What follows belongs to an exercise in optimizing a design on an open flow for small area, a short achievable clock period and few clock cycles per item; a production flow would make more cautious choices. Where RTL was checked, it was by simulation tests only, not by an equivalence proof against the original. The series may have gaps, and a smaller design here may also do less where the tests do not look. No functional check of the RTL was part of runs 1, 9 and 10.

===== flow/config.mk =====
export PLATFORM = sky130hd
export DESIGN_NAME = tanh
export DESIGN_NICKNAME = tanh
export VERILOG_FILES = /design/flow/design.v
export SDC_FILE = /design/flow/constraint.sdc
export NUM_CORES = 4
export LEC_CHECK = 0
export CAP_MARGIN = 20
export CORE_MARGIN = 2
export CORE_UTILIZATION = 40
export SETUP_SLACK_MARGIN = 5
export SLEW_MARGIN = 20
export TNS_END_PERCENT = 10

===== flow/constraint.sdc =====
create_clock -name core_clock -period 8.0 [get_ports {clk}]
set_input_delay 1.6000 -clock core_clock [delete_from_list [all_inputs] [get_ports {clk}]]
set_output_delay 1.6000 -clock core_clock [all_outputs]
set_load 0.01 [all_outputs]

===== flow/design.v =====
module tanh (
    input  clk,
    input  rst,
    input  [13:0] i_x,
    input  i_valid,
    output o_ready,
    output [13:0] o_fx,
    output o_valid,
    input  i_ready
);
logic        adv;
logic [13:0] x0;
logic [1:0]  cnt;
logic        ov_r;
logic [13:0] e0, e1;
logic [0:0] m1_hc;
logic [17:0] m1_ha;
logic [17:0] m1_hb;
logic [13:0] x_s1;
logic [13:0] q_s2;
logic [13:0] x_s2;
logic [4:0] d1_one;
logic [3:0] d1_two;
logic [3:0] d1_neg;
logic [13:0] q_s3;
logic [13:0] x_s3;
logic [0:0] m2_hc;
logic [17:0] m2_ha;
logic [17:0] m2_hb;
logic [13:0] x_s4;
logic [13:0] q_s4;
logic [5:0] d2_one;
logic [4:0] d2_two;
logic [4:0] d2_neg;
logic [13:0] x_s5;
logic [13:0] q_s5;
logic [0:0] m3_hc;
logic [17:0] m3_ha;
logic [17:0] m3_hb;
logic [13:0] x_s6;
logic [13:0] q_s6;
logic [5:0] d3_one;
logic [5:0] d3_two;
logic [4:0] d3_neg;
logic [13:0] x_s7;
logic [13:0] q_s7;
logic [0:0] m4_hc;
logic [17:0] m4_ha;
logic [17:0] m4_hb;
logic [13:0] x_s8;
logic [13:0] q_s8;
logic [6:0] d4_one;
logic [6:0] d4_two;
logic [5:0] d4_neg;
logic [13:0] x_s9;
logic [13:0] q_s9;
logic [0:0] m5_hc;
logic [17:0] m5_ha;
logic [17:0] m5_hb;
logic [13:0] x_s10;
logic [14:0] r5p;
logic [6:0] dx_one;
logic [6:0] dx_two;
logic [6:0] dx_neg;
logic [0:0] m6_hc;
logic [17:0] m6_ha;
logic [17:0] m6_hb;
logic v0, v1, v2, v3, v4, v5, v6, v7, v8, v9, v10, v11, v12;
wire deliver = ov_r & i_ready;
wire arrive  = adv & v12;
wire [1:0] cnt_n = cnt + {1'b0, arrive} - {1'b0, deliver};
wire m1_pp_1 = x0[0] & x0[1];
wire m1_pp_2 = x0[0] & x0[2];
wire m1_pp_3 = x0[0] & x0[3];
wire m1_pp_4 = x0[0] & x0[4];
wire m1_pp_5 = x0[0] & x0[5];
wire m1_pp_6 = x0[0] & x0[6];
wire m1_pp_7 = x0[0] & x0[7];
wire m1_pp_8 = x0[0] & x0[8];
wire m1_pp_9 = x0[0] & x0[9];
wire m1_pp_10 = x0[0] & x0[10];
wire m1_pp_11 = x0[0] & x0[11];
wire m1_pp_12 = x0[0] & x0[12];
wire m1_pp_13 = ~(x0[0] & x0[13]);
wire m1_pp_14 = x0[1] & x0[2];
wire m1_pp_15 = x0[1] & x0[3];
wire m1_pp_16 = x0[1] & x0[4];
wire m1_pp_17 = x0[1] & x0[5];
wire m1_pp_18 = x0[1] & x0[6];
wire m1_pp_19 = x0[1] & x0[7];
wire m1_pp_20 = x0[1] & x0[8];
wire m1_pp_21 = x0[1] & x0[9];
wire m1_pp_22 = x0[10] & x0[1];
wire m1_pp_23 = x0[11] & x0[1];
wire m1_pp_24 = x0[12] & x0[1];
wire m1_pp_25 = ~(x0[13] & x0[1]);
wire m1_pp_26 = x0[2] & x0[3];
wire m1_pp_27 = x0[2] & x0[4];
wire m1_pp_28 = x0[2] & x0[5];
wire m1_pp_29 = x0[2] & x0[6];
wire m1_pp_30 = x0[2] & x0[7];
wire m1_pp_31 = x0[2] & x0[8];
wire m1_pp_32 = x0[2] & x0[9];
wire m1_pp_33 = x0[10] & x0[2];
wire m1_pp_34 = x0[11] & x0[2];
wire m1_pp_35 = x0[12] & x0[2];
wire m1_pp_36 = ~(x0[13] & x0[2]);
wire m1_pp_37 = x0[3] & x0[4];
wire m1_pp_38 = x0[3] & x0[5];
wire m1_pp_39 = x0[3] & x0[6];
wire m1_pp_40 = x0[3] & x0[7];
wire m1_pp_41 = x0[3] & x0[8];
wire m1_pp_42 = x0[3] & x0[9];
wire m1_pp_43 = x0[10] & x0[3];
wire m1_pp_44 = x0[11] & x0[3];
wire m1_pp_45 = x0[12] & x0[3];
wire m1_pp_46 = ~(x0[13] & x0[3]);
wire m1_pp_47 = x0[4] & x0[5];
wire m1_pp_48 = x0[4] & x0[6];
wire m1_pp_49 = x0[4] & x0[7];
wire m1_pp_50 = x0[4] & x0[8];
wire m1_pp_51 = x0[4] & x0[9];
wire m1_pp_52 = x0[10] & x0[4];
wire m1_pp_53 = x0[11] & x0[4];
wire m1_pp_54 = x0[12] & x0[4];
wire m1_pp_55 = ~(x0[13] & x0[4]);
wire m1_pp_56 = x0[5] & x0[6];
wire m1_pp_57 = x0[5] & x0[7];
wire m1_pp_58 = x0[5] & x0[8];
wire m1_pp_59 = x0[5] & x0[9];
wire m1_pp_60 = x0[10] & x0[5];
wire m1_pp_61 = x0[11] & x0[5];
wire m1_pp_62 = x0[12] & x0[5];
wire m1_pp_63 = ~(x0[13] & x0[5]);
wire m1_pp_64 = x0[6] & x0[7];
wire m1_pp_65 = x0[6] & x0[8];
wire m1_pp_66 = x0[6] & x0[9];
wire m1_pp_67 = x0[10] & x0[6];
wire m1_pp_68 = x0[11] & x0[6];
wire m1_pp_69 = x0[12] & x0[6];
wire m1_pp_70 = ~(x0[13] & x0[6]);
wire m1_pp_71 = x0[7] & x0[8];
wire m1_pp_72 = x0[7] & x0[9];
wire m1_pp_73 = x0[10] & x0[7];
wire m1_pp_74 = x0[11] & x0[7];
wire m1_pp_75 = x0[12] & x0[7];
wire m1_pp_76 = ~(x0[13] & x0[7]);
wire m1_pp_77 = x0[8] & x0[9];
wire m1_pp_78 = x0[10] & x0[8];
wire m1_pp_79 = x0[11] & x0[8];
wire m1_pp_80 = x0[12] & x0[8];
wire m1_pp_81 = ~(x0[13] & x0[8]);
wire m1_pp_82 = x0[10] & x0[9];
wire m1_pp_83 = x0[11] & x0[9];
wire m1_pp_84 = x0[12] & x0[9];
wire m1_pp_85 = ~(x0[13] & x0[9]);
wire m1_pp_86 = x0[10] & x0[11];
wire m1_pp_87 = x0[10] & x0[12];
wire m1_pp_88 = ~(x0[10] & x0[13]);
wire m1_pp_89 = x0[11] & x0[12];
wire m1_pp_90 = ~(x0[11] & x0[13]);
wire m1_s_91 = m1_pp_11 ^ m1_pp_22;
wire m1_c_92 = m1_pp_11 & m1_pp_22;
wire m1_s_93 = m1_pp_12 ^ m1_pp_23;
wire m1_c_94 = m1_pp_12 & m1_pp_23;
wire m1_s_95 = m1_pp_13 ^ m1_pp_24 ^ m1_pp_34;
wire m1_c_96 = (m1_pp_13 & m1_pp_24) | (m1_pp_13 & m1_pp_34) | (m1_pp_24 & m1_pp_34);
wire m1_s_97 = m1_pp_43 ^ m1_pp_51 ^ m1_pp_58;
wire m1_c_98 = (m1_pp_43 & m1_pp_51) | (m1_pp_43 & m1_pp_58) | (m1_pp_51 & m1_pp_58);
wire m1_s_99 = m1_pp_25 ^ m1_pp_35 ^ m1_pp_44;
wire m1_c_100 = (m1_pp_25 & m1_pp_35) | (m1_pp_25 & m1_pp_44) | (m1_pp_35 & m1_pp_44);
wire m1_s_101 = m1_pp_36 ^ m1_pp_45 ^ m1_pp_53;
wire m1_c_102 = (m1_pp_36 & m1_pp_45) | (m1_pp_36 & m1_pp_53) | (m1_pp_45 & m1_pp_53);
wire m1_s_103 = m1_pp_7 ^ m1_pp_18;
wire m1_c_104 = m1_pp_7 & m1_pp_18;
wire m1_s_105 = m1_pp_8 ^ m1_pp_19;
wire m1_c_106 = m1_pp_8 & m1_pp_19;
wire m1_s_107 = m1_pp_9 ^ m1_pp_20 ^ m1_pp_30;
wire m1_c_108 = (m1_pp_9 & m1_pp_20) | (m1_pp_9 & m1_pp_30) | (m1_pp_20 & m1_pp_30);
wire m1_s_109 = m1_pp_39 ^ m1_pp_47;
wire m1_c_110 = m1_pp_39 & m1_pp_47;
wire m1_s_111 = m1_pp_10 ^ m1_pp_21 ^ m1_pp_31;
wire m1_c_112 = (m1_pp_10 & m1_pp_21) | (m1_pp_10 & m1_pp_31) | (m1_pp_21 & m1_pp_31);
wire m1_s_113 = m1_pp_40 ^ m1_pp_48;
wire m1_c_114 = m1_pp_40 & m1_pp_48;
wire m1_s_115 = m1_s_91 ^ m1_pp_32 ^ m1_pp_41;
wire m1_c_116 = (m1_s_91 & m1_pp_32) | (m1_s_91 & m1_pp_41) | (m1_pp_32 & m1_pp_41);
wire m1_s_117 = m1_pp_49 ^ m1_pp_56 ^ x0[6];
wire m1_c_118 = (m1_pp_49 & m1_pp_56) | (m1_pp_49 & x0[6]) | (m1_pp_56 & x0[6]);
wire m1_s_119 = m1_s_93 ^ m1_pp_33 ^ m1_pp_42;
wire m1_c_120 = (m1_s_93 & m1_pp_33) | (m1_s_93 & m1_pp_42) | (m1_pp_33 & m1_pp_42);
wire m1_s_121 = m1_pp_50 ^ m1_pp_57 ^ m1_c_92;
wire m1_c_122 = (m1_pp_50 & m1_pp_57) | (m1_pp_50 & m1_c_92) | (m1_pp_57 & m1_c_92);
wire m1_s_123 = m1_s_95 ^ m1_s_97 ^ m1_pp_64;
wire m1_c_124 = (m1_s_95 & m1_s_97) | (m1_s_95 & m1_pp_64) | (m1_s_97 & m1_pp_64);
wire m1_s_125 = ~(x0[7] ^ m1_c_94);
wire m1_c_126 = x0[7] | m1_c_94;
wire m1_s_127 = m1_s_99 ^ m1_pp_52 ^ m1_pp_59;
wire m1_c_128 = (m1_s_99 & m1_pp_52) | (m1_s_99 & m1_pp_59) | (m1_pp_52 & m1_pp_59);
wire m1_s_129 = m1_pp_65 ^ m1_c_96 ^ m1_c_98;
wire m1_c_130 = (m1_pp_65 & m1_c_96) | (m1_pp_65 & m1_c_98) | (m1_c_96 & m1_c_98);
wire m1_s_131 = m1_s_101 ^ m1_pp_60 ^ m1_pp_66;
wire m1_c_132 = (m1_s_101 & m1_pp_60) | (m1_s_101 & m1_pp_66) | (m1_pp_60 & m1_pp_66);
wire m1_s_133 = m1_pp_71 ^ x0[8] ^ m1_c_100;
wire m1_c_134 = (m1_pp_71 & x0[8]) | (m1_pp_71 & m1_c_100) | (x0[8] & m1_c_100);
wire m1_s_135 = m1_pp_46 ^ m1_pp_54 ^ m1_pp_61;
wire m1_c_136 = (m1_pp_46 & m1_pp_54) | (m1_pp_46 & m1_pp_61) | (m1_pp_54 & m1_pp_61);
wire m1_s_137 = m1_pp_67 ^ m1_pp_72 ^ m1_c_102;
wire m1_c_138 = (m1_pp_67 & m1_pp_72) | (m1_pp_67 & m1_c_102) | (m1_pp_72 & m1_c_102);
wire m1_s_139 = m1_pp_55 ^ m1_pp_62 ^ m1_pp_68;
wire m1_c_140 = (m1_pp_55 & m1_pp_62) | (m1_pp_55 & m1_pp_68) | (m1_pp_62 & m1_pp_68);
wire m1_s_141 = m1_pp_73 ^ m1_pp_77 ^ x0[9];
wire m1_c_142 = (m1_pp_73 & m1_pp_77) | (m1_pp_73 & x0[9]) | (m1_pp_77 & x0[9]);
wire m1_s_143 = m1_pp_63 ^ m1_pp_69 ^ m1_pp_74;
wire m1_c_144 = (m1_pp_63 & m1_pp_69) | (m1_pp_63 & m1_pp_74) | (m1_pp_69 & m1_pp_74);
wire m1_s_145 = m1_pp_70 ^ m1_pp_75 ^ m1_pp_79;
wire m1_c_146 = (m1_pp_70 & m1_pp_75) | (m1_pp_70 & m1_pp_79) | (m1_pp_75 & m1_pp_79);
wire m1_s_147 = m1_pp_5 ^ m1_pp_16;
wire m1_c_148 = m1_pp_5 & m1_pp_16;
wire m1_s_149 = m1_pp_6 ^ m1_pp_17;
wire m1_c_150 = m1_pp_6 & m1_pp_17;
wire m1_s_151 = m1_s_103 ^ m1_pp_28 ^ m1_pp_37;
wire m1_c_152 = (m1_s_103 & m1_pp_28) | (m1_s_103 & m1_pp_37) | (m1_pp_28 & m1_pp_37);
wire m1_s_153 = m1_s_105 ^ m1_pp_29 ^ m1_pp_38;
wire m1_c_154 = (m1_s_105 & m1_pp_29) | (m1_s_105 & m1_pp_38) | (m1_pp_29 & m1_pp_38);
wire m1_s_155 = m1_s_107 ^ m1_s_109 ^ x0[5];
wire m1_c_156 = (m1_s_107 & m1_s_109) | (m1_s_107 & x0[5]) | (m1_s_109 & x0[5]);
wire m1_s_157 = m1_s_111 ^ m1_s_113 ^ m1_c_108;
wire m1_c_158 = (m1_s_111 & m1_s_113) | (m1_s_111 & m1_c_108) | (m1_s_113 & m1_c_108);
wire m1_s_159 = m1_s_115 ^ m1_s_117 ^ m1_c_112;
wire m1_c_160 = (m1_s_115 & m1_s_117) | (m1_s_115 & m1_c_112) | (m1_s_117 & m1_c_112);
wire m1_s_161 = m1_s_119 ^ m1_s_121 ^ m1_c_116;
wire m1_c_162 = (m1_s_119 & m1_s_121) | (m1_s_119 & m1_c_116) | (m1_s_121 & m1_c_116);
wire m1_s_163 = m1_s_123 ^ m1_s_125 ^ m1_c_120;
wire m1_c_164 = (m1_s_123 & m1_s_125) | (m1_s_123 & m1_c_120) | (m1_s_125 & m1_c_120);
wire m1_s_165 = m1_s_127 ^ m1_s_129 ^ m1_c_124;
wire m1_c_166 = (m1_s_127 & m1_s_129) | (m1_s_127 & m1_c_124) | (m1_s_129 & m1_c_124);
wire m1_s_167 = m1_s_131 ^ m1_s_133 ^ m1_c_128;
wire m1_c_168 = (m1_s_131 & m1_s_133) | (m1_s_131 & m1_c_128) | (m1_s_133 & m1_c_128);
wire m1_s_169 = m1_s_135 ^ m1_s_137 ^ m1_c_132;
wire m1_c_170 = (m1_s_135 & m1_s_137) | (m1_s_135 & m1_c_132) | (m1_s_137 & m1_c_132);
wire m1_s_171 = m1_s_139 ^ m1_s_141 ^ m1_c_136;
wire m1_c_172 = (m1_s_139 & m1_s_141) | (m1_s_139 & m1_c_136) | (m1_s_141 & m1_c_136);
wire m1_s_173 = m1_s_143 ^ m1_pp_78 ^ m1_c_140;
wire m1_c_174 = (m1_s_143 & m1_pp_78) | (m1_s_143 & m1_c_140) | (m1_pp_78 & m1_c_140);
wire m1_s_175 = m1_s_145 ^ m1_pp_82 ^ x0[10];
wire m1_c_176 = (m1_s_145 & m1_pp_82) | (m1_s_145 & x0[10]) | (m1_pp_82 & x0[10]);
wire m1_s_177 = m1_pp_76 ^ m1_pp_80 ^ m1_pp_83;
wire m1_c_178 = (m1_pp_76 & m1_pp_80) | (m1_pp_76 & m1_pp_83) | (m1_pp_80 & m1_pp_83);
wire m1_s_179 = m1_pp_81 ^ m1_pp_84 ^ m1_pp_86;
wire m1_c_180 = (m1_pp_81 & m1_pp_84) | (m1_pp_81 & m1_pp_86) | (m1_pp_84 & m1_pp_86);
wire m1_s_181 = m1_pp_3 ^ m1_pp_14;
wire m1_c_182 = m1_pp_3 & m1_pp_14;
wire m1_s_183 = m1_pp_4 ^ m1_pp_15;
wire m1_c_184 = m1_pp_4 & m1_pp_15;
wire m1_s_185 = m1_s_147 ^ m1_pp_26 ^ x0[3];
wire m1_c_186 = (m1_s_147 & m1_pp_26) | (m1_s_147 & x0[3]) | (m1_pp_26 & x0[3]);
wire m1_s_187 = m1_s_149 ^ m1_pp_27 ^ m1_c_148;
wire m1_c_188 = (m1_s_149 & m1_pp_27) | (m1_s_149 & m1_c_148) | (m1_pp_27 & m1_c_148);
wire m1_s_189 = m1_s_151 ^ x0[4] ^ m1_c_150;
wire m1_c_190 = (m1_s_151 & x0[4]) | (m1_s_151 & m1_c_150) | (x0[4] & m1_c_150);
wire m1_s_191 = m1_s_153 ^ m1_c_104 ^ m1_c_152;
wire m1_c_192 = (m1_s_153 & m1_c_104) | (m1_s_153 & m1_c_152) | (m1_c_104 & m1_c_152);
wire m1_s_193 = m1_s_155 ^ m1_c_106 ^ m1_c_154;
wire m1_c_194 = (m1_s_155 & m1_c_106) | (m1_s_155 & m1_c_154) | (m1_c_106 & m1_c_154);
wire m1_s_195 = m1_s_157 ^ m1_c_110 ^ m1_c_156;
wire m1_c_196 = (m1_s_157 & m1_c_110) | (m1_s_157 & m1_c_156) | (m1_c_110 & m1_c_156);
wire m1_s_197 = m1_s_159 ^ m1_c_114 ^ m1_c_158;
wire m1_c_198 = (m1_s_159 & m1_c_114) | (m1_s_159 & m1_c_158) | (m1_c_114 & m1_c_158);
wire m1_s_199 = m1_s_161 ^ m1_c_118 ^ m1_c_160;
wire m1_c_200 = (m1_s_161 & m1_c_118) | (m1_s_161 & m1_c_160) | (m1_c_118 & m1_c_160);
wire m1_s_201 = m1_s_163 ^ m1_c_122 ^ m1_c_162;
wire m1_c_202 = (m1_s_163 & m1_c_122) | (m1_s_163 & m1_c_162) | (m1_c_122 & m1_c_162);
wire m1_s_203 = m1_s_165 ^ m1_c_126 ^ m1_c_164;
wire m1_c_204 = (m1_s_165 & m1_c_126) | (m1_s_165 & m1_c_164) | (m1_c_126 & m1_c_164);
wire m1_s_205 = m1_s_167 ^ m1_c_130 ^ m1_c_166;
wire m1_c_206 = (m1_s_167 & m1_c_130) | (m1_s_167 & m1_c_166) | (m1_c_130 & m1_c_166);
wire m1_s_207 = m1_s_169 ^ m1_c_134 ^ m1_c_168;
wire m1_c_208 = (m1_s_169 & m1_c_134) | (m1_s_169 & m1_c_168) | (m1_c_134 & m1_c_168);
wire m1_s_209 = m1_s_171 ^ m1_c_138 ^ m1_c_170;
wire m1_c_210 = (m1_s_171 & m1_c_138) | (m1_s_171 & m1_c_170) | (m1_c_138 & m1_c_170);
wire m1_s_211 = m1_s_173 ^ m1_c_142 ^ m1_c_172;
wire m1_c_212 = (m1_s_173 & m1_c_142) | (m1_s_173 & m1_c_172) | (m1_c_142 & m1_c_172);
wire m1_s_213 = m1_s_175 ^ m1_c_144 ^ m1_c_174;
wire m1_c_214 = (m1_s_175 & m1_c_144) | (m1_s_175 & m1_c_174) | (m1_c_144 & m1_c_174);
wire m1_s_215 = m1_s_177 ^ m1_c_146 ^ m1_c_176;
wire m1_c_216 = (m1_s_177 & m1_c_146) | (m1_s_177 & m1_c_176) | (m1_c_146 & m1_c_176);
wire m1_s_217 = m1_s_179 ^ x0[11] ^ m1_c_178;
wire m1_c_218 = (m1_s_179 & x0[11]) | (m1_s_179 & m1_c_178) | (x0[11] & m1_c_178);
wire m1_s_219 = m1_pp_85 ^ m1_pp_87 ^ m1_c_180;
wire m1_c_220 = (m1_pp_85 & m1_pp_87) | (m1_pp_85 & m1_c_180) | (m1_pp_87 & m1_c_180);
wire m1_s_221 = m1_pp_88 ^ m1_pp_89 ^ x0[12];
wire m1_c_222 = (m1_pp_88 & m1_pp_89) | (m1_pp_88 & x0[12]) | (m1_pp_89 & x0[12]);
wire [25:0] m1_ra = {m1_pp_90, m1_s_221, m1_s_219, m1_s_217, m1_s_215, m1_s_213, m1_s_211, m1_s_209, m1_s_207, m1_s_205, m1_s_203, m1_s_201, m1_s_199, m1_s_197, m1_s_195, m1_s_193, m1_s_191, m1_s_189, m1_s_187, m1_s_185, m1_s_183, m1_s_181, m1_pp_2, m1_pp_1, 1'b0, x0[0]};
wire [25:0] m1_rb = {m1_c_222, m1_c_220, m1_c_218, m1_c_216, m1_c_214, m1_c_212, m1_c_210, m1_c_208, m1_c_206, m1_c_204, m1_c_202, m1_c_200, m1_c_198, m1_c_196, m1_c_194, m1_c_192, m1_c_190, m1_c_188, m1_c_186, m1_c_184, m1_c_182, x0[2], 1'b0, x0[1], 1'b0, 1'b0};
wire [8:0] m1_lo = m1_ra[7:0] + m1_rb[7:0];
wire [17:0] m1_full = m1_ha + m1_hb + {17'd0, m1_hc};
wire [13:0] m1_sum = m1_full[17:4];
wire m2a_pp_223 = ~(q_s2[0]);
wire m2a_pp_224 = ~(q_s2[1]);
wire m2a_pp_225 = ~(q_s2[2]);
wire m2a_pp_226 = ~(q_s2[3]);
wire m2a_pp_227 = ~(q_s2[4]);
wire m2a_pp_228 = ~(q_s2[5]);
wire m2a_pp_229 = ~(q_s2[6]);
wire m2a_pp_230 = ~(q_s2[7]);
wire m2a_pp_231 = ~(q_s2[8]);
wire m2a_pp_232 = ~(q_s2[9]);
wire m2a_pp_233 = ~(q_s2[10]);
wire m2a_pp_234 = ~(q_s2[11]);
wire m2a_pp_235 = ~(q_s2[12]);
wire m2a_s_236 = m2a_pp_223 ^ m2a_pp_226;
wire m2a_c_237 = m2a_pp_223 & m2a_pp_226;
wire m2a_s_238 = m2a_pp_224 ^ m2a_pp_227;
wire m2a_c_239 = m2a_pp_224 & m2a_pp_227;
wire m2a_s_240 = m2a_pp_225 ^ m2a_pp_228;
wire m2a_c_241 = m2a_pp_225 & m2a_pp_228;
wire m2a_s_242 = m2a_pp_226 ^ m2a_pp_229;
wire m2a_c_243 = m2a_pp_226 & m2a_pp_229;
wire m2a_s_244 = m2a_pp_227 ^ m2a_pp_230;
wire m2a_c_245 = m2a_pp_227 & m2a_pp_230;
wire m2a_s_246 = m2a_pp_228 ^ m2a_pp_231;
wire m2a_c_247 = m2a_pp_228 & m2a_pp_231;
wire m2a_s_248 = m2a_pp_229 ^ m2a_pp_232;
wire m2a_c_249 = m2a_pp_229 & m2a_pp_232;
wire m2a_s_250 = ~(m2a_pp_230 ^ m2a_pp_233);
wire m2a_c_251 = m2a_pp_230 | m2a_pp_233;
wire m2a_s_252 = m2a_pp_231 ^ m2a_pp_234;
wire m2a_c_253 = m2a_pp_231 & m2a_pp_234;
wire m2a_s_254 = m2a_pp_232 ^ m2a_pp_235;
wire m2a_c_255 = m2a_pp_232 & m2a_pp_235;
wire m2a_s_256 = m2a_pp_233 ^ q_s2[13];
wire m2a_c_257 = m2a_pp_233 & q_s2[13];
wire m2a_s_258 = ~m2a_pp_234;
wire [25:0] m2a_ra = {1'b0, 1'b0, 1'b0, 1'b0, 1'b0, 1'b0, 1'b0, q_s2[13], m2a_pp_235, m2a_s_258, m2a_s_256, m2a_s_254, m2a_s_252, m2a_s_250, m2a_s_248, m2a_s_246, m2a_s_244, m2a_s_242, m2a_s_240, m2a_s_238, m2a_s_236, m2a_pp_225, m2a_pp_224, m2a_pp_223, 1'b0, 1'b0};
wire [25:0] m2a_rb = {1'b0, 1'b0, 1'b0, 1'b0, 1'b0, 1'b0, 1'b0, 1'b0, m2a_pp_234, m2a_c_257, m2a_c_255, m2a_c_253, m2a_c_251, m2a_c_249, m2a_c_247, m2a_c_245, m2a_c_243, m2a_c_241, m2a_c_239, m2a_c_237, 1'b1, 1'b0, 1'b0, 1'b1, 1'b0, 1'b0};
wire [25:0] m2a_sum = m2a_ra + m2a_rb;
wire [7:0] r1 = m2a_sum[19:12];
wire [4:0] d1_one_w = {r1[7], (r1[6] ^ r1[5]), (r1[4] ^ r1[3]), (r1[2] ^ r1[1]), r1[0]};
wire [3:0] d1_two_w = {((r1[7] & (~r1[6] & ~r1[5])) | (~r1[7] & (r1[6] & r1[5]))), ((r1[5] & (~r1[4] & ~r1[3])) | (~r1[5] & (r1[4] & r1[3]))), ((r1[3] & (~r1[2] & ~r1[1])) | (~r1[3] & (r1[2] & r1[1]))), (r1[1] & ~r1[0])};
wire [3:0] d1_neg_w = {r1[7], r1[5], r1[3], r1[1]};
wire m2_pp_259 = ((d1_one[0] & q_s3[0]) ^ d1_neg[0]);
wire m2_pp_260 = (((d1_one[0] & q_s3[1]) | (d1_two[0] & q_s3[0])) ^ d1_neg[0]);
wire m2_pp_261 = (((d1_one[0] & q_s3[2]) | (d1_two[0] & q_s3[1])) ^ d1_neg[0]);
wire m2_pp_262 = (((d1_one[0] & q_s3[3]) | (d1_two[0] & q_s3[2])) ^ d1_neg[0]);
wire m2_pp_263 = (((d1_one[0] & q_s3[4]) | (d1_two[0] & q_s3[3])) ^ d1_neg[0]);
wire m2_pp_264 = (((d1_one[0] & q_s3[5]) | (d1_two[0] & q_s3[4])) ^ d1_neg[0]);
wire m2_pp_265 = (((d1_one[0] & q_s3[6]) | (d1_two[0] & q_s3[5])) ^ d1_neg[0]);
wire m2_pp_266 = (((d1_one[0] & q_s3[7]) | (d1_two[0] & q_s3[6])) ^ d1_neg[0]);
wire m2_pp_267 = (((d1_one[0] & q_s3[8]) | (d1_two[0] & q_s3[7])) ^ d1_neg[0]);
wire m2_pp_268 = (((d1_one[0] & q_s3[9]) | (d1_two[0] & q_s3[8])) ^ d1_neg[0]);
wire m2_pp_269 = (((d1_one[0] & q_s3[10]) | (d1_two[0] & q_s3[9])) ^ d1_neg[0]);
wire m2_pp_270 = (((d1_one[0] & q_s3[11]) | (d1_two[0] & q_s3[10])) ^ d1_neg[0]);
wire m2_pp_271 = (((d1_one[0] & q_s3[12]) | (d1_two[0] & q_s3[11])) ^ d1_neg[0]);
wire m2_pp_272 = (((d1_one[0] & q_s3[13]) | (d1_two[0] & q_s3[12])) ^ d1_neg[0]);
wire m2_pp_273 = ~((((d1_one[0] & q_s3[13]) | (d1_two[0] & q_s3[13])) ^ d1_neg[0]));
wire m2_pp_274 = ((d1_one[1] & q_s3[0]) ^ d1_neg[1]);
wire m2_pp_275 = (((d1_one[1] & q_s3[1]) | (d1_two[1] & q_s3[0])) ^ d1_neg[1]);
wire m2_pp_276 = (((d1_one[1] & q_s3[2]) | (d1_two[1] & q_s3[1])) ^ d1_neg[1]);
wire m2_pp_277 = (((d1_one[1] & q_s3[3]) | (d1_two[1] & q_s3[2])) ^ d1_neg[1]);
wire m2_pp_278 = (((d1_one[1] & q_s3[4]) | (d1_two[1] & q_s3[3])) ^ d1_neg[1]);
wire m2_pp_279 = (((d1_one[1] & q_s3[5]) | (d1_two[1] & q_s3[4])) ^ d1_neg[1]);
wire m2_pp_280 = (((d1_one[1] & q_s3[6]) | (d1_two[1] & q_s3[5])) ^ d1_neg[1]);
wire m2_pp_281 = (((d1_one[1] & q_s3[7]) | (d1_two[1] & q_s3[6])) ^ d1_neg[1]);
wire m2_pp_282 = (((d1_one[1] & q_s3[8]) | (d1_two[1] & q_s3[7])) ^ d1_neg[1]);
wire m2_pp_283 = (((d1_one[1] & q_s3[9]) | (d1_two[1] & q_s3[8])) ^ d1_neg[1]);
wire m2_pp_284 = (((d1_one[1] & q_s3[10]) | (d1_two[1] & q_s3[9])) ^ d1_neg[1]);
wire m2_pp_285 = (((d1_one[1] & q_s3[11]) | (d1_two[1] & q_s3[10])) ^ d1_neg[1]);
wire m2_pp_286 = (((d1_one[1] & q_s3[12]) | (d1_two[1] & q_s3[11])) ^ d1_neg[1]);
wire m2_pp_287 = (((d1_one[1] & q_s3[13]) | (d1_two[1] & q_s3[12])) ^ d1_neg[1]);
wire m2_pp_288 = ~((((d1_one[1] & q_s3[13]) | (d1_two[1] & q_s3[13])) ^ d1_neg[1]));
wire m2_pp_289 = ((d1_one[2] & q_s3[0]) ^ d1_neg[2]);
wire m2_pp_290 = (((d1_one[2] & q_s3[1]) | (d1_two[2] & q_s3[0])) ^ d1_neg[2]);
wire m2_pp_291 = (((d1_one[2] & q_s3[2]) | (d1_two[2] & q_s3[1])) ^ d1_neg[2]);
wire m2_pp_292 = (((d1_one[2] & q_s3[3]) | (d1_two[2] & q_s3[2])) ^ d1_neg[2]);
wire m2_pp_293 = (((d1_one[2] & q_s3[4]) | (d1_two[2] & q_s3[3])) ^ d1_neg[2]);
wire m2_pp_294 = (((d1_one[2] & q_s3[5]) | (d1_two[2] & q_s3[4])) ^ d1_neg[2]);
wire m2_pp_295 = (((d1_one[2] & q_s3[6]) | (d1_two[2] & q_s3[5])) ^ d1_neg[2]);
wire m2_pp_296 = (((d1_one[2] & q_s3[7]) | (d1_two[2] & q_s3[6])) ^ d1_neg[2]);
wire m2_pp_297 = (((d1_one[2] & q_s3[8]) | (d1_two[2] & q_s3[7])) ^ d1_neg[2]);
wire m2_pp_298 = (((d1_one[2] & q_s3[9]) | (d1_two[2] & q_s3[8])) ^ d1_neg[2]);
wire m2_pp_299 = (((d1_one[2] & q_s3[10]) | (d1_two[2] & q_s3[9])) ^ d1_neg[2]);
wire m2_pp_300 = (((d1_one[2] & q_s3[11]) | (d1_two[2] & q_s3[10])) ^ d1_neg[2]);
wire m2_pp_301 = (((d1_one[2] & q_s3[12]) | (d1_two[2] & q_s3[11])) ^ d1_neg[2]);
wire m2_pp_302 = (((d1_one[2] & q_s3[13]) | (d1_two[2] & q_s3[12])) ^ d1_neg[2]);
wire m2_pp_303 = ~((((d1_one[2] & q_s3[13]) | (d1_two[2] & q_s3[13])) ^ d1_neg[2]));
wire m2_pp_304 = ((d1_one[3] & q_s3[0]) ^ d1_neg[3]);
wire m2_pp_305 = (((d1_one[3] & q_s3[1]) | (d1_two[3] & q_s3[0])) ^ d1_neg[3]);
wire m2_pp_306 = (((d1_one[3] & q_s3[2]) | (d1_two[3] & q_s3[1])) ^ d1_neg[3]);
wire m2_pp_307 = (((d1_one[3] & q_s3[3]) | (d1_two[3] & q_s3[2])) ^ d1_neg[3]);
wire m2_pp_308 = (((d1_one[3] & q_s3[4]) | (d1_two[3] & q_s3[3])) ^ d1_neg[3]);
wire m2_pp_309 = (((d1_one[3] & q_s3[5]) | (d1_two[3] & q_s3[4])) ^ d1_neg[3]);
wire m2_pp_310 = (((d1_one[3] & q_s3[6]) | (d1_two[3] & q_s3[5])) ^ d1_neg[3]);
wire m2_pp_311 = (((d1_one[3] & q_s3[7]) | (d1_two[3] & q_s3[6])) ^ d1_neg[3]);
wire m2_pp_312 = (((d1_one[3] & q_s3[8]) | (d1_two[3] & q_s3[7])) ^ d1_neg[3]);
wire m2_pp_313 = (((d1_one[3] & q_s3[9]) | (d1_two[3] & q_s3[8])) ^ d1_neg[3]);
wire m2_pp_314 = (((d1_one[3] & q_s3[10]) | (d1_two[3] & q_s3[9])) ^ d1_neg[3]);
wire m2_pp_315 = (((d1_one[3] & q_s3[11]) | (d1_two[3] & q_s3[10])) ^ d1_neg[3]);
wire m2_pp_316 = (((d1_one[3] & q_s3[12]) | (d1_two[3] & q_s3[11])) ^ d1_neg[3]);
wire m2_pp_317 = (((d1_one[3] & q_s3[13]) | (d1_two[3] & q_s3[12])) ^ d1_neg[3]);
wire m2_pp_318 = ~((((d1_one[3] & q_s3[13]) | (d1_two[3] & q_s3[13])) ^ d1_neg[3]));
wire m2_pp_319 = (d1_one[4] & q_s3[0]);
wire m2_pp_320 = (d1_one[4] & q_s3[1]);
wire m2_pp_321 = (d1_one[4] & q_s3[2]);
wire m2_pp_322 = (d1_one[4] & q_s3[3]);
wire m2_pp_323 = (d1_one[4] & q_s3[4]);
wire m2_pp_324 = (d1_one[4] & q_s3[5]);
wire m2_pp_325 = (d1_one[4] & q_s3[6]);
wire m2_pp_326 = (d1_one[4] & q_s3[7]);
wire m2_pp_327 = (d1_one[4] & q_s3[8]);
wire m2_pp_328 = (d1_one[4] & q_s3[9]);
wire m2_pp_329 = (d1_one[4] & q_s3[10]);
wire m2_pp_330 = (d1_one[4] & q_s3[11]);
wire m2_pp_331 = (d1_one[4] & q_s3[12]);
wire m2_pp_332 = ~((d1_one[4] & q_s3[13]));
wire m2_s_333 = m2_pp_265 ^ m2_pp_278;
wire m2_c_334 = m2_pp_265 & m2_pp_278;
wire m2_s_335 = m2_pp_266 ^ m2_pp_279;
wire m2_c_336 = m2_pp_266 & m2_pp_279;
wire m2_s_337 = m2_pp_267 ^ m2_pp_280 ^ m2_pp_293;
wire m2_c_338 = (m2_pp_267 & m2_pp_280) | (m2_pp_267 & m2_pp_293) | (m2_pp_280 & m2_pp_293);
wire m2_s_339 = m2_pp_268 ^ m2_pp_281 ^ m2_pp_294;
wire m2_c_340 = (m2_pp_268 & m2_pp_281) | (m2_pp_268 & m2_pp_294) | (m2_pp_281 & m2_pp_294);
wire m2_s_341 = m2_pp_269 ^ m2_pp_282 ^ m2_pp_295;
wire m2_c_342 = (m2_pp_269 & m2_pp_282) | (m2_pp_269 & m2_pp_295) | (m2_pp_282 & m2_pp_295);
wire m2_s_343 = m2_pp_270 ^ m2_pp_283 ^ m2_pp_296;
wire m2_c_344 = (m2_pp_270 & m2_pp_283) | (m2_pp_270 & m2_pp_296) | (m2_pp_283 & m2_pp_296);
wire m2_s_345 = m2_pp_271 ^ m2_pp_284 ^ m2_pp_297;
wire m2_c_346 = (m2_pp_271 & m2_pp_284) | (m2_pp_271 & m2_pp_297) | (m2_pp_284 & m2_pp_297);
wire m2_s_347 = m2_pp_310 ^ m2_pp_323;
wire m2_c_348 = m2_pp_310 & m2_pp_323;
wire m2_s_349 = m2_pp_272 ^ m2_pp_285 ^ m2_pp_298;
wire m2_c_350 = (m2_pp_272 & m2_pp_285) | (m2_pp_272 & m2_pp_298) | (m2_pp_285 & m2_pp_298);
wire m2_s_351 = ~(m2_pp_311 ^ m2_pp_324);
wire m2_c_352 = m2_pp_311 | m2_pp_324;
wire m2_s_353 = m2_pp_273 ^ m2_pp_286 ^ m2_pp_299;
wire m2_c_354 = (m2_pp_273 & m2_pp_286) | (m2_pp_273 & m2_pp_299) | (m2_pp_286 & m2_pp_299);
wire m2_s_355 = ~(m2_pp_312 ^ m2_pp_325);
wire m2_c_356 = m2_pp_312 | m2_pp_325;
wire m2_s_357 = m2_pp_287 ^ m2_pp_300 ^ m2_pp_313;
wire m2_c_358 = (m2_pp_287 & m2_pp_300) | (m2_pp_287 & m2_pp_313) | (m2_pp_300 & m2_pp_313);
wire m2_s_359 = ~m2_pp_326;
wire m2_s_360 = m2_pp_288 ^ m2_pp_301 ^ m2_pp_314;
wire m2_c_361 = (m2_pp_288 & m2_pp_301) | (m2_pp_288 & m2_pp_314) | (m2_pp_301 & m2_pp_314);
wire m2_s_362 = m2_pp_263 ^ m2_pp_276;
wire m2_c_363 = m2_pp_263 & m2_pp_276;
wire m2_s_364 = m2_pp_264 ^ m2_pp_277;
wire m2_c_365 = m2_pp_264 & m2_pp_277;
wire m2_s_366 = m2_s_333 ^ m2_pp_291 ^ m2_pp_304;
wire m2_c_367 = (m2_s_333 & m2_pp_291) | (m2_s_333 & m2_pp_304) | (m2_pp_291 & m2_pp_304);
wire m2_s_368 = m2_s_335 ^ m2_pp_292 ^ m2_pp_305;
wire m2_c_369 = (m2_s_335 & m2_pp_292) | (m2_s_335 & m2_pp_305) | (m2_pp_292 & m2_pp_305);
wire m2_s_370 = m2_s_337 ^ m2_pp_306 ^ m2_pp_319;
wire m2_c_371 = (m2_s_337 & m2_pp_306) | (m2_s_337 & m2_pp_319) | (m2_pp_306 & m2_pp_319);
wire m2_s_372 = m2_s_339 ^ m2_pp_307 ^ m2_pp_320;
wire m2_c_373 = (m2_s_339 & m2_pp_307) | (m2_s_339 & m2_pp_320) | (m2_pp_307 & m2_pp_320);
wire m2_s_374 = m2_s_341 ^ m2_pp_308 ^ m2_pp_321;
wire m2_c_375 = (m2_s_341 & m2_pp_308) | (m2_s_341 & m2_pp_321) | (m2_pp_308 & m2_pp_321);
wire m2_s_376 = m2_s_343 ^ m2_pp_309 ^ m2_pp_322;
wire m2_c_377 = (m2_s_343 & m2_pp_309) | (m2_s_343 & m2_pp_322) | (m2_pp_309 & m2_pp_322);
wire m2_s_378 = ~(m2_s_345 ^ m2_s_347);
wire m2_c_379 = m2_s_345 | m2_s_347;
wire m2_s_380 = m2_s_349 ^ m2_s_351 ^ m2_c_346;
wire m2_c_381 = (m2_s_349 & m2_s_351) | (m2_s_349 & m2_c_346) | (m2_s_351 & m2_c_346);
wire m2_s_382 = m2_s_353 ^ m2_s_355 ^ m2_c_350;
wire m2_c_383 = (m2_s_353 & m2_s_355) | (m2_s_353 & m2_c_350) | (m2_s_355 & m2_c_350);
wire m2_s_384 = m2_s_357 ^ m2_s_359 ^ m2_c_354;
wire m2_c_385 = (m2_s_357 & m2_s_359) | (m2_s_357 & m2_c_354) | (m2_s_359 & m2_c_354);
wire m2_s_386 = m2_s_360 ^ m2_pp_327 ^ m2_c_358;
wire m2_c_387 = (m2_s_360 & m2_pp_327) | (m2_s_360 & m2_c_358) | (m2_pp_327 & m2_c_358);
wire m2_s_388 = m2_pp_302 ^ m2_pp_315 ^ m2_pp_328;
wire m2_c_389 = (m2_pp_302 & m2_pp_315) | (m2_pp_302 & m2_pp_328) | (m2_pp_315 & m2_pp_328);
wire m2_s_390 = m2_pp_303 ^ m2_pp_316 ^ m2_pp_329;
wire m2_c_391 = (m2_pp_303 & m2_pp_316) | (m2_pp_303 & m2_pp_329) | (m2_pp_316 & m2_pp_329);
wire m2_s_392 = m2_pp_317 ^ m2_pp_330;
wire m2_c_393 = m2_pp_317 & m2_pp_330;
wire m2_s_394 = m2_pp_318 ^ m2_pp_331;
wire m2_c_395 = m2_pp_318 & m2_pp_331;
wire m2_s_396 = m2_pp_261 ^ m2_pp_274;
wire m2_c_397 = m2_pp_261 & m2_pp_274;
wire m2_s_398 = m2_pp_262 ^ m2_pp_275;
wire m2_c_399 = m2_pp_262 & m2_pp_275;
wire m2_s_400 = m2_s_362 ^ m2_pp_289 ^ d1_neg[2];
wire m2_c_401 = (m2_s_362 & m2_pp_289) | (m2_s_362 & d1_neg[2]) | (m2_pp_289 & d1_neg[2]);
wire m2_s_402 = m2_s_364 ^ m2_pp_290 ^ m2_c_363;
wire m2_c_403 = (m2_s_364 & m2_pp_290) | (m2_s_364 & m2_c_363) | (m2_pp_290 & m2_c_363);
wire m2_s_404 = m2_s_366 ^ d1_neg[3] ^ m2_c_365;
wire m2_c_405 = (m2_s_366 & d1_neg[3]) | (m2_s_366 & m2_c_365) | (d1_neg[3] & m2_c_365);
wire m2_s_406 = m2_s_368 ^ m2_c_334 ^ m2_c_367;
wire m2_c_407 = (m2_s_368 & m2_c_334) | (m2_s_368 & m2_c_367) | (m2_c_334 & m2_c_367);
wire m2_s_408 = m2_s_370 ^ m2_c_336 ^ m2_c_369;
wire m2_c_409 = (m2_s_370 & m2_c_336) | (m2_s_370 & m2_c_369) | (m2_c_336 & m2_c_369);
wire m2_s_410 = m2_s_372 ^ m2_c_338 ^ m2_c_371;
wire m2_c_411 = (m2_s_372 & m2_c_338) | (m2_s_372 & m2_c_371) | (m2_c_338 & m2_c_371);
wire m2_s_412 = m2_s_374 ^ m2_c_340 ^ m2_c_373;
wire m2_c_413 = (m2_s_374 & m2_c_340) | (m2_s_374 & m2_c_373) | (m2_c_340 & m2_c_373);
wire m2_s_414 = m2_s_376 ^ m2_c_342 ^ m2_c_375;
wire m2_c_415 = (m2_s_376 & m2_c_342) | (m2_s_376 & m2_c_375) | (m2_c_342 & m2_c_375);
wire m2_s_416 = m2_s_378 ^ m2_c_344 ^ m2_c_377;
wire m2_c_417 = (m2_s_378 & m2_c_344) | (m2_s_378 & m2_c_377) | (m2_c_344 & m2_c_377);
wire m2_s_418 = m2_s_380 ^ m2_c_348 ^ m2_c_379;
wire m2_c_419 = (m2_s_380 & m2_c_348) | (m2_s_380 & m2_c_379) | (m2_c_348 & m2_c_379);
wire m2_s_420 = m2_s_382 ^ m2_c_352 ^ m2_c_381;
wire m2_c_421 = (m2_s_382 & m2_c_352) | (m2_s_382 & m2_c_381) | (m2_c_352 & m2_c_381);
wire m2_s_422 = m2_s_384 ^ m2_c_356 ^ m2_c_383;
wire m2_c_423 = (m2_s_384 & m2_c_356) | (m2_s_384 & m2_c_383) | (m2_c_356 & m2_c_383);
wire m2_s_424 = m2_s_386 ^ m2_pp_326 ^ m2_c_385;
wire m2_c_425 = (m2_s_386 & m2_pp_326) | (m2_s_386 & m2_c_385) | (m2_pp_326 & m2_c_385);
wire m2_s_426 = m2_s_388 ^ m2_c_361 ^ m2_c_387;
wire m2_c_427 = (m2_s_388 & m2_c_361) | (m2_s_388 & m2_c_387) | (m2_c_361 & m2_c_387);
wire m2_s_428 = ~(m2_s_390 ^ m2_c_389);
wire m2_c_429 = m2_s_390 | m2_c_389;
wire m2_s_430 = ~(m2_s_392 ^ m2_c_391);
wire m2_c_431 = m2_s_392 | m2_c_391;
wire m2_s_432 = ~(m2_s_394 ^ m2_c_393);
wire m2_c_433 = m2_s_394 | m2_c_393;
wire m2_s_434 = ~(m2_pp_332 ^ m2_c_395);
wire m2_c_435 = m2_pp_332 | m2_c_395;
wire [25:0] m2_ra = {1'b1, 1'b1, 1'b1, m2_c_435, m2_s_434, m2_s_432, m2_s_430, m2_s_428, m2_s_426, m2_s_424, m2_s_422, m2_s_420, m2_s_418, m2_s_416, m2_s_414, m2_s_412, m2_s_410, m2_s_408, m2_s_406, m2_s_404, m2_s_402, m2_s_400, m2_s_398, m2_s_396, m2_pp_260, m2_pp_259};
wire [25:0] m2_rb = {1'b0, 1'b0, 1'b0, 1'b0, m2_c_433, m2_c_431, m2_c_429, m2_c_427, m2_c_425, m2_c_423, m2_c_421, m2_c_419, m2_c_417, m2_c_415, m2_c_413, m2_c_411, m2_c_409, m2_c_407, m2_c_405, m2_c_403, m2_c_401, m2_c_399, m2_c_397, d1_neg[1], 1'b0, d1_neg[0]};
wire [8:0] m2_lo = m2_ra[7:0] + m2_rb[7:0];
wire [17:0] m2_full = m2_ha + m2_hb + {17'd0, m2_hc};
wire [13:0] m2_sum = m2_full[17:4];
wire [9:0] m2_r = m2_sum[9:0];
wire [5:0] d2_one_w = {~m2_r[9], (m2_r[8] ^ m2_r[7]), (m2_r[6] ^ m2_r[5]), (m2_r[4] ^ m2_r[3]), (m2_r[2] ^ m2_r[1]), m2_r[0]};
wire [4:0] d2_two_w = {((m2_r[9] & (~m2_r[8] & ~m2_r[7])) | (~m2_r[9] & (m2_r[8] & m2_r[7]))), ((m2_r[7] & (~m2_r[6] & ~m2_r[5])) | (~m2_r[7] & (m2_r[6] & m2_r[5]))), ((m2_r[5] & (~m2_r[4] & ~m2_r[3])) | (~m2_r[5] & (m2_r[4] & m2_r[3]))), ((m2_r[3] & (~m2_r[2] & ~m2_r[1])) | (~m2_r[3] & (m2_r[2] & m2_r[1]))), (m2_r[1] & ~m2_r[0])};
wire [4:0] d2_neg_w = {m2_r[9], m2_r[7], m2_r[5], m2_r[3], m2_r[1]};
wire m3_pp_436 = ((d2_one[0] & q_s5[0]) ^ d2_neg[0]);
wire m3_pp_437 = (((d2_one[0] & q_s5[1]) | (d2_two[0] & q_s5[0])) ^ d2_neg[0]);
wire m3_pp_438 = (((d2_one[0] & q_s5[2]) | (d2_two[0] & q_s5[1])) ^ d2_neg[0]);
wire m3_pp_439 = (((d2_one[0] & q_s5[3]) | (d2_two[0] & q_s5[2])) ^ d2_neg[0]);
wire m3_pp_440 = (((d2_one[0] & q_s5[4]) | (d2_two[0] & q_s5[3])) ^ d2_neg[0]);
wire m3_pp_441 = (((d2_one[0] & q_s5[5]) | (d2_two[0] & q_s5[4])) ^ d2_neg[0]);
wire m3_pp_442 = (((d2_one[0] & q_s5[6]) | (d2_two[0] & q_s5[5])) ^ d2_neg[0]);
wire m3_pp_443 = (((d2_one[0] & q_s5[7]) | (d2_two[0] & q_s5[6])) ^ d2_neg[0]);
wire m3_pp_444 = (((d2_one[0] & q_s5[8]) | (d2_two[0] & q_s5[7])) ^ d2_neg[0]);
wire m3_pp_445 = (((d2_one[0] & q_s5[9]) | (d2_two[0] & q_s5[8])) ^ d2_neg[0]);
wire m3_pp_446 = (((d2_one[0] & q_s5[10]) | (d2_two[0] & q_s5[9])) ^ d2_neg[0]);
wire m3_pp_447 = (((d2_one[0] & q_s5[11]) | (d2_two[0] & q_s5[10])) ^ d2_neg[0]);
wire m3_pp_448 = (((d2_one[0] & q_s5[12]) | (d2_two[0] & q_s5[11])) ^ d2_neg[0]);
wire m3_pp_449 = (((d2_one[0] & q_s5[13]) | (d2_two[0] & q_s5[12])) ^ d2_neg[0]);
wire m3_pp_450 = ~((((d2_one[0] & q_s5[13]) | (d2_two[0] & q_s5[13])) ^ d2_neg[0]));
wire m3_pp_451 = ((d2_one[1] & q_s5[0]) ^ d2_neg[1]);
wire m3_pp_452 = (((d2_one[1] & q_s5[1]) | (d2_two[1] & q_s5[0])) ^ d2_neg[1]);
wire m3_pp_453 = (((d2_one[1] & q_s5[2]) | (d2_two[1] & q_s5[1])) ^ d2_neg[1]);
wire m3_pp_454 = (((d2_one[1] & q_s5[3]) | (d2_two[1] & q_s5[2])) ^ d2_neg[1]);
wire m3_pp_455 = (((d2_one[1] & q_s5[4]) | (d2_two[1] & q_s5[3])) ^ d2_neg[1]);
wire m3_pp_456 = (((d2_one[1] & q_s5[5]) | (d2_two[1] & q_s5[4])) ^ d2_neg[1]);
wire m3_pp_457 = (((d2_one[1] & q_s5[6]) | (d2_two[1] & q_s5[5])) ^ d2_neg[1]);
wire m3_pp_458 = (((d2_one[1] & q_s5[7]) | (d2_two[1] & q_s5[6])) ^ d2_neg[1]);
wire m3_pp_459 = (((d2_one[1] & q_s5[8]) | (d2_two[1] & q_s5[7])) ^ d2_neg[1]);
wire m3_pp_460 = (((d2_one[1] & q_s5[9]) | (d2_two[1] & q_s5[8])) ^ d2_neg[1]);
wire m3_pp_461 = (((d2_one[1] & q_s5[10]) | (d2_two[1] & q_s5[9])) ^ d2_neg[1]);
wire m3_pp_462 = (((d2_one[1] & q_s5[11]) | (d2_two[1] & q_s5[10])) ^ d2_neg[1]);
wire m3_pp_463 = (((d2_one[1] & q_s5[12]) | (d2_two[1] & q_s5[11])) ^ d2_neg[1]);
wire m3_pp_464 = (((d2_one[1] & q_s5[13]) | (d2_two[1] & q_s5[12])) ^ d2_neg[1]);
wire m3_pp_465 = ~((((d2_one[1] & q_s5[13]) | (d2_two[1] & q_s5[13])) ^ d2_neg[1]));
wire m3_pp_466 = ((d2_one[2] & q_s5[0]) ^ d2_neg[2]);
wire m3_pp_467 = (((d2_one[2] & q_s5[1]) | (d2_two[2] & q_s5[0])) ^ d2_neg[2]);
wire m3_pp_468 = (((d2_one[2] & q_s5[2]) | (d2_two[2] & q_s5[1])) ^ d2_neg[2]);
wire m3_pp_469 = (((d2_one[2] & q_s5[3]) | (d2_two[2] & q_s5[2])) ^ d2_neg[2]);
wire m3_pp_470 = (((d2_one[2] & q_s5[4]) | (d2_two[2] & q_s5[3])) ^ d2_neg[2]);
wire m3_pp_471 = (((d2_one[2] & q_s5[5]) | (d2_two[2] & q_s5[4])) ^ d2_neg[2]);
wire m3_pp_472 = (((d2_one[2] & q_s5[6]) | (d2_two[2] & q_s5[5])) ^ d2_neg[2]);
wire m3_pp_473 = (((d2_one[2] & q_s5[7]) | (d2_two[2] & q_s5[6])) ^ d2_neg[2]);
wire m3_pp_474 = (((d2_one[2] & q_s5[8]) | (d2_two[2] & q_s5[7])) ^ d2_neg[2]);
wire m3_pp_475 = (((d2_one[2] & q_s5[9]) | (d2_two[2] & q_s5[8])) ^ d2_neg[2]);
wire m3_pp_476 = (((d2_one[2] & q_s5[10]) | (d2_two[2] & q_s5[9])) ^ d2_neg[2]);
wire m3_pp_477 = (((d2_one[2] & q_s5[11]) | (d2_two[2] & q_s5[10])) ^ d2_neg[2]);
wire m3_pp_478 = (((d2_one[2] & q_s5[12]) | (d2_two[2] & q_s5[11])) ^ d2_neg[2]);
wire m3_pp_479 = (((d2_one[2] & q_s5[13]) | (d2_two[2] & q_s5[12])) ^ d2_neg[2]);
wire m3_pp_480 = ~((((d2_one[2] & q_s5[13]) | (d2_two[2] & q_s5[13])) ^ d2_neg[2]));
wire m3_pp_481 = ((d2_one[3] & q_s5[0]) ^ d2_neg[3]);
wire m3_pp_482 = (((d2_one[3] & q_s5[1]) | (d2_two[3] & q_s5[0])) ^ d2_neg[3]);
wire m3_pp_483 = (((d2_one[3] & q_s5[2]) | (d2_two[3] & q_s5[1])) ^ d2_neg[3]);
wire m3_pp_484 = (((d2_one[3] & q_s5[3]) | (d2_two[3] & q_s5[2])) ^ d2_neg[3]);
wire m3_pp_485 = (((d2_one[3] & q_s5[4]) | (d2_two[3] & q_s5[3])) ^ d2_neg[3]);
wire m3_pp_486 = (((d2_one[3] & q_s5[5]) | (d2_two[3] & q_s5[4])) ^ d2_neg[3]);
wire m3_pp_487 = (((d2_one[3] & q_s5[6]) | (d2_two[3] & q_s5[5])) ^ d2_neg[3]);
wire m3_pp_488 = (((d2_one[3] & q_s5[7]) | (d2_two[3] & q_s5[6])) ^ d2_neg[3]);
wire m3_pp_489 = (((d2_one[3] & q_s5[8]) | (d2_two[3] & q_s5[7])) ^ d2_neg[3]);
wire m3_pp_490 = (((d2_one[3] & q_s5[9]) | (d2_two[3] & q_s5[8])) ^ d2_neg[3]);
wire m3_pp_491 = (((d2_one[3] & q_s5[10]) | (d2_two[3] & q_s5[9])) ^ d2_neg[3]);
wire m3_pp_492 = (((d2_one[3] & q_s5[11]) | (d2_two[3] & q_s5[10])) ^ d2_neg[3]);
wire m3_pp_493 = (((d2_one[3] & q_s5[12]) | (d2_two[3] & q_s5[11])) ^ d2_neg[3]);
wire m3_pp_494 = (((d2_one[3] & q_s5[13]) | (d2_two[3] & q_s5[12])) ^ d2_neg[3]);
wire m3_pp_495 = ~((((d2_one[3] & q_s5[13]) | (d2_two[3] & q_s5[13])) ^ d2_neg[3]));
wire m3_pp_496 = ((d2_one[4] & q_s5[0]) ^ d2_neg[4]);
wire m3_pp_497 = (((d2_one[4] & q_s5[1]) | (d2_two[4] & q_s5[0])) ^ d2_neg[4]);
wire m3_pp_498 = (((d2_one[4] & q_s5[2]) | (d2_two[4] & q_s5[1])) ^ d2_neg[4]);
wire m3_pp_499 = (((d2_one[4] & q_s5[3]) | (d2_two[4] & q_s5[2])) ^ d2_neg[4]);
wire m3_pp_500 = (((d2_one[4] & q_s5[4]) | (d2_two[4] & q_s5[3])) ^ d2_neg[4]);
wire m3_pp_501 = (((d2_one[4] & q_s5[5]) | (d2_two[4] & q_s5[4])) ^ d2_neg[4]);
wire m3_pp_502 = (((d2_one[4] & q_s5[6]) | (d2_two[4] & q_s5[5])) ^ d2_neg[4]);
wire m3_pp_503 = (((d2_one[4] & q_s5[7]) | (d2_two[4] & q_s5[6])) ^ d2_neg[4]);
wire m3_pp_504 = (((d2_one[4] & q_s5[8]) | (d2_two[4] & q_s5[7])) ^ d2_neg[4]);
wire m3_pp_505 = (((d2_one[4] & q_s5[9]) | (d2_two[4] & q_s5[8])) ^ d2_neg[4]);
wire m3_pp_506 = (((d2_one[4] & q_s5[10]) | (d2_two[4] & q_s5[9])) ^ d2_neg[4]);
wire m3_pp_507 = (((d2_one[4] & q_s5[11]) | (d2_two[4] & q_s5[10])) ^ d2_neg[4]);
wire m3_pp_508 = (((d2_one[4] & q_s5[12]) | (d2_two[4] & q_s5[11])) ^ d2_neg[4]);
wire m3_pp_509 = (((d2_one[4] & q_s5[13]) | (d2_two[4] & q_s5[12])) ^ d2_neg[4]);
wire m3_pp_510 = ~((((d2_one[4] & q_s5[13]) | (d2_two[4] & q_s5[13])) ^ d2_neg[4]));
wire m3_pp_511 = ~(d2_one[5] & q_s5[0]);
wire m3_pp_512 = ~(d2_one[5] & q_s5[1]);
wire m3_pp_513 = ~(d2_one[5] & q_s5[2]);
wire m3_pp_514 = ~(d2_one[5] & q_s5[3]);
wire m3_pp_515 = ~(d2_one[5] & q_s5[4]);
wire m3_pp_516 = ~(d2_one[5] & q_s5[5]);
wire m3_pp_517 = ~(d2_one[5] & q_s5[6]);
wire m3_pp_518 = ~(d2_one[5] & q_s5[7]);
wire m3_pp_519 = ~(d2_one[5] & q_s5[8]);
wire m3_pp_520 = ~(d2_one[5] & q_s5[9]);
wire m3_pp_521 = ~(d2_one[5] & q_s5[10]);
wire m3_pp_522 = ~(d2_one[5] & q_s5[11]);
wire m3_pp_523 = ~(d2_one[5] & q_s5[12]);
wire m3_pp_524 = ~(~(d2_one[5] & q_s5[13]));
wire m3_s_525 = m3_pp_446 ^ m3_pp_459;
wire m3_c_526 = m3_pp_446 & m3_pp_459;
wire m3_s_527 = m3_pp_447 ^ m3_pp_460;
wire m3_c_528 = m3_pp_447 & m3_pp_460;
wire m3_s_529 = m3_pp_448 ^ m3_pp_461;
wire m3_c_530 = m3_pp_448 & m3_pp_461;
wire m3_s_531 = m3_pp_449 ^ m3_pp_462 ^ m3_pp_475;
wire m3_c_532 = (m3_pp_449 & m3_pp_462) | (m3_pp_449 & m3_pp_475) | (m3_pp_462 & m3_pp_475);
wire m3_s_533 = m3_pp_450 ^ m3_pp_463 ^ m3_pp_476;
wire m3_c_534 = (m3_pp_450 & m3_pp_463) | (m3_pp_450 & m3_pp_476) | (m3_pp_463 & m3_pp_476);
wire m3_s_535 = m3_pp_464 ^ m3_pp_477;
wire m3_c_536 = m3_pp_464 & m3_pp_477;
wire m3_s_537 = m3_pp_442 ^ m3_pp_455;
wire m3_c_538 = m3_pp_442 & m3_pp_455;
wire m3_s_539 = m3_pp_443 ^ m3_pp_456;
wire m3_c_540 = m3_pp_443 & m3_pp_456;
wire m3_s_541 = m3_pp_444 ^ m3_pp_457 ^ m3_pp_470;
wire m3_c_542 = (m3_pp_444 & m3_pp_457) | (m3_pp_444 & m3_pp_470) | (m3_pp_457 & m3_pp_470);
wire m3_s_543 = m3_pp_483 ^ m3_pp_496;
wire m3_c_544 = m3_pp_483 & m3_pp_496;
wire m3_s_545 = m3_pp_445 ^ m3_pp_458 ^ m3_pp_471;
wire m3_c_546 = (m3_pp_445 & m3_pp_458) | (m3_pp_445 & m3_pp_471) | (m3_pp_458 & m3_pp_471);
wire m3_s_547 = m3_pp_484 ^ m3_pp_497;
wire m3_c_548 = m3_pp_484 & m3_pp_497;
wire m3_s_549 = m3_s_525 ^ m3_pp_472 ^ m3_pp_485;
wire m3_c_550 = (m3_s_525 & m3_pp_472) | (m3_s_525 & m3_pp_485) | (m3_pp_472 & m3_pp_485);
wire m3_s_551 = ~(m3_pp_498 ^ m3_pp_511);
wire m3_c_552 = m3_pp_498 | m3_pp_511;
wire m3_s_553 = m3_s_527 ^ m3_pp_473 ^ m3_pp_486;
wire m3_c_554 = (m3_s_527 & m3_pp_473) | (m3_s_527 & m3_pp_486) | (m3_pp_473 & m3_pp_486);
wire m3_s_555 = m3_pp_499 ^ m3_pp_512 ^ m3_c_526;
wire m3_c_556 = (m3_pp_499 & m3_pp_512) | (m3_pp_499 & m3_c_526) | (m3_pp_512 & m3_c_526);
wire m3_s_557 = m3_s_529 ^ m3_pp_474 ^ m3_pp_487;
wire m3_c_558 = (m3_s_529 & m3_pp_474) | (m3_s_529 & m3_pp_487) | (m3_pp_474 & m3_pp_487);
wire m3_s_559 = m3_pp_500 ^ m3_pp_513 ^ m3_c_528;
wire m3_c_560 = (m3_pp_500 & m3_pp_513) | (m3_pp_500 & m3_c_528) | (m3_pp_513 & m3_c_528);
wire m3_s_561 = m3_s_531 ^ m3_pp_488 ^ m3_pp_501;
wire m3_c_562 = (m3_s_531 & m3_pp_488) | (m3_s_531 & m3_pp_501) | (m3_pp_488 & m3_pp_501);
wire m3_s_563 = ~(m3_pp_514 ^ m3_c_530);
wire m3_c_564 = m3_pp_514 | m3_c_530;
wire m3_s_565 = m3_s_533 ^ m3_pp_489 ^ m3_pp_502;
wire m3_c_566 = (m3_s_533 & m3_pp_489) | (m3_s_533 & m3_pp_502) | (m3_pp_489 & m3_pp_502);
wire m3_s_567 = ~(m3_pp_515 ^ m3_c_532);
wire m3_c_568 = m3_pp_515 | m3_c_532;
wire m3_s_569 = m3_s_535 ^ m3_pp_490 ^ m3_pp_503;
wire m3_c_570 = (m3_s_535 & m3_pp_490) | (m3_s_535 & m3_pp_503) | (m3_pp_490 & m3_pp_503);
wire m3_s_571 = ~(m3_pp_516 ^ m3_c_534);
wire m3_c_572 = m3_pp_516 | m3_c_534;
wire m3_s_573 = m3_pp_465 ^ m3_pp_478 ^ m3_pp_491;
wire m3_c_574 = (m3_pp_465 & m3_pp_478) | (m3_pp_465 & m3_pp_491) | (m3_pp_478 & m3_pp_491);
wire m3_s_575 = m3_pp_504 ^ m3_pp_517 ^ m3_c_536;
wire m3_c_576 = (m3_pp_504 & m3_pp_517) | (m3_pp_504 & m3_c_536) | (m3_pp_517 & m3_c_536);
wire m3_s_577 = m3_pp_479 ^ m3_pp_492 ^ m3_pp_505;
wire m3_c_578 = (m3_pp_479 & m3_pp_492) | (m3_pp_479 & m3_pp_505) | (m3_pp_492 & m3_pp_505);
wire m3_s_579 = m3_pp_480 ^ m3_pp_493 ^ m3_pp_506;
wire m3_c_580 = (m3_pp_480 & m3_pp_493) | (m3_pp_480 & m3_pp_506) | (m3_pp_493 & m3_pp_506);
wire m3_s_581 = m3_pp_494 ^ m3_pp_507;
wire m3_c_582 = m3_pp_494 & m3_pp_507;
wire m3_s_583 = m3_pp_440 ^ m3_pp_453;
wire m3_c_584 = m3_pp_440 & m3_pp_453;
wire m3_s_585 = m3_pp_441 ^ m3_pp_454;
wire m3_c_586 = m3_pp_441 & m3_pp_454;
wire m3_s_587 = m3_s_537 ^ m3_pp_468 ^ m3_pp_481;
wire m3_c_588 = (m3_s_537 & m3_pp_468) | (m3_s_537 & m3_pp_481) | (m3_pp_468 & m3_pp_481);
wire m3_s_589 = m3_s_539 ^ m3_pp_469 ^ m3_pp_482;
wire m3_c_590 = (m3_s_539 & m3_pp_469) | (m3_s_539 & m3_pp_482) | (m3_pp_469 & m3_pp_482);
wire m3_s_591 = m3_s_541 ^ m3_s_543 ^ d2_neg[4];
wire m3_c_592 = (m3_s_541 & m3_s_543) | (m3_s_541 & d2_neg[4]) | (m3_s_543 & d2_neg[4]);
wire m3_s_593 = m3_s_545 ^ m3_s_547 ^ m3_c_542;
wire m3_c_594 = (m3_s_545 & m3_s_547) | (m3_s_545 & m3_c_542) | (m3_s_547 & m3_c_542);
wire m3_s_595 = m3_s_549 ^ m3_s_551 ^ m3_c_546;
wire m3_c_596 = (m3_s_549 & m3_s_551) | (m3_s_549 & m3_c_546) | (m3_s_551 & m3_c_546);
wire m3_s_597 = m3_s_553 ^ m3_s_555 ^ m3_c_550;
wire m3_c_598 = (m3_s_553 & m3_s_555) | (m3_s_553 & m3_c_550) | (m3_s_555 & m3_c_550);
wire m3_s_599 = m3_s_557 ^ m3_s_559 ^ m3_c_554;
wire m3_c_600 = (m3_s_557 & m3_s_559) | (m3_s_557 & m3_c_554) | (m3_s_559 & m3_c_554);
wire m3_s_601 = m3_s_561 ^ m3_s_563 ^ m3_c_558;
wire m3_c_602 = (m3_s_561 & m3_s_563) | (m3_s_561 & m3_c_558) | (m3_s_563 & m3_c_558);
wire m3_s_603 = m3_s_565 ^ m3_s_567 ^ m3_c_562;
wire m3_c_604 = (m3_s_565 & m3_s_567) | (m3_s_565 & m3_c_562) | (m3_s_567 & m3_c_562);
wire m3_s_605 = m3_s_569 ^ m3_s_571 ^ m3_c_566;
wire m3_c_606 = (m3_s_569 & m3_s_571) | (m3_s_569 & m3_c_566) | (m3_s_571 & m3_c_566);
wire m3_s_607 = m3_s_573 ^ m3_s_575 ^ m3_c_570;
wire m3_c_608 = (m3_s_573 & m3_s_575) | (m3_s_573 & m3_c_570) | (m3_s_575 & m3_c_570);
wire m3_s_609 = m3_s_577 ^ m3_pp_518 ^ m3_c_574;
wire m3_c_610 = (m3_s_577 & m3_pp_518) | (m3_s_577 & m3_c_574) | (m3_pp_518 & m3_c_574);
wire m3_s_611 = ~(m3_s_579 ^ m3_pp_519);
wire m3_c_612 = m3_s_579 | m3_pp_519;
wire m3_s_613 = ~(m3_s_581 ^ m3_pp_520);
wire m3_c_614 = m3_s_581 | m3_pp_520;
wire m3_s_615 = m3_pp_495 ^ m3_pp_508 ^ m3_pp_521;
wire m3_c_616 = (m3_pp_495 & m3_pp_508) | (m3_pp_495 & m3_pp_521) | (m3_pp_508 & m3_pp_521);
wire m3_s_617 = m3_pp_438 ^ m3_pp_451;
wire m3_c_618 = m3_pp_438 & m3_pp_451;
wire m3_s_619 = m3_pp_439 ^ m3_pp_452;
wire m3_c_620 = m3_pp_439 & m3_pp_452;
wire m3_s_621 = m3_s_583 ^ m3_pp_466 ^ d2_neg[2];
wire m3_c_622 = (m3_s_583 & m3_pp_466) | (m3_s_583 & d2_neg[2]) | (m3_pp_466 & d2_neg[2]);
wire m3_s_623 = m3_s_585 ^ m3_pp_467 ^ m3_c_584;
wire m3_c_624 = (m3_s_585 & m3_pp_467) | (m3_s_585 & m3_c_584) | (m3_pp_467 & m3_c_584);
wire m3_s_625 = m3_s_587 ^ d2_neg[3] ^ m3_c_586;
wire m3_c_626 = (m3_s_587 & d2_neg[3]) | (m3_s_587 & m3_c_586) | (d2_neg[3] & m3_c_586);
wire m3_s_627 = m3_s_589 ^ m3_c_538 ^ m3_c_588;
wire m3_c_628 = (m3_s_589 & m3_c_538) | (m3_s_589 & m3_c_588) | (m3_c_538 & m3_c_588);
wire m3_s_629 = m3_s_591 ^ m3_c_540 ^ m3_c_590;
wire m3_c_630 = (m3_s_591 & m3_c_540) | (m3_s_591 & m3_c_590) | (m3_c_540 & m3_c_590);
wire m3_s_631 = m3_s_593 ^ m3_c_544 ^ m3_c_592;
wire m3_c_632 = (m3_s_593 & m3_c_544) | (m3_s_593 & m3_c_592) | (m3_c_544 & m3_c_592);
wire m3_s_633 = m3_s_595 ^ m3_c_548 ^ m3_c_594;
wire m3_c_634 = (m3_s_595 & m3_c_548) | (m3_s_595 & m3_c_594) | (m3_c_548 & m3_c_594);
wire m3_s_635 = m3_s_597 ^ m3_c_552 ^ m3_c_596;
wire m3_c_636 = (m3_s_597 & m3_c_552) | (m3_s_597 & m3_c_596) | (m3_c_552 & m3_c_596);
wire m3_s_637 = m3_s_599 ^ m3_c_556 ^ m3_c_598;
wire m3_c_638 = (m3_s_599 & m3_c_556) | (m3_s_599 & m3_c_598) | (m3_c_556 & m3_c_598);
wire m3_s_639 = m3_s_601 ^ m3_c_560 ^ m3_c_600;
wire m3_c_640 = (m3_s_601 & m3_c_560) | (m3_s_601 & m3_c_600) | (m3_c_560 & m3_c_600);
wire m3_s_641 = m3_s_603 ^ m3_c_564 ^ m3_c_602;
wire m3_c_642 = (m3_s_603 & m3_c_564) | (m3_s_603 & m3_c_602) | (m3_c_564 & m3_c_602);
wire m3_s_643 = m3_s_605 ^ m3_c_568 ^ m3_c_604;
wire m3_c_644 = (m3_s_605 & m3_c_568) | (m3_s_605 & m3_c_604) | (m3_c_568 & m3_c_604);
wire m3_s_645 = m3_s_607 ^ m3_c_572 ^ m3_c_606;
wire m3_c_646 = (m3_s_607 & m3_c_572) | (m3_s_607 & m3_c_606) | (m3_c_572 & m3_c_606);
wire m3_s_647 = m3_s_609 ^ m3_c_576 ^ m3_c_608;
wire m3_c_648 = (m3_s_609 & m3_c_576) | (m3_s_609 & m3_c_608) | (m3_c_576 & m3_c_608);
wire m3_s_649 = m3_s_611 ^ m3_c_578 ^ m3_c_610;
wire m3_c_650 = (m3_s_611 & m3_c_578) | (m3_s_611 & m3_c_610) | (m3_c_578 & m3_c_610);
wire m3_s_651 = m3_s_613 ^ m3_c_580 ^ m3_c_612;
wire m3_c_652 = (m3_s_613 & m3_c_580) | (m3_s_613 & m3_c_612) | (m3_c_580 & m3_c_612);
wire m3_s_653 = m3_s_615 ^ m3_c_582 ^ m3_c_614;
wire m3_c_654 = (m3_s_615 & m3_c_582) | (m3_s_615 & m3_c_614) | (m3_c_582 & m3_c_614);
wire m3_s_655 = m3_pp_509 ^ m3_pp_522 ^ m3_c_616;
wire m3_c_656 = (m3_pp_509 & m3_pp_522) | (m3_pp_509 & m3_c_616) | (m3_pp_522 & m3_c_616);
wire m3_s_657 = ~(m3_pp_510 ^ m3_pp_523);
wire m3_c_658 = m3_pp_510 | m3_pp_523;
wire [25:0] m3_ra = {1'b1, 1'b1, m3_pp_524, m3_s_657, m3_s_655, m3_s_653, m3_s_651, m3_s_649, m3_s_647, m3_s_645, m3_s_643, m3_s_641, m3_s_639, m3_s_637, m3_s_635, m3_s_633, m3_s_631, m3_s_629, m3_s_627, m3_s_625, m3_s_623, m3_s_621, m3_s_619, m3_s_617, m3_pp_437, m3_pp_436};
wire [25:0] m3_rb = {1'b0, 1'b0, m3_c_658, m3_c_656, m3_c_654, m3_c_652, m3_c_650, m3_c_648, m3_c_646, m3_c_644, m3_c_642, m3_c_640, m3_c_638, m3_c_636, m3_c_634, m3_c_632, m3_c_630, m3_c_628, m3_c_626, m3_c_624, m3_c_622, m3_c_620, m3_c_618, d2_neg[1], 1'b0, d2_neg[0]};
wire [8:0] m3_lo = m3_ra[7:0] + m3_rb[7:0];
wire [17:0] m3_full = m3_ha + m3_hb + {17'd0, m3_hc};
wire [13:0] m3_sum = m3_full[17:4];
wire [10:0] m3_r = m3_sum[10:0];
wire [5:0] d3_one_w = {(m3_r[10] ^ m3_r[9]), (m3_r[8] ^ m3_r[7]), (m3_r[6] ^ m3_r[5]), (m3_r[4] ^ m3_r[3]), (m3_r[2] ^ m3_r[1]), m3_r[0]};
wire [5:0] d3_two_w = {(m3_r[10] & m3_r[9]), ((m3_r[9] & (~m3_r[8] & ~m3_r[7])) | (~m3_r[9] & (m3_r[8] & m3_r[7]))), ((m3_r[7] & (~m3_r[6] & ~m3_r[5])) | (~m3_r[7] & (m3_r[6] & m3_r[5]))), ((m3_r[5] & (~m3_r[4] & ~m3_r[3])) | (~m3_r[5] & (m3_r[4] & m3_r[3]))), ((m3_r[3] & (~m3_r[2] & ~m3_r[1])) | (~m3_r[3] & (m3_r[2] & m3_r[1]))), (m3_r[1] & ~m3_r[0])};
wire [4:0] d3_neg_w = {m3_r[9], m3_r[7], m3_r[5], m3_r[3], m3_r[1]};
wire m4_pp_659 = ((d3_one[0] & q_s7[0]) ^ d3_neg[0]);
wire m4_pp_660 = (((d3_one[0] & q_s7[1]) | (d3_two[0] & q_s7[0])) ^ d3_neg[0]);
wire m4_pp_661 = (((d3_one[0] & q_s7[2]) | (d3_two[0] & q_s7[1])) ^ d3_neg[0]);
wire m4_pp_662 = (((d3_one[0] & q_s7[3]) | (d3_two[0] & q_s7[2])) ^ d3_neg[0]);
wire m4_pp_663 = (((d3_one[0] & q_s7[4]) | (d3_two[0] & q_s7[3])) ^ d3_neg[0]);
wire m4_pp_664 = (((d3_one[0] & q_s7[5]) | (d3_two[0] & q_s7[4])) ^ d3_neg[0]);
wire m4_pp_665 = (((d3_one[0] & q_s7[6]) | (d3_two[0] & q_s7[5])) ^ d3_neg[0]);
wire m4_pp_666 = (((d3_one[0] & q_s7[7]) | (d3_two[0] & q_s7[6])) ^ d3_neg[0]);
wire m4_pp_667 = (((d3_one[0] & q_s7[8]) | (d3_two[0] & q_s7[7])) ^ d3_neg[0]);
wire m4_pp_668 = (((d3_one[0] & q_s7[9]) | (d3_two[0] & q_s7[8])) ^ d3_neg[0]);
wire m4_pp_669 = (((d3_one[0] & q_s7[10]) | (d3_two[0] & q_s7[9])) ^ d3_neg[0]);
wire m4_pp_670 = (((d3_one[0] & q_s7[11]) | (d3_two[0] & q_s7[10])) ^ d3_neg[0]);
wire m4_pp_671 = (((d3_one[0] & q_s7[12]) | (d3_two[0] & q_s7[11])) ^ d3_neg[0]);
wire m4_pp_672 = (((d3_one[0] & q_s7[13]) | (d3_two[0] & q_s7[12])) ^ d3_neg[0]);
wire m4_pp_673 = ~((((d3_one[0] & q_s7[13]) | (d3_two[0] & q_s7[13])) ^ d3_neg[0]));
wire m4_pp_674 = ((d3_one[1] & q_s7[0]) ^ d3_neg[1]);
wire m4_pp_675 = (((d3_one[1] & q_s7[1]) | (d3_two[1] & q_s7[0])) ^ d3_neg[1]);
wire m4_pp_676 = (((d3_one[1] & q_s7[2]) | (d3_two[1] & q_s7[1])) ^ d3_neg[1]);
wire m4_pp_677 = (((d3_one[1] & q_s7[3]) | (d3_two[1] & q_s7[2])) ^ d3_neg[1]);
wire m4_pp_678 = (((d3_one[1] & q_s7[4]) | (d3_two[1] & q_s7[3])) ^ d3_neg[1]);
wire m4_pp_679 = (((d3_one[1] & q_s7[5]) | (d3_two[1] & q_s7[4])) ^ d3_neg[1]);
wire m4_pp_680 = (((d3_one[1] & q_s7[6]) | (d3_two[1] & q_s7[5])) ^ d3_neg[1]);
wire m4_pp_681 = (((d3_one[1] & q_s7[7]) | (d3_two[1] & q_s7[6])) ^ d3_neg[1]);
wire m4_pp_682 = (((d3_one[1] & q_s7[8]) | (d3_two[1] & q_s7[7])) ^ d3_neg[1]);
wire m4_pp_683 = (((d3_one[1] & q_s7[9]) | (d3_two[1] & q_s7[8])) ^ d3_neg[1]);
wire m4_pp_684 = (((d3_one[1] & q_s7[10]) | (d3_two[1] & q_s7[9])) ^ d3_neg[1]);
wire m4_pp_685 = (((d3_one[1] & q_s7[11]) | (d3_two[1] & q_s7[10])) ^ d3_neg[1]);
wire m4_pp_686 = (((d3_one[1] & q_s7[12]) | (d3_two[1] & q_s7[11])) ^ d3_neg[1]);
wire m4_pp_687 = (((d3_one[1] & q_s7[13]) | (d3_two[1] & q_s7[12])) ^ d3_neg[1]);
wire m4_pp_688 = ~((((d3_one[1] & q_s7[13]) | (d3_two[1] & q_s7[13])) ^ d3_neg[1]));
wire m4_pp_689 = ((d3_one[2] & q_s7[0]) ^ d3_neg[2]);
wire m4_pp_690 = (((d3_one[2] & q_s7[1]) | (d3_two[2] & q_s7[0])) ^ d3_neg[2]);
wire m4_pp_691 = (((d3_one[2] & q_s7[2]) | (d3_two[2] & q_s7[1])) ^ d3_neg[2]);
wire m4_pp_692 = (((d3_one[2] & q_s7[3]) | (d3_two[2] & q_s7[2])) ^ d3_neg[2]);
wire m4_pp_693 = (((d3_one[2] & q_s7[4]) | (d3_two[2] & q_s7[3])) ^ d3_neg[2]);
wire m4_pp_694 = (((d3_one[2] & q_s7[5]) | (d3_two[2] & q_s7[4])) ^ d3_neg[2]);
wire m4_pp_695 = (((d3_one[2] & q_s7[6]) | (d3_two[2] & q_s7[5])) ^ d3_neg[2]);
wire m4_pp_696 = (((d3_one[2] & q_s7[7]) | (d3_two[2] & q_s7[6])) ^ d3_neg[2]);
wire m4_pp_697 = (((d3_one[2] & q_s7[8]) | (d3_two[2] & q_s7[7])) ^ d3_neg[2]);
wire m4_pp_698 = (((d3_one[2] & q_s7[9]) | (d3_two[2] & q_s7[8])) ^ d3_neg[2]);
wire m4_pp_699 = (((d3_one[2] & q_s7[10]) | (d3_two[2] & q_s7[9])) ^ d3_neg[2]);
wire m4_pp_700 = (((d3_one[2] & q_s7[11]) | (d3_two[2] & q_s7[10])) ^ d3_neg[2]);
wire m4_pp_701 = (((d3_one[2] & q_s7[12]) | (d3_two[2] & q_s7[11])) ^ d3_neg[2]);
wire m4_pp_702 = (((d3_one[2] & q_s7[13]) | (d3_two[2] & q_s7[12])) ^ d3_neg[2]);
wire m4_pp_703 = ~((((d3_one[2] & q_s7[13]) | (d3_two[2] & q_s7[13])) ^ d3_neg[2]));
wire m4_pp_704 = ((d3_one[3] & q_s7[0]) ^ d3_neg[3]);
wire m4_pp_705 = (((d3_one[3] & q_s7[1]) | (d3_two[3] & q_s7[0])) ^ d3_neg[3]);
wire m4_pp_706 = (((d3_one[3] & q_s7[2]) | (d3_two[3] & q_s7[1])) ^ d3_neg[3]);
wire m4_pp_707 = (((d3_one[3] & q_s7[3]) | (d3_two[3] & q_s7[2])) ^ d3_neg[3]);
wire m4_pp_708 = (((d3_one[3] & q_s7[4]) | (d3_two[3] & q_s7[3])) ^ d3_neg[3]);
wire m4_pp_709 = (((d3_one[3] & q_s7[5]) | (d3_two[3] & q_s7[4])) ^ d3_neg[3]);
wire m4_pp_710 = (((d3_one[3] & q_s7[6]) | (d3_two[3] & q_s7[5])) ^ d3_neg[3]);
wire m4_pp_711 = (((d3_one[3] & q_s7[7]) | (d3_two[3] & q_s7[6])) ^ d3_neg[3]);
wire m4_pp_712 = (((d3_one[3] & q_s7[8]) | (d3_two[3] & q_s7[7])) ^ d3_neg[3]);
wire m4_pp_713 = (((d3_one[3] & q_s7[9]) | (d3_two[3] & q_s7[8])) ^ d3_neg[3]);
wire m4_pp_714 = (((d3_one[3] & q_s7[10]) | (d3_two[3] & q_s7[9])) ^ d3_neg[3]);
wire m4_pp_715 = (((d3_one[3] & q_s7[11]) | (d3_two[3] & q_s7[10])) ^ d3_neg[3]);
wire m4_pp_716 = (((d3_one[3] & q_s7[12]) | (d3_two[3] & q_s7[11])) ^ d3_neg[3]);
wire m4_pp_717 = (((d3_one[3] & q_s7[13]) | (d3_two[3] & q_s7[12])) ^ d3_neg[3]);
wire m4_pp_718 = ~((((d3_one[3] & q_s7[13]) | (d3_two[3] & q_s7[13])) ^ d3_neg[3]));
wire m4_pp_719 = ((d3_one[4] & q_s7[0]) ^ d3_neg[4]);
wire m4_pp_720 = (((d3_one[4] & q_s7[1]) | (d3_two[4] & q_s7[0])) ^ d3_neg[4]);
wire m4_pp_721 = (((d3_one[4] & q_s7[2]) | (d3_two[4] & q_s7[1])) ^ d3_neg[4]);
wire m4_pp_722 = (((d3_one[4] & q_s7[3]) | (d3_two[4] & q_s7[2])) ^ d3_neg[4]);
wire m4_pp_723 = (((d3_one[4] & q_s7[4]) | (d3_two[4] & q_s7[3])) ^ d3_neg[4]);
wire m4_pp_724 = (((d3_one[4] & q_s7[5]) | (d3_two[4] & q_s7[4])) ^ d3_neg[4]);
wire m4_pp_725 = (((d3_one[4] & q_s7[6]) | (d3_two[4] & q_s7[5])) ^ d3_neg[4]);
wire m4_pp_726 = (((d3_one[4] & q_s7[7]) | (d3_two[4] & q_s7[6])) ^ d3_neg[4]);
wire m4_pp_727 = (((d3_one[4] & q_s7[8]) | (d3_two[4] & q_s7[7])) ^ d3_neg[4]);
wire m4_pp_728 = (((d3_one[4] & q_s7[9]) | (d3_two[4] & q_s7[8])) ^ d3_neg[4]);
wire m4_pp_729 = (((d3_one[4] & q_s7[10]) | (d3_two[4] & q_s7[9])) ^ d3_neg[4]);
wire m4_pp_730 = (((d3_one[4] & q_s7[11]) | (d3_two[4] & q_s7[10])) ^ d3_neg[4]);
wire m4_pp_731 = (((d3_one[4] & q_s7[12]) | (d3_two[4] & q_s7[11])) ^ d3_neg[4]);
wire m4_pp_732 = (((d3_one[4] & q_s7[13]) | (d3_two[4] & q_s7[12])) ^ d3_neg[4]);
wire m4_pp_733 = ~((((d3_one[4] & q_s7[13]) | (d3_two[4] & q_s7[13])) ^ d3_neg[4]));
wire m4_pp_734 = (d3_one[5] & q_s7[0]);
wire m4_pp_735 = ((d3_one[5] & q_s7[1]) | (d3_two[5] & q_s7[0]));
wire m4_pp_736 = ((d3_one[5] & q_s7[2]) | (d3_two[5] & q_s7[1]));
wire m4_pp_737 = ((d3_one[5] & q_s7[3]) | (d3_two[5] & q_s7[2]));
wire m4_pp_738 = ((d3_one[5] & q_s7[4]) | (d3_two[5] & q_s7[3]));
wire m4_pp_739 = ((d3_one[5] & q_s7[5]) | (d3_two[5] & q_s7[4]));
wire m4_pp_740 = ((d3_one[5] & q_s7[6]) | (d3_two[5] & q_s7[5]));
wire m4_pp_741 = ((d3_one[5] & q_s7[7]) | (d3_two[5] & q_s7[6]));
wire m4_pp_742 = ((d3_one[5] & q_s7[8]) | (d3_two[5] & q_s7[7]));
wire m4_pp_743 = ((d3_one[5] & q_s7[9]) | (d3_two[5] & q_s7[8]));
wire m4_pp_744 = ((d3_one[5] & q_s7[10]) | (d3_two[5] & q_s7[9]));
wire m4_pp_745 = ((d3_one[5] & q_s7[11]) | (d3_two[5] & q_s7[10]));
wire m4_pp_746 = ((d3_one[5] & q_s7[12]) | (d3_two[5] & q_s7[11]));
wire m4_pp_747 = ((d3_one[5] & q_s7[13]) | (d3_two[5] & q_s7[12]));
wire m4_pp_748 = ~(((d3_one[5] & q_s7[13]) | (d3_two[5] & q_s7[13])));
wire m4_s_749 = m4_pp_671 ^ m4_pp_684;
wire m4_c_750 = m4_pp_671 & m4_pp_684;
wire m4_s_751 = m4_pp_672 ^ m4_pp_685 ^ m4_pp_698;
wire m4_c_752 = (m4_pp_672 & m4_pp_685) | (m4_pp_672 & m4_pp_698) | (m4_pp_685 & m4_pp_698);
wire m4_s_753 = m4_pp_673 ^ m4_pp_686 ^ m4_pp_699;
wire m4_c_754 = (m4_pp_673 & m4_pp_686) | (m4_pp_673 & m4_pp_699) | (m4_pp_686 & m4_pp_699);
wire m4_s_755 = m4_pp_665 ^ m4_pp_678;
wire m4_c_756 = m4_pp_665 & m4_pp_678;
wire m4_s_757 = m4_pp_666 ^ m4_pp_679;
wire m4_c_758 = m4_pp_666 & m4_pp_679;
wire m4_s_759 = m4_pp_667 ^ m4_pp_680 ^ m4_pp_693;
wire m4_c_760 = (m4_pp_667 & m4_pp_680) | (m4_pp_667 & m4_pp_693) | (m4_pp_680 & m4_pp_693);
wire m4_s_761 = m4_pp_706 ^ m4_pp_719;
wire m4_c_762 = m4_pp_706 & m4_pp_719;
wire m4_s_763 = m4_pp_668 ^ m4_pp_681 ^ m4_pp_694;
wire m4_c_764 = (m4_pp_668 & m4_pp_681) | (m4_pp_668 & m4_pp_694) | (m4_pp_681 & m4_pp_694);
wire m4_s_765 = m4_pp_707 ^ m4_pp_720;
wire m4_c_766 = m4_pp_707 & m4_pp_720;
wire m4_s_767 = m4_pp_669 ^ m4_pp_682 ^ m4_pp_695;
wire m4_c_768 = (m4_pp_669 & m4_pp_682) | (m4_pp_669 & m4_pp_695) | (m4_pp_682 & m4_pp_695);
wire m4_s_769 = m4_pp_708 ^ m4_pp_721 ^ m4_pp_734;
wire m4_c_770 = (m4_pp_708 & m4_pp_721) | (m4_pp_708 & m4_pp_734) | (m4_pp_721 & m4_pp_734);
wire m4_s_771 = m4_pp_670 ^ m4_pp_683 ^ m4_pp_696;
wire m4_c_772 = (m4_pp_670 & m4_pp_683) | (m4_pp_670 & m4_pp_696) | (m4_pp_683 & m4_pp_696);
wire m4_s_773 = m4_pp_709 ^ m4_pp_722 ^ m4_pp_735;
wire m4_c_774 = (m4_pp_709 & m4_pp_722) | (m4_pp_709 & m4_pp_735) | (m4_pp_722 & m4_pp_735);
wire m4_s_775 = m4_s_749 ^ m4_pp_697 ^ m4_pp_710;
wire m4_c_776 = (m4_s_749 & m4_pp_697) | (m4_s_749 & m4_pp_710) | (m4_pp_697 & m4_pp_710);
wire m4_s_777 = ~(m4_pp_723 ^ m4_pp_736);
wire m4_c_778 = m4_pp_723 | m4_pp_736;
wire m4_s_779 = m4_s_751 ^ m4_pp_711 ^ m4_pp_724;
wire m4_c_780 = (m4_s_751 & m4_pp_711) | (m4_s_751 & m4_pp_724) | (m4_pp_711 & m4_pp_724);
wire m4_s_781 = ~(m4_pp_737 ^ m4_c_750);
wire m4_c_782 = m4_pp_737 | m4_c_750;
wire m4_s_783 = m4_s_753 ^ m4_pp_712 ^ m4_pp_725;
wire m4_c_784 = (m4_s_753 & m4_pp_712) | (m4_s_753 & m4_pp_725) | (m4_pp_712 & m4_pp_725);
wire m4_s_785 = ~(m4_pp_738 ^ m4_c_752);
wire m4_c_786 = m4_pp_738 | m4_c_752;
wire m4_s_787 = m4_pp_687 ^ m4_pp_700 ^ m4_pp_713;
wire m4_c_788 = (m4_pp_687 & m4_pp_700) | (m4_pp_687 & m4_pp_713) | (m4_pp_700 & m4_pp_713);
wire m4_s_789 = m4_pp_726 ^ m4_pp_739 ^ m4_c_754;
wire m4_c_790 = (m4_pp_726 & m4_pp_739) | (m4_pp_726 & m4_c_754) | (m4_pp_739 & m4_c_754);
wire m4_s_791 = m4_pp_688 ^ m4_pp_701 ^ m4_pp_714;
wire m4_c_792 = (m4_pp_688 & m4_pp_701) | (m4_pp_688 & m4_pp_714) | (m4_pp_701 & m4_pp_714);
wire m4_s_793 = ~(m4_pp_727 ^ m4_pp_740);
wire m4_c_794 = m4_pp_727 | m4_pp_740;
wire m4_s_795 = m4_pp_702 ^ m4_pp_715 ^ m4_pp_728;
wire m4_c_796 = (m4_pp_702 & m4_pp_715) | (m4_pp_702 & m4_pp_728) | (m4_pp_715 & m4_pp_728);
wire m4_s_797 = m4_pp_703 ^ m4_pp_716 ^ m4_pp_729;
wire m4_c_798 = (m4_pp_703 & m4_pp_716) | (m4_pp_703 & m4_pp_729) | (m4_pp_716 & m4_pp_729);
wire m4_s_799 = m4_pp_663 ^ m4_pp_676;
wire m4_c_800 = m4_pp_663 & m4_pp_676;
wire m4_s_801 = m4_pp_664 ^ m4_pp_677;
wire m4_c_802 = m4_pp_664 & m4_pp_677;
wire m4_s_803 = m4_s_755 ^ m4_pp_691 ^ m4_pp_704;
wire m4_c_804 = (m4_s_755 & m4_pp_691) | (m4_s_755 & m4_pp_704) | (m4_pp_691 & m4_pp_704);
wire m4_s_805 = m4_s_757 ^ m4_pp_692 ^ m4_pp_705;
wire m4_c_806 = (m4_s_757 & m4_pp_692) | (m4_s_757 & m4_pp_705) | (m4_pp_692 & m4_pp_705);
wire m4_s_807 = m4_s_759 ^ m4_s_761 ^ d3_neg[4];
wire m4_c_808 = (m4_s_759 & m4_s_761) | (m4_s_759 & d3_neg[4]) | (m4_s_761 & d3_neg[4]);
wire m4_s_809 = m4_s_763 ^ m4_s_765 ^ m4_c_760;
wire m4_c_810 = (m4_s_763 & m4_s_765) | (m4_s_763 & m4_c_760) | (m4_s_765 & m4_c_760);
wire m4_s_811 = m4_s_767 ^ m4_s_769 ^ m4_c_764;
wire m4_c_812 = (m4_s_767 & m4_s_769) | (m4_s_767 & m4_c_764) | (m4_s_769 & m4_c_764);
wire m4_s_813 = m4_s_771 ^ m4_s_773 ^ m4_c_768;
wire m4_c_814 = (m4_s_771 & m4_s_773) | (m4_s_771 & m4_c_768) | (m4_s_773 & m4_c_768);
wire m4_s_815 = m4_s_775 ^ m4_s_777 ^ m4_c_772;
wire m4_c_816 = (m4_s_775 & m4_s_777) | (m4_s_775 & m4_c_772) | (m4_s_777 & m4_c_772);
wire m4_s_817 = m4_s_779 ^ m4_s_781 ^ m4_c_776;
wire m4_c_818 = (m4_s_779 & m4_s_781) | (m4_s_779 & m4_c_776) | (m4_s_781 & m4_c_776);
wire m4_s_819 = m4_s_783 ^ m4_s_785 ^ m4_c_780;
wire m4_c_820 = (m4_s_783 & m4_s_785) | (m4_s_783 & m4_c_780) | (m4_s_785 & m4_c_780);
wire m4_s_821 = m4_s_787 ^ m4_s_789 ^ m4_c_784;
wire m4_c_822 = (m4_s_787 & m4_s_789) | (m4_s_787 & m4_c_784) | (m4_s_789 & m4_c_784);
wire m4_s_823 = m4_s_791 ^ m4_s_793 ^ m4_c_788;
wire m4_c_824 = (m4_s_791 & m4_s_793) | (m4_s_791 & m4_c_788) | (m4_s_793 & m4_c_788);
wire m4_s_825 = m4_s_795 ^ m4_pp_741 ^ m4_c_792;
wire m4_c_826 = (m4_s_795 & m4_pp_741) | (m4_s_795 & m4_c_792) | (m4_pp_741 & m4_c_792);
wire m4_s_827 = ~(m4_s_797 ^ m4_pp_742);
wire m4_c_828 = m4_s_797 | m4_pp_742;
wire m4_s_829 = m4_pp_717 ^ m4_pp_730 ^ m4_pp_743;
wire m4_c_830 = (m4_pp_717 & m4_pp_730) | (m4_pp_717 & m4_pp_743) | (m4_pp_730 & m4_pp_743);
wire m4_s_831 = m4_pp_718 ^ m4_pp_731 ^ m4_pp_744;
wire m4_c_832 = (m4_pp_718 & m4_pp_731) | (m4_pp_718 & m4_pp_744) | (m4_pp_731 & m4_pp_744);
wire m4_s_833 = m4_pp_661 ^ m4_pp_674;
wire m4_c_834 = m4_pp_661 & m4_pp_674;
wire m4_s_835 = m4_pp_662 ^ m4_pp_675;
wire m4_c_836 = m4_pp_662 & m4_pp_675;
wire m4_s_837 = m4_s_799 ^ m4_pp_689 ^ d3_neg[2];
wire m4_c_838 = (m4_s_799 & m4_pp_689) | (m4_s_799 & d3_neg[2]) | (m4_pp_689 & d3_neg[2]);
wire m4_s_839 = m4_s_801 ^ m4_pp_690 ^ m4_c_800;
wire m4_c_840 = (m4_s_801 & m4_pp_690) | (m4_s_801 & m4_c_800) | (m4_pp_690 & m4_c_800);
wire m4_s_841 = m4_s_803 ^ d3_neg[3] ^ m4_c_802;
wire m4_c_842 = (m4_s_803 & d3_neg[3]) | (m4_s_803 & m4_c_802) | (d3_neg[3] & m4_c_802);
wire m4_s_843 = m4_s_805 ^ m4_c_756 ^ m4_c_804;
wire m4_c_844 = (m4_s_805 & m4_c_756) | (m4_s_805 & m4_c_804) | (m4_c_756 & m4_c_804);
wire m4_s_845 = m4_s_807 ^ m4_c_758 ^ m4_c_806;
wire m4_c_846 = (m4_s_807 & m4_c_758) | (m4_s_807 & m4_c_806) | (m4_c_758 & m4_c_806);
wire m4_s_847 = m4_s_809 ^ m4_c_762 ^ m4_c_808;
wire m4_c_848 = (m4_s_809 & m4_c_762) | (m4_s_809 & m4_c_808) | (m4_c_762 & m4_c_808);
wire m4_s_849 = m4_s_811 ^ m4_c_766 ^ m4_c_810;
wire m4_c_850 = (m4_s_811 & m4_c_766) | (m4_s_811 & m4_c_810) | (m4_c_766 & m4_c_810);
wire m4_s_851 = m4_s_813 ^ m4_c_770 ^ m4_c_812;
wire m4_c_852 = (m4_s_813 & m4_c_770) | (m4_s_813 & m4_c_812) | (m4_c_770 & m4_c_812);
wire m4_s_853 = m4_s_815 ^ m4_c_774 ^ m4_c_814;
wire m4_c_854 = (m4_s_815 & m4_c_774) | (m4_s_815 & m4_c_814) | (m4_c_774 & m4_c_814);
wire m4_s_855 = m4_s_817 ^ m4_c_778 ^ m4_c_816;
wire m4_c_856 = (m4_s_817 & m4_c_778) | (m4_s_817 & m4_c_816) | (m4_c_778 & m4_c_816);
wire m4_s_857 = m4_s_819 ^ m4_c_782 ^ m4_c_818;
wire m4_c_858 = (m4_s_819 & m4_c_782) | (m4_s_819 & m4_c_818) | (m4_c_782 & m4_c_818);
wire m4_s_859 = m4_s_821 ^ m4_c_786 ^ m4_c_820;
wire m4_c_860 = (m4_s_821 & m4_c_786) | (m4_s_821 & m4_c_820) | (m4_c_786 & m4_c_820);
wire m4_s_861 = m4_s_823 ^ m4_c_790 ^ m4_c_822;
wire m4_c_862 = (m4_s_823 & m4_c_790) | (m4_s_823 & m4_c_822) | (m4_c_790 & m4_c_822);
wire m4_s_863 = m4_s_825 ^ m4_c_794 ^ m4_c_824;
wire m4_c_864 = (m4_s_825 & m4_c_794) | (m4_s_825 & m4_c_824) | (m4_c_794 & m4_c_824);
wire m4_s_865 = m4_s_827 ^ m4_c_796 ^ m4_c_826;
wire m4_c_866 = (m4_s_827 & m4_c_796) | (m4_s_827 & m4_c_826) | (m4_c_796 & m4_c_826);
wire m4_s_867 = m4_s_829 ^ m4_c_798 ^ m4_c_828;
wire m4_c_868 = (m4_s_829 & m4_c_798) | (m4_s_829 & m4_c_828) | (m4_c_798 & m4_c_828);
wire m4_s_869 = ~(m4_s_831 ^ m4_c_830);
wire m4_c_870 = m4_s_831 | m4_c_830;
wire m4_s_871 = m4_pp_732 ^ m4_pp_745 ^ m4_c_832;
wire m4_c_872 = (m4_pp_732 & m4_pp_745) | (m4_pp_732 & m4_c_832) | (m4_pp_745 & m4_c_832);
wire m4_s_873 = ~(m4_pp_733 ^ m4_pp_746);
wire m4_c_874 = m4_pp_733 | m4_pp_746;
wire [25:0] m4_ra = {1'b1, m4_pp_748, m4_pp_747, m4_s_873, m4_s_871, m4_s_869, m4_s_867, m4_s_865, m4_s_863, m4_s_861, m4_s_859, m4_s_857, m4_s_855, m4_s_853, m4_s_851, m4_s_849, m4_s_847, m4_s_845, m4_s_843, m4_s_841, m4_s_839, m4_s_837, m4_s_835, m4_s_833, m4_pp_660, m4_pp_659};
wire [25:0] m4_rb = {1'b0, 1'b0, m4_c_874, m4_c_872, m4_c_870, m4_c_868, m4_c_866, m4_c_864, m4_c_862, m4_c_860, m4_c_858, m4_c_856, m4_c_854, m4_c_852, m4_c_850, m4_c_848, m4_c_846, m4_c_844, m4_c_842, m4_c_840, m4_c_838, m4_c_836, m4_c_834, d3_neg[1], 1'b0, d3_neg[0]};
wire [8:0] m4_lo = m4_ra[7:0] + m4_rb[7:0];
wire [17:0] m4_full = m4_ha + m4_hb + {17'd0, m4_hc};
wire [13:0] m4_sum = m4_full[17:4];
wire [12:0] m4_r = m4_sum[12:0];
wire [6:0] d4_one_w = {(m4_r[12] ^ m4_r[11]), (m4_r[10] ^ m4_r[9]), (m4_r[8] ^ m4_r[7]), (m4_r[6] ^ m4_r[5]), (m4_r[4] ^ m4_r[3]), (m4_r[2] ^ m4_r[1]), m4_r[0]};
wire [6:0] d4_two_w = {(~m4_r[12] & ~m4_r[11]), ((m4_r[11] & (~m4_r[10] & ~m4_r[9])) | (~m4_r[11] & (m4_r[10] & m4_r[9]))), ((m4_r[9] & (~m4_r[8] & ~m4_r[7])) | (~m4_r[9] & (m4_r[8] & m4_r[7]))), ((m4_r[7] & (~m4_r[6] & ~m4_r[5])) | (~m4_r[7] & (m4_r[6] & m4_r[5]))), ((m4_r[5] & (~m4_r[4] & ~m4_r[3])) | (~m4_r[5] & (m4_r[4] & m4_r[3]))), ((m4_r[3] & (~m4_r[2] & ~m4_r[1])) | (~m4_r[3] & (m4_r[2] & m4_r[1]))), (m4_r[1] & ~m4_r[0])};
wire [5:0] d4_neg_w = {m4_r[11], m4_r[9], m4_r[7], m4_r[5], m4_r[3], m4_r[1]};
wire m5_pp_875 = ((d4_one[0] & q_s9[0]) ^ d4_neg[0]);
wire m5_pp_876 = (((d4_one[0] & q_s9[1]) | (d4_two[0] & q_s9[0])) ^ d4_neg[0]);
wire m5_pp_877 = (((d4_one[0] & q_s9[2]) | (d4_two[0] & q_s9[1])) ^ d4_neg[0]);
wire m5_pp_878 = (((d4_one[0] & q_s9[3]) | (d4_two[0] & q_s9[2])) ^ d4_neg[0]);
wire m5_pp_879 = (((d4_one[0] & q_s9[4]) | (d4_two[0] & q_s9[3])) ^ d4_neg[0]);
wire m5_pp_880 = (((d4_one[0] & q_s9[5]) | (d4_two[0] & q_s9[4])) ^ d4_neg[0]);
wire m5_pp_881 = (((d4_one[0] & q_s9[6]) | (d4_two[0] & q_s9[5])) ^ d4_neg[0]);
wire m5_pp_882 = (((d4_one[0] & q_s9[7]) | (d4_two[0] & q_s9[6])) ^ d4_neg[0]);
wire m5_pp_883 = (((d4_one[0] & q_s9[8]) | (d4_two[0] & q_s9[7])) ^ d4_neg[0]);
wire m5_pp_884 = (((d4_one[0] & q_s9[9]) | (d4_two[0] & q_s9[8])) ^ d4_neg[0]);
wire m5_pp_885 = (((d4_one[0] & q_s9[10]) | (d4_two[0] & q_s9[9])) ^ d4_neg[0]);
wire m5_pp_886 = (((d4_one[0] & q_s9[11]) | (d4_two[0] & q_s9[10])) ^ d4_neg[0]);
wire m5_pp_887 = (((d4_one[0] & q_s9[12]) | (d4_two[0] & q_s9[11])) ^ d4_neg[0]);
wire m5_pp_888 = (((d4_one[0] & q_s9[13]) | (d4_two[0] & q_s9[12])) ^ d4_neg[0]);
wire m5_pp_889 = ~((((d4_one[0] & q_s9[13]) | (d4_two[0] & q_s9[13])) ^ d4_neg[0]));
wire m5_pp_890 = ((d4_one[1] & q_s9[0]) ^ d4_neg[1]);
wire m5_pp_891 = (((d4_one[1] & q_s9[1]) | (d4_two[1] & q_s9[0])) ^ d4_neg[1]);
wire m5_pp_892 = (((d4_one[1] & q_s9[2]) | (d4_two[1] & q_s9[1])) ^ d4_neg[1]);
wire m5_pp_893 = (((d4_one[1] & q_s9[3]) | (d4_two[1] & q_s9[2])) ^ d4_neg[1]);
wire m5_pp_894 = (((d4_one[1] & q_s9[4]) | (d4_two[1] & q_s9[3])) ^ d4_neg[1]);
wire m5_pp_895 = (((d4_one[1] & q_s9[5]) | (d4_two[1] & q_s9[4])) ^ d4_neg[1]);
wire m5_pp_896 = (((d4_one[1] & q_s9[6]) | (d4_two[1] & q_s9[5])) ^ d4_neg[1]);
wire m5_pp_897 = (((d4_one[1] & q_s9[7]) | (d4_two[1] & q_s9[6])) ^ d4_neg[1]);
wire m5_pp_898 = (((d4_one[1] & q_s9[8]) | (d4_two[1] & q_s9[7])) ^ d4_neg[1]);
wire m5_pp_899 = (((d4_one[1] & q_s9[9]) | (d4_two[1] & q_s9[8])) ^ d4_neg[1]);
wire m5_pp_900 = (((d4_one[1] & q_s9[10]) | (d4_two[1] & q_s9[9])) ^ d4_neg[1]);
wire m5_pp_901 = (((d4_one[1] & q_s9[11]) | (d4_two[1] & q_s9[10])) ^ d4_neg[1]);
wire m5_pp_902 = (((d4_one[1] & q_s9[12]) | (d4_two[1] & q_s9[11])) ^ d4_neg[1]);
wire m5_pp_903 = (((d4_one[1] & q_s9[13]) | (d4_two[1] & q_s9[12])) ^ d4_neg[1]);
wire m5_pp_904 = ~((((d4_one[1] & q_s9[13]) | (d4_two[1] & q_s9[13])) ^ d4_neg[1]));
wire m5_pp_905 = ((d4_one[2] & q_s9[0]) ^ d4_neg[2]);
wire m5_pp_906 = (((d4_one[2] & q_s9[1]) | (d4_two[2] & q_s9[0])) ^ d4_neg[2]);
wire m5_pp_907 = (((d4_one[2] & q_s9[2]) | (d4_two[2] & q_s9[1])) ^ d4_neg[2]);
wire m5_pp_908 = (((d4_one[2] & q_s9[3]) | (d4_two[2] & q_s9[2])) ^ d4_neg[2]);
wire m5_pp_909 = (((d4_one[2] & q_s9[4]) | (d4_two[2] & q_s9[3])) ^ d4_neg[2]);
wire m5_pp_910 = (((d4_one[2] & q_s9[5]) | (d4_two[2] & q_s9[4])) ^ d4_neg[2]);
wire m5_pp_911 = (((d4_one[2] & q_s9[6]) | (d4_two[2] & q_s9[5])) ^ d4_neg[2]);
wire m5_pp_912 = (((d4_one[2] & q_s9[7]) | (d4_two[2] & q_s9[6])) ^ d4_neg[2]);
wire m5_pp_913 = (((d4_one[2] & q_s9[8]) | (d4_two[2] & q_s9[7])) ^ d4_neg[2]);
wire m5_pp_914 = (((d4_one[2] & q_s9[9]) | (d4_two[2] & q_s9[8])) ^ d4_neg[2]);
wire m5_pp_915 = (((d4_one[2] & q_s9[10]) | (d4_two[2] & q_s9[9])) ^ d4_neg[2]);
wire m5_pp_916 = (((d4_one[2] & q_s9[11]) | (d4_two[2] & q_s9[10])) ^ d4_neg[2]);
wire m5_pp_917 = (((d4_one[2] & q_s9[12]) | (d4_two[2] & q_s9[11])) ^ d4_neg[2]);
wire m5_pp_918 = (((d4_one[2] & q_s9[13]) | (d4_two[2] & q_s9[12])) ^ d4_neg[2]);
wire m5_pp_919 = ~((((d4_one[2] & q_s9[13]) | (d4_two[2] & q_s9[13])) ^ d4_neg[2]));
wire m5_pp_920 = ((d4_one[3] & q_s9[0]) ^ d4_neg[3]);
wire m5_pp_921 = (((d4_one[3] & q_s9[1]) | (d4_two[3] & q_s9[0])) ^ d4_neg[3]);
wire m5_pp_922 = (((d4_one[3] & q_s9[2]) | (d4_two[3] & q_s9[1])) ^ d4_neg[3]);
wire m5_pp_923 = (((d4_one[3] & q_s9[3]) | (d4_two[3] & q_s9[2])) ^ d4_neg[3]);
wire m5_pp_924 = (((d4_one[3] & q_s9[4]) | (d4_two[3] & q_s9[3])) ^ d4_neg[3]);
wire m5_pp_925 = (((d4_one[3] & q_s9[5]) | (d4_two[3] & q_s9[4])) ^ d4_neg[3]);
wire m5_pp_926 = (((d4_one[3] & q_s9[6]) | (d4_two[3] & q_s9[5])) ^ d4_neg[3]);
wire m5_pp_927 = (((d4_one[3] & q_s9[7]) | (d4_two[3] & q_s9[6])) ^ d4_neg[3]);
wire m5_pp_928 = (((d4_one[3] & q_s9[8]) | (d4_two[3] & q_s9[7])) ^ d4_neg[3]);
wire m5_pp_929 = (((d4_one[3] & q_s9[9]) | (d4_two[3] & q_s9[8])) ^ d4_neg[3]);
wire m5_pp_930 = (((d4_one[3] & q_s9[10]) | (d4_two[3] & q_s9[9])) ^ d4_neg[3]);
wire m5_pp_931 = (((d4_one[3] & q_s9[11]) | (d4_two[3] & q_s9[10])) ^ d4_neg[3]);
wire m5_pp_932 = (((d4_one[3] & q_s9[12]) | (d4_two[3] & q_s9[11])) ^ d4_neg[3]);
wire m5_pp_933 = (((d4_one[3] & q_s9[13]) | (d4_two[3] & q_s9[12])) ^ d4_neg[3]);
wire m5_pp_934 = ~((((d4_one[3] & q_s9[13]) | (d4_two[3] & q_s9[13])) ^ d4_neg[3]));
wire m5_pp_935 = ((d4_one[4] & q_s9[0]) ^ d4_neg[4]);
wire m5_pp_936 = (((d4_one[4] & q_s9[1]) | (d4_two[4] & q_s9[0])) ^ d4_neg[4]);
wire m5_pp_937 = (((d4_one[4] & q_s9[2]) | (d4_two[4] & q_s9[1])) ^ d4_neg[4]);
wire m5_pp_938 = (((d4_one[4] & q_s9[3]) | (d4_two[4] & q_s9[2])) ^ d4_neg[4]);
wire m5_pp_939 = (((d4_one[4] & q_s9[4]) | (d4_two[4] & q_s9[3])) ^ d4_neg[4]);
wire m5_pp_940 = (((d4_one[4] & q_s9[5]) | (d4_two[4] & q_s9[4])) ^ d4_neg[4]);
wire m5_pp_941 = (((d4_one[4] & q_s9[6]) | (d4_two[4] & q_s9[5])) ^ d4_neg[4]);
wire m5_pp_942 = (((d4_one[4] & q_s9[7]) | (d4_two[4] & q_s9[6])) ^ d4_neg[4]);
wire m5_pp_943 = (((d4_one[4] & q_s9[8]) | (d4_two[4] & q_s9[7])) ^ d4_neg[4]);
wire m5_pp_944 = (((d4_one[4] & q_s9[9]) | (d4_two[4] & q_s9[8])) ^ d4_neg[4]);
wire m5_pp_945 = (((d4_one[4] & q_s9[10]) | (d4_two[4] & q_s9[9])) ^ d4_neg[4]);
wire m5_pp_946 = (((d4_one[4] & q_s9[11]) | (d4_two[4] & q_s9[10])) ^ d4_neg[4]);
wire m5_pp_947 = (((d4_one[4] & q_s9[12]) | (d4_two[4] & q_s9[11])) ^ d4_neg[4]);
wire m5_pp_948 = (((d4_one[4] & q_s9[13]) | (d4_two[4] & q_s9[12])) ^ d4_neg[4]);
wire m5_pp_949 = ~((((d4_one[4] & q_s9[13]) | (d4_two[4] & q_s9[13])) ^ d4_neg[4]));
wire m5_pp_950 = ((d4_one[5] & q_s9[0]) ^ d4_neg[5]);
wire m5_pp_951 = (((d4_one[5] & q_s9[1]) | (d4_two[5] & q_s9[0])) ^ d4_neg[5]);
wire m5_pp_952 = (((d4_one[5] & q_s9[2]) | (d4_two[5] & q_s9[1])) ^ d4_neg[5]);
wire m5_pp_953 = (((d4_one[5] & q_s9[3]) | (d4_two[5] & q_s9[2])) ^ d4_neg[5]);
wire m5_pp_954 = (((d4_one[5] & q_s9[4]) | (d4_two[5] & q_s9[3])) ^ d4_neg[5]);
wire m5_pp_955 = (((d4_one[5] & q_s9[5]) | (d4_two[5] & q_s9[4])) ^ d4_neg[5]);
wire m5_pp_956 = (((d4_one[5] & q_s9[6]) | (d4_two[5] & q_s9[5])) ^ d4_neg[5]);
wire m5_pp_957 = (((d4_one[5] & q_s9[7]) | (d4_two[5] & q_s9[6])) ^ d4_neg[5]);
wire m5_pp_958 = (((d4_one[5] & q_s9[8]) | (d4_two[5] & q_s9[7])) ^ d4_neg[5]);
wire m5_pp_959 = (((d4_one[5] & q_s9[9]) | (d4_two[5] & q_s9[8])) ^ d4_neg[5]);
wire m5_pp_960 = (((d4_one[5] & q_s9[10]) | (d4_two[5] & q_s9[9])) ^ d4_neg[5]);
wire m5_pp_961 = (((d4_one[5] & q_s9[11]) | (d4_two[5] & q_s9[10])) ^ d4_neg[5]);
wire m5_pp_962 = (((d4_one[5] & q_s9[12]) | (d4_two[5] & q_s9[11])) ^ d4_neg[5]);
wire m5_pp_963 = (((d4_one[5] & q_s9[13]) | (d4_two[5] & q_s9[12])) ^ d4_neg[5]);
wire m5_pp_964 = ~((((d4_one[5] & q_s9[13]) | (d4_two[5] & q_s9[13])) ^ d4_neg[5]));
wire m5_pp_965 = ~(d4_one[6] & q_s9[0]);
wire m5_pp_966 = ~((d4_one[6] & q_s9[1]) | (d4_two[6] & q_s9[0]));
wire m5_pp_967 = ~((d4_one[6] & q_s9[2]) | (d4_two[6] & q_s9[1]));
wire m5_pp_968 = ~((d4_one[6] & q_s9[3]) | (d4_two[6] & q_s9[2]));
wire m5_pp_969 = ~((d4_one[6] & q_s9[4]) | (d4_two[6] & q_s9[3]));
wire m5_pp_970 = ~((d4_one[6] & q_s9[5]) | (d4_two[6] & q_s9[4]));
wire m5_pp_971 = ~((d4_one[6] & q_s9[6]) | (d4_two[6] & q_s9[5]));
wire m5_pp_972 = ~((d4_one[6] & q_s9[7]) | (d4_two[6] & q_s9[6]));
wire m5_pp_973 = ~((d4_one[6] & q_s9[8]) | (d4_two[6] & q_s9[7]));
wire m5_pp_974 = ~((d4_one[6] & q_s9[9]) | (d4_two[6] & q_s9[8]));
wire m5_pp_975 = ~((d4_one[6] & q_s9[10]) | (d4_two[6] & q_s9[9]));
wire m5_pp_976 = ~((d4_one[6] & q_s9[11]) | (d4_two[6] & q_s9[10]));
wire m5_pp_977 = ~((d4_one[6] & q_s9[12]) | (d4_two[6] & q_s9[11]));
wire m5_pp_978 = ~((d4_one[6] & q_s9[13]) | (d4_two[6] & q_s9[12]));
wire m5_s_979 = m5_pp_885 ^ m5_pp_898;
wire m5_c_980 = m5_pp_885 & m5_pp_898;
wire m5_s_981 = m5_pp_886 ^ m5_pp_899;
wire m5_c_982 = m5_pp_886 & m5_pp_899;
wire m5_s_983 = m5_pp_887 ^ m5_pp_900 ^ m5_pp_913;
wire m5_c_984 = (m5_pp_887 & m5_pp_900) | (m5_pp_887 & m5_pp_913) | (m5_pp_900 & m5_pp_913);
wire m5_s_985 = m5_pp_926 ^ m5_pp_939;
wire m5_c_986 = m5_pp_926 & m5_pp_939;
wire m5_s_987 = m5_pp_888 ^ m5_pp_901 ^ m5_pp_914;
wire m5_c_988 = (m5_pp_888 & m5_pp_901) | (m5_pp_888 & m5_pp_914) | (m5_pp_901 & m5_pp_914);
wire m5_s_989 = m5_pp_927 ^ m5_pp_940;
wire m5_c_990 = m5_pp_927 & m5_pp_940;
wire m5_s_991 = m5_pp_889 ^ m5_pp_902 ^ m5_pp_915;
wire m5_c_992 = (m5_pp_889 & m5_pp_902) | (m5_pp_889 & m5_pp_915) | (m5_pp_902 & m5_pp_915);
wire m5_s_993 = m5_pp_928 ^ m5_pp_941 ^ m5_pp_954;
wire m5_c_994 = (m5_pp_928 & m5_pp_941) | (m5_pp_928 & m5_pp_954) | (m5_pp_941 & m5_pp_954);
wire m5_s_995 = m5_pp_903 ^ m5_pp_916 ^ m5_pp_929;
wire m5_c_996 = (m5_pp_903 & m5_pp_916) | (m5_pp_903 & m5_pp_929) | (m5_pp_916 & m5_pp_929);
wire m5_s_997 = m5_pp_942 ^ m5_pp_955;
wire m5_c_998 = m5_pp_942 & m5_pp_955;
wire m5_s_999 = m5_pp_904 ^ m5_pp_917 ^ m5_pp_930;
wire m5_c_1000 = (m5_pp_904 & m5_pp_917) | (m5_pp_904 & m5_pp_930) | (m5_pp_917 & m5_pp_930);
wire m5_s_1001 = m5_pp_918 ^ m5_pp_931;
wire m5_c_1002 = m5_pp_918 & m5_pp_931;
wire m5_s_1003 = m5_pp_881 ^ m5_pp_894;
wire m5_c_1004 = m5_pp_881 & m5_pp_894;
wire m5_s_1005 = m5_pp_882 ^ m5_pp_895;
wire m5_c_1006 = m5_pp_882 & m5_pp_895;
wire m5_s_1007 = m5_pp_883 ^ m5_pp_896 ^ m5_pp_909;
wire m5_c_1008 = (m5_pp_883 & m5_pp_896) | (m5_pp_883 & m5_pp_909) | (m5_pp_896 & m5_pp_909);
wire m5_s_1009 = m5_pp_922 ^ m5_pp_935;
wire m5_c_1010 = m5_pp_922 & m5_pp_935;
wire m5_s_1011 = m5_pp_884 ^ m5_pp_897 ^ m5_pp_910;
wire m5_c_1012 = (m5_pp_884 & m5_pp_897) | (m5_pp_884 & m5_pp_910) | (m5_pp_897 & m5_pp_910);
wire m5_s_1013 = m5_pp_923 ^ m5_pp_936;
wire m5_c_1014 = m5_pp_923 & m5_pp_936;
wire m5_s_1015 = m5_s_979 ^ m5_pp_911 ^ m5_pp_924;
wire m5_c_1016 = (m5_s_979 & m5_pp_911) | (m5_s_979 & m5_pp_924) | (m5_pp_911 & m5_pp_924);
wire m5_s_1017 = m5_pp_937 ^ m5_pp_950 ^ d4_neg[5];
wire m5_c_1018 = (m5_pp_937 & m5_pp_950) | (m5_pp_937 & d4_neg[5]) | (m5_pp_950 & d4_neg[5]);
wire m5_s_1019 = m5_s_981 ^ m5_pp_912 ^ m5_pp_925;
wire m5_c_1020 = (m5_s_981 & m5_pp_912) | (m5_s_981 & m5_pp_925) | (m5_pp_912 & m5_pp_925);
wire m5_s_1021 = m5_pp_938 ^ m5_pp_951 ^ m5_c_980;
wire m5_c_1022 = (m5_pp_938 & m5_pp_951) | (m5_pp_938 & m5_c_980) | (m5_pp_951 & m5_c_980);
wire m5_s_1023 = m5_s_983 ^ m5_s_985 ^ m5_pp_952;
wire m5_c_1024 = (m5_s_983 & m5_s_985) | (m5_s_983 & m5_pp_952) | (m5_s_985 & m5_pp_952);
wire m5_s_1025 = ~(m5_pp_965 ^ m5_c_982);
wire m5_c_1026 = m5_pp_965 | m5_c_982;
wire m5_s_1027 = m5_s_987 ^ m5_s_989 ^ m5_pp_953;
wire m5_c_1028 = (m5_s_987 & m5_s_989) | (m5_s_987 & m5_pp_953) | (m5_s_989 & m5_pp_953);
wire m5_s_1029 = m5_pp_966 ^ m5_c_984 ^ m5_c_986;
wire m5_c_1030 = (m5_pp_966 & m5_c_984) | (m5_pp_966 & m5_c_986) | (m5_c_984 & m5_c_986);
wire m5_s_1031 = m5_s_991 ^ m5_s_993 ^ m5_pp_967;
wire m5_c_1032 = (m5_s_991 & m5_s_993) | (m5_s_991 & m5_pp_967) | (m5_s_993 & m5_pp_967);
wire m5_s_1033 = ~(m5_c_988 ^ m5_c_990);
wire m5_c_1034 = m5_c_988 | m5_c_990;
wire m5_s_1035 = m5_s_995 ^ m5_s_997 ^ m5_pp_968;
wire m5_c_1036 = (m5_s_995 & m5_s_997) | (m5_s_995 & m5_pp_968) | (m5_s_997 & m5_pp_968);
wire m5_s_1037 = ~(m5_c_992 ^ m5_c_994);
wire m5_c_1038 = m5_c_992 | m5_c_994;
wire m5_s_1039 = m5_s_999 ^ m5_pp_943 ^ m5_pp_956;
wire m5_c_1040 = (m5_s_999 & m5_pp_943) | (m5_s_999 & m5_pp_956) | (m5_pp_943 & m5_pp_956);
wire m5_s_1041 = m5_pp_969 ^ m5_c_996 ^ m5_c_998;
wire m5_c_1042 = (m5_pp_969 & m5_c_996) | (m5_pp_969 & m5_c_998) | (m5_c_996 & m5_c_998);
wire m5_s_1043 = m5_s_1001 ^ m5_pp_944 ^ m5_pp_957;
wire m5_c_1044 = (m5_s_1001 & m5_pp_944) | (m5_s_1001 & m5_pp_957) | (m5_pp_944 & m5_pp_957);
wire m5_s_1045 = ~(m5_pp_970 ^ m5_c_1000);
wire m5_c_1046 = m5_pp_970 | m5_c_1000;
wire m5_s_1047 = m5_pp_919 ^ m5_pp_932 ^ m5_pp_945;
wire m5_c_1048 = (m5_pp_919 & m5_pp_932) | (m5_pp_919 & m5_pp_945) | (m5_pp_932 & m5_pp_945);
wire m5_s_1049 = m5_pp_958 ^ m5_pp_971 ^ m5_c_1002;
wire m5_c_1050 = (m5_pp_958 & m5_pp_971) | (m5_pp_958 & m5_c_1002) | (m5_pp_971 & m5_c_1002);
wire m5_s_1051 = m5_pp_933 ^ m5_pp_946 ^ m5_pp_959;
wire m5_c_1052 = (m5_pp_933 & m5_pp_946) | (m5_pp_933 & m5_pp_959) | (m5_pp_946 & m5_pp_959);
wire m5_s_1053 = ~m5_pp_972;
wire m5_s_1054 = m5_pp_934 ^ m5_pp_947 ^ m5_pp_960;
wire m5_c_1055 = (m5_pp_934 & m5_pp_947) | (m5_pp_934 & m5_pp_960) | (m5_pp_947 & m5_pp_960);
wire m5_s_1056 = m5_pp_948 ^ m5_pp_961;
wire m5_c_1057 = m5_pp_948 & m5_pp_961;
wire m5_s_1058 = m5_pp_879 ^ m5_pp_892;
wire m5_c_1059 = m5_pp_879 & m5_pp_892;
wire m5_s_1060 = m5_pp_880 ^ m5_pp_893;
wire m5_c_1061 = m5_pp_880 & m5_pp_893;
wire m5_s_1062 = m5_s_1003 ^ m5_pp_907 ^ m5_pp_920;
wire m5_c_1063 = (m5_s_1003 & m5_pp_907) | (m5_s_1003 & m5_pp_920) | (m5_pp_907 & m5_pp_920);
wire m5_s_1064 = m5_s_1005 ^ m5_pp_908 ^ m5_pp_921;
wire m5_c_1065 = (m5_s_1005 & m5_pp_908) | (m5_s_1005 & m5_pp_921) | (m5_pp_908 & m5_pp_921);
wire m5_s_1066 = m5_s_1007 ^ m5_s_1009 ^ d4_neg[4];
wire m5_c_1067 = (m5_s_1007 & m5_s_1009) | (m5_s_1007 & d4_neg[4]) | (m5_s_1009 & d4_neg[4]);
wire m5_s_1068 = m5_s_1011 ^ m5_s_1013 ^ m5_c_1008;
wire m5_c_1069 = (m5_s_1011 & m5_s_1013) | (m5_s_1011 & m5_c_1008) | (m5_s_1013 & m5_c_1008);
wire m5_s_1070 = m5_s_1015 ^ m5_s_1017 ^ m5_c_1012;
wire m5_c_1071 = (m5_s_1015 & m5_s_1017) | (m5_s_1015 & m5_c_1012) | (m5_s_1017 & m5_c_1012);
wire m5_s_1072 = m5_s_1019 ^ m5_s_1021 ^ m5_c_1016;
wire m5_c_1073 = (m5_s_1019 & m5_s_1021) | (m5_s_1019 & m5_c_1016) | (m5_s_1021 & m5_c_1016);
wire m5_s_1074 = m5_s_1023 ^ m5_s_1025 ^ m5_c_1020;
wire m5_c_1075 = (m5_s_1023 & m5_s_1025) | (m5_s_1023 & m5_c_1020) | (m5_s_1025 & m5_c_1020);
wire m5_s_1076 = m5_s_1027 ^ m5_s_1029 ^ m5_c_1024;
wire m5_c_1077 = (m5_s_1027 & m5_s_1029) | (m5_s_1027 & m5_c_1024) | (m5_s_1029 & m5_c_1024);
wire m5_s_1078 = m5_s_1031 ^ m5_s_1033 ^ m5_c_1028;
wire m5_c_1079 = (m5_s_1031 & m5_s_1033) | (m5_s_1031 & m5_c_1028) | (m5_s_1033 & m5_c_1028);
wire m5_s_1080 = m5_s_1035 ^ m5_s_1037 ^ m5_c_1032;
wire m5_c_1081 = (m5_s_1035 & m5_s_1037) | (m5_s_1035 & m5_c_1032) | (m5_s_1037 & m5_c_1032);
wire m5_s_1082 = m5_s_1039 ^ m5_s_1041 ^ m5_c_1036;
wire m5_c_1083 = (m5_s_1039 & m5_s_1041) | (m5_s_1039 & m5_c_1036) | (m5_s_1041 & m5_c_1036);
wire m5_s_1084 = m5_s_1043 ^ m5_s_1045 ^ m5_c_1040;
wire m5_c_1085 = (m5_s_1043 & m5_s_1045) | (m5_s_1043 & m5_c_1040) | (m5_s_1045 & m5_c_1040);
wire m5_s_1086 = m5_s_1047 ^ m5_s_1049 ^ m5_c_1044;
wire m5_c_1087 = (m5_s_1047 & m5_s_1049) | (m5_s_1047 & m5_c_1044) | (m5_s_1049 & m5_c_1044);
wire m5_s_1088 = m5_s_1051 ^ m5_s_1053 ^ m5_c_1048;
wire m5_c_1089 = (m5_s_1051 & m5_s_1053) | (m5_s_1051 & m5_c_1048) | (m5_s_1053 & m5_c_1048);
wire m5_s_1090 = m5_s_1054 ^ m5_pp_973 ^ m5_c_1052;
wire m5_c_1091 = (m5_s_1054 & m5_pp_973) | (m5_s_1054 & m5_c_1052) | (m5_pp_973 & m5_c_1052);
wire m5_s_1092 = ~(m5_s_1056 ^ m5_pp_974);
wire m5_c_1093 = m5_s_1056 | m5_pp_974;
wire m5_s_1094 = m5_pp_949 ^ m5_pp_962 ^ m5_pp_975;
wire m5_c_1095 = (m5_pp_949 & m5_pp_962) | (m5_pp_949 & m5_pp_975) | (m5_pp_962 & m5_pp_975);
wire m5_s_1096 = m5_pp_963 ^ m5_pp_976;
wire m5_c_1097 = m5_pp_963 & m5_pp_976;
wire m5_s_1098 = m5_pp_877 ^ m5_pp_890;
wire m5_c_1099 = m5_pp_877 & m5_pp_890;
wire m5_s_1100 = m5_pp_878 ^ m5_pp_891;
wire m5_c_1101 = m5_pp_878 & m5_pp_891;
wire m5_s_1102 = m5_s_1058 ^ m5_pp_905 ^ d4_neg[2];
wire m5_c_1103 = (m5_s_1058 & m5_pp_905) | (m5_s_1058 & d4_neg[2]) | (m5_pp_905 & d4_neg[2]);
wire m5_s_1104 = m5_s_1060 ^ m5_pp_906 ^ m5_c_1059;
wire m5_c_1105 = (m5_s_1060 & m5_pp_906) | (m5_s_1060 & m5_c_1059) | (m5_pp_906 & m5_c_1059);
wire m5_s_1106 = m5_s_1062 ^ d4_neg[3] ^ m5_c_1061;
wire m5_c_1107 = (m5_s_1062 & d4_neg[3]) | (m5_s_1062 & m5_c_1061) | (d4_neg[3] & m5_c_1061);
wire m5_s_1108 = m5_s_1064 ^ m5_c_1004 ^ m5_c_1063;
wire m5_c_1109 = (m5_s_1064 & m5_c_1004) | (m5_s_1064 & m5_c_1063) | (m5_c_1004 & m5_c_1063);
wire m5_s_1110 = m5_s_1066 ^ m5_c_1006 ^ m5_c_1065;
wire m5_c_1111 = (m5_s_1066 & m5_c_1006) | (m5_s_1066 & m5_c_1065) | (m5_c_1006 & m5_c_1065);
wire m5_s_1112 = m5_s_1068 ^ m5_c_1010 ^ m5_c_1067;
wire m5_c_1113 = (m5_s_1068 & m5_c_1010) | (m5_s_1068 & m5_c_1067) | (m5_c_1010 & m5_c_1067);
wire m5_s_1114 = m5_s_1070 ^ m5_c_1014 ^ m5_c_1069;
wire m5_c_1115 = (m5_s_1070 & m5_c_1014) | (m5_s_1070 & m5_c_1069) | (m5_c_1014 & m5_c_1069);
wire m5_s_1116 = m5_s_1072 ^ m5_c_1018 ^ m5_c_1071;
wire m5_c_1117 = (m5_s_1072 & m5_c_1018) | (m5_s_1072 & m5_c_1071) | (m5_c_1018 & m5_c_1071);
wire m5_s_1118 = m5_s_1074 ^ m5_c_1022 ^ m5_c_1073;
wire m5_c_1119 = (m5_s_1074 & m5_c_1022) | (m5_s_1074 & m5_c_1073) | (m5_c_1022 & m5_c_1073);
wire m5_s_1120 = m5_s_1076 ^ m5_c_1026 ^ m5_c_1075;
wire m5_c_1121 = (m5_s_1076 & m5_c_1026) | (m5_s_1076 & m5_c_1075) | (m5_c_1026 & m5_c_1075);
wire m5_s_1122 = m5_s_1078 ^ m5_c_1030 ^ m5_c_1077;
wire m5_c_1123 = (m5_s_1078 & m5_c_1030) | (m5_s_1078 & m5_c_1077) | (m5_c_1030 & m5_c_1077);
wire m5_s_1124 = m5_s_1080 ^ m5_c_1034 ^ m5_c_1079;
wire m5_c_1125 = (m5_s_1080 & m5_c_1034) | (m5_s_1080 & m5_c_1079) | (m5_c_1034 & m5_c_1079);
wire m5_s_1126 = m5_s_1082 ^ m5_c_1038 ^ m5_c_1081;
wire m5_c_1127 = (m5_s_1082 & m5_c_1038) | (m5_s_1082 & m5_c_1081) | (m5_c_1038 & m5_c_1081);
wire m5_s_1128 = m5_s_1084 ^ m5_c_1042 ^ m5_c_1083;
wire m5_c_1129 = (m5_s_1084 & m5_c_1042) | (m5_s_1084 & m5_c_1083) | (m5_c_1042 & m5_c_1083);
wire m5_s_1130 = m5_s_1086 ^ m5_c_1046 ^ m5_c_1085;
wire m5_c_1131 = (m5_s_1086 & m5_c_1046) | (m5_s_1086 & m5_c_1085) | (m5_c_1046 & m5_c_1085);
wire m5_s_1132 = m5_s_1088 ^ m5_c_1050 ^ m5_c_1087;
wire m5_c_1133 = (m5_s_1088 & m5_c_1050) | (m5_s_1088 & m5_c_1087) | (m5_c_1050 & m5_c_1087);
wire m5_s_1134 = m5_s_1090 ^ m5_pp_972 ^ m5_c_1089;
wire m5_c_1135 = (m5_s_1090 & m5_pp_972) | (m5_s_1090 & m5_c_1089) | (m5_pp_972 & m5_c_1089);
wire m5_s_1136 = m5_s_1092 ^ m5_c_1055 ^ m5_c_1091;
wire m5_c_1137 = (m5_s_1092 & m5_c_1055) | (m5_s_1092 & m5_c_1091) | (m5_c_1055 & m5_c_1091);
wire m5_s_1138 = m5_s_1094 ^ m5_c_1057 ^ m5_c_1093;
wire m5_c_1139 = (m5_s_1094 & m5_c_1057) | (m5_s_1094 & m5_c_1093) | (m5_c_1057 & m5_c_1093);
wire m5_s_1140 = ~(m5_s_1096 ^ m5_c_1095);
wire m5_c_1141 = m5_s_1096 | m5_c_1095;
wire m5_s_1142 = m5_pp_964 ^ m5_pp_977 ^ m5_c_1097;
wire m5_c_1143 = (m5_pp_964 & m5_pp_977) | (m5_pp_964 & m5_c_1097) | (m5_pp_977 & m5_c_1097);
wire m5_s_1144 = ~m5_pp_978;
wire [25:0] m5_ra = {m5_s_1144, m5_s_1142, m5_s_1140, m5_s_1138, m5_s_1136, m5_s_1134, m5_s_1132, m5_s_1130, m5_s_1128, m5_s_1126, m5_s_1124, m5_s_1122, m5_s_1120, m5_s_1118, m5_s_1116, m5_s_1114, m5_s_1112, m5_s_1110, m5_s_1108, m5_s_1106, m5_s_1104, m5_s_1102, m5_s_1100, m5_s_1098, m5_pp_876, m5_pp_875};
wire [25:0] m5_rb = {m5_c_1143, m5_c_1141, m5_c_1139, m5_c_1137, m5_c_1135, m5_c_1133, m5_c_1131, m5_c_1129, m5_c_1127, m5_c_1125, m5_c_1123, m5_c_1121, m5_c_1119, m5_c_1117, m5_c_1115, m5_c_1113, m5_c_1111, m5_c_1109, m5_c_1107, m5_c_1105, m5_c_1103, m5_c_1101, m5_c_1099, d4_neg[1], 1'b0, d4_neg[0]};
wire [8:0] m5_lo = m5_ra[7:0] + m5_rb[7:0];
wire [17:0] m5_full = m5_ha + m5_hb + {17'd0, m5_hc};
wire [13:0] m5_sum = m5_full[17:4];
wire [13:0] m5_r = m5_sum[13:0];
wire [14:0] r5p_w = {m5_r[13], m5_r} + 15'd4096;
wire [6:0] dx_one_w = {(x_s10[12] ^ x_s10[11]), (x_s10[10] ^ x_s10[9]), (x_s10[8] ^ x_s10[7]), (x_s10[6] ^ x_s10[5]), (x_s10[4] ^ x_s10[3]), (x_s10[2] ^ x_s10[1]), x_s10[0]};
wire [6:0] dx_two_w = {((x_s10[13] & (~x_s10[12] & ~x_s10[11])) | (~x_s10[13] & (x_s10[12] & x_s10[11]))), ((x_s10[11] & (~x_s10[10] & ~x_s10[9])) | (~x_s10[11] & (x_s10[10] & x_s10[9]))), ((x_s10[9] & (~x_s10[8] & ~x_s10[7])) | (~x_s10[9] & (x_s10[8] & x_s10[7]))), ((x_s10[7] & (~x_s10[6] & ~x_s10[5])) | (~x_s10[7] & (x_s10[6] & x_s10[5]))), ((x_s10[5] & (~x_s10[4] & ~x_s10[3])) | (~x_s10[5] & (x_s10[4] & x_s10[3]))), ((x_s10[3] & (~x_s10[2] & ~x_s10[1])) | (~x_s10[3] & (x_s10[2] & x_s10[1]))), (x_s10[1] & ~x_s10[0])};
wire [6:0] dx_neg_w = {x_s10[13], x_s10[11], x_s10[9], x_s10[7], x_s10[5], x_s10[3], x_s10[1]};
wire m6_pp_1145 = ((dx_one[0] & r5p[0]) ^ dx_neg[0]);
wire m6_pp_1146 = (((dx_one[0] & r5p[1]) | (dx_two[0] & r5p[0])) ^ dx_neg[0]);
wire m6_pp_1147 = (((dx_one[0] & r5p[2]) | (dx_two[0] & r5p[1])) ^ dx_neg[0]);
wire m6_pp_1148 = (((dx_one[0] & r5p[3]) | (dx_two[0] & r5p[2])) ^ dx_neg[0]);
wire m6_pp_1149 = (((dx_one[0] & r5p[4]) | (dx_two[0] & r5p[3])) ^ dx_neg[0]);
wire m6_pp_1150 = (((dx_one[0] & r5p[5]) | (dx_two[0] & r5p[4])) ^ dx_neg[0]);
wire m6_pp_1151 = (((dx_one[0] & r5p[6]) | (dx_two[0] & r5p[5])) ^ dx_neg[0]);
wire m6_pp_1152 = (((dx_one[0] & r5p[7]) | (dx_two[0] & r5p[6])) ^ dx_neg[0]);
wire m6_pp_1153 = (((dx_one[0] & r5p[8]) | (dx_two[0] & r5p[7])) ^ dx_neg[0]);
wire m6_pp_1154 = (((dx_one[0] & r5p[9]) | (dx_two[0] & r5p[8])) ^ dx_neg[0]);
wire m6_pp_1155 = (((dx_one[0] & r5p[10]) | (dx_two[0] & r5p[9])) ^ dx_neg[0]);
wire m6_pp_1156 = (((dx_one[0] & r5p[11]) | (dx_two[0] & r5p[10])) ^ dx_neg[0]);
wire m6_pp_1157 = (((dx_one[0] & r5p[12]) | (dx_two[0] & r5p[11])) ^ dx_neg[0]);
wire m6_pp_1158 = (((dx_one[0] & r5p[13]) | (dx_two[0] & r5p[12])) ^ dx_neg[0]);
wire m6_pp_1159 = (((dx_one[0] & r5p[14]) | (dx_two[0] & r5p[13])) ^ dx_neg[0]);
wire m6_pp_1160 = ~((((dx_one[0] & r5p[14]) | (dx_two[0] & r5p[14])) ^ dx_neg[0]));
wire m6_pp_1161 = ((dx_one[1] & r5p[0]) ^ dx_neg[1]);
wire m6_pp_1162 = (((dx_one[1] & r5p[1]) | (dx_two[1] & r5p[0])) ^ dx_neg[1]);
wire m6_pp_1163 = (((dx_one[1] & r5p[2]) | (dx_two[1] & r5p[1])) ^ dx_neg[1]);
wire m6_pp_1164 = (((dx_one[1] & r5p[3]) | (dx_two[1] & r5p[2])) ^ dx_neg[1]);
wire m6_pp_1165 = (((dx_one[1] & r5p[4]) | (dx_two[1] & r5p[3])) ^ dx_neg[1]);
wire m6_pp_1166 = (((dx_one[1] & r5p[5]) | (dx_two[1] & r5p[4])) ^ dx_neg[1]);
wire m6_pp_1167 = (((dx_one[1] & r5p[6]) | (dx_two[1] & r5p[5])) ^ dx_neg[1]);
wire m6_pp_1168 = (((dx_one[1] & r5p[7]) | (dx_two[1] & r5p[6])) ^ dx_neg[1]);
wire m6_pp_1169 = (((dx_one[1] & r5p[8]) | (dx_two[1] & r5p[7])) ^ dx_neg[1]);
wire m6_pp_1170 = (((dx_one[1] & r5p[9]) | (dx_two[1] & r5p[8])) ^ dx_neg[1]);
wire m6_pp_1171 = (((dx_one[1] & r5p[10]) | (dx_two[1] & r5p[9])) ^ dx_neg[1]);
wire m6_pp_1172 = (((dx_one[1] & r5p[11]) | (dx_two[1] & r5p[10])) ^ dx_neg[1]);
wire m6_pp_1173 = (((dx_one[1] & r5p[12]) | (dx_two[1] & r5p[11])) ^ dx_neg[1]);
wire m6_pp_1174 = (((dx_one[1] & r5p[13]) | (dx_two[1] & r5p[12])) ^ dx_neg[1]);
wire m6_pp_1175 = (((dx_one[1] & r5p[14]) | (dx_two[1] & r5p[13])) ^ dx_neg[1]);
wire m6_pp_1176 = ~((((dx_one[1] & r5p[14]) | (dx_two[1] & r5p[14])) ^ dx_neg[1]));
wire m6_pp_1177 = ((dx_one[2] & r5p[0]) ^ dx_neg[2]);
wire m6_pp_1178 = (((dx_one[2] & r5p[1]) | (dx_two[2] & r5p[0])) ^ dx_neg[2]);
wire m6_pp_1179 = (((dx_one[2] & r5p[2]) | (dx_two[2] & r5p[1])) ^ dx_neg[2]);
wire m6_pp_1180 = (((dx_one[2] & r5p[3]) | (dx_two[2] & r5p[2])) ^ dx_neg[2]);
wire m6_pp_1181 = (((dx_one[2] & r5p[4]) | (dx_two[2] & r5p[3])) ^ dx_neg[2]);
wire m6_pp_1182 = (((dx_one[2] & r5p[5]) | (dx_two[2] & r5p[4])) ^ dx_neg[2]);
wire m6_pp_1183 = (((dx_one[2] & r5p[6]) | (dx_two[2] & r5p[5])) ^ dx_neg[2]);
wire m6_pp_1184 = (((dx_one[2] & r5p[7]) | (dx_two[2] & r5p[6])) ^ dx_neg[2]);
wire m6_pp_1185 = (((dx_one[2] & r5p[8]) | (dx_two[2] & r5p[7])) ^ dx_neg[2]);
wire m6_pp_1186 = (((dx_one[2] & r5p[9]) | (dx_two[2] & r5p[8])) ^ dx_neg[2]);
wire m6_pp_1187 = (((dx_one[2] & r5p[10]) | (dx_two[2] & r5p[9])) ^ dx_neg[2]);
wire m6_pp_1188 = (((dx_one[2] & r5p[11]) | (dx_two[2] & r5p[10])) ^ dx_neg[2]);
wire m6_pp_1189 = (((dx_one[2] & r5p[12]) | (dx_two[2] & r5p[11])) ^ dx_neg[2]);
wire m6_pp_1190 = (((dx_one[2] & r5p[13]) | (dx_two[2] & r5p[12])) ^ dx_neg[2]);
wire m6_pp_1191 = (((dx_one[2] & r5p[14]) | (dx_two[2] & r5p[13])) ^ dx_neg[2]);
wire m6_pp_1192 = ~((((dx_one[2] & r5p[14]) | (dx_two[2] & r5p[14])) ^ dx_neg[2]));
wire m6_pp_1193 = ((dx_one[3] & r5p[0]) ^ dx_neg[3]);
wire m6_pp_1194 = (((dx_one[3] & r5p[1]) | (dx_two[3] & r5p[0])) ^ dx_neg[3]);
wire m6_pp_1195 = (((dx_one[3] & r5p[2]) | (dx_two[3] & r5p[1])) ^ dx_neg[3]);
wire m6_pp_1196 = (((dx_one[3] & r5p[3]) | (dx_two[3] & r5p[2])) ^ dx_neg[3]);
wire m6_pp_1197 = (((dx_one[3] & r5p[4]) | (dx_two[3] & r5p[3])) ^ dx_neg[3]);
wire m6_pp_1198 = (((dx_one[3] & r5p[5]) | (dx_two[3] & r5p[4])) ^ dx_neg[3]);
wire m6_pp_1199 = (((dx_one[3] & r5p[6]) | (dx_two[3] & r5p[5])) ^ dx_neg[3]);
wire m6_pp_1200 = (((dx_one[3] & r5p[7]) | (dx_two[3] & r5p[6])) ^ dx_neg[3]);
wire m6_pp_1201 = (((dx_one[3] & r5p[8]) | (dx_two[3] & r5p[7])) ^ dx_neg[3]);
wire m6_pp_1202 = (((dx_one[3] & r5p[9]) | (dx_two[3] & r5p[8])) ^ dx_neg[3]);
wire m6_pp_1203 = (((dx_one[3] & r5p[10]) | (dx_two[3] & r5p[9])) ^ dx_neg[3]);
wire m6_pp_1204 = (((dx_one[3] & r5p[11]) | (dx_two[3] & r5p[10])) ^ dx_neg[3]);
wire m6_pp_1205 = (((dx_one[3] & r5p[12]) | (dx_two[3] & r5p[11])) ^ dx_neg[3]);
wire m6_pp_1206 = (((dx_one[3] & r5p[13]) | (dx_two[3] & r5p[12])) ^ dx_neg[3]);
wire m6_pp_1207 = (((dx_one[3] & r5p[14]) | (dx_two[3] & r5p[13])) ^ dx_neg[3]);
wire m6_pp_1208 = ~((((dx_one[3] & r5p[14]) | (dx_two[3] & r5p[14])) ^ dx_neg[3]));
wire m6_pp_1209 = ((dx_one[4] & r5p[0]) ^ dx_neg[4]);
wire m6_pp_1210 = (((dx_one[4] & r5p[1]) | (dx_two[4] & r5p[0])) ^ dx_neg[4]);
wire m6_pp_1211 = (((dx_one[4] & r5p[2]) | (dx_two[4] & r5p[1])) ^ dx_neg[4]);
wire m6_pp_1212 = (((dx_one[4] & r5p[3]) | (dx_two[4] & r5p[2])) ^ dx_neg[4]);
wire m6_pp_1213 = (((dx_one[4] & r5p[4]) | (dx_two[4] & r5p[3])) ^ dx_neg[4]);
wire m6_pp_1214 = (((dx_one[4] & r5p[5]) | (dx_two[4] & r5p[4])) ^ dx_neg[4]);
wire m6_pp_1215 = (((dx_one[4] & r5p[6]) | (dx_two[4] & r5p[5])) ^ dx_neg[4]);
wire m6_pp_1216 = (((dx_one[4] & r5p[7]) | (dx_two[4] & r5p[6])) ^ dx_neg[4]);
wire m6_pp_1217 = (((dx_one[4] & r5p[8]) | (dx_two[4] & r5p[7])) ^ dx_neg[4]);
wire m6_pp_1218 = (((dx_one[4] & r5p[9]) | (dx_two[4] & r5p[8])) ^ dx_neg[4]);
wire m6_pp_1219 = (((dx_one[4] & r5p[10]) | (dx_two[4] & r5p[9])) ^ dx_neg[4]);
wire m6_pp_1220 = (((dx_one[4] & r5p[11]) | (dx_two[4] & r5p[10])) ^ dx_neg[4]);
wire m6_pp_1221 = (((dx_one[4] & r5p[12]) | (dx_two[4] & r5p[11])) ^ dx_neg[4]);
wire m6_pp_1222 = (((dx_one[4] & r5p[13]) | (dx_two[4] & r5p[12])) ^ dx_neg[4]);
wire m6_pp_1223 = (((dx_one[4] & r5p[14]) | (dx_two[4] & r5p[13])) ^ dx_neg[4]);
wire m6_pp_1224 = ~((((dx_one[4] & r5p[14]) | (dx_two[4] & r5p[14])) ^ dx_neg[4]));
wire m6_pp_1225 = ((dx_one[5] & r5p[0]) ^ dx_neg[5]);
wire m6_pp_1226 = (((dx_one[5] & r5p[1]) | (dx_two[5] & r5p[0])) ^ dx_neg[5]);
wire m6_pp_1227 = (((dx_one[5] & r5p[2]) | (dx_two[5] & r5p[1])) ^ dx_neg[5]);
wire m6_pp_1228 = (((dx_one[5] & r5p[3]) | (dx_two[5] & r5p[2])) ^ dx_neg[5]);
wire m6_pp_1229 = (((dx_one[5] & r5p[4]) | (dx_two[5] & r5p[3])) ^ dx_neg[5]);
wire m6_pp_1230 = (((dx_one[5] & r5p[5]) | (dx_two[5] & r5p[4])) ^ dx_neg[5]);
wire m6_pp_1231 = (((dx_one[5] & r5p[6]) | (dx_two[5] & r5p[5])) ^ dx_neg[5]);
wire m6_pp_1232 = (((dx_one[5] & r5p[7]) | (dx_two[5] & r5p[6])) ^ dx_neg[5]);
wire m6_pp_1233 = (((dx_one[5] & r5p[8]) | (dx_two[5] & r5p[7])) ^ dx_neg[5]);
wire m6_pp_1234 = (((dx_one[5] & r5p[9]) | (dx_two[5] & r5p[8])) ^ dx_neg[5]);
wire m6_pp_1235 = (((dx_one[5] & r5p[10]) | (dx_two[5] & r5p[9])) ^ dx_neg[5]);
wire m6_pp_1236 = (((dx_one[5] & r5p[11]) | (dx_two[5] & r5p[10])) ^ dx_neg[5]);
wire m6_pp_1237 = (((dx_one[5] & r5p[12]) | (dx_two[5] & r5p[11])) ^ dx_neg[5]);
wire m6_pp_1238 = (((dx_one[5] & r5p[13]) | (dx_two[5] & r5p[12])) ^ dx_neg[5]);
wire m6_pp_1239 = (((dx_one[5] & r5p[14]) | (dx_two[5] & r5p[13])) ^ dx_neg[5]);
wire m6_pp_1240 = ~((((dx_one[5] & r5p[14]) | (dx_two[5] & r5p[14])) ^ dx_neg[5]));
wire m6_pp_1241 = ((dx_one[6] & r5p[0]) ^ dx_neg[6]);
wire m6_pp_1242 = (((dx_one[6] & r5p[1]) | (dx_two[6] & r5p[0])) ^ dx_neg[6]);
wire m6_pp_1243 = (((dx_one[6] & r5p[2]) | (dx_two[6] & r5p[1])) ^ dx_neg[6]);
wire m6_pp_1244 = (((dx_one[6] & r5p[3]) | (dx_two[6] & r5p[2])) ^ dx_neg[6]);
wire m6_pp_1245 = (((dx_one[6] & r5p[4]) | (dx_two[6] & r5p[3])) ^ dx_neg[6]);
wire m6_pp_1246 = (((dx_one[6] & r5p[5]) | (dx_two[6] & r5p[4])) ^ dx_neg[6]);
wire m6_pp_1247 = (((dx_one[6] & r5p[6]) | (dx_two[6] & r5p[5])) ^ dx_neg[6]);
wire m6_pp_1248 = (((dx_one[6] & r5p[7]) | (dx_two[6] & r5p[6])) ^ dx_neg[6]);
wire m6_pp_1249 = (((dx_one[6] & r5p[8]) | (dx_two[6] & r5p[7])) ^ dx_neg[6]);
wire m6_pp_1250 = (((dx_one[6] & r5p[9]) | (dx_two[6] & r5p[8])) ^ dx_neg[6]);
wire m6_pp_1251 = (((dx_one[6] & r5p[10]) | (dx_two[6] & r5p[9])) ^ dx_neg[6]);
wire m6_pp_1252 = (((dx_one[6] & r5p[11]) | (dx_two[6] & r5p[10])) ^ dx_neg[6]);
wire m6_pp_1253 = (((dx_one[6] & r5p[12]) | (dx_two[6] & r5p[11])) ^ dx_neg[6]);
wire m6_pp_1254 = (((dx_one[6] & r5p[13]) | (dx_two[6] & r5p[12])) ^ dx_neg[6]);
wire m6_s_1255 = m6_pp_1155 ^ m6_pp_1169;
wire m6_c_1256 = m6_pp_1155 & m6_pp_1169;
wire m6_s_1257 = m6_pp_1156 ^ m6_pp_1170;
wire m6_c_1258 = m6_pp_1156 & m6_pp_1170;
wire m6_s_1259 = m6_pp_1157 ^ m6_pp_1171 ^ m6_pp_1185;
wire m6_c_1260 = (m6_pp_1157 & m6_pp_1171) | (m6_pp_1157 & m6_pp_1185) | (m6_pp_1171 & m6_pp_1185);
wire m6_s_1261 = m6_pp_1199 ^ m6_pp_1213;
wire m6_c_1262 = m6_pp_1199 & m6_pp_1213;
wire m6_s_1263 = m6_pp_1158 ^ m6_pp_1172 ^ m6_pp_1186;
wire m6_c_1264 = (m6_pp_1158 & m6_pp_1172) | (m6_pp_1158 & m6_pp_1186) | (m6_pp_1172 & m6_pp_1186);
wire m6_s_1265 = m6_pp_1200 ^ m6_pp_1214;
wire m6_c_1266 = m6_pp_1200 & m6_pp_1214;
wire m6_s_1267 = m6_pp_1159 ^ m6_pp_1173 ^ m6_pp_1187;
wire m6_c_1268 = (m6_pp_1159 & m6_pp_1173) | (m6_pp_1159 & m6_pp_1187) | (m6_pp_1173 & m6_pp_1187);
wire m6_s_1269 = m6_pp_1201 ^ m6_pp_1215;
wire m6_c_1270 = m6_pp_1201 & m6_pp_1215;
wire m6_s_1271 = m6_pp_1160 ^ m6_pp_1174 ^ m6_pp_1188;
wire m6_c_1272 = (m6_pp_1160 & m6_pp_1174) | (m6_pp_1160 & m6_pp_1188) | (m6_pp_1174 & m6_pp_1188);
wire m6_s_1273 = m6_pp_1202 ^ m6_pp_1216 ^ m6_pp_1230;
wire m6_c_1274 = (m6_pp_1202 & m6_pp_1216) | (m6_pp_1202 & m6_pp_1230) | (m6_pp_1216 & m6_pp_1230);
wire m6_s_1275 = m6_pp_1175 ^ m6_pp_1189 ^ m6_pp_1203;
wire m6_c_1276 = (m6_pp_1175 & m6_pp_1189) | (m6_pp_1175 & m6_pp_1203) | (m6_pp_1189 & m6_pp_1203);
wire m6_s_1277 = m6_pp_1217 ^ m6_pp_1231;
wire m6_c_1278 = m6_pp_1217 & m6_pp_1231;
wire m6_s_1279 = m6_pp_1176 ^ m6_pp_1190 ^ m6_pp_1204;
wire m6_c_1280 = (m6_pp_1176 & m6_pp_1190) | (m6_pp_1176 & m6_pp_1204) | (m6_pp_1190 & m6_pp_1204);
wire m6_s_1281 = m6_pp_1191 ^ m6_pp_1205;
wire m6_c_1282 = m6_pp_1191 & m6_pp_1205;
wire m6_s_1283 = m6_pp_1151 ^ m6_pp_1165;
wire m6_c_1284 = m6_pp_1151 & m6_pp_1165;
wire m6_s_1285 = m6_pp_1152 ^ m6_pp_1166;
wire m6_c_1286 = m6_pp_1152 & m6_pp_1166;
wire m6_s_1287 = m6_pp_1153 ^ m6_pp_1167 ^ m6_pp_1181;
wire m6_c_1288 = (m6_pp_1153 & m6_pp_1167) | (m6_pp_1153 & m6_pp_1181) | (m6_pp_1167 & m6_pp_1181);
wire m6_s_1289 = m6_pp_1195 ^ m6_pp_1209;
wire m6_c_1290 = m6_pp_1195 & m6_pp_1209;
wire m6_s_1291 = m6_pp_1154 ^ m6_pp_1168 ^ m6_pp_1182;
wire m6_c_1292 = (m6_pp_1154 & m6_pp_1168) | (m6_pp_1154 & m6_pp_1182) | (m6_pp_1168 & m6_pp_1182);
wire m6_s_1293 = m6_pp_1196 ^ m6_pp_1210;
wire m6_c_1294 = m6_pp_1196 & m6_pp_1210;
wire m6_s_1295 = m6_s_1255 ^ m6_pp_1183 ^ m6_pp_1197;
wire m6_c_1296 = (m6_s_1255 & m6_pp_1183) | (m6_s_1255 & m6_pp_1197) | (m6_pp_1183 & m6_pp_1197);
wire m6_s_1297 = m6_pp_1211 ^ m6_pp_1225 ^ dx_neg[5];
wire m6_c_1298 = (m6_pp_1211 & m6_pp_1225) | (m6_pp_1211 & dx_neg[5]) | (m6_pp_1225 & dx_neg[5]);
wire m6_s_1299 = m6_s_1257 ^ m6_pp_1184 ^ m6_pp_1198;
wire m6_c_1300 = (m6_s_1257 & m6_pp_1184) | (m6_s_1257 & m6_pp_1198) | (m6_pp_1184 & m6_pp_1198);
wire m6_s_1301 = m6_pp_1212 ^ m6_pp_1226 ^ m6_c_1256;
wire m6_c_1302 = (m6_pp_1212 & m6_pp_1226) | (m6_pp_1212 & m6_c_1256) | (m6_pp_1226 & m6_c_1256);
wire m6_s_1303 = m6_s_1259 ^ m6_s_1261 ^ m6_pp_1227;
wire m6_c_1304 = (m6_s_1259 & m6_s_1261) | (m6_s_1259 & m6_pp_1227) | (m6_s_1261 & m6_pp_1227);
wire m6_s_1305 = m6_pp_1241 ^ dx_neg[6] ^ m6_c_1258;
wire m6_c_1306 = (m6_pp_1241 & dx_neg[6]) | (m6_pp_1241 & m6_c_1258) | (dx_neg[6] & m6_c_1258);
wire m6_s_1307 = m6_s_1263 ^ m6_s_1265 ^ m6_pp_1228;
wire m6_c_1308 = (m6_s_1263 & m6_s_1265) | (m6_s_1263 & m6_pp_1228) | (m6_s_1265 & m6_pp_1228);
wire m6_s_1309 = m6_pp_1242 ^ m6_c_1260 ^ m6_c_1262;
wire m6_c_1310 = (m6_pp_1242 & m6_c_1260) | (m6_pp_1242 & m6_c_1262) | (m6_c_1260 & m6_c_1262);
wire m6_s_1311 = m6_s_1267 ^ m6_s_1269 ^ m6_pp_1229;
wire m6_c_1312 = (m6_s_1267 & m6_s_1269) | (m6_s_1267 & m6_pp_1229) | (m6_s_1269 & m6_pp_1229);
wire m6_s_1313 = m6_pp_1243 ^ m6_c_1264 ^ m6_c_1266;
wire m6_c_1314 = (m6_pp_1243 & m6_c_1264) | (m6_pp_1243 & m6_c_1266) | (m6_c_1264 & m6_c_1266);
wire m6_s_1315 = m6_s_1271 ^ m6_s_1273 ^ m6_pp_1244;
wire m6_c_1316 = (m6_s_1271 & m6_s_1273) | (m6_s_1271 & m6_pp_1244) | (m6_s_1273 & m6_pp_1244);
wire m6_s_1317 = ~(m6_c_1268 ^ m6_c_1270);
wire m6_c_1318 = m6_c_1268 | m6_c_1270;
wire m6_s_1319 = m6_s_1275 ^ m6_s_1277 ^ m6_pp_1245;
wire m6_c_1320 = (m6_s_1275 & m6_s_1277) | (m6_s_1275 & m6_pp_1245) | (m6_s_1277 & m6_pp_1245);
wire m6_s_1321 = ~(m6_c_1272 ^ m6_c_1274);
wire m6_c_1322 = m6_c_1272 | m6_c_1274;
wire m6_s_1323 = m6_s_1279 ^ m6_pp_1218 ^ m6_pp_1232;
wire m6_c_1324 = (m6_s_1279 & m6_pp_1218) | (m6_s_1279 & m6_pp_1232) | (m6_pp_1218 & m6_pp_1232);
wire m6_s_1325 = m6_pp_1246 ^ m6_c_1276 ^ m6_c_1278;
wire m6_c_1326 = (m6_pp_1246 & m6_c_1276) | (m6_pp_1246 & m6_c_1278) | (m6_c_1276 & m6_c_1278);
wire m6_s_1327 = m6_s_1281 ^ m6_pp_1219 ^ m6_pp_1233;
wire m6_c_1328 = (m6_s_1281 & m6_pp_1219) | (m6_s_1281 & m6_pp_1233) | (m6_pp_1219 & m6_pp_1233);
wire m6_s_1329 = ~(m6_pp_1247 ^ m6_c_1280);
wire m6_c_1330 = m6_pp_1247 | m6_c_1280;
wire m6_s_1331 = m6_pp_1192 ^ m6_pp_1206 ^ m6_pp_1220;
wire m6_c_1332 = (m6_pp_1192 & m6_pp_1206) | (m6_pp_1192 & m6_pp_1220) | (m6_pp_1206 & m6_pp_1220);
wire m6_s_1333 = m6_pp_1234 ^ m6_pp_1248 ^ m6_c_1282;
wire m6_c_1334 = (m6_pp_1234 & m6_pp_1248) | (m6_pp_1234 & m6_c_1282) | (m6_pp_1248 & m6_c_1282);
wire m6_s_1335 = m6_pp_1207 ^ m6_pp_1221 ^ m6_pp_1235;
wire m6_c_1336 = (m6_pp_1207 & m6_pp_1221) | (m6_pp_1207 & m6_pp_1235) | (m6_pp_1221 & m6_pp_1235);
wire m6_s_1337 = ~m6_pp_1249;
wire m6_s_1338 = m6_pp_1208 ^ m6_pp_1222 ^ m6_pp_1236;
wire m6_c_1339 = (m6_pp_1208 & m6_pp_1222) | (m6_pp_1208 & m6_pp_1236) | (m6_pp_1222 & m6_pp_1236);
wire m6_s_1340 = m6_pp_1223 ^ m6_pp_1237;
wire m6_c_1341 = m6_pp_1223 & m6_pp_1237;
wire m6_s_1342 = m6_pp_1149 ^ m6_pp_1163;
wire m6_c_1343 = m6_pp_1149 & m6_pp_1163;
wire m6_s_1344 = m6_pp_1150 ^ m6_pp_1164;
wire m6_c_1345 = m6_pp_1150 & m6_pp_1164;
wire m6_s_1346 = m6_s_1283 ^ m6_pp_1179 ^ m6_pp_1193;
wire m6_c_1347 = (m6_s_1283 & m6_pp_1179) | (m6_s_1283 & m6_pp_1193) | (m6_pp_1179 & m6_pp_1193);
wire m6_s_1348 = m6_s_1285 ^ m6_pp_1180 ^ m6_pp_1194;
wire m6_c_1349 = (m6_s_1285 & m6_pp_1180) | (m6_s_1285 & m6_pp_1194) | (m6_pp_1180 & m6_pp_1194);
wire m6_s_1350 = m6_s_1287 ^ m6_s_1289 ^ dx_neg[4];
wire m6_c_1351 = (m6_s_1287 & m6_s_1289) | (m6_s_1287 & dx_neg[4]) | (m6_s_1289 & dx_neg[4]);
wire m6_s_1352 = m6_s_1291 ^ m6_s_1293 ^ m6_c_1288;
wire m6_c_1353 = (m6_s_1291 & m6_s_1293) | (m6_s_1291 & m6_c_1288) | (m6_s_1293 & m6_c_1288);
wire m6_s_1354 = m6_s_1295 ^ m6_s_1297 ^ m6_c_1292;
wire m6_c_1355 = (m6_s_1295 & m6_s_1297) | (m6_s_1295 & m6_c_1292) | (m6_s_1297 & m6_c_1292);
wire m6_s_1356 = m6_s_1299 ^ m6_s_1301 ^ m6_c_1296;
wire m6_c_1357 = (m6_s_1299 & m6_s_1301) | (m6_s_1299 & m6_c_1296) | (m6_s_1301 & m6_c_1296);
wire m6_s_1358 = m6_s_1303 ^ m6_s_1305 ^ m6_c_1300;
wire m6_c_1359 = (m6_s_1303 & m6_s_1305) | (m6_s_1303 & m6_c_1300) | (m6_s_1305 & m6_c_1300);
wire m6_s_1360 = m6_s_1307 ^ m6_s_1309 ^ m6_c_1304;
wire m6_c_1361 = (m6_s_1307 & m6_s_1309) | (m6_s_1307 & m6_c_1304) | (m6_s_1309 & m6_c_1304);
wire m6_s_1362 = m6_s_1311 ^ m6_s_1313 ^ m6_c_1308;
wire m6_c_1363 = (m6_s_1311 & m6_s_1313) | (m6_s_1311 & m6_c_1308) | (m6_s_1313 & m6_c_1308);
wire m6_s_1364 = m6_s_1315 ^ m6_s_1317 ^ m6_c_1312;
wire m6_c_1365 = (m6_s_1315 & m6_s_1317) | (m6_s_1315 & m6_c_1312) | (m6_s_1317 & m6_c_1312);
wire m6_s_1366 = m6_s_1319 ^ m6_s_1321 ^ m6_c_1316;
wire m6_c_1367 = (m6_s_1319 & m6_s_1321) | (m6_s_1319 & m6_c_1316) | (m6_s_1321 & m6_c_1316);
wire m6_s_1368 = m6_s_1323 ^ m6_s_1325 ^ m6_c_1320;
wire m6_c_1369 = (m6_s_1323 & m6_s_1325) | (m6_s_1323 & m6_c_1320) | (m6_s_1325 & m6_c_1320);
wire m6_s_1370 = m6_s_1327 ^ m6_s_1329 ^ m6_c_1324;
wire m6_c_1371 = (m6_s_1327 & m6_s_1329) | (m6_s_1327 & m6_c_1324) | (m6_s_1329 & m6_c_1324);
wire m6_s_1372 = m6_s_1331 ^ m6_s_1333 ^ m6_c_1328;
wire m6_c_1373 = (m6_s_1331 & m6_s_1333) | (m6_s_1331 & m6_c_1328) | (m6_s_1333 & m6_c_1328);
wire m6_s_1374 = m6_s_1335 ^ m6_s_1337 ^ m6_c_1332;
wire m6_c_1375 = (m6_s_1335 & m6_s_1337) | (m6_s_1335 & m6_c_1332) | (m6_s_1337 & m6_c_1332);
wire m6_s_1376 = m6_s_1338 ^ m6_pp_1250 ^ m6_c_1336;
wire m6_c_1377 = (m6_s_1338 & m6_pp_1250) | (m6_s_1338 & m6_c_1336) | (m6_pp_1250 & m6_c_1336);
wire m6_s_1378 = ~(m6_s_1340 ^ m6_pp_1251);
wire m6_c_1379 = m6_s_1340 | m6_pp_1251;
wire m6_s_1380 = m6_pp_1224 ^ m6_pp_1238 ^ m6_pp_1252;
wire m6_c_1381 = (m6_pp_1224 & m6_pp_1238) | (m6_pp_1224 & m6_pp_1252) | (m6_pp_1238 & m6_pp_1252);
wire m6_s_1382 = m6_pp_1239 ^ m6_pp_1253;
wire m6_c_1383 = m6_pp_1239 & m6_pp_1253;
wire m6_s_1384 = m6_pp_1147 ^ m6_pp_1161;
wire m6_c_1385 = m6_pp_1147 & m6_pp_1161;
wire m6_s_1386 = m6_pp_1148 ^ m6_pp_1162;
wire m6_c_1387 = m6_pp_1148 & m6_pp_1162;
wire m6_s_1388 = m6_s_1342 ^ m6_pp_1177 ^ dx_neg[2];
wire m6_c_1389 = (m6_s_1342 & m6_pp_1177) | (m6_s_1342 & dx_neg[2]) | (m6_pp_1177 & dx_neg[2]);
wire m6_s_1390 = m6_s_1344 ^ m6_pp_1178 ^ m6_c_1343;
wire m6_c_1391 = (m6_s_1344 & m6_pp_1178) | (m6_s_1344 & m6_c_1343) | (m6_pp_1178 & m6_c_1343);
wire m6_s_1392 = m6_s_1346 ^ dx_neg[3] ^ m6_c_1345;
wire m6_c_1393 = (m6_s_1346 & dx_neg[3]) | (m6_s_1346 & m6_c_1345) | (dx_neg[3] & m6_c_1345);
wire m6_s_1394 = m6_s_1348 ^ m6_c_1284 ^ m6_c_1347;
wire m6_c_1395 = (m6_s_1348 & m6_c_1284) | (m6_s_1348 & m6_c_1347) | (m6_c_1284 & m6_c_1347);
wire m6_s_1396 = m6_s_1350 ^ m6_c_1286 ^ m6_c_1349;
wire m6_c_1397 = (m6_s_1350 & m6_c_1286) | (m6_s_1350 & m6_c_1349) | (m6_c_1286 & m6_c_1349);
wire m6_s_1398 = m6_s_1352 ^ m6_c_1290 ^ m6_c_1351;
wire m6_c_1399 = (m6_s_1352 & m6_c_1290) | (m6_s_1352 & m6_c_1351) | (m6_c_1290 & m6_c_1351);
wire m6_s_1400 = m6_s_1354 ^ m6_c_1294 ^ m6_c_1353;
wire m6_c_1401 = (m6_s_1354 & m6_c_1294) | (m6_s_1354 & m6_c_1353) | (m6_c_1294 & m6_c_1353);
wire m6_s_1402 = m6_s_1356 ^ m6_c_1298 ^ m6_c_1355;
wire m6_c_1403 = (m6_s_1356 & m6_c_1298) | (m6_s_1356 & m6_c_1355) | (m6_c_1298 & m6_c_1355);
wire m6_s_1404 = m6_s_1358 ^ m6_c_1302 ^ m6_c_1357;
wire m6_c_1405 = (m6_s_1358 & m6_c_1302) | (m6_s_1358 & m6_c_1357) | (m6_c_1302 & m6_c_1357);
wire m6_s_1406 = m6_s_1360 ^ m6_c_1306 ^ m6_c_1359;
wire m6_c_1407 = (m6_s_1360 & m6_c_1306) | (m6_s_1360 & m6_c_1359) | (m6_c_1306 & m6_c_1359);
wire m6_s_1408 = m6_s_1362 ^ m6_c_1310 ^ m6_c_1361;
wire m6_c_1409 = (m6_s_1362 & m6_c_1310) | (m6_s_1362 & m6_c_1361) | (m6_c_1310 & m6_c_1361);
wire m6_s_1410 = m6_s_1364 ^ m6_c_1314 ^ m6_c_1363;
wire m6_c_1411 = (m6_s_1364 & m6_c_1314) | (m6_s_1364 & m6_c_1363) | (m6_c_1314 & m6_c_1363);
wire m6_s_1412 = m6_s_1366 ^ m6_c_1318 ^ m6_c_1365;
wire m6_c_1413 = (m6_s_1366 & m6_c_1318) | (m6_s_1366 & m6_c_1365) | (m6_c_1318 & m6_c_1365);
wire m6_s_1414 = m6_s_1368 ^ m6_c_1322 ^ m6_c_1367;
wire m6_c_1415 = (m6_s_1368 & m6_c_1322) | (m6_s_1368 & m6_c_1367) | (m6_c_1322 & m6_c_1367);
wire m6_s_1416 = m6_s_1370 ^ m6_c_1326 ^ m6_c_1369;
wire m6_c_1417 = (m6_s_1370 & m6_c_1326) | (m6_s_1370 & m6_c_1369) | (m6_c_1326 & m6_c_1369);
wire m6_s_1418 = m6_s_1372 ^ m6_c_1330 ^ m6_c_1371;
wire m6_c_1419 = (m6_s_1372 & m6_c_1330) | (m6_s_1372 & m6_c_1371) | (m6_c_1330 & m6_c_1371);
wire m6_s_1420 = m6_s_1374 ^ m6_c_1334 ^ m6_c_1373;
wire m6_c_1421 = (m6_s_1374 & m6_c_1334) | (m6_s_1374 & m6_c_1373) | (m6_c_1334 & m6_c_1373);
wire m6_s_1422 = m6_s_1376 ^ m6_pp_1249 ^ m6_c_1375;
wire m6_c_1423 = (m6_s_1376 & m6_pp_1249) | (m6_s_1376 & m6_c_1375) | (m6_pp_1249 & m6_c_1375);
wire m6_s_1424 = m6_s_1378 ^ m6_c_1339 ^ m6_c_1377;
wire m6_c_1425 = (m6_s_1378 & m6_c_1339) | (m6_s_1378 & m6_c_1377) | (m6_c_1339 & m6_c_1377);
wire m6_s_1426 = m6_s_1380 ^ m6_c_1341 ^ m6_c_1379;
wire m6_c_1427 = (m6_s_1380 & m6_c_1341) | (m6_s_1380 & m6_c_1379) | (m6_c_1341 & m6_c_1379);
wire m6_s_1428 = ~(m6_s_1382 ^ m6_c_1381);
wire m6_c_1429 = m6_s_1382 | m6_c_1381;
wire m6_s_1430 = m6_pp_1240 ^ m6_pp_1254 ^ m6_c_1383;
wire m6_c_1431 = (m6_pp_1240 & m6_pp_1254) | (m6_pp_1240 & m6_c_1383) | (m6_pp_1254 & m6_c_1383);
wire [25:0] m6_ra = {m6_s_1430, m6_s_1428, m6_s_1426, m6_s_1424, m6_s_1422, m6_s_1420, m6_s_1418, m6_s_1416, m6_s_1414, m6_s_1412, m6_s_1410, m6_s_1408, m6_s_1406, m6_s_1404, m6_s_1402, m6_s_1400, m6_s_1398, m6_s_1396, m6_s_1394, m6_s_1392, m6_s_1390, m6_s_1388, m6_s_1386, m6_s_1384, m6_pp_1146, m6_pp_1145};
wire [25:0] m6_rb = {m6_c_1429, m6_c_1427, m6_c_1425, m6_c_1423, m6_c_1421, m6_c_1419, m6_c_1417, m6_c_1415, m6_c_1413, m6_c_1411, m6_c_1409, m6_c_1407, m6_c_1405, m6_c_1403, m6_c_1401, m6_c_1399, m6_c_1397, m6_c_1395, m6_c_1393, m6_c_1391, m6_c_1389, m6_c_1387, m6_c_1385, dx_neg[1], 1'b0, dx_neg[0]};
wire [8:0] m6_lo = m6_ra[7:0] + m6_rb[7:0];
wire [17:0] m6_full = m6_ha + m6_hb + {17'd0, m6_hc};
wire [13:0] m6_sum = m6_full[17:4];
wire [13:0] fres = m6_sum;
always_ff @(posedge clk) begin
    if (rst) begin
        adv    <= 1'b1;
        cnt    <= 2'd0;
        ov_r   <= 1'b0;
        v0 <= 1'b0; v1 <= 1'b0; v2 <= 1'b0; v3 <= 1'b0; v4 <= 1'b0; v5 <= 1'b0; v6 <= 1'b0; v7 <= 1'b0; v8 <= 1'b0; v9 <= 1'b0; v10 <= 1'b0; v11 <= 1'b0; v12 <= 1'b0;
    end else begin
        cnt  <= cnt_n;
        ov_r <= cnt_n != 2'd0;
        adv  <= cnt_n[1] == 1'b0;
        if (adv) begin
            v0 <= i_valid;
            v1 <= v0; v2 <= v1; v3 <= v2; v4 <= v3; v5 <= v4; v6 <= v5; v7 <= v6; v8 <= v7; v9 <= v8; v10 <= v9; v11 <= v10; v12 <= v11;
        end
    end
end
always_ff @(posedge clk) begin
    if (adv) begin
        x0 <= i_x;
        m1_hc <= m1_lo[8:8];
        m1_ha <= m1_ra[25:8];
        m1_hb <= m1_rb[25:8];
        x_s1 <= x0;
        q_s2 <= m1_sum;
        x_s2 <= x_s1;
        d1_one <= d1_one_w;
        d1_two <= d1_two_w;
        d1_neg <= d1_neg_w;
        q_s3 <= q_s2;
        x_s3 <= x_s2;
        m2_hc <= m2_lo[8:8];
        m2_ha <= m2_ra[25:8];
        m2_hb <= m2_rb[25:8];
        x_s4 <= x_s3;
        q_s4 <= q_s3;
        d2_one <= d2_one_w;
        d2_two <= d2_two_w;
        d2_neg <= d2_neg_w;
        x_s5 <= x_s4;
        q_s5 <= q_s4;
        m3_hc <= m3_lo[8:8];
        m3_ha <= m3_ra[25:8];
        m3_hb <= m3_rb[25:8];
        x_s6 <= x_s5;
        q_s6 <= q_s5;
        d3_one <= d3_one_w;
        d3_two <= d3_two_w;
        d3_neg <= d3_neg_w;
        x_s7 <= x_s6;
        q_s7 <= q_s6;
        m4_hc <= m4_lo[8:8];
        m4_ha <= m4_ra[25:8];
        m4_hb <= m4_rb[25:8];
        x_s8 <= x_s7;
        q_s8 <= q_s7;
        d4_one <= d4_one_w;
        d4_two <= d4_two_w;
        d4_neg <= d4_neg_w;
        x_s9 <= x_s8;
        q_s9 <= q_s8;
        m5_hc <= m5_lo[8:8];
        m5_ha <= m5_ra[25:8];
        m5_hb <= m5_rb[25:8];
        x_s10 <= x_s9;
        r5p <= r5p_w;
        dx_one <= dx_one_w;
        dx_two <= dx_two_w;
        dx_neg <= dx_neg_w;
        m6_hc <= m6_lo[8:8];
        m6_ha <= m6_ra[25:8];
        m6_hb <= m6_rb[25:8];
    end
end
always_ff @(posedge clk) begin
    if ((arrive && (cnt == 2'd0 || (cnt == 2'd1 && deliver))))
        e0 <= fres;
    else if (deliver && cnt == 2'd2)
        e0 <= e1;
    if (arrive && ((cnt == 2'd1 && !deliver) || (cnt == 2'd2 && deliver)))
        e1 <= fres;
end
assign o_ready = adv;
assign o_valid = ov_r;
assign o_fx    = e0;
endmodule

===== flow/run.sh =====
#!/bin/bash
# synth_recipe.tcl (not shown) runs the flow's synth.tcl, then flattens the netlist and writes it again
# the make line also repeats each setting of config.mk as NAME=value (left out here)
make -C /OpenROAD-flow-scripts/flow DESIGN_CONFIG=/design/flow/config.mk WORK_HOME=/design/flow/orfs CLKGATE_MAP_FILE= SYNTH_SCRIPT=/design/flow/synth_recipe.tcl finish

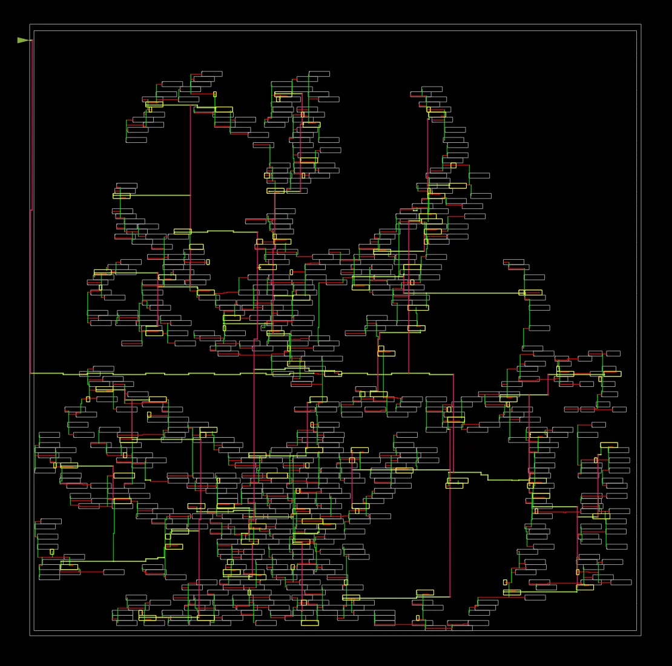
Fig. 1. Clock routing (run 1).
clock latency on the worst-skew pair: 0.63 ns
sequential cells: 617
clock sinks: 617
CLK BUF: 80

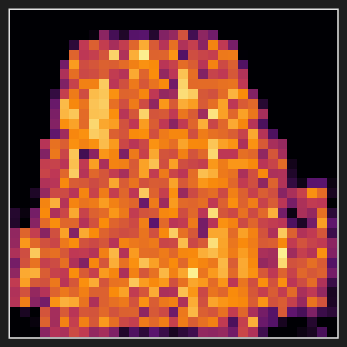
Fig. 2. Local utilization (run 1).
Drawn at 1 px/micron. The die is cut into 33 by 33 equal tiles; black is low, pale yellow is high, 0 to 100% covered.
fullest tile	97%
nearly empty tiles	25%
emptiest ninth of the die	upper right

==> run summary, run 1 <==
Placer Congestion 0.818; reg2reg setup slack ~4.7 ns; Clock transition at path regs ~0.06 ns; Synth warnings 1; dpl cell area approximately 43000 sq um; Worst Max-Slew Pin Slew 1.05 ns; critical path peak fanout 5; largest cells by area after synthesis edfxtp_1 43%, fa_1 14%, ha_1 9.3%; status complete, no violations; Cells after DPL about 4600; largest family of logic cells by synthesized area adder cells; Post-Synth Simple-Gate Area 0.0377; total gr overflow 0; worst slack at placement about 4.2 ns; DR top layer met4; hold path cells 0; cell taking the most area after synthesis edfxtp_1; multi-input combinational area share 0.442; Final Hold Fails 0; Site Rows between 100 and 150; drt via density just over 5; first-pass GRT wire length ~140000 microns; register area share after synthesis 0.439; CTS root buf clkbuf_16; DR pass1 iterations 5; Post-synth EDFFs 600; # IOs 34; die width 327 microns; drc violations 0; min Tclk post-route 3.32 ns; Synth Area in XOR/XNOR 0.103; Worst Path Class, Setup reg -> reg; vias roughly 26000; Mapped Area 41800 sq um; CTS tree built; Initial Util 0.404; max-slew violation count 0; Synthesized Nets 4023; Fmax about 300 MHz; number of CTS-inserted buffers between 70 and 80; WL met1 approximately 37000 microns; met1 Usage GRT 0.210; final setup violation count 0; clk tree area frac 0.0462; critical path capture point type register; sequential share of cell area 0.375; fraction of registers with async set or reset after synthesis 0; max cap viols 0; setup TNS 0 ns; core area 103000 sq um; Data buffer area share 0.0661; max_slew headroom 0.297; proportion of synthesized area in mux cells 0.0149; Tapcells around 1400; met2 WL ~40000 microns; Yosys top cell area share 0.431; Signal buffers 382; Inserted Diodes 0; synthesized instance count 3400; CP Data Required Time 8.39 ns; Vert. Die Dim 327 microns; vias in the first global route between 20000 and 30000; Primary FF master, synth edfxtp_1; Clock Path Buffers 3; CTS Hold Bufs 0; layout cells sized above 1 0.176; largest net degree at the start of global routing about 160; storage element area around 18000 sq um; multi-input logic area 21600 sq um; hold slack ~0.4 ns; Clock Skew approximately 0.042 ns; Area Growth Syn to Fin 17.1%; final core occ 0.473; initial antenna violation count 0; Port Buffers 33; post-synthesis compound-gate area fraction 0.112; Area-dominant class multi-input combinational cells; fin cells about 5100; most common cell after layout, fill and taps aside edfxtp_1; Hold Path Class reg -> reg; total global-route track usage 0.158; commonest cells after routing, fill and taps aside 600 x edfxtp_1, 425 x inv_1, 346 x xnor2_1; setup ws final 4.68 ns; Critical Path AT ~3.7 ns; initial DRC count 1834; Seq cells post-synth slightly above 600; Multi-In Gates about 2100; Die ar. approximately 110000 sq um; Routed WL around 83000 microns; H-tree depth 3; # nets final between 4000 and 5000; period utilisation layout 0.415; fill cell count 9082; worst reg2reg path depth 10; distinct cell type count after synthesis 70; Final HPWL DP around 53000 microns; unrepaired setup endpoints after global routing true; inverters around 450; post-route ant nets 0; adder-cell share of the synthesized area 0.234; startpoint type of the worst setup path register; Synth Area per Inst roughly 12 sq um; met3 routed WL 3850 microns; fin area 48900 sq um
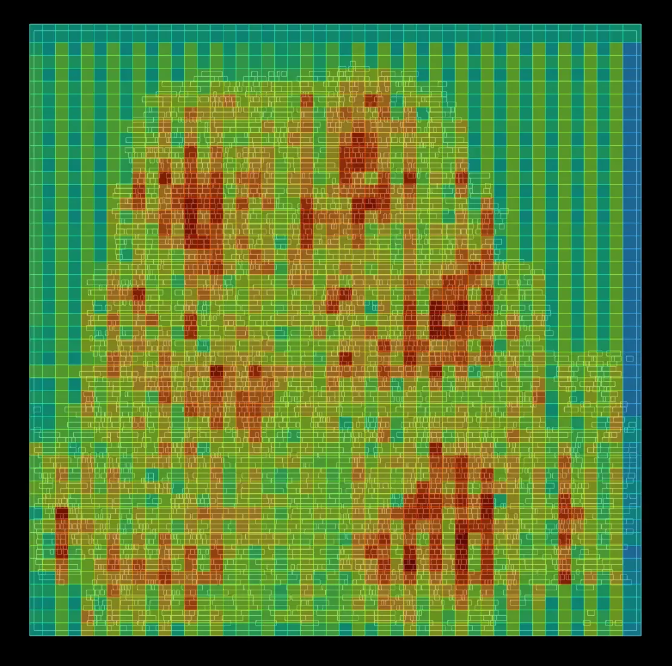
Fig. 3. Routing congestion map (run 1).
GRT Max-Usage Layer: met2
routing usage on met3: 0.0260
grt met2 use: 0.259
average wire per standard cell: 16.4 microns

[run 1: final timing paths]
| check | start | to |
|---|---|---|
| worst max-delay path | r5p[12] | m6_ha[5] |
| worst min-delay path | q_s8[3] | q_s9[3] |
| worst max register to register | r5p[12] | m6_ha[5] |
| worst min register to register | q_s8[3] | q_s9[3] |
[run 1: worst max-delay path, stage by stage, from the launching register on]
cell and delay [ns]:
edfxtp_1 0.50, buf_4 0.19, a22oi_2 0.18, xor2_1 0.12
fa_1 0.52, inv_2 0.05, fa_2 0.53, inv_2 0.04
fa_1 0.38, fa_1 0.54, inv_1 0.04
[run 1: what timing repair did]
item,CTS,global route
pin swaps,83,72
setup buffers,275,65
setup endpoints to repair,244,278
cloned,0,0
resized for setup,82,98
[run 1: Yosys cell counts (37+ instances only)]
cell type,count
a21o_1,47
xnor2_1,353
ha_1,310
mux2_2,37
fa_1,295
o21ai_0,79
edfxtp_1,600
inv_1,444
nand2_1,94
and2_1,81
clkbuf_1,180
nor2_1,68
a21oi_1,71
a22oi_1,368
xor2_1,136
==> run 2, diff against run 1 <==
--- a/flow/design.v
+++ b/flow/design.v
@@ -10,3 +10,4 @@
 );
-logic        adv;
+logic        rdy_r, skid_v, adv;
+logic [13:0] skid_x;
 logic [13:0] x0;
@@ -68,2 +69,4 @@
 logic v0, v1, v2, v3, v4, v5, v6, v7, v8, v9, v10, v11, v12;
+wire acc     = i_valid & rdy_r;
+wire in_v    = skid_v | acc;
 wire deliver = ov_r & i_ready;
@@ -1559,2 +1562,4 @@
     if (rst) begin
+        rdy_r  <= 1'b1;
+        skid_v <= 1'b0;
         adv    <= 1'b1;
@@ -1568,4 +1573,9 @@
         if (adv) begin
-            v0 <= i_valid;
+            skid_v <= 1'b0;
+            rdy_r  <= 1'b1;
+            v0 <= in_v;
             v1 <= v0; v2 <= v1; v3 <= v2; v4 <= v3; v5 <= v4; v6 <= v5; v7 <= v6; v8 <= v7; v9 <= v8; v10 <= v9; v11 <= v10; v12 <= v11;
+        end else begin
+            skid_v <= in_v;
+            rdy_r  <= ~in_v;
         end
@@ -1574,4 +1584,5 @@
 always_ff @(posedge clk) begin
+    if (!adv && !skid_v) skid_x <= i_x;
     if (adv) begin
-        x0 <= i_x;
+        x0 <= skid_v ? skid_x : i_x;
         m1_hc <= m1_lo[8:8];
@@ -1638,3 +1649,3 @@
 end
-assign o_ready = adv;
+assign o_ready = rdy_r;
 assign o_valid = ov_r;
--- a/flow/config.mk
+++ b/flow/config.mk
@@ -10,4 +10,3 @@
 export CORE_UTILIZATION = 40
-export SETUP_SLACK_MARGIN = 5
+export SETUP_SLACK_MARGIN = 4.5
 export SLEW_MARGIN = 20
-export TNS_END_PERCENT = 10
==> run summary, run 2 <==
register area share after synthesis 0.445 (was 0.439); Tapcells 1391 (was 1380); first-pass GRT wire length 133000 microns (was 137000 microns); largest family of logic cells by synthesized area adder cells (unchanged); worst slack at placement 4.14 ns (was 4.20 ns); Clock Skew 0.0372 ns (was 0.0416 ns); worst reg2reg path depth 9 (was 10); synthesized instance count 3418 (was 3400); GRT Max-Usage Layer met2 (unchanged); CTS root buf clkbuf_16 (unchanged); critical path peak fanout 6 (was 5); Synth Area in XOR/XNOR 0.102 (was 0.103); average wire per standard cell 16.2 microns (was 16.4 microns); Hold Path End x_s7[0] (was q_s9[3]); routing usage on met3 0.0225 (was 0.0260); reg2reg setup slack 4.55 ns (was 4.68 ns); Cells after DPL 4646 (was 4620); Placer Congestion 0.816 (was 0.818); critical path capture point type register (unchanged); Routed WL 80200 microns (was 83500 microns); reg-to-reg endpoint m6_ha[4] (was m6_ha[5]); initial antenna violation count 0 (unchanged); status complete, no violations (unchanged); dpl cell area 43800 sq um (was 43200 sq um); DR pass1 iterations 6 (was 5); Site Rows 119 (was 118); Initial Util 0.403 (was 0.404); Post-synth EDFFs 614 (was 600); Clock transition at path regs 0.06 ns (about the same); cell taking the most area after synthesis edfxtp_1 (unchanged); most common cell in the netlist edfxtp_1 (unchanged); Hold Path Class reg -> reg (unchanged); fin cells 4956 (was 5089); Area-dominant class multi-input combinational cells (unchanged); final setup violation count 0 (unchanged); vias 25100 (was 25900); commonest cells after routing, fill and taps aside 614 x edfxtp_1, 431 x inv_1, 365 x a22oi_1 (was 600 x edfxtp_1, 425 x inv_1, 346 x xnor2_1); min Tclk post-route 3.45 ns (was 3.32 ns); layout cells sized above 1 0.111 (was 0.176); Port Buffers 33 (unchanged); proportion of synthesized area in mux cells 0.0179 (was 0.0149); fill cell count 9649 (was 9082); post-synthesis compound-gate area fraction 0.109 (was 0.112); initial DRC count 1867 (was 1834); Synth warnings 1 (unchanged); hold slack 0.389 ns (was 0.398 ns); CTS Hold Bufs 0 (unchanged); WL met1 36700 microns (was 37400 microns); CLK BUF 87 (was 80); # nets final 4130 (was 4276); clk tree area frac 0.0516 (was 0.0462); Data buffer area share 0.0374 (was 0.0661); CTS tree built (unchanged); Fmax 290 MHz (was 301 MHz); number of CTS-inserted buffers 74 (was 71); Primary FF master, synth edfxtp_1 (unchanged); DR top layer met4 (unchanged); Worst Path Class, Setup reg -> reg (unchanged); final core occ 0.454 (was 0.473); largest net degree at the start of global routing 179 (was 158); Multi-In Gates 2142 (was 2130); Area Growth Syn to Fin 12.7% (was 17.1%); period utilisation layout 0.431 (was 0.415); largest cells by area after synthesis edfxtp_1 44%, fa_1 14%, ha_1 9.2% (was edfxtp_1 43%, fa_1 14%, ha_1 9.3%); vias in the first global route 25400 (was 26500); sequential share of cell area 0.395 (was 0.375); Post-Synth Simple-Gate Area 0.0371 (was 0.0377); Yosys top cell area share 0.436 (was 0.431); max_slew headroom 0.331 (was 0.297); H-tree depth 3 (unchanged); core area 105000 sq um (was 103000 sq um); hold path cells 0 (unchanged); Synthesized Nets 4041 (was 4023); Clock Path Buffers 3 (unchanged); Mapped Area 42300 sq um (was 41800 sq um); Synth top cells by count 614 x edfxtp_1, 432 x inv_1, 368 x a22oi_1, 363 x xnor2_1, 310 x ha_1 (was 600 x edfxtp_1, 444 x inv_1, 368 x a22oi_1, 353 x xnor2_1, 310 x ha_1); startpoint type of the worst setup path register (unchanged); met2 WL 38900 microns (was 39800 microns); max cap viols 0 (unchanged); Final Hold Fails 0 (unchanged); adder-cell share of the synthesized area 0.231 (was 0.234); total global-route track usage 0.150 (was 0.158); unrepaired setup endpoints after global routing true (unchanged); drc violations 0 (unchanged); Signal buffers 217 (was 382); fraction of registers with async set or reset after synthesis 0 (unchanged); storage element area 18800 sq um (was 18400 sq um); sequential cells 633 (was 617); grt met2 use 0.252 (was 0.259); fin area 47700 sq um (was 48900 sq um); clock sinks 633 (was 617); worst r2r src r5p[12] (unchanged); Die ar. 108000 sq um (was 107000 sq um); setup TNS 0 ns (unchanged); setup ws final 4.55 ns (was 4.68 ns); Inserted Diodes 0 (unchanged); Final HPWL DP 54700 microns (was 53200 microns); clock latency on the worst-skew pair 0.66 ns (was 0.63 ns); post-route ant nets 0 (unchanged); met1 Usage GRT 0.202 (was 0.210); CP Data Required Time 8.37 ns (was 8.39 ns); inverters 439 (was 451); total gr overflow 0 (unchanged); Seq cells post-synth 633 (was 617); die width 329 microns (was 327 microns); max-slew violation count 0 (unchanged); # IOs 34 (unchanged); drt via density 5.06 (was 5.09); Critical Path AT 3.82 ns (was 3.71 ns); multi-input logic area 21200 sq um (was 21600 sq um); Vert. Die Dim 329 microns (was 327 microns); multi-input combinational area share 0.445 (was 0.442); distinct cell type count after synthesis 67 (was 70); Worst Max-Slew Pin Slew 1.00 ns (was 1.05 ns); met3 routed WL 2890 microns (was 3850 microns); hold_sp x_s6[0] (was q_s8[3]); Synth Area per Inst 12.4 sq um (was 12.3 sq um); most common cell after layout, fill and taps aside edfxtp_1 (unchanged)
Testbench counts for the RTL of run 2, summed over its fixed seeds: cycles 16,112, items 16,000.
## run 2: how the worst max path moves through the flow
stage	start	to	slack, ns	cells past startpoint
2_1_floorplan	adv	ov_r	1.98	10
3_3_place_gp	dx_neg[4]	m6_ha[7]	4.20	7
3_5_place_dp	dx_neg[4]	m6_ha[7]	4.14	7
4_1_cts	d2_neg[1]	m3_ha[5]	4.51	6
5_1_grt	r5p[12]	m6_ha[5]	4.46	9
6_report	r5p[12]	m6_ha[4]	4.55	9
## run 2: worst max-delay path, stage by stage (launching register included)
cell,delay [ns]
edfxtp_1,0.53
a22oi_1,0.25
xor2_1,0.13
fa_1,0.57
inv_1,0.06
fa_1,0.53
inv_1,0.06
fa_1,0.53
inv_1,0.05
fa_1,0.47
## run 2: what timing repair did
item,in CTS,in global routing
buffers inserted,37,139
pin swaps,0,1
setup endpoints to repair,19,26
resized for setup,0,9
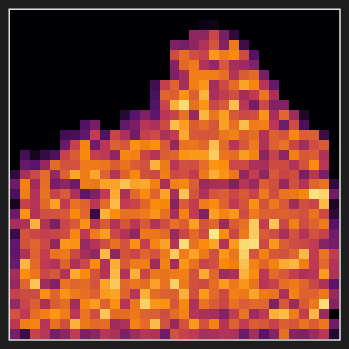
Fig. 4. Local utilization (run 2).
Drawn at 1 px/micron. The die is cut into 33 by 33 equal tiles; black is low, pale yellow is high, 0 to 100% covered.
tiles over 75% full	11%
nearly empty tiles	27%
emptiest ninth of the die	upper left
fullest tile	95%
mean over tiles	42%

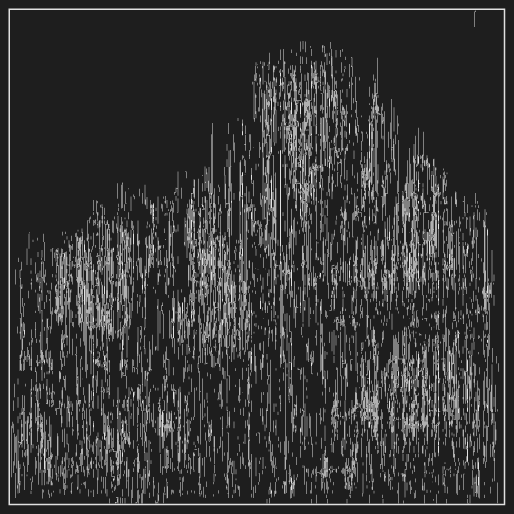
Fig. 5. Signal wires on met2 (run 2).
Drawn at 1.5 px/micron.
wire length on this layer	38.9 mm
share of all routed wire	49%
nets with wire on the layer	3407

--- run 3: outline of the changes from run 2 ---
flow/design.v: 1653 -> 1650 lines; modules unchanged: 0
  tanh: edited, 1653 -> 1642 lines
  tanh_fa: new, 4 lines
  tanh_ha: new, 4 lines
==> module tanh_fa as of run 3 <==
module tanh_fa (input a, input b, input c, output s, output co);
assign s  = a ^ b ^ c;
assign co = (a & b) | (a & c) | (b & c);
endmodule
==> module tanh_ha as of run 3 <==
module tanh_ha (input a, input b, output s, output co);
assign s  = a ^ b;
assign co = a & b;
endmodule
--- a/flow/config.mk
+++ b/flow/config.mk
@@ -9,4 +9,6 @@
 export CORE_MARGIN = 2
 export CORE_UTILIZATION = 40
-export SETUP_SLACK_MARGIN = 4.5
+export SETUP_SLACK_MARGIN = 5
 export SLEW_MARGIN = 20
+export SYNTH_HIERARCHICAL = 1
+export SYNTH_MINIMUM_KEEP_SIZE = 0
==> run summary, run 3 <==
met1 Usage GRT 0.218 (was 0.202); crit path cell chain buf_4, a22oi_2, xnor2_2, fa_1, fa_2, fa_1, fa_2 (was a22oi_1, xor2_1, fa_1, inv_1, fa_1, inv_1, fa_1, inv_1, fa_1); critical path's top delay family adder cells (unchanged); Multi-In Gates 2086 (was 2142); vias in the first global route 25500 (was 25400); Clock Path Buffers 3 (unchanged); largest net degree at the start of global routing 161 (was 179); inverters 177 (was 439); Synth Area per Inst 13.2 sq um (was 12.4 sq um); cell taking the most area after synthesis edfxtp_1 (unchanged); postcts setup bufs 344 (was 37); hold slack 0.414 ns (was 0.389 ns); CTS tree built (unchanged); storage element area 18400 sq um (was 18800 sq um); Synth warnings 7 (was 1); synthesized instance count 3084 (was 3418); total global-route track usage 0.167 (was 0.150); Site Rows 116 (was 119); die width 323 microns (was 329 microns); Area Growth Syn to Fin 21.4% (was 12.7%); average wire per standard cell 17.9 microns (was 16.2 microns); Placer Congestion 0.791 (was 0.816); setup ws final 4.76 ns (was 4.55 ns); Yosys top cell area share 0.443 (was 0.436); CTS root buf clkbuf_16 (unchanged); Routed WL 86100 microns (was 80200 microns); critical path peak fanout 5 (was 6); vias 25000 (was 25100); layout cells sized above 1 0.240 (was 0.111); Final HPWL DP 55200 microns (was 54700 microns); CTS Hold Bufs 0 (unchanged); WP buf/inv 1 (was 3); sequential cells 617 (was 633); fill cell count 8735 (was 9649); multi-input combinational area share 0.450 (was 0.445); post-cts resize count 130 (was 0); DR pass1 iterations 5 (was 6); Fmax 309 MHz (was 290 MHz); Seq cells post-synth 617 (was 633); drc violations 0 (unchanged); most common cell in the netlist edfxtp_1 (unchanged); Tapcells 1357 (was 1391); multi-input logic area 22200 sq um (was 21200 sq um); fin cells 4805 (was 4956); CP peak stage delay 0.54 ns (was 0.57 ns); most common cell after layout, fill and taps aside edfxtp_1 (unchanged); DR top layer met4 (unchanged); # nets final 4035 (was 4130); register area share after synthesis 0.452 (was 0.445); Critical Path AT 3.60 ns (was 3.82 ns); initial DRC count 1555 (was 1867); fraction of registers with async set or reset after synthesis 0 (unchanged); max_slew headroom 0.347 (was 0.331); Synth top cells by count 600 x edfxtp_1, 415 x xnor2_1, 367 x a22oi_1, 310 x fa_1, 305 x ha_1 (was 614 x edfxtp_1, 432 x inv_1, 368 x a22oi_1, 363 x xnor2_1, 310 x ha_1); Cells after DPL 4285 (was 4646); Final Hold Fails 0 (unchanged); H-tree depth 3 (unchanged); total gr overflow 0 (unchanged); largest cells by area after synthesis edfxtp_1 44%, fa_1 15%, ha_1 9.4% (was edfxtp_1 44%, fa_1 14%, ha_1 9.2%); Synthesized Nets 3717 (was 4041); clk tree area frac 0.0452 (was 0.0516); worst slack at placement 4.24 ns (was 4.14 ns); Mapped Area 40600 sq um (was 42300 sq um); Clock transition at path regs 0.06 ns (about the same); Port Buffers 33 (unchanged); Inserted Diodes 0 (unchanged); startpoint type of the worst setup path register (unchanged); Initial Util 0.405 (was 0.403); setup TNS 0 ns (unchanged); clock sinks 617 (was 633); final core occ 0.491 (was 0.454); Signal buffers 452 (was 217); Data buffer area share 0.0852 (was 0.0374); # IOs 34 (unchanged); GRT Max-Usage Layer met2 (unchanged); Worst path slowest cell edfxtp_1 (was fa_1); max-slew violation count 0 (unchanged); met3 routed WL 3220 microns (was 2890 microns); Die ar. 104000 sq um (was 108000 sq um); distinct cell type count after synthesis 64 (was 67); max cap viols 0 (unchanged); sequential share of cell area 0.372 (was 0.395); Post-synth EDFFs 600 (was 614); grt met2 use 0.286 (was 0.252); Area-dominant class multi-input combinational cells (unchanged); post-route ant nets 0 (unchanged); core area 100000 sq um (was 105000 sq um); drt via density 5.19 (was 5.06); critical path capture point type register (unchanged); min Tclk post-route 3.24 ns (was 3.45 ns); commonest cells after routing, fill and taps aside 600 x edfxtp_1, 380 x xnor2_1, 327 x buf_4 (was 614 x edfxtp_1, 431 x inv_1, 365 x a22oi_1); Hold Path Class reg -> reg (unchanged); initial antenna violation count 1 (was 0); routing usage on met3 0.0215 (was 0.0225); status complete, no violations (unchanged); unrepaired setup endpoints after global routing true (unchanged); Vert. Die Dim 323 microns (was 329 microns); Worst Max-Slew Pin Slew 0.980 ns (was 1.00 ns); dpl cell area 42400 sq um (was 43800 sq um); final setup violation count 0 (unchanged); fin area 49300 sq um (was 47700 sq um); Primary FF master, synth edfxtp_1 (unchanged); period utilisation layout 0.405 (was 0.431); CP Data Required Time 8.36 ns (was 8.37 ns); first-pass GRT wire length 138000 microns (was 133000 microns); Worst Path Class, Setup reg -> reg (unchanged); met2 WL 42700 microns (was 38900 microns); WL met1 37600 microns (was 36700 microns)
Testbench counts for the RTL of run 3, summed over its fixed seeds: cycles 16,112, items 16,000.
-- run 3: changes by cell type in the layout (fill, tap and decap cells not counted), sizes merged, moves of 15 or more --
cell and delta:
a21o +17, and2 +15, buf +234, clkdlybuf4s50 -16, fa +15, inv -259, mux2 -16, nand2 -22
xnor2 +54, xor2 -67
-- run 3: cell families (layout without fill, tap and decap cells) --
kind of cell             Yosys count  count (layout)  synth area share
XOR/XNOR                         482             482             0.104
AND/OR/NAND/NOR                  305             305            0.0385
flip-flops                       617             617             0.452
AO/OA/AOI/OAI                    635             635             0.111
buffers and inverters            381             745            0.0352
adder cells (fa/ha/maj)          615             615             0.247
multiplexers                      49              49            0.0132
-- run 3: worst paths after layout --
| path | cells after the start | slack, ns | from | end |
|---|---|---|---|---|
| worst min-delay path | 0 | 0.41 | q_s4[3] | q_s5[3] |
| worst max-delay path | 7 | 4.76 | q_s9[12] | m5_ha[4] |
| worst max register to register | 7 | 4.76 | q_s9[12] | m5_ha[4] |
| worst min register to register | 0 | 0.41 | q_s4[3] | q_s5[3] |
-- run 3: per-module statistics from Yosys (local to each module, per instance) --
module,flip-flops and latches,area (sq um)
tanh,617,33400
tanh_fa,0,20.0
tanh_ha,0,12.5
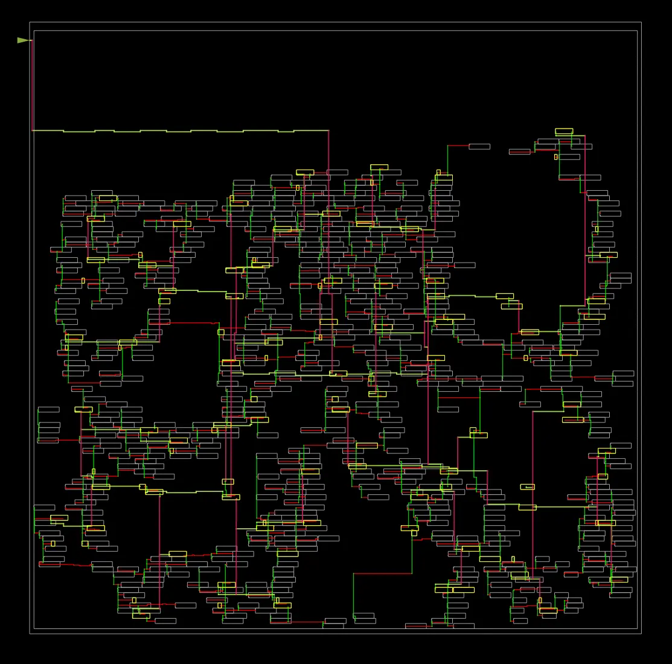
Fig. 6. Clock routing (run 3).
Clock Skew: 0.0237 ns
number of CTS-inserted buffers: 68
CLK BUF: 77
clock latency on the worst-skew pair: 0.62 ns

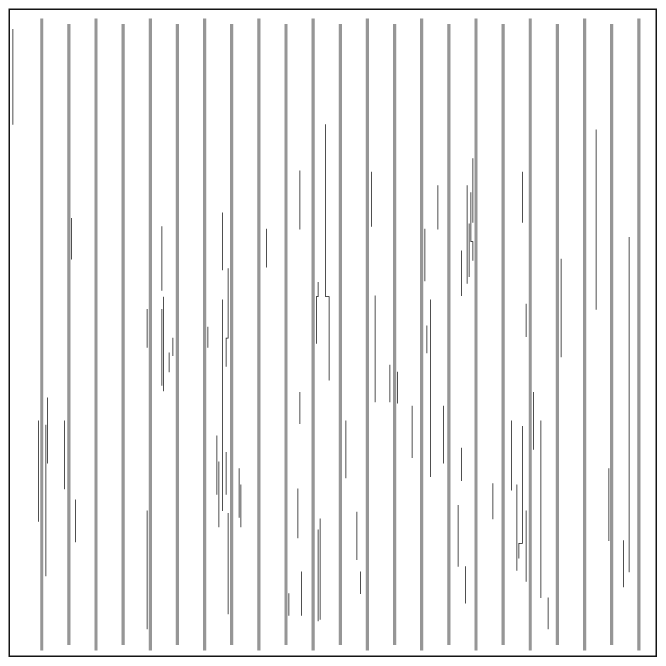
Fig. 7. Metal 4 (run 3).
Drawn at 2 px/micron. Supply wires on this layer in grey.
nets with wire on the layer	45
main direction	vertical
longest straight run	167 microns
wire length on this layer	2600 microns
share of all routed wire	3.0%

==> run 4, diff against run 3 <==
--- a/flow/config.mk
+++ b/flow/config.mk
@@ -10,3 +10,3 @@
 export CORE_UTILIZATION = 40
-export SETUP_SLACK_MARGIN = 5
+export SETUP_SLACK_MARGIN = 4.5
 export SLEW_MARGIN = 20
==> run summary, run 4 <==
worst slack at placement 4.16 ns (was 4.24 ns); initial antenna violation count 0 (was 1); Worst path slowest cell edfxtp_1 (unchanged); dpl cell area 42100 sq um (was 42400 sq um); clock sinks 617 (unchanged); DR top layer met4 (unchanged); grt met2 use 0.254 (was 0.286); most common cell after layout, fill and taps aside edfxtp_1 (unchanged); Hold Path Class reg -> reg (unchanged); Fmax 293 MHz (was 309 MHz); GRT Max-Usage Layer met2 (unchanged); # IOs 34 (unchanged); Area Growth Syn to Fin 11.8% (was 21.4%); total gr overflow 0 (unchanged); commonest cells after routing, fill and taps aside 600 x edfxtp_1, 414 x xnor2_1, 367 x a22oi_1 (was 600 x edfxtp_1, 380 x xnor2_1, 327 x buf_4); hold_sp x_s1[1] (was q_s4[3]); Clock Skew 0.0202 ns (was 0.0237 ns); Data buffer area share 0.0352 (was 0.0852); Cells after DPL 4282 (was 4285); min Tclk post-route 3.41 ns (was 3.24 ns); proportion of synthesized area in mux cells 0.0132 (unchanged); status complete, no violations (unchanged); adder-cell share of the synthesized area 0.247 (unchanged); post-route ant nets 0 (unchanged); register area share after synthesis 0.452 (unchanged); most common cell in the netlist edfxtp_1 (unchanged); post-synthesis compound-gate area fraction 0.111 (unchanged); hold slack 0.413 ns (was 0.414 ns); Final Hold Fails 0 (unchanged); Worst Max-Slew Pin Slew 1.02 ns (was 0.980 ns); met3 routed WL 2800 microns (was 3220 microns); Die ar. 104000 sq um (unchanged); storage element area 18400 sq um (unchanged); Area-dominant class multi-input combinational cells (unchanged); sequential cells 617 (unchanged); Mapped Area 40600 sq um (unchanged); number of CTS-inserted buffers 68 (unchanged); hold path cells 0 (unchanged); Synth warnings 7 (unchanged); routing usage on met3 0.0224 (was 0.0215); startpoint type of the worst setup path register (unchanged); DR pass1 iterations 5 (unchanged); average wire per standard cell 17.0 microns (was 17.9 microns); Synth Area per Inst 13.2 sq um (unchanged); drc violations 0 (unchanged); Routed WL 77300 microns (was 86100 microns); first-pass GRT wire length 127000 microns (was 138000 microns); die width 323 microns (unchanged); Clock Path Buffers 3 (unchanged); Final HPWL DP 53000 microns (was 55200 microns); vias in the first global route 23900 (was 25500); Primary FF master, synth edfxtp_1 (unchanged); Signal buffers 180 (was 452); CP Data Required Time 8.35 ns (was 8.36 ns); met2 WL 37700 microns (was 42700 microns); total global-route track usage 0.151 (was 0.167); CTS root buf clkbuf_16 (unchanged); WL met1 35200 microns (was 37600 microns); Post-Synth Simple-Gate Area 0.0385 (unchanged); Placer Congestion 0.791 (about the same)
## run 4: critical path: cells and delay by family (launching register included)
| family | cells | cell delay [ns] |
|---|---|---|
| fa+ha+maj | 4 | 2.00 |
| flops | 1 | 0.75 |
| xor+xnor | 1 | 0.24 |
| compound gates | 1 | 0.17 |
## run 4: how the worst max path moves through the flow
stage / start / end / slack [ns]
after global routing: d2_two[2] / m3_ha[5] / 4.45
after global placement: adv / m2_hb[4] / 4.21
after floorplan: adv / ov_r / 2.25
final: q_s7[9] / m4_ha[5] / 4.59
after detailed placement: adv / m2_hb[4] / 4.16
after CTS: adv / o_ready / 4.39
## run 4: repair_timing
item,4_1_cts,5_1_grt
gates resized for setup,5,5
pin swaps,0,4
setup endpoints to repair,86,111
buffers inserted,14,121
## run 4: cells by family (layout without fill, tap and decap cells)
| kind of cell | Yosys count | count (layout) |
|---|---|---|
| and+or+nand+nor | 305 | 305 |
| buffers and inverters | 381 | 478 |
| DFF | 617 | 617 |
| adders and majority gates | 615 | 615 |
| xor gates and xnor gates | 482 | 482 |
| AOI/OAI and AO/OA | 635 | 635 |
| muxes | 49 | 49 |
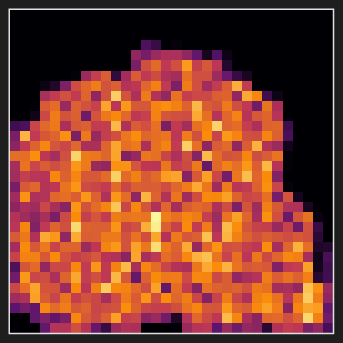
Fig. 8. Local utilization (run 4).
Drawn at 1 px/micron. The die is cut into 32 by 32 equal tiles; black is low, pale yellow is high, 0 to 100% covered.
core area: 100000 sq um
final core occ: 0.452
Initial Util: 0.405

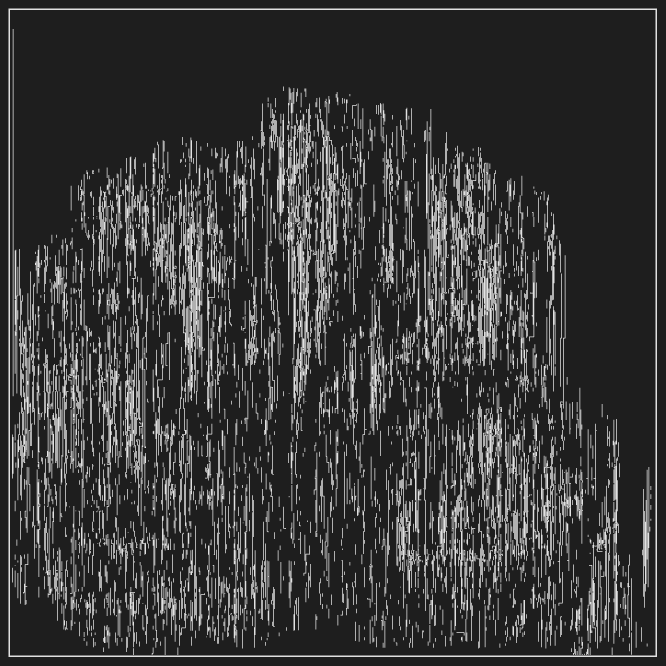
Fig. 9. Signal wires on met2 (run 4).
Drawn at 2 px/micron.
nets with wire on the layer	3107
longest straight run	183 microns
share of all routed wire	49%
main direction	vertical

==> run 5, diff against run 4 <==
--- a/flow/config.mk
+++ b/flow/config.mk
@@ -10,2 +10,3 @@
 export CORE_UTILIZATION = 40
+export PLACE_DENSITY = 0.75
 export SETUP_SLACK_MARGIN = 4.5
==> run summary, run 5 <==
status complete, no violations (unchanged); Synth warnings 7 (unchanged); Vert. Die Dim 323 microns (unchanged); fraction of registers with async set or reset after synthesis 0 (unchanged); grt met2 use 0.268 (was 0.254); core area 100000 sq um (unchanged); Final Hold Fails 0 (unchanged); most common cell in the netlist edfxtp_1 (unchanged); vias 24200 (was 23500); Post-synth EDFFs 600 (unchanged); Initial Util 0.405 (unchanged); dpl cell area 42100 sq um (about the same); clock latency on the worst-skew pair 0.65 ns (was 0.62 ns); unrepaired setup endpoints after global routing false (was true); CLK BUF 64 (was 78); Signal buffers 239 (was 180); Tapcells 1357 (unchanged); Multi-In Gates 2086 (unchanged); period utilisation layout 0.433 (was 0.426); Final HPWL DP 52700 microns (was 53000 microns); sequential cells 617 (unchanged); die width 323 microns (unchanged); multi-input logic area 21000 sq um (about the same); Seq cells post-synth 617 (unchanged); clock sinks 617 (unchanged); startpoint type of the worst setup path register (unchanged); initial antenna violation count 0 (unchanged); inverters 177 (unchanged); max-slew violation count 0 (unchanged); drc violations 0 (unchanged); Hold Path End q_s7[11] (was x_s2[1]); Worst path depth 6 (unchanged); adder-cell share of the synthesized area 0.247 (unchanged); number of CTS-inserted buffers 59 (was 68); critical path's top delay family adder cells (unchanged); Die ar. 104000 sq um (unchanged); hold_sp q_s6[11] (was x_s1[1]); multi-input combinational area share 0.458 (was 0.462); CP Data Required Time 8.37 ns (was 8.35 ns); layout cells sized above 1 0.115 (was 0.102); vias in the first global route 24600 (was 23900); register area share after synthesis 0.452 (unchanged); worst r2r src q_s7[11] (was q_s7[9]); Area-dominant class multi-input combinational cells (unchanged); setup TNS 0 ns (unchanged); H-tree depth 2 (was 3); max cap viols 0 (unchanged); GRT Max-Usage Layer met2 (unchanged); reg2reg setup slack 4.53 ns (was 4.59 ns); synthesized instance count 3084 (unchanged); final setup violation count 0 (unchanged); drt via density 5.27 (was 5.18); postcts setup bufs 21 (was 14); cell taking the most area after synthesis edfxtp_1 (unchanged); sequential share of cell area 0.401 (was 0.404); fin cells 4584 (was 4538); worst reg2reg path depth 6 (unchanged); Synthesized Nets 3717 (unchanged); total global-route track usage 0.149 (was 0.151); met1 Usage GRT 0.182 (was 0.203); Clock transition at path regs 0.06 ns (about the same); CP peak stage delay 0.67 ns (was 0.75 ns); Clock Skew 0.0214 ns (was 0.0202 ns); CP Capture Point m4_ha[5] (unchanged); Placer Congestion 0.831 (was 0.791); reg-to-reg endpoint m4_ha[5] (unchanged); max_slew headroom 0.311 (was 0.319); Cells after DPL 4277 (was 4282); CTS tree built (unchanged); final core occ 0.456 (was 0.452); initial DRC count 1942 (was 1482); critical path capture point type register (unchanged); # nets final 3813 (was 3763); Clock Path Buffers 3 (unchanged); Data buffer area share 0.0461 (was 0.0352); CP most frequent cell fa_1 (unchanged)
-- run 5: cell counts after synthesis --
Identical to the previous run, type by type.
-- run 5: through the flow --
stage / hold WS, ns / setup slack (ns)
5_1_grt: 0.419 / 4.41
2_1_floorplan: 0.400 / 2.25
3_3_place_gp: 0.401 / 4.22
3_5_place_dp: 0.405 / 4.16
6_report: 0.403 / 4.53
4_1_cts: 0.403 / 4.51
-- run 5: routing by layer --
metal / vias up / share of wire
li1: 11200 / -
met1: 12100 / 0.40
met2: 699 / 0.52
met3: 161 / 0.049
met4: 0 / 0.030
met5: - / 0
-- run 5: cells by family (layout without fill, tap and decap cells) --
| family | count (synthesis) | after routing |
|---|---|---|
| AO/OA/AOI/OAI | 635 | 635 |
| flip-flops | 617 | 617 |
| adder cells (fa/ha/maj) | 615 | 615 |
| XOR/XNOR | 482 | 482 |
| buffers and inverters | 381 | 524 |
| AND/OR/NAND/NOR | 305 | 305 |
| multiplexers | 49 | 49 |
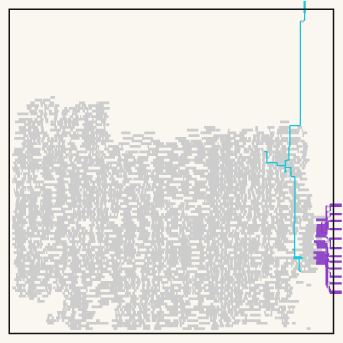
Fig. 10. Nets reached from selected ports (run 5).
Drawn at 1 px/micron.
port	colour	direction	edge	end cells	buffers	wire
`o_ready`	cyan	output	top	1	1	342 microns
`o_fx`	purple	output	right	14	14	284 microns

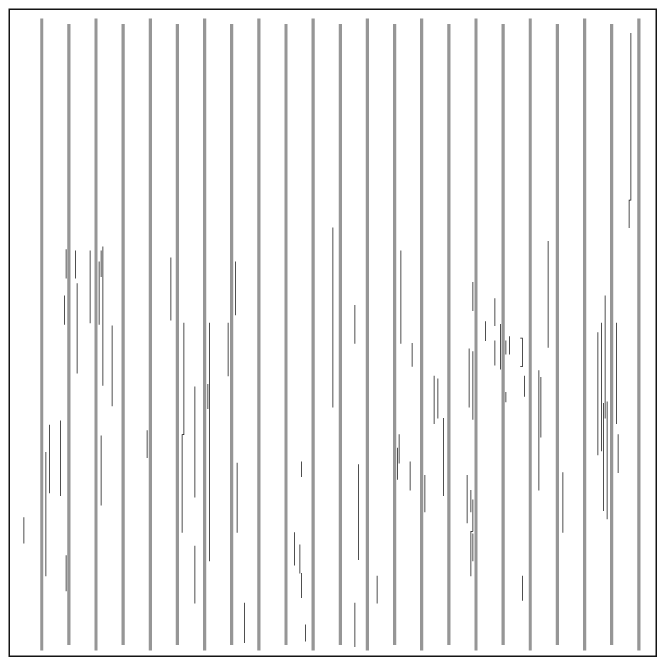
Fig. 11. Metal 4 (run 5).
Drawn at 2 px/micron. Supply wires on this layer in grey.
main direction	vertical
wire length on this layer	2320 microns

==> run 6, diff against run 5 <==
--- a/flow/config.mk
+++ b/flow/config.mk
@@ -10,4 +10,3 @@
 export CORE_UTILIZATION = 40
-export PLACE_DENSITY = 0.75
-export SETUP_SLACK_MARGIN = 4.5
+export SETUP_SLACK_MARGIN = 4.7
 export SLEW_MARGIN = 20
==> run summary, run 6 <==
max_slew headroom 0.302 (was 0.311); Synth Area per Inst 13.2 sq um (unchanged); DR pass1 iterations 5 (was 6); Worst Max-Slew Pin Slew 1.04 ns (was 1.03 ns); Area-dominant class multi-input combinational cells (unchanged); Hold Path Class reg -> reg (unchanged); H-tree depth 3 (was 2); Post-synth EDFFs 600 (unchanged); Mapped Area 40600 sq um (unchanged); routing usage on met3 0.0272 (was 0.0197); period utilisation layout 0.411 (was 0.433); Clock Skew 0.0314 ns (was 0.0214 ns); clk tree area frac 0.0499 (was 0.0443); Vert. Die Dim 323 microns (unchanged); fin cells 4699 (was 4584); Cells after DPL 4284 (was 4277); distinct cell type count after synthesis 64 (unchanged); Yosys top cell area share 0.443 (unchanged); CP Data Required Time 8.36 ns (was 8.37 ns); Die ar. 104000 sq um (unchanged); commonest cells after routing, fill and taps aside 600 x edfxtp_1, 412 x xnor2_1, 350 x a22oi_1 (was 600 x edfxtp_1, 414 x xnor2_1, 367 x a22oi_1); Placer Congestion 0.790 (was 0.831); drc violations 0 (unchanged); Multi-In Gates 2086 (unchanged); Clock Path Buffers 3 (unchanged); Area Growth Syn to Fin 15.6% (was 12.8%); CTS Hold Bufs 0 (unchanged); hold slack 0.411 ns (was 0.403 ns); total global-route track usage 0.164 (was 0.149); Primary FF master, synth edfxtp_1 (unchanged); initial DRC count 1455 (was 1942); drt via density 5.18 (was 5.27); worst reg2reg path depth 7 (was 6); critical path peak fanout 7 (was 13); reg-to-reg endpoint m6_ha[7] (was m4_ha[5]); clock latency on the worst-skew pair 0.62 ns (was 0.65 ns); Initial Util 0.405 (unchanged); Worst path slowest cell fa_1 (was edfxtp_1); synthesized instance count 3084 (unchanged); multi-input logic area 21200 sq um (was 21000 sq um); GRT Max-Usage Layer met2 (unchanged); core area 100000 sq um (unchanged); sequential share of cell area 0.391 (was 0.401); # nets final 3918 (was 3813); layout cells sized above 1 0.151 (was 0.115); CP most frequent cell fa_1 (unchanged); Final Hold Fails 0 (unchanged); CTS root buf clkbuf_16 (unchanged); first-pass GRT wire length 136000 microns (was 127000 microns); grt met2 use 0.276 (was 0.268); Inserted Diodes 2 (was 0); clock sinks 617 (unchanged); max cap viols 0 (unchanged); Synth warnings 7 (unchanged); CP peak stage delay 0.62 ns (was 0.67 ns); Synthesized Nets 3717 (unchanged); post-cts resize count 6 (was 0); Worst path depth 7 (was 6); critical path capture point type register (unchanged); dpl cell area 42100 sq um (about the same); worst slack at placement 3.94 ns (was 4.16 ns); Hold Path End x_s10[6] (was q_s7[11]); unrepaired setup endpoints after global routing true (was false); average wire per standard cell 17.9 microns (was 17.0 microns); max-slew violation count 0 (unchanged); # IOs 34 (unchanged); reg2reg setup slack 4.72 ns (was 4.53 ns); sequential cells 617 (unchanged); critical path's top delay family adder cells (unchanged); Signal buffers 331 (was 239); final core occ 0.468 (was 0.456); cell taking the most area after synthesis edfxtp_1 (unchanged); setup ws final 4.72 ns (was 4.53 ns); worst r2r src r5p[10] (was q_s7[11]); vias in the first global route 25000 (was 24600); WP buf/inv 1 (was 0); Fmax 304 MHz (was 288 MHz); vias 24300 (was 24200); min Tclk post-route 3.28 ns (was 3.47 ns); number of CTS-inserted buffers 72 (was 59); post-route ant nets 0 (unchanged); fraction of registers with async set or reset after synthesis 0 (unchanged); fin area 47000 sq um (was 45800 sq um); postcts setup bufs 192 (was 21); Critical Path Start r5p[10] (was q_s7[11]); total gr overflow 0 (unchanged); CP Capture Point m6_ha[7] (was m4_ha[5]); met1 Usage GRT 0.217 (was 0.182); die width 323 microns (unchanged); largest net degree at the start of global routing 84 (was 183); largest cells by area after synthesis edfxtp_1 44%, fa_1 15%, ha_1 9.4% (unchanged); Final HPWL DP 55600 microns (was 52700 microns); inverters 177 (unchanged); multi-input combinational area share 0.451 (was 0.458); CTS tree built (unchanged); storage element area 18400 sq um (unchanged); Seq cells post-synth 617 (unchanged); initial antenna violation count 1 (was 0); setup TNS 0 ns (unchanged); status complete, no violations (unchanged); Port Buffers 33 (unchanged); CLK BUF 90 (was 64); Data buffer area share 0.0584 (was 0.0461); Routed WL 84300 microns (was 78100 microns); hold_sp x_s9[6] (was q_s6[11]); register area share after synthesis 0.452 (unchanged); Synth top cells by count 600 x edfxtp_1, 415 x xnor2_1, 367 x a22oi_1, 310 x fa_1, 305 x ha_1 (unchanged); most common cell in the netlist edfxtp_1 (unchanged); Tapcells 1357 (unchanged); Worst Path Class, Setup reg -> reg (unchanged); crit path cell chain buf_12, a22oi_2, xnor2_2, fa_1, fa_1, fa_1, fa_2 (was a22oi_1, xnor2_1, fa_1, fa_1, fa_1, fa_1); hold path cells 0 (unchanged); Site Rows 116 (unchanged); startpoint type of the worst setup path register (unchanged); Clock transition at path regs 0.06 ns (about the same); final setup violation count 0 (unchanged); fill cell count 9098 (was 8695)
==> run 6: cell families (layout without fill, tap and decap cells) <==
| logic type | Yosys count | in the layout | synth area share |
|---|---|---|---|
| AO/OA/AOI/OAI | 635 | 635 | 0.111 |
| XOR/XNOR | 482 | 482 | 0.104 |
| adder cells (fa/ha/maj) | 615 | 615 | 0.247 |
| buffers and inverters | 381 | 637 | 0.0352 |
| flip-flops | 617 | 617 | 0.452 |
| multiplexers | 49 | 49 | 0.0132 |
| other | 0 | 2 | 0 |
| AND/OR/NAND/NOR | 305 | 305 | 0.0385 |
==> run 6: metal layers <==
| metal | up-vias | part of all wire |
|---|---|---|
| met5 | - | 0 |
| met4 | 0 | 0.026 |
| met3 | 137 | 0.040 |
| met2 | 487 | 0.49 |
| met1 | 12200 | 0.44 |
| li1 | 11500 | - |
==> run 6: modules after synthesis (local to each module, per instance) <==
module	cell area, sq um	flops+latches
tanh	33400	617
tanh_fa	20.0	0
tanh_ha	12.5	0
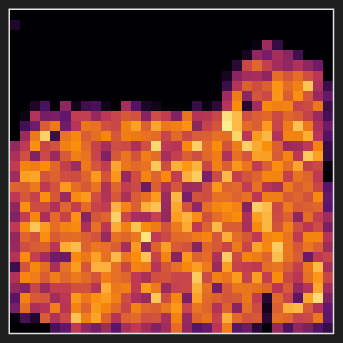
Fig. 12. Local utilization (run 6).
Drawn at 1 px/micron. The die is cut into 32 by 32 equal tiles; black is low, pale yellow is high, 0 to 100% covered.
fullest tile	96%
nearly empty tiles	25%
emptiest ninth of the die	upper left
tiles over 75% full	11%
mean over tiles	44%

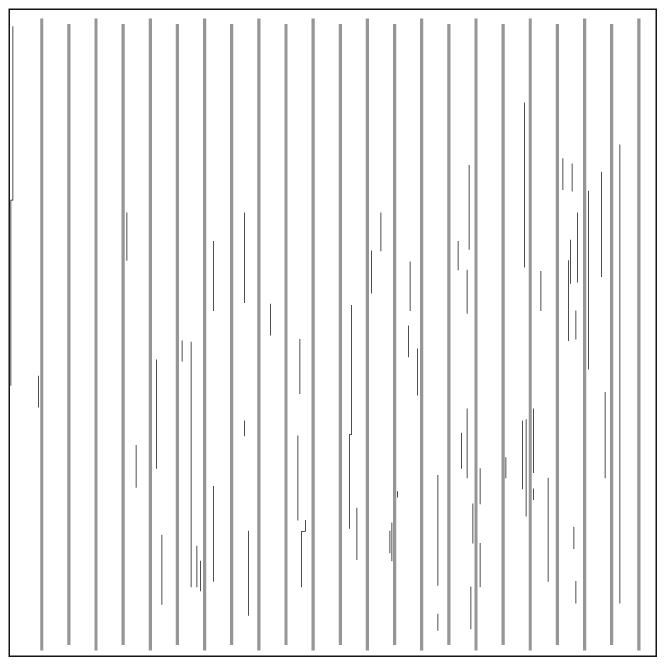
Fig. 13. Metal 4 (run 6).
Drawn at 2 px/micron. Supply wires on this layer in grey.
share of all routed wire	2.6%
nets with wire on the layer	36

==> run 7, diff against run 6 <==
--- a/flow/config.mk
+++ b/flow/config.mk
@@ -9,4 +9,4 @@
 export CORE_MARGIN = 2
-export CORE_UTILIZATION = 40
-export SETUP_SLACK_MARGIN = 4.7
+export CORE_UTILIZATION = 55
+export SETUP_SLACK_MARGIN = 4.6
 export SLEW_MARGIN = 20
==> run summary, run 7 <==
# nets final 3898 (was 3918); commonest cells after routing, fill and taps aside 600 x edfxtp_1, 414 x xnor2_1, 364 x a22oi_1 (was 600 x edfxtp_1, 412 x xnor2_1, 350 x a22oi_1); fill cell count 5605 (was 9098); CLK BUF 87 (was 90); drc violations 0 (unchanged); Die ar. 76100 sq um (was 104000 sq um); startpoint type of the worst setup path register (unchanged); layout cells sized above 1 0.139 (was 0.151); Site Rows 99 (was 116); hold slack 0.413 ns (was 0.411 ns); dpl cell area 41600 sq um (was 42100 sq um); Primary FF master, synth edfxtp_1 (unchanged); initial antenna violation count 1 (unchanged); core area 73100 sq um (was 100000 sq um); fraction of registers with async set or reset after synthesis 0 (unchanged); Area-dominant class multi-input combinational cells (unchanged); crit path cell chain inv_2, ha_1, ha_1, or4b_4, a21oi_2, o2111ai_1, a21boi_2, buf_4, a31oi_2, xnor2_2, buf_4, ha_1, mux2_2 (was buf_12, a22oi_2, xnor2_2, fa_1, fa_1, fa_1, fa_2); Initial Util 0.556 (was 0.405); max_slew headroom 0.319 (was 0.302); critical path peak fanout 6 (was 7); Seq cells post-synth 617 (unchanged); unrepaired setup endpoints after global routing true (unchanged); Hold Path Class reg -> reg (unchanged); most common cell after layout, fill and taps aside edfxtp_1 (unchanged); fin area 46300 sq um (was 47000 sq um); DR pass1 iterations 16 (was 5); CTS root buf clkbuf_16 (unchanged); die width 276 microns (was 323 microns); reg-to-reg endpoint d1_two[3] (was m6_ha[7]); routing usage on met3 0.0338 (was 0.0272); vias 24600 (was 24300); clock sinks 617 (unchanged); drt via density 5.75 (was 5.18); CP most frequent cell ha_1 (was fa_1); Inserted Diodes 0 (was 2); post-route ant nets 0 (unchanged); fin cells 4276 (was 4699); Critical Path Start q_s2[4] (was r5p[10]); worst r2r src q_s2[4] (was r5p[10]); Clock transition at path regs 0.06 ns (about the same); Area Growth Syn to Fin 13.9% (was 15.6%); first-pass GRT wire length 137000 microns (was 136000 microns); # IOs 34 (unchanged); largest cells by area after synthesis edfxtp_1 44%, fa_1 15%, ha_1 9.4% (unchanged); Routed WL 86800 microns (was 84300 microns); Final Hold Fails 0 (unchanged); final core occ 0.633 (was 0.468); largest net degree at the start of global routing 79 (was 84); average wire per standard cell 20.3 microns (was 17.9 microns); Cells after DPL 3881 (was 4284); Synth Area per Inst 13.2 sq um (unchanged); Fmax 301 MHz (was 304 MHz); Synth warnings 7 (unchanged); worst slack at placement 4.09 ns (was 3.94 ns); DR top layer met4 (unchanged); max-slew violation count 0 (unchanged); cell taking the most area after synthesis edfxtp_1 (unchanged); sequential share of cell area 0.397 (was 0.391); setup TNS 0 ns (unchanged); setup ws final 4.68 ns (was 4.72 ns); met1 Usage GRT 0.293 (was 0.217); met3 routed WL 3870 microns (was 3410 microns); distinct cell type count after synthesis 64 (unchanged); CTS Hold Bufs 0 (unchanged); sequential cells 617 (unchanged); CTS tree built (unchanged); Worst path slowest cell or4b_4 (was fa_1); Worst Path Class, Setup reg -> reg (unchanged); total gr overflow 0 (unchanged); CP Data Required Time 8.34 ns (was 8.36 ns); Mapped Area 40600 sq um (unchanged); Placer Congestion 0.849 (was 0.790); Post-synth EDFFs 600 (unchanged); inverters 177 (unchanged); status complete, no violations (unchanged); Synthesized Nets 3717 (unchanged); Critical Path AT 3.66 ns (was 3.64 ns); vias in the first global route 25300 (was 25000); Hold Path End x_s9[13] (was x_s10[6]); multi-input logic area 21000 sq um (was 21200 sq um); period utilisation layout 0.415 (was 0.411); postcts setup bufs 118 (was 192); Worst Max-Slew Pin Slew 1.02 ns (was 1.04 ns); GRT Max-Usage Layer met2 (unchanged); WP buf/inv 3 (was 1); post-cts resize count 5 (was 6); Multi-In Gates 2086 (unchanged); Vert. Die Dim 276 microns (was 323 microns); Worst path depth 13 (was 7); critical path capture point type register (unchanged); worst reg2reg path depth 13 (was 7); register area share after synthesis 0.452 (unchanged); synthesized instance count 3084 (unchanged); reg2reg setup slack 4.68 ns (was 4.72 ns); CP peak stage delay 0.47 ns (was 0.62 ns)
[run 7: cell types whose count changed in the layout (fill, tap and decap cells not counted), sizes merged]
cell	delta
buf	-19
clkbuf	-1
clkdlybuf4s50	+1
clkinv	-4
clkinvlp	+3
diode	-2
dlygate4sd2	-1
inv	-2
[run 7: per-module statistics from Yosys (local to each module, per instance)]
| module | copies in the design | flip-flops and latches | cells | area, sq um |
|---|---|---|---|---|
| tanh | 1 | 617 | 2690 | 33400 |
| tanh_fa | 310 | 0 | 1 | 20.0 |
| tanh_ha | 84 | 0 | 1 | 12.5 |
[run 7: cell families (layout without fill, tap and decap cells)]
kind of cell | after synthesis | after routing | synth area share
muxes | 49 | 49 | 0.0132
buffers and inverters | 381 | 614 | 0.0352
and+or+nand+nor | 305 | 305 | 0.0385
DFF | 617 | 617 | 0.452
xor gates and xnor gates | 482 | 482 | 0.104
adders and majority gates | 615 | 615 | 0.247
AOI/OAI and AO/OA | 635 | 635 | 0.111
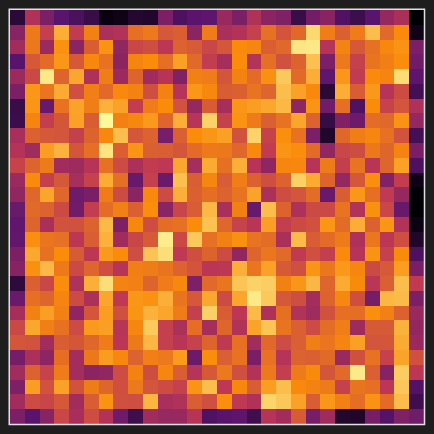
Fig. 14. Local utilization (run 7).
Drawn at 1.5 px/micron. The die is cut into 28 by 28 equal tiles; black is low, pale yellow is high, 0 to 100% covered.
mean over tiles	59%
fullest tile	99%
nearly empty tiles	0.40%
tiles over 75% full	20%

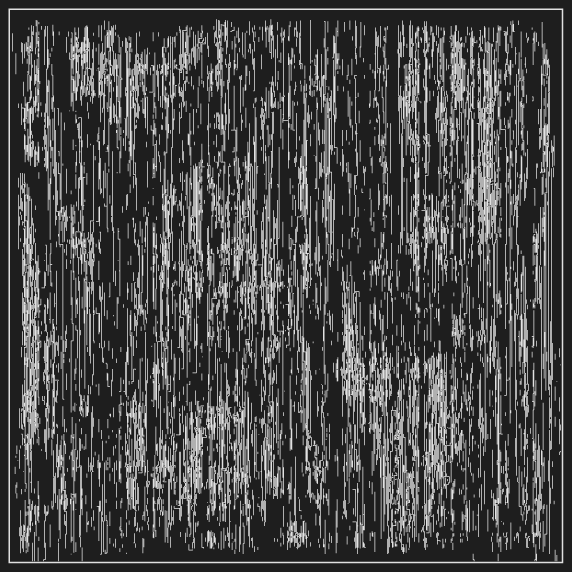
Fig. 15. Signal wires on met2 (run 7).
Drawn at 2 px/micron.
nets with wire on the layer	3366
wire length on this layer	44.7 mm
share of all routed wire	52%

==> run 8, diff against run 7 <==
--- a/flow/config.mk
+++ b/flow/config.mk
@@ -9,3 +9,4 @@
 export CORE_MARGIN = 2
-export CORE_UTILIZATION = 55
+export CORE_UTILIZATION = 40
+export CTS_BUF_LIST = sky130_fd_sc_hd__clkbuf_8 sky130_fd_sc_hd__clkbuf_4
 export SETUP_SLACK_MARGIN = 4.6
==> run summary, run 8 <==
status complete, no violations (unchanged); fraction of registers with async set or reset after synthesis 0 (unchanged); crit path cell chain a22oi_1, xnor2_1, fa_1, fa_1, fa_1, fa_1 (was inv_2, ha_1, ha_1, or4b_4, a21oi_2, o2111ai_1, a21boi_2, buf_4, a31oi_2, xnor2_2, buf_4, ha_1, mux2_2); critical path capture point type register (unchanged); layout cells sized above 1 0.143 (was 0.139); Final Hold Fails 0 (unchanged); Final HPWL DP 54600 microns (was 58700 microns); Die ar. 104000 sq um (was 76100 sq um); max_slew headroom 0.324 (was 0.319); reg2reg setup slack 4.61 ns (was 4.68 ns); Clock Skew 0.0364 ns (was 0.0126 ns); largest net degree at the start of global routing 138 (was 79); Mapped Area 40600 sq um (unchanged); CP Data Required Time 8.45 ns (was 8.34 ns); Placer Congestion 0.805 (was 0.849); # IOs 34 (unchanged); Synth Area per Inst 13.2 sq um (unchanged); Area Growth Syn to Fin 13.5% (was 13.9%); Synthesized Nets 3717 (unchanged); adder-cell share of the synthesized area 0.247 (unchanged); Routed WL 79500 microns (was 86800 microns); fill cell count 9124 (was 5605); Post-synth EDFFs 600 (unchanged); Synth Area in XOR/XNOR 0.104 (unchanged); Clock Path Buffers 3 (unchanged); die width 323 microns (was 276 microns); Vert. Die Dim 323 microns (was 276 microns); Post-Synth Simple-Gate Area 0.0385 (unchanged); Seq cells post-synth 617 (unchanged); met3 routed WL 2820 microns (was 3870 microns); post-synthesis compound-gate area fraction 0.111 (unchanged); critical path's top delay family adder cells (unchanged); worst r2r src q_s9[4] (was q_s2[4]); vias 23900 (was 24600); CP most frequent cell fa_1 (was ha_1); Clock transition at path regs 0.06 ns (about the same); post-route ant nets 0 (unchanged); storage element area 18400 sq um (unchanged); unrepaired setup endpoints after global routing true (unchanged); hold_sp x_s9[2] (was x_s8[13]); WP buf/inv 0 (was 3); final setup violation count 0 (unchanged); vias in the first global route 24000 (was 25300); max-slew violation count 0 (unchanged); first-pass GRT wire length 130000 microns (was 137000 microns); worst slack at placement 4.19 ns (was 4.09 ns); Port Buffers 33 (unchanged); core area 100000 sq um (was 73100 sq um); initial antenna violation count 2 (was 1); min Tclk post-route 3.39 ns (was 3.32 ns); average wire per standard cell 17.0 microns (was 20.3 microns); Site Rows 116 (was 99); distinct cell type count after synthesis 64 (unchanged); Initial Util 0.405 (was 0.556); # nets final 3877 (was 3898); synthesized instance count 3084 (unchanged); DR top layer met5 (was met4); Critical Path AT 3.84 ns (was 3.66 ns); Hold Path Class reg -> reg (unchanged); startpoint type of the worst setup path register (unchanged); critical path peak fanout 14 (was 6); drt via density 5.09 (was 5.75); fin area 46100 sq um (was 46300 sq um); clock latency on the worst-skew pair 0.71 ns (was 0.60 ns); largest cells by area after synthesis edfxtp_1 44%, fa_1 15%, ha_1 9.4% (unchanged); worst reg2reg path depth 6 (was 13); reg-to-reg endpoint m5_ha[6] (was d1_two[3]); initial DRC count 1397 (was 1688); multi-input logic area 21000 sq um (about the same); WL met1 35400 microns (was 35700 microns); max cap viols 0 (unchanged); Synth warnings 7 (unchanged); H-tree depth 3 (unchanged); register area share after synthesis 0.452 (unchanged); Fmax 295 MHz (was 301 MHz); commonest cells after routing, fill and taps aside 600 x edfxtp_1, 414 x xnor2_1, 367 x a22oi_1 (was 600 x edfxtp_1, 414 x xnor2_1, 364 x a22oi_1); cell taking the most area after synthesis edfxtp_1 (unchanged); Synth top cells by count 600 x edfxtp_1, 415 x xnor2_1, 367 x a22oi_1, 310 x fa_1, 305 x ha_1 (unchanged); Worst Path Class, Setup reg -> reg (unchanged); Hold Path End x_s10[2] (was x_s9[13]); dpl cell area 42100 sq um (was 41600 sq um); hold path cells 0 (unchanged); DR pass1 iterations 5 (was 16); Worst Max-Slew Pin Slew 1.01 ns (was 1.02 ns); hold slack 0.397 ns (was 0.413 ns); Worst path slowest cell edfxtp_1 (was or4b_4); CTS tree built (unchanged); most common cell after layout, fill and taps aside edfxtp_1 (unchanged); total gr overflow 0 (unchanged); Cells after DPL 4283 (was 3881); clock sinks 617 (unchanged); GRT Max-Usage Layer met2 (unchanged); Primary FF master, synth edfxtp_1 (unchanged); grt met2 use 0.262 (was 0.410); most common cell in the netlist edfxtp_1 (unchanged); drc violations 0 (unchanged); CTS root buf clkbuf_8 (was clkbuf_16); number of CTS-inserted buffers 103 (was 69); proportion of synthesized area in mux cells 0.0132 (unchanged); Yosys top cell area share 0.443 (unchanged); setup TNS 0 ns (unchanged); largest family of logic cells by synthesized area adder cells (unchanged); CTS Hold Bufs 0 (unchanged); CP peak stage delay 0.72 ns (was 0.47 ns); met2 WL 38900 microns (was 44700 microns); period utilisation layout 0.424 (was 0.415); setup ws final 4.61 ns (was 4.68 ns); fin cells 4691 (was 4276)
==> run 8: cell counts after synthesis <==
No cell type changed its count.
==> run 8: final cells by class <==
class,count,area share
multi-input combinational,2086,0.456
antenna,2,0.000108
timing repair buffer,259,0.0478
clock inverter,51,0.00949
sequential,617,0.398
inverter,177,0.0144
clock buffer,142,0.0373
tap,1357,0.0368
==> run 8: repair_timing <==
| item | in CTS | in global routing |
|---|---|---|
| setup buffers | 59 | 154 |
| setup endpoints to repair | 27 | 120 |
| pin swaps | 2 | 4 |
| resized for setup | 3 | 14 |
==> run 8: worst max-delay path by stage <==
| stage | startpoint | to | slack (ns) | depth (start not counted) |
|---|---|---|---|---|
| 2_1_floorplan | adv | ov_r | 2.25 | 10 |
| 3_3_place_gp | i_ready | e0[11] | 4.24 | 4 |
| 3_5_place_dp | i_ready | e0[12] | 4.19 | 4 |
| 4_1_cts | d2_one[0] | m3_ha[6] | 4.60 | 6 |
| 5_1_grt | dx_two[5] | m6_ha[7] | 4.53 | 6 |
| 6_report | q_s9[4] | m5_ha[6] | 4.61 | 6 |
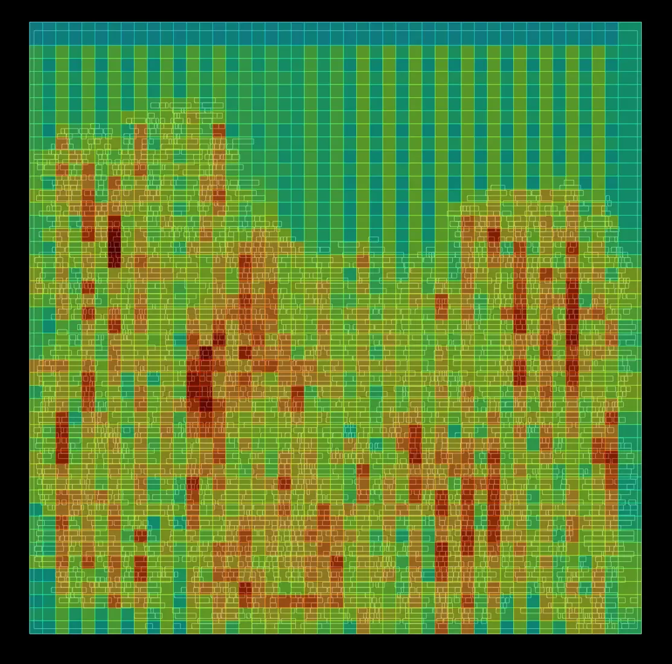
Fig. 16. Routing congestion map (run 8).
routing usage on met3: 0.0223
met1 Usage GRT: 0.202
total global-route track usage: 0.154
final core occ: 0.459

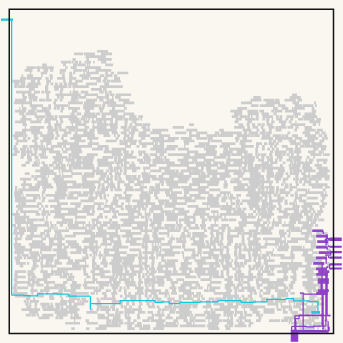
Fig. 17. Nets reached from selected ports (run 8).
Drawn at 1 px/micron.
port	colour	direction	edge	end cells	buffers	wire
`o_fx`	purple	output	7 bottom, 7 right	14	14	693 microns
`o_ready`	cyan	output	left	1	1	634 microns

==> run 9, diff against run 8 <==
--- a/flow/design.v
+++ b/flow/design.v
@@ -16,4 +16,4 @@
 logic [0:0] m1_hc;
-logic [17:0] m1_ha;
-logic [17:0] m1_hb;
+logic [13:0] m1_ha;
+logic [13:0] m1_hb;
 logic [13:0] x_s1;
@@ -27,4 +27,4 @@
 logic [0:0] m2_hc;
-logic [17:0] m2_ha;
-logic [17:0] m2_hb;
+logic [13:0] m2_ha;
+logic [13:0] m2_hb;
 logic [13:0] x_s4;
@@ -37,4 +37,4 @@
 logic [0:0] m3_hc;
-logic [17:0] m3_ha;
-logic [17:0] m3_hb;
+logic [13:0] m3_ha;
+logic [13:0] m3_hb;
 logic [13:0] x_s6;
@@ -47,4 +47,4 @@
 logic [0:0] m4_hc;
-logic [17:0] m4_ha;
-logic [17:0] m4_hb;
+logic [13:0] m4_ha;
+logic [13:0] m4_hb;
 logic [13:0] x_s8;
@@ -57,4 +57,4 @@
 logic [0:0] m5_hc;
-logic [17:0] m5_ha;
-logic [17:0] m5_hb;
+logic [13:0] m5_ha;
+logic [13:0] m5_hb;
 logic [13:0] x_s10;
@@ -65,4 +65,4 @@
 logic [0:0] m6_hc;
-logic [17:0] m6_ha;
-logic [17:0] m6_hb;
+logic [13:0] m6_ha;
+logic [13:0] m6_hb;
 logic v0, v1, v2, v3, v4, v5, v6, v7, v8, v9, v10, v11, v12;
@@ -295,5 +295,5 @@
 wire [25:0] m1_rb = {m1_c_157, m1_c_156, m1_c_155, m1_c_154, m1_c_153, m1_c_152, m1_c_151, m1_c_150, m1_c_149, m1_c_148, m1_c_147, m1_c_146, m1_c_145, m1_c_144, m1_c_143, m1_c_142, m1_c_141, m1_c_140, m1_c_139, m1_c_138, m1_c_137, x0[2], 1'b0, x0[1], 1'b0, 1'b0};
-wire [8:0] m1_lo = m1_ra[7:0] + m1_rb[7:0];
-wire [17:0] m1_full = m1_ha + m1_hb + {17'd0, m1_hc};
-wire [13:0] m1_sum = m1_full[17:4];
+wire [12:0] m1_lo = m1_ra[11:0] + m1_rb[11:0];
+wire [13:0] m1_full = m1_ha + m1_hb + {13'd0, m1_hc};
+wire [13:0] m1_sum = m1_full[13:0];
 wire m2a_pp_158 = ~(q_s2[0]);
@@ -520,5 +520,5 @@
 wire [25:0] m2_rb = {1'b0, 1'b0, 1'b0, 1'b0, m2_c_314, m2_c_312, m2_c_310, m2_c_308, m2_c_307, m2_c_306, m2_c_305, m2_c_304, m2_c_303, m2_c_302, m2_c_301, m2_c_300, m2_c_299, m2_c_298, m2_c_297, m2_c_296, m2_c_295, m2_c_294, m2_c_293, d1_neg[1], 1'b0, d1_neg[0]};
-wire [8:0] m2_lo = m2_ra[7:0] + m2_rb[7:0];
-wire [17:0] m2_full = m2_ha + m2_hb + {17'd0, m2_hc};
-wire [13:0] m2_sum = m2_full[17:4];
+wire [12:0] m2_lo = m2_ra[11:0] + m2_rb[11:0];
+wire [13:0] m2_full = m2_ha + m2_hb + {13'd0, m2_hc};
+wire [13:0] m2_sum = m2_full[13:0];
 wire [9:0] m2_r = m2_sum[9:0];
@@ -752,5 +752,5 @@
 wire [25:0] m3_rb = {1'b0, 1'b0, m3_c_479, m3_c_477, m3_c_476, m3_c_475, m3_c_474, m3_c_473, m3_c_472, m3_c_471, m3_c_470, m3_c_469, m3_c_468, m3_c_467, m3_c_466, m3_c_465, m3_c_464, m3_c_463, m3_c_462, m3_c_461, m3_c_460, m3_c_459, m3_c_458, d2_neg[1], 1'b0, d2_neg[0]};
-wire [8:0] m3_lo = m3_ra[7:0] + m3_rb[7:0];
-wire [17:0] m3_full = m3_ha + m3_hb + {17'd0, m3_hc};
-wire [13:0] m3_sum = m3_full[17:4];
+wire [12:0] m3_lo = m3_ra[11:0] + m3_rb[11:0];
+wire [13:0] m3_full = m3_ha + m3_hb + {13'd0, m3_hc};
+wire [13:0] m3_sum = m3_full[13:0];
 wire [10:0] m3_r = m3_sum[10:0];
@@ -977,5 +977,5 @@
 wire [25:0] m4_rb = {1'b0, 1'b0, m4_c_639, m4_c_637, m4_c_636, m4_c_634, m4_c_633, m4_c_632, m4_c_631, m4_c_630, m4_c_629, m4_c_628, m4_c_627, m4_c_626, m4_c_625, m4_c_624, m4_c_623, m4_c_622, m4_c_621, m4_c_620, m4_c_619, m4_c_618, m4_c_617, d3_neg[1], 1'b0, d3_neg[0]};
-wire [8:0] m4_lo = m4_ra[7:0] + m4_rb[7:0];
-wire [17:0] m4_full = m4_ha + m4_hb + {17'd0, m4_hc};
-wire [13:0] m4_sum = m4_full[17:4];
+wire [12:0] m4_lo = m4_ra[11:0] + m4_rb[11:0];
+wire [13:0] m4_full = m4_ha + m4_hb + {13'd0, m4_hc};
+wire [13:0] m4_sum = m4_full[13:0];
 wire [12:0] m4_r = m4_sum[12:0];
@@ -1256,5 +1256,5 @@
 wire [25:0] m5_rb = {m5_c_832, m5_c_831, m5_c_829, m5_c_828, m5_c_827, m5_c_826, m5_c_825, m5_c_824, m5_c_823, m5_c_822, m5_c_821, m5_c_820, m5_c_819, m5_c_818, m5_c_817, m5_c_816, m5_c_815, m5_c_814, m5_c_813, m5_c_812, m5_c_811, m5_c_810, m5_c_809, d4_neg[1], 1'b0, d4_neg[0]};
-wire [8:0] m5_lo = m5_ra[7:0] + m5_rb[7:0];
-wire [17:0] m5_full = m5_ha + m5_hb + {17'd0, m5_hc};
-wire [13:0] m5_sum = m5_full[17:4];
+wire [12:0] m5_lo = m5_ra[11:0] + m5_rb[11:0];
+wire [13:0] m5_full = m5_ha + m5_hb + {13'd0, m5_hc};
+wire [13:0] m5_sum = m5_full[13:0];
 wire [13:0] m5_r = m5_sum[13:0];
@@ -1553,5 +1553,5 @@
 wire [25:0] m6_rb = {m6_c_1036, m6_c_1034, m6_c_1033, m6_c_1032, m6_c_1031, m6_c_1030, m6_c_1029, m6_c_1028, m6_c_1027, m6_c_1026, m6_c_1025, m6_c_1024, m6_c_1023, m6_c_1022, m6_c_1021, m6_c_1020, m6_c_1019, m6_c_1018, m6_c_1017, m6_c_1016, m6_c_1015, m6_c_1014, m6_c_1013, dx_neg[1], 1'b0, dx_neg[0]};
-wire [8:0] m6_lo = m6_ra[7:0] + m6_rb[7:0];
-wire [17:0] m6_full = m6_ha + m6_hb + {17'd0, m6_hc};
-wire [13:0] m6_sum = m6_full[17:4];
+wire [12:0] m6_lo = m6_ra[11:0] + m6_rb[11:0];
+wire [13:0] m6_full = m6_ha + m6_hb + {13'd0, m6_hc};
+wire [13:0] m6_sum = m6_full[13:0];
 wire [13:0] fres = m6_sum;
@@ -1576,5 +1576,5 @@
         x0 <= i_x;
-        m1_hc <= m1_lo[8:8];
-        m1_ha <= m1_ra[25:8];
-        m1_hb <= m1_rb[25:8];
+        m1_hc <= m1_lo[12:12];
+        m1_ha <= m1_ra[25:12];
+        m1_hb <= m1_rb[25:12];
         x_s1 <= x0;
@@ -1587,5 +1587,5 @@
         x_s3 <= x_s2;
-        m2_hc <= m2_lo[8:8];
-        m2_ha <= m2_ra[25:8];
-        m2_hb <= m2_rb[25:8];
+        m2_hc <= m2_lo[12:12];
+        m2_ha <= m2_ra[25:12];
+        m2_hb <= m2_rb[25:12];
         x_s4 <= x_s3;
@@ -1597,5 +1597,5 @@
         q_s5 <= q_s4;
-        m3_hc <= m3_lo[8:8];
-        m3_ha <= m3_ra[25:8];
-        m3_hb <= m3_rb[25:8];
+        m3_hc <= m3_lo[12:12];
+        m3_ha <= m3_ra[25:12];
+        m3_hb <= m3_rb[25:12];
         x_s6 <= x_s5;
@@ -1607,5 +1607,5 @@
         q_s7 <= q_s6;
-        m4_hc <= m4_lo[8:8];
-        m4_ha <= m4_ra[25:8];
-        m4_hb <= m4_rb[25:8];
+        m4_hc <= m4_lo[12:12];
+        m4_ha <= m4_ra[25:12];
+        m4_hb <= m4_rb[25:12];
         x_s8 <= x_s7;
@@ -1617,5 +1617,5 @@
         q_s9 <= q_s8;
-        m5_hc <= m5_lo[8:8];
-        m5_ha <= m5_ra[25:8];
-        m5_hb <= m5_rb[25:8];
+        m5_hc <= m5_lo[12:12];
+        m5_ha <= m5_ra[25:12];
+        m5_hb <= m5_rb[25:12];
         x_s10 <= x_s9;
@@ -1625,5 +1625,5 @@
         dx_neg <= dx_neg_w;
-        m6_hc <= m6_lo[8:8];
-        m6_ha <= m6_ra[25:8];
-        m6_hb <= m6_rb[25:8];
+        m6_hc <= m6_lo[12:12];
+        m6_ha <= m6_ra[25:12];
+        m6_hb <= m6_rb[25:12];
     end
--- a/flow/config.mk
+++ b/flow/config.mk
@@ -10,4 +10,3 @@
 export CORE_UTILIZATION = 40
-export CTS_BUF_LIST = sky130_fd_sc_hd__clkbuf_8 sky130_fd_sc_hd__clkbuf_4
-export SETUP_SLACK_MARGIN = 4.6
+export SETUP_SLACK_MARGIN = 4.5
 export SLEW_MARGIN = 20
==> run summary, run 9 <==
critical path capture point type register (unchanged); postcts setup bufs 296 (was 59); multi-input combinational area share 0.467 (was 0.456); Multi-In Gates 2094 (was 2086); Placer Congestion 0.822 (was 0.805); Tapcells 1287 (was 1357); max_slew headroom 0.340 (was 0.324); initial antenna violation count 0 (was 2); largest cells by area after synthesis edfxtp_1 42%, fa_1 16%, ha_1 9.5% (was edfxtp_1 44%, fa_1 15%, ha_1 9.4%); multi-input logic area 21600 sq um (was 21000 sq um); Worst Max-Slew Pin Slew 0.989 ns (was 1.01 ns); Area Growth Syn to Fin 17.2% (was 13.5%); Clock Path Buffers 3 (unchanged); fraction of registers with async set or reset after synthesis 0 (unchanged); largest net degree at the start of global routing 177 (was 138); post-route ant nets 0 (unchanged); worst slack at placement 4.08 ns (was 4.19 ns); Vert. Die Dim 318 microns (was 323 microns); drc violations 0 (unchanged); # nets final 3953 (was 3877); Inserted Diodes 0 (was 2); Fmax 273 MHz (was 295 MHz); Synth warnings 7 (unchanged); sequential share of cell area 0.366 (was 0.398); vias in the first global route 25300 (was 24000); Worst path depth 11 (was 6); crit path cell chain buf_4, a22oi_2, xnor2_1, ha_1, fa_1, fa_1, fa_1, ha_1, nand4_1, nor3_1, or3_1 (was a22oi_1, xnor2_1, fa_1, fa_1, fa_1, fa_1); status complete, no violations (unchanged); initial DRC count 1447 (was 1397); Initial Util 0.402 (was 0.405); critical path peak fanout 6 (was 14); final setup violation count 0 (unchanged); Hold Path Class reg -> reg (unchanged); synthesized instance count 3085 (was 3084); core area 98100 sq um (was 100000 sq um); CTS Hold Bufs 0 (unchanged); dpl cell area 41000 sq um (was 42100 sq um); CP Capture Point m6_hc (was m5_ha[6]); cell taking the most area after synthesis edfxtp_1 (unchanged); fin area 46300 sq um (was 46100 sq um); storage element area 16900 sq um (was 18400 sq um); critical path's top delay family adder cells (unchanged); Site Rows 115 (was 116); total gr overflow 0 (unchanged); fin cells 4652 (was 4691); CTS root buf clkbuf_16 (was clkbuf_8); sequential cells 569 (was 617); Post-synth EDFFs 552 (was 600); Signal buffers 372 (was 259); clk tree area frac 0.0450 (was 0.0468); reg2reg setup slack 4.33 ns (was 4.61 ns); Seq cells post-synth 569 (was 617); Clock Skew 0.0265 ns (was 0.0364 ns); Port Buffers 33 (unchanged); Final Hold Fails 0 (unchanged); clock sinks 569 (was 617); CP most frequent cell fa_1 (unchanged); number of CTS-inserted buffers 61 (was 103); reg-to-reg endpoint m6_hc (was m5_ha[6]); Die ar. 101000 sq um (was 104000 sq um); first-pass GRT wire length 134000 microns (was 130000 microns); Critical Path Start dx_one[0] (was q_s9[4]); Synthesized Nets 3724 (was 3717); Clock transition at path regs 0.06 ns (about the same); WP buf/inv 1 (was 0); register area share after synthesis 0.429 (was 0.452); CTS tree built (unchanged); max-slew violation count 0 (unchanged); Synth Area per Inst 12.8 sq um (was 13.2 sq um); fill cell count 8749 (was 9124); max cap viols 0 (unchanged); Mapped Area 39500 sq um (was 40600 sq um); DR pass1 iterations 6 (was 5); hold slack 0.413 ns (was 0.397 ns); distinct cell type count after synthesis 69 (was 64)
==> run 9: cell types whose count changed after synthesis, moves of 7 or more <==
cell,delta
a21o_1,-10
a21oi_1,-16
buf_1,-9
clkbuf_1,+12
edfxtp_1,-48
fa_1,+12
inv_1,+40
mux2_2,-13
nand2_1,+7
nor2b_1,+16
o21ai_0,+9
xor2_1,-15
==> run 9: how the worst min path moves through the flow <==
stage / from / to / depth (start not counted)
after global routing: x_s3[7] / x_s4[7] / 0
after floorplan: q_s4[0] / q_s5[0] / 0
after global placement: x_s5[10] / x_s6[10] / 0
after CTS: x_s1[6] / x_s2[6] / 0
after detailed placement: q_s6[9] / q_s7[9] / 0
final: x_s4[5] / x_s5[5] / 0
==> run 9: kinds of logic after synthesis <==
group           share of synthesized area
fa+ha+maj                           0.258
compound gates                      0.112
flops                               0.429
xor+xnor                            0.105
buf+inv                            0.0401
simple gates                       0.0445
mux                                0.0119
==> run 9: per-layer routing <==
metal	up-vias	routed length, microns	track usage
met5	-	0	0
met4	0	1840	0.0452
met3	134	3770	0.0228
met2	550	39100	0.273
met1	12000	35900	0.216
li1	11400	-	-
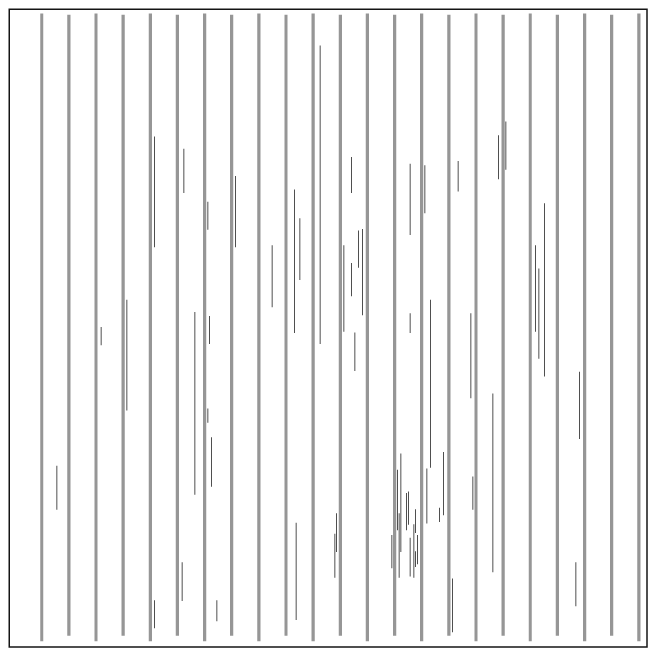
Fig. 18. Metal 4 (run 9).
Drawn at 2 px/micron. Supply wires on this layer in grey.
Routed WL: 80600 microns
vias: 24100

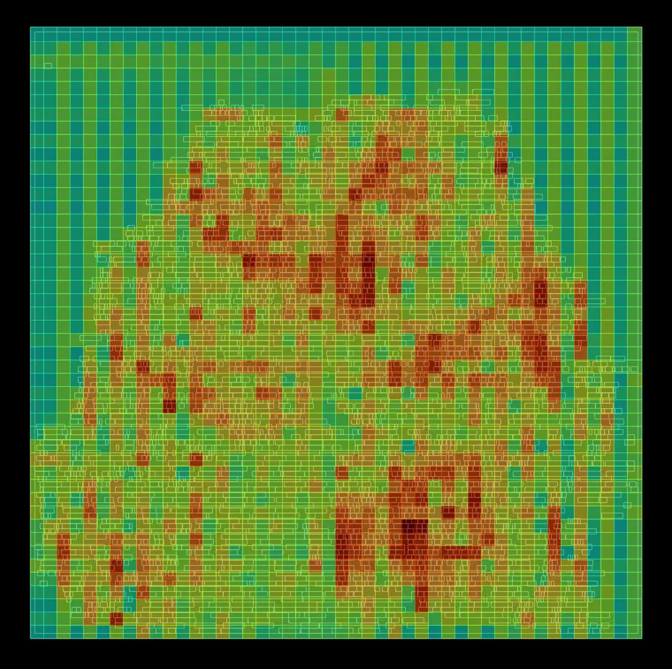
Fig. 19. Routing congestion map (run 9).
grt met2 use: 0.273
final core occ: 0.471
total global-route track usage: 0.161
met1 Usage GRT: 0.216

==> run 10, diff against run 9 <==
--- a/flow/design.v
+++ b/flow/design.v
@@ -16,4 +16,4 @@
 logic [0:0] m1_hc;
-logic [13:0] m1_ha;
-logic [13:0] m1_hb;
+logic [15:0] m1_ha;
+logic [15:0] m1_hb;
 logic [13:0] x_s1;
@@ -27,4 +27,4 @@
 logic [0:0] m2_hc;
-logic [13:0] m2_ha;
-logic [13:0] m2_hb;
+logic [15:0] m2_ha;
+logic [15:0] m2_hb;
 logic [13:0] x_s4;
@@ -37,4 +37,4 @@
 logic [0:0] m3_hc;
-logic [13:0] m3_ha;
-logic [13:0] m3_hb;
+logic [15:0] m3_ha;
+logic [15:0] m3_hb;
 logic [13:0] x_s6;
@@ -47,4 +47,4 @@
 logic [0:0] m4_hc;
-logic [13:0] m4_ha;
-logic [13:0] m4_hb;
+logic [15:0] m4_ha;
+logic [15:0] m4_hb;
 logic [13:0] x_s8;
@@ -57,4 +57,4 @@
 logic [0:0] m5_hc;
-logic [13:0] m5_ha;
-logic [13:0] m5_hb;
+logic [15:0] m5_ha;
+logic [15:0] m5_hb;
 logic [13:0] x_s10;
@@ -65,4 +65,4 @@
 logic [0:0] m6_hc;
-logic [13:0] m6_ha;
-logic [13:0] m6_hb;
+logic [15:0] m6_ha;
+logic [15:0] m6_hb;
 logic v0, v1, v2, v3, v4, v5, v6, v7, v8, v9, v10, v11, v12;
@@ -295,5 +295,5 @@
 wire [25:0] m1_rb = {m1_c_157, m1_c_156, m1_c_155, m1_c_154, m1_c_153, m1_c_152, m1_c_151, m1_c_150, m1_c_149, m1_c_148, m1_c_147, m1_c_146, m1_c_145, m1_c_144, m1_c_143, m1_c_142, m1_c_141, m1_c_140, m1_c_139, m1_c_138, m1_c_137, x0[2], 1'b0, x0[1], 1'b0, 1'b0};
-wire [12:0] m1_lo = m1_ra[11:0] + m1_rb[11:0];
-wire [13:0] m1_full = m1_ha + m1_hb + {13'd0, m1_hc};
-wire [13:0] m1_sum = m1_full[13:0];
+wire [10:0] m1_lo = m1_ra[9:0] + m1_rb[9:0];
+wire [15:0] m1_full = m1_ha + m1_hb + {15'd0, m1_hc};
+wire [13:0] m1_sum = m1_full[15:2];
 wire m2a_pp_158 = ~(q_s2[0]);
@@ -520,5 +520,5 @@
 wire [25:0] m2_rb = {1'b0, 1'b0, 1'b0, 1'b0, m2_c_314, m2_c_312, m2_c_310, m2_c_308, m2_c_307, m2_c_306, m2_c_305, m2_c_304, m2_c_303, m2_c_302, m2_c_301, m2_c_300, m2_c_299, m2_c_298, m2_c_297, m2_c_296, m2_c_295, m2_c_294, m2_c_293, d1_neg[1], 1'b0, d1_neg[0]};
-wire [12:0] m2_lo = m2_ra[11:0] + m2_rb[11:0];
-wire [13:0] m2_full = m2_ha + m2_hb + {13'd0, m2_hc};
-wire [13:0] m2_sum = m2_full[13:0];
+wire [10:0] m2_lo = m2_ra[9:0] + m2_rb[9:0];
+wire [15:0] m2_full = m2_ha + m2_hb + {15'd0, m2_hc};
+wire [13:0] m2_sum = m2_full[15:2];
 wire [9:0] m2_r = m2_sum[9:0];
@@ -752,5 +752,5 @@
 wire [25:0] m3_rb = {1'b0, 1'b0, m3_c_479, m3_c_477, m3_c_476, m3_c_475, m3_c_474, m3_c_473, m3_c_472, m3_c_471, m3_c_470, m3_c_469, m3_c_468, m3_c_467, m3_c_466, m3_c_465, m3_c_464, m3_c_463, m3_c_462, m3_c_461, m3_c_460, m3_c_459, m3_c_458, d2_neg[1], 1'b0, d2_neg[0]};
-wire [12:0] m3_lo = m3_ra[11:0] + m3_rb[11:0];
-wire [13:0] m3_full = m3_ha + m3_hb + {13'd0, m3_hc};
-wire [13:0] m3_sum = m3_full[13:0];
+wire [10:0] m3_lo = m3_ra[9:0] + m3_rb[9:0];
+wire [15:0] m3_full = m3_ha + m3_hb + {15'd0, m3_hc};
+wire [13:0] m3_sum = m3_full[15:2];
 wire [10:0] m3_r = m3_sum[10:0];
@@ -977,5 +977,5 @@
 wire [25:0] m4_rb = {1'b0, 1'b0, m4_c_639, m4_c_637, m4_c_636, m4_c_634, m4_c_633, m4_c_632, m4_c_631, m4_c_630, m4_c_629, m4_c_628, m4_c_627, m4_c_626, m4_c_625, m4_c_624, m4_c_623, m4_c_622, m4_c_621, m4_c_620, m4_c_619, m4_c_618, m4_c_617, d3_neg[1], 1'b0, d3_neg[0]};
-wire [12:0] m4_lo = m4_ra[11:0] + m4_rb[11:0];
-wire [13:0] m4_full = m4_ha + m4_hb + {13'd0, m4_hc};
-wire [13:0] m4_sum = m4_full[13:0];
+wire [10:0] m4_lo = m4_ra[9:0] + m4_rb[9:0];
+wire [15:0] m4_full = m4_ha + m4_hb + {15'd0, m4_hc};
+wire [13:0] m4_sum = m4_full[15:2];
 wire [12:0] m4_r = m4_sum[12:0];
@@ -1256,5 +1256,5 @@
 wire [25:0] m5_rb = {m5_c_832, m5_c_831, m5_c_829, m5_c_828, m5_c_827, m5_c_826, m5_c_825, m5_c_824, m5_c_823, m5_c_822, m5_c_821, m5_c_820, m5_c_819, m5_c_818, m5_c_817, m5_c_816, m5_c_815, m5_c_814, m5_c_813, m5_c_812, m5_c_811, m5_c_810, m5_c_809, d4_neg[1], 1'b0, d4_neg[0]};
-wire [12:0] m5_lo = m5_ra[11:0] + m5_rb[11:0];
-wire [13:0] m5_full = m5_ha + m5_hb + {13'd0, m5_hc};
-wire [13:0] m5_sum = m5_full[13:0];
+wire [10:0] m5_lo = m5_ra[9:0] + m5_rb[9:0];
+wire [15:0] m5_full = m5_ha + m5_hb + {15'd0, m5_hc};
+wire [13:0] m5_sum = m5_full[15:2];
 wire [13:0] m5_r = m5_sum[13:0];
@@ -1553,5 +1553,5 @@
 wire [25:0] m6_rb = {m6_c_1036, m6_c_1034, m6_c_1033, m6_c_1032, m6_c_1031, m6_c_1030, m6_c_1029, m6_c_1028, m6_c_1027, m6_c_1026, m6_c_1025, m6_c_1024, m6_c_1023, m6_c_1022, m6_c_1021, m6_c_1020, m6_c_1019, m6_c_1018, m6_c_1017, m6_c_1016, m6_c_1015, m6_c_1014, m6_c_1013, dx_neg[1], 1'b0, dx_neg[0]};
-wire [12:0] m6_lo = m6_ra[11:0] + m6_rb[11:0];
-wire [13:0] m6_full = m6_ha + m6_hb + {13'd0, m6_hc};
-wire [13:0] m6_sum = m6_full[13:0];
+wire [10:0] m6_lo = m6_ra[9:0] + m6_rb[9:0];
+wire [15:0] m6_full = m6_ha + m6_hb + {15'd0, m6_hc};
+wire [13:0] m6_sum = m6_full[15:2];
 wire [13:0] fres = m6_sum;
@@ -1576,5 +1576,5 @@
         x0 <= i_x;
-        m1_hc <= m1_lo[12:12];
-        m1_ha <= m1_ra[25:12];
-        m1_hb <= m1_rb[25:12];
+        m1_hc <= m1_lo[10:10];
+        m1_ha <= m1_ra[25:10];
+        m1_hb <= m1_rb[25:10];
         x_s1 <= x0;
@@ -1587,5 +1587,5 @@
         x_s3 <= x_s2;
-        m2_hc <= m2_lo[12:12];
-        m2_ha <= m2_ra[25:12];
-        m2_hb <= m2_rb[25:12];
+        m2_hc <= m2_lo[10:10];
+        m2_ha <= m2_ra[25:10];
+        m2_hb <= m2_rb[25:10];
         x_s4 <= x_s3;
@@ -1597,5 +1597,5 @@
         q_s5 <= q_s4;
-        m3_hc <= m3_lo[12:12];
-        m3_ha <= m3_ra[25:12];
-        m3_hb <= m3_rb[25:12];
+        m3_hc <= m3_lo[10:10];
+        m3_ha <= m3_ra[25:10];
+        m3_hb <= m3_rb[25:10];
         x_s6 <= x_s5;
@@ -1607,5 +1607,5 @@
         q_s7 <= q_s6;
-        m4_hc <= m4_lo[12:12];
-        m4_ha <= m4_ra[25:12];
-        m4_hb <= m4_rb[25:12];
+        m4_hc <= m4_lo[10:10];
+        m4_ha <= m4_ra[25:10];
+        m4_hb <= m4_rb[25:10];
         x_s8 <= x_s7;
@@ -1617,5 +1617,5 @@
         q_s9 <= q_s8;
-        m5_hc <= m5_lo[12:12];
-        m5_ha <= m5_ra[25:12];
-        m5_hb <= m5_rb[25:12];
+        m5_hc <= m5_lo[10:10];
+        m5_ha <= m5_ra[25:10];
+        m5_hb <= m5_rb[25:10];
         x_s10 <= x_s9;
@@ -1625,5 +1625,5 @@
         dx_neg <= dx_neg_w;
-        m6_hc <= m6_lo[12:12];
-        m6_ha <= m6_ra[25:12];
-        m6_hb <= m6_rb[25:12];
+        m6_hc <= m6_lo[10:10];
+        m6_ha <= m6_ra[25:10];
+        m6_hb <= m6_rb[25:10];
     end
==> run summary, run 10 <==
min Tclk post-route 3.39 ns (was 3.67 ns); WP buf/inv 1 (unchanged); largest cells by area after synthesis edfxtp_1 43%, fa_1 16%, ha_1 9.6% (was edfxtp_1 42%, fa_1 16%, ha_1 9.5%); Hold Path End q_s5[7] (was x_s5[5]); number of CTS-inserted buffers 69 (was 61); Final Hold Fails 0 (unchanged); fill cell count 8719 (was 8749); proportion of synthesized area in mux cells 0.0118 (was 0.0119); Vert. Die Dim 320 microns (was 318 microns); Post-synth EDFFs 576 (was 552); drc violations 0 (unchanged); fin area 46000 sq um (was 46300 sq um); final setup violation count 0 (unchanged); Seq cells post-synth 593 (was 569); critical path's top delay family compound AO/OA/AOI/OAI gates (was adder cells); CP peak stage delay 0.59 ns (was 0.52 ns); total gr overflow 0 (unchanged); Final HPWL DP 51000 microns (was 52200 microns); Inserted Diodes 0 (unchanged); H-tree depth 3 (was 2); hold_sp q_s4[7] (was x_s4[5]); # IOs 34 (unchanged); Worst Path Class, Setup reg -> reg (unchanged); status complete, no violations (unchanged); period utilisation layout 0.423 (was 0.459); most common cell after layout, fill and taps aside edfxtp_1 (unchanged); reg-to-reg endpoint d1_two[2] (was m6_hc); setup ws final 4.61 ns (was 4.33 ns); critical path peak fanout 4 (was 6); hold path cells 0 (unchanged); max cap viols 0 (unchanged); CP Data Required Time 8.50 ns (was 8.40 ns); dpl cell area 41200 sq um (was 41000 sq um); Synth Area in XOR/XNOR 0.107 (was 0.105); average wire per standard cell 16.8 microns (was 17.3 microns); Clock Skew 0.0314 ns (was 0.0265 ns); drt via density 5.19 (about the same); Worst path slowest cell or4b_2 (was fa_1); commonest cells after routing, fill and taps aside 576 x edfxtp_1, 426 x xnor2_1, 367 x a22oi_1 (was 552 x edfxtp_1, 398 x xnor2_1, 315 x fa_1); Site Rows 115 (unchanged); Synthesized Nets 3705 (was 3724); Clock Path Buffers 3 (unchanged); most common cell in the netlist edfxtp_1 (unchanged); Area Growth Syn to Fin 15.6% (was 17.2%); largest family of logic cells by synthesized area adder cells (unchanged); initial DRC count 1417 (was 1447); initial antenna violation count 0 (unchanged); # nets final 3887 (was 3953); post-synthesis compound-gate area fraction 0.108 (was 0.112); storage element area 17600 sq um (was 16900 sq um); startpoint type of the worst setup path register (unchanged); fin cells 4593 (was 4652); adder-cell share of the synthesized area 0.252 (was 0.258); Post-Synth Simple-Gate Area 0.0426 (was 0.0445); Placer Congestion 0.803 (was 0.822); unrepaired setup endpoints after global routing true (unchanged); reg2reg setup slack 4.61 ns (was 4.33 ns); Cells after DPL 4202 (was 4210); fraction of registers with async set or reset after synthesis 0 (unchanged); CTS root buf clkbuf_16 (unchanged); worst r2r src q_s2[8] (was dx_one[0]); setup TNS 0 ns (unchanged); post-route ant nets 0 (unchanged); Worst path depth 13 (was 11); DR pass1 iterations 5 (was 6); cell taking the most area after synthesis edfxtp_1 (unchanged); Mapped Area 39800 sq um (was 39500 sq um); worst slack at placement 4.33 ns (was 4.08 ns); clock sinks 593 (was 569); clock latency on the worst-skew pair 0.63 ns (was 0.66 ns); Fmax 295 MHz (was 273 MHz); Critical Path Start q_s2[8] (was dx_one[0]); CP Capture Point d1_two[2] (was m6_hc); Synth warnings 7 (unchanged); register area share after synthesis 0.443 (was 0.429)
-- run 10: cell count changes after synthesis, sizes merged, moves of 12 or more --
cell	change
fa	-12
nand2	+19
edfxtp	+24
nor2b	-14
o21ai	-17
inv	-43
-- run 10: timing repair --
item	CTS	global route
setup endpoints to repair	15	37
resized for setup	2	7
cloned	0	0
buffers inserted	27	241
pin swaps	1	1
hold buffers	0	0
-- run 10: logic make-up after synthesis --
family / after synthesis
adder cells (fa/ha/maj): 615
AO/OA/AOI/OAI: 607
flip-flops: 593
XOR/XNOR: 488
buffers and inverters: 381
AND/OR/NAND/NOR: 344
multiplexers: 44
-- run 10: cell type report --
| cell class | instances | area share |
|---|---|---|
| Clock buffer | 81 | 0.0389 |
| Clock inverter | 42 | 0.0102 |
| Inverter | 173 | 0.0141 |
| Multi-Input combinational cell | 2098 | 0.453 |
| Sequential cell | 593 | 0.383 |
| Tap cell | 1287 | 0.0350 |
| Timing Repair Buffer | 319 | 0.0655 |
-- run 10: routing by layer --
layer / vias to the layer above / global-route usage / part of all wire
met5: - / 0 / 0
met4: 0 / 0.0451 / 0.021
met3: 104 / 0.0238 / 0.046
met2: 468 / 0.253 / 0.49
met1: 12000 / 0.199 / 0.44
li1: 11300 / - / -
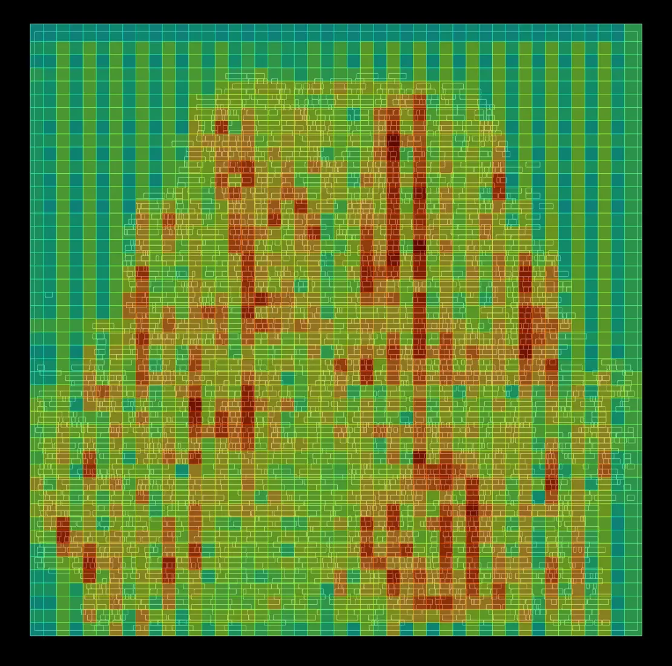
Fig. 20. Routing congestion map (run 10).
total global-route track usage: 0.150
final core occ: 0.467
grt met2 use: 0.253

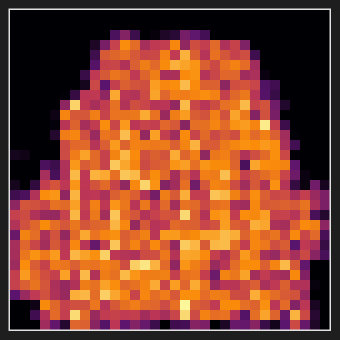
Fig. 21. Local utilization (run 10).
Drawn at 1 px/micron. The die is cut into 32 by 32 equal tiles; black is low, pale yellow is high, 0 to 100% covered.
core area: 98600 sq um
Initial Util: 0.404


==> layout pictures side by side <==
Clock routing.
image #1
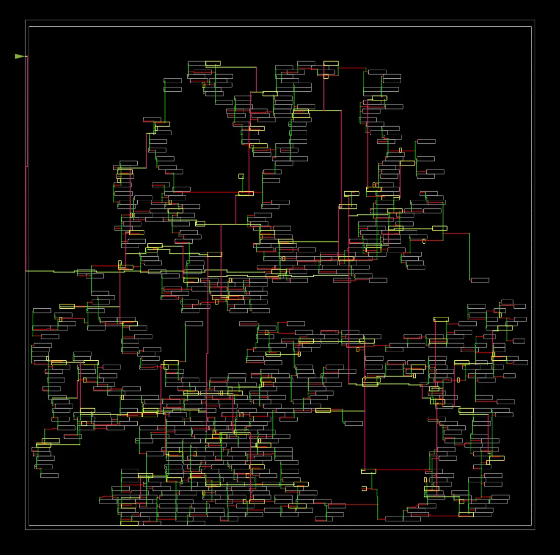
image #2
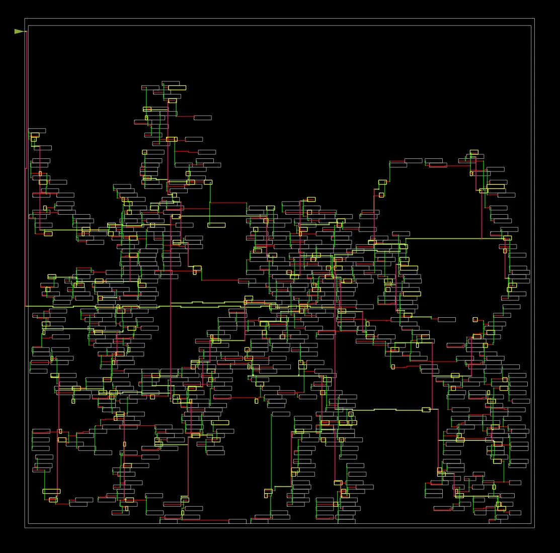
image #3
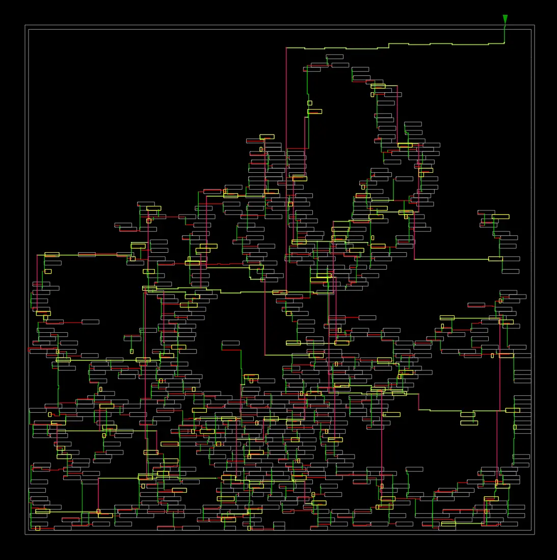
image #4
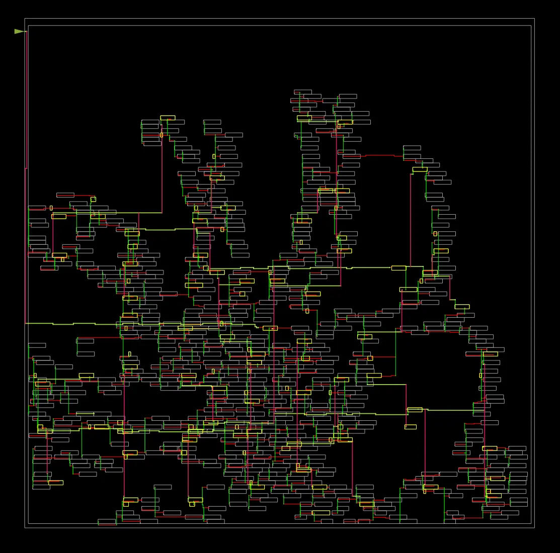
image #5
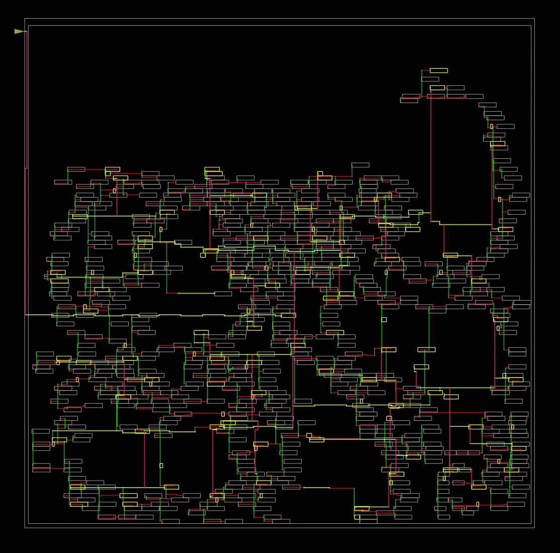
image #6
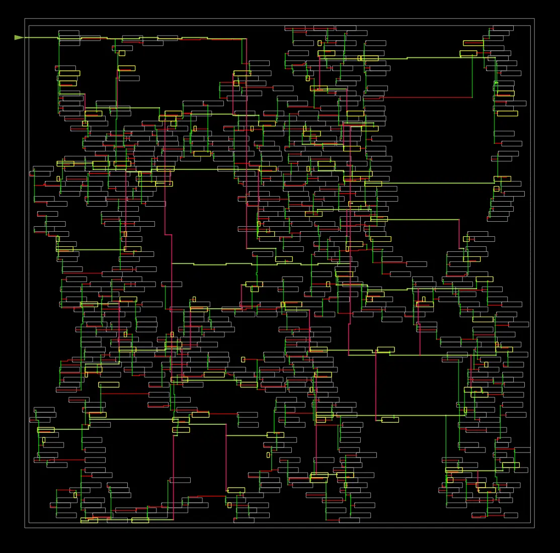
| picture | from |
|---|---|
| image #1 | run 10 |
| image #3 | run 2 |
| image #4 | run 4 |
| image #6 | run 7 |
| image #5 | run 6 |
| image #2 | run 8 |
The one with the most clock buffers is image #2.

## what the ideal ports hide
The results above use ideal ports. As a check the final layouts listed here were re-extracted and re-timed, cells and wires unchanged. Step 1, drivers: a clkbuf_16 drives clk and a buf_2 each remaining input, both assumed. Step 2 adds t to the input delays and takes it off the output delays; t is the mean of the earliest and latest rising clock arrival at the registers after step 1. Input paths then give back, and output paths get back, about the clock's delay inside the block. Three values: ideal, step 1, step 2; two values: the first two.
run	t, ns	slack for setup (ns)	worst setup path after step 2	worst register clock-pin slew, ns
run 1	0.689	4.678 / 4.678 / 4.233	input to register	0.06 / 0.06
run 2	0.712	4.553 / 4.553 / 4.422	input to register	0.07 / 0.07
run 3	0.674	4.763 / 4.763 / 4.546	input to register	0.06 / 0.06
run 4	0.684	4.590 / 4.590 / 4.208	input to register	0.06 / 0.06
run 5	0.702	4.534 / 4.534 / 4.230	input to register	0.07 / 0.07
run 6	0.670	4.716 / 4.716 / 4.238	input to register	0.06 / 0.06
run 7	0.657	4.678 / 4.667 / 4.193	input to register	0.06 / 0.06
run 8	0.767	4.611 / 4.611 / 4.201	input to register	0.07 / 0.07
run 9	0.716	4.332 / 4.332 / 4.291	input to register	0.07 / 0.07
run 10	0.674	4.613 / 4.613 / 4.345	input to register	0.07 / 0.07
After both steps every run listed still meets setup and hold. For run 7, which loses most, drivers alone change the setup slack by -0.011 ns; drivers and shift together by -0.485 ns.
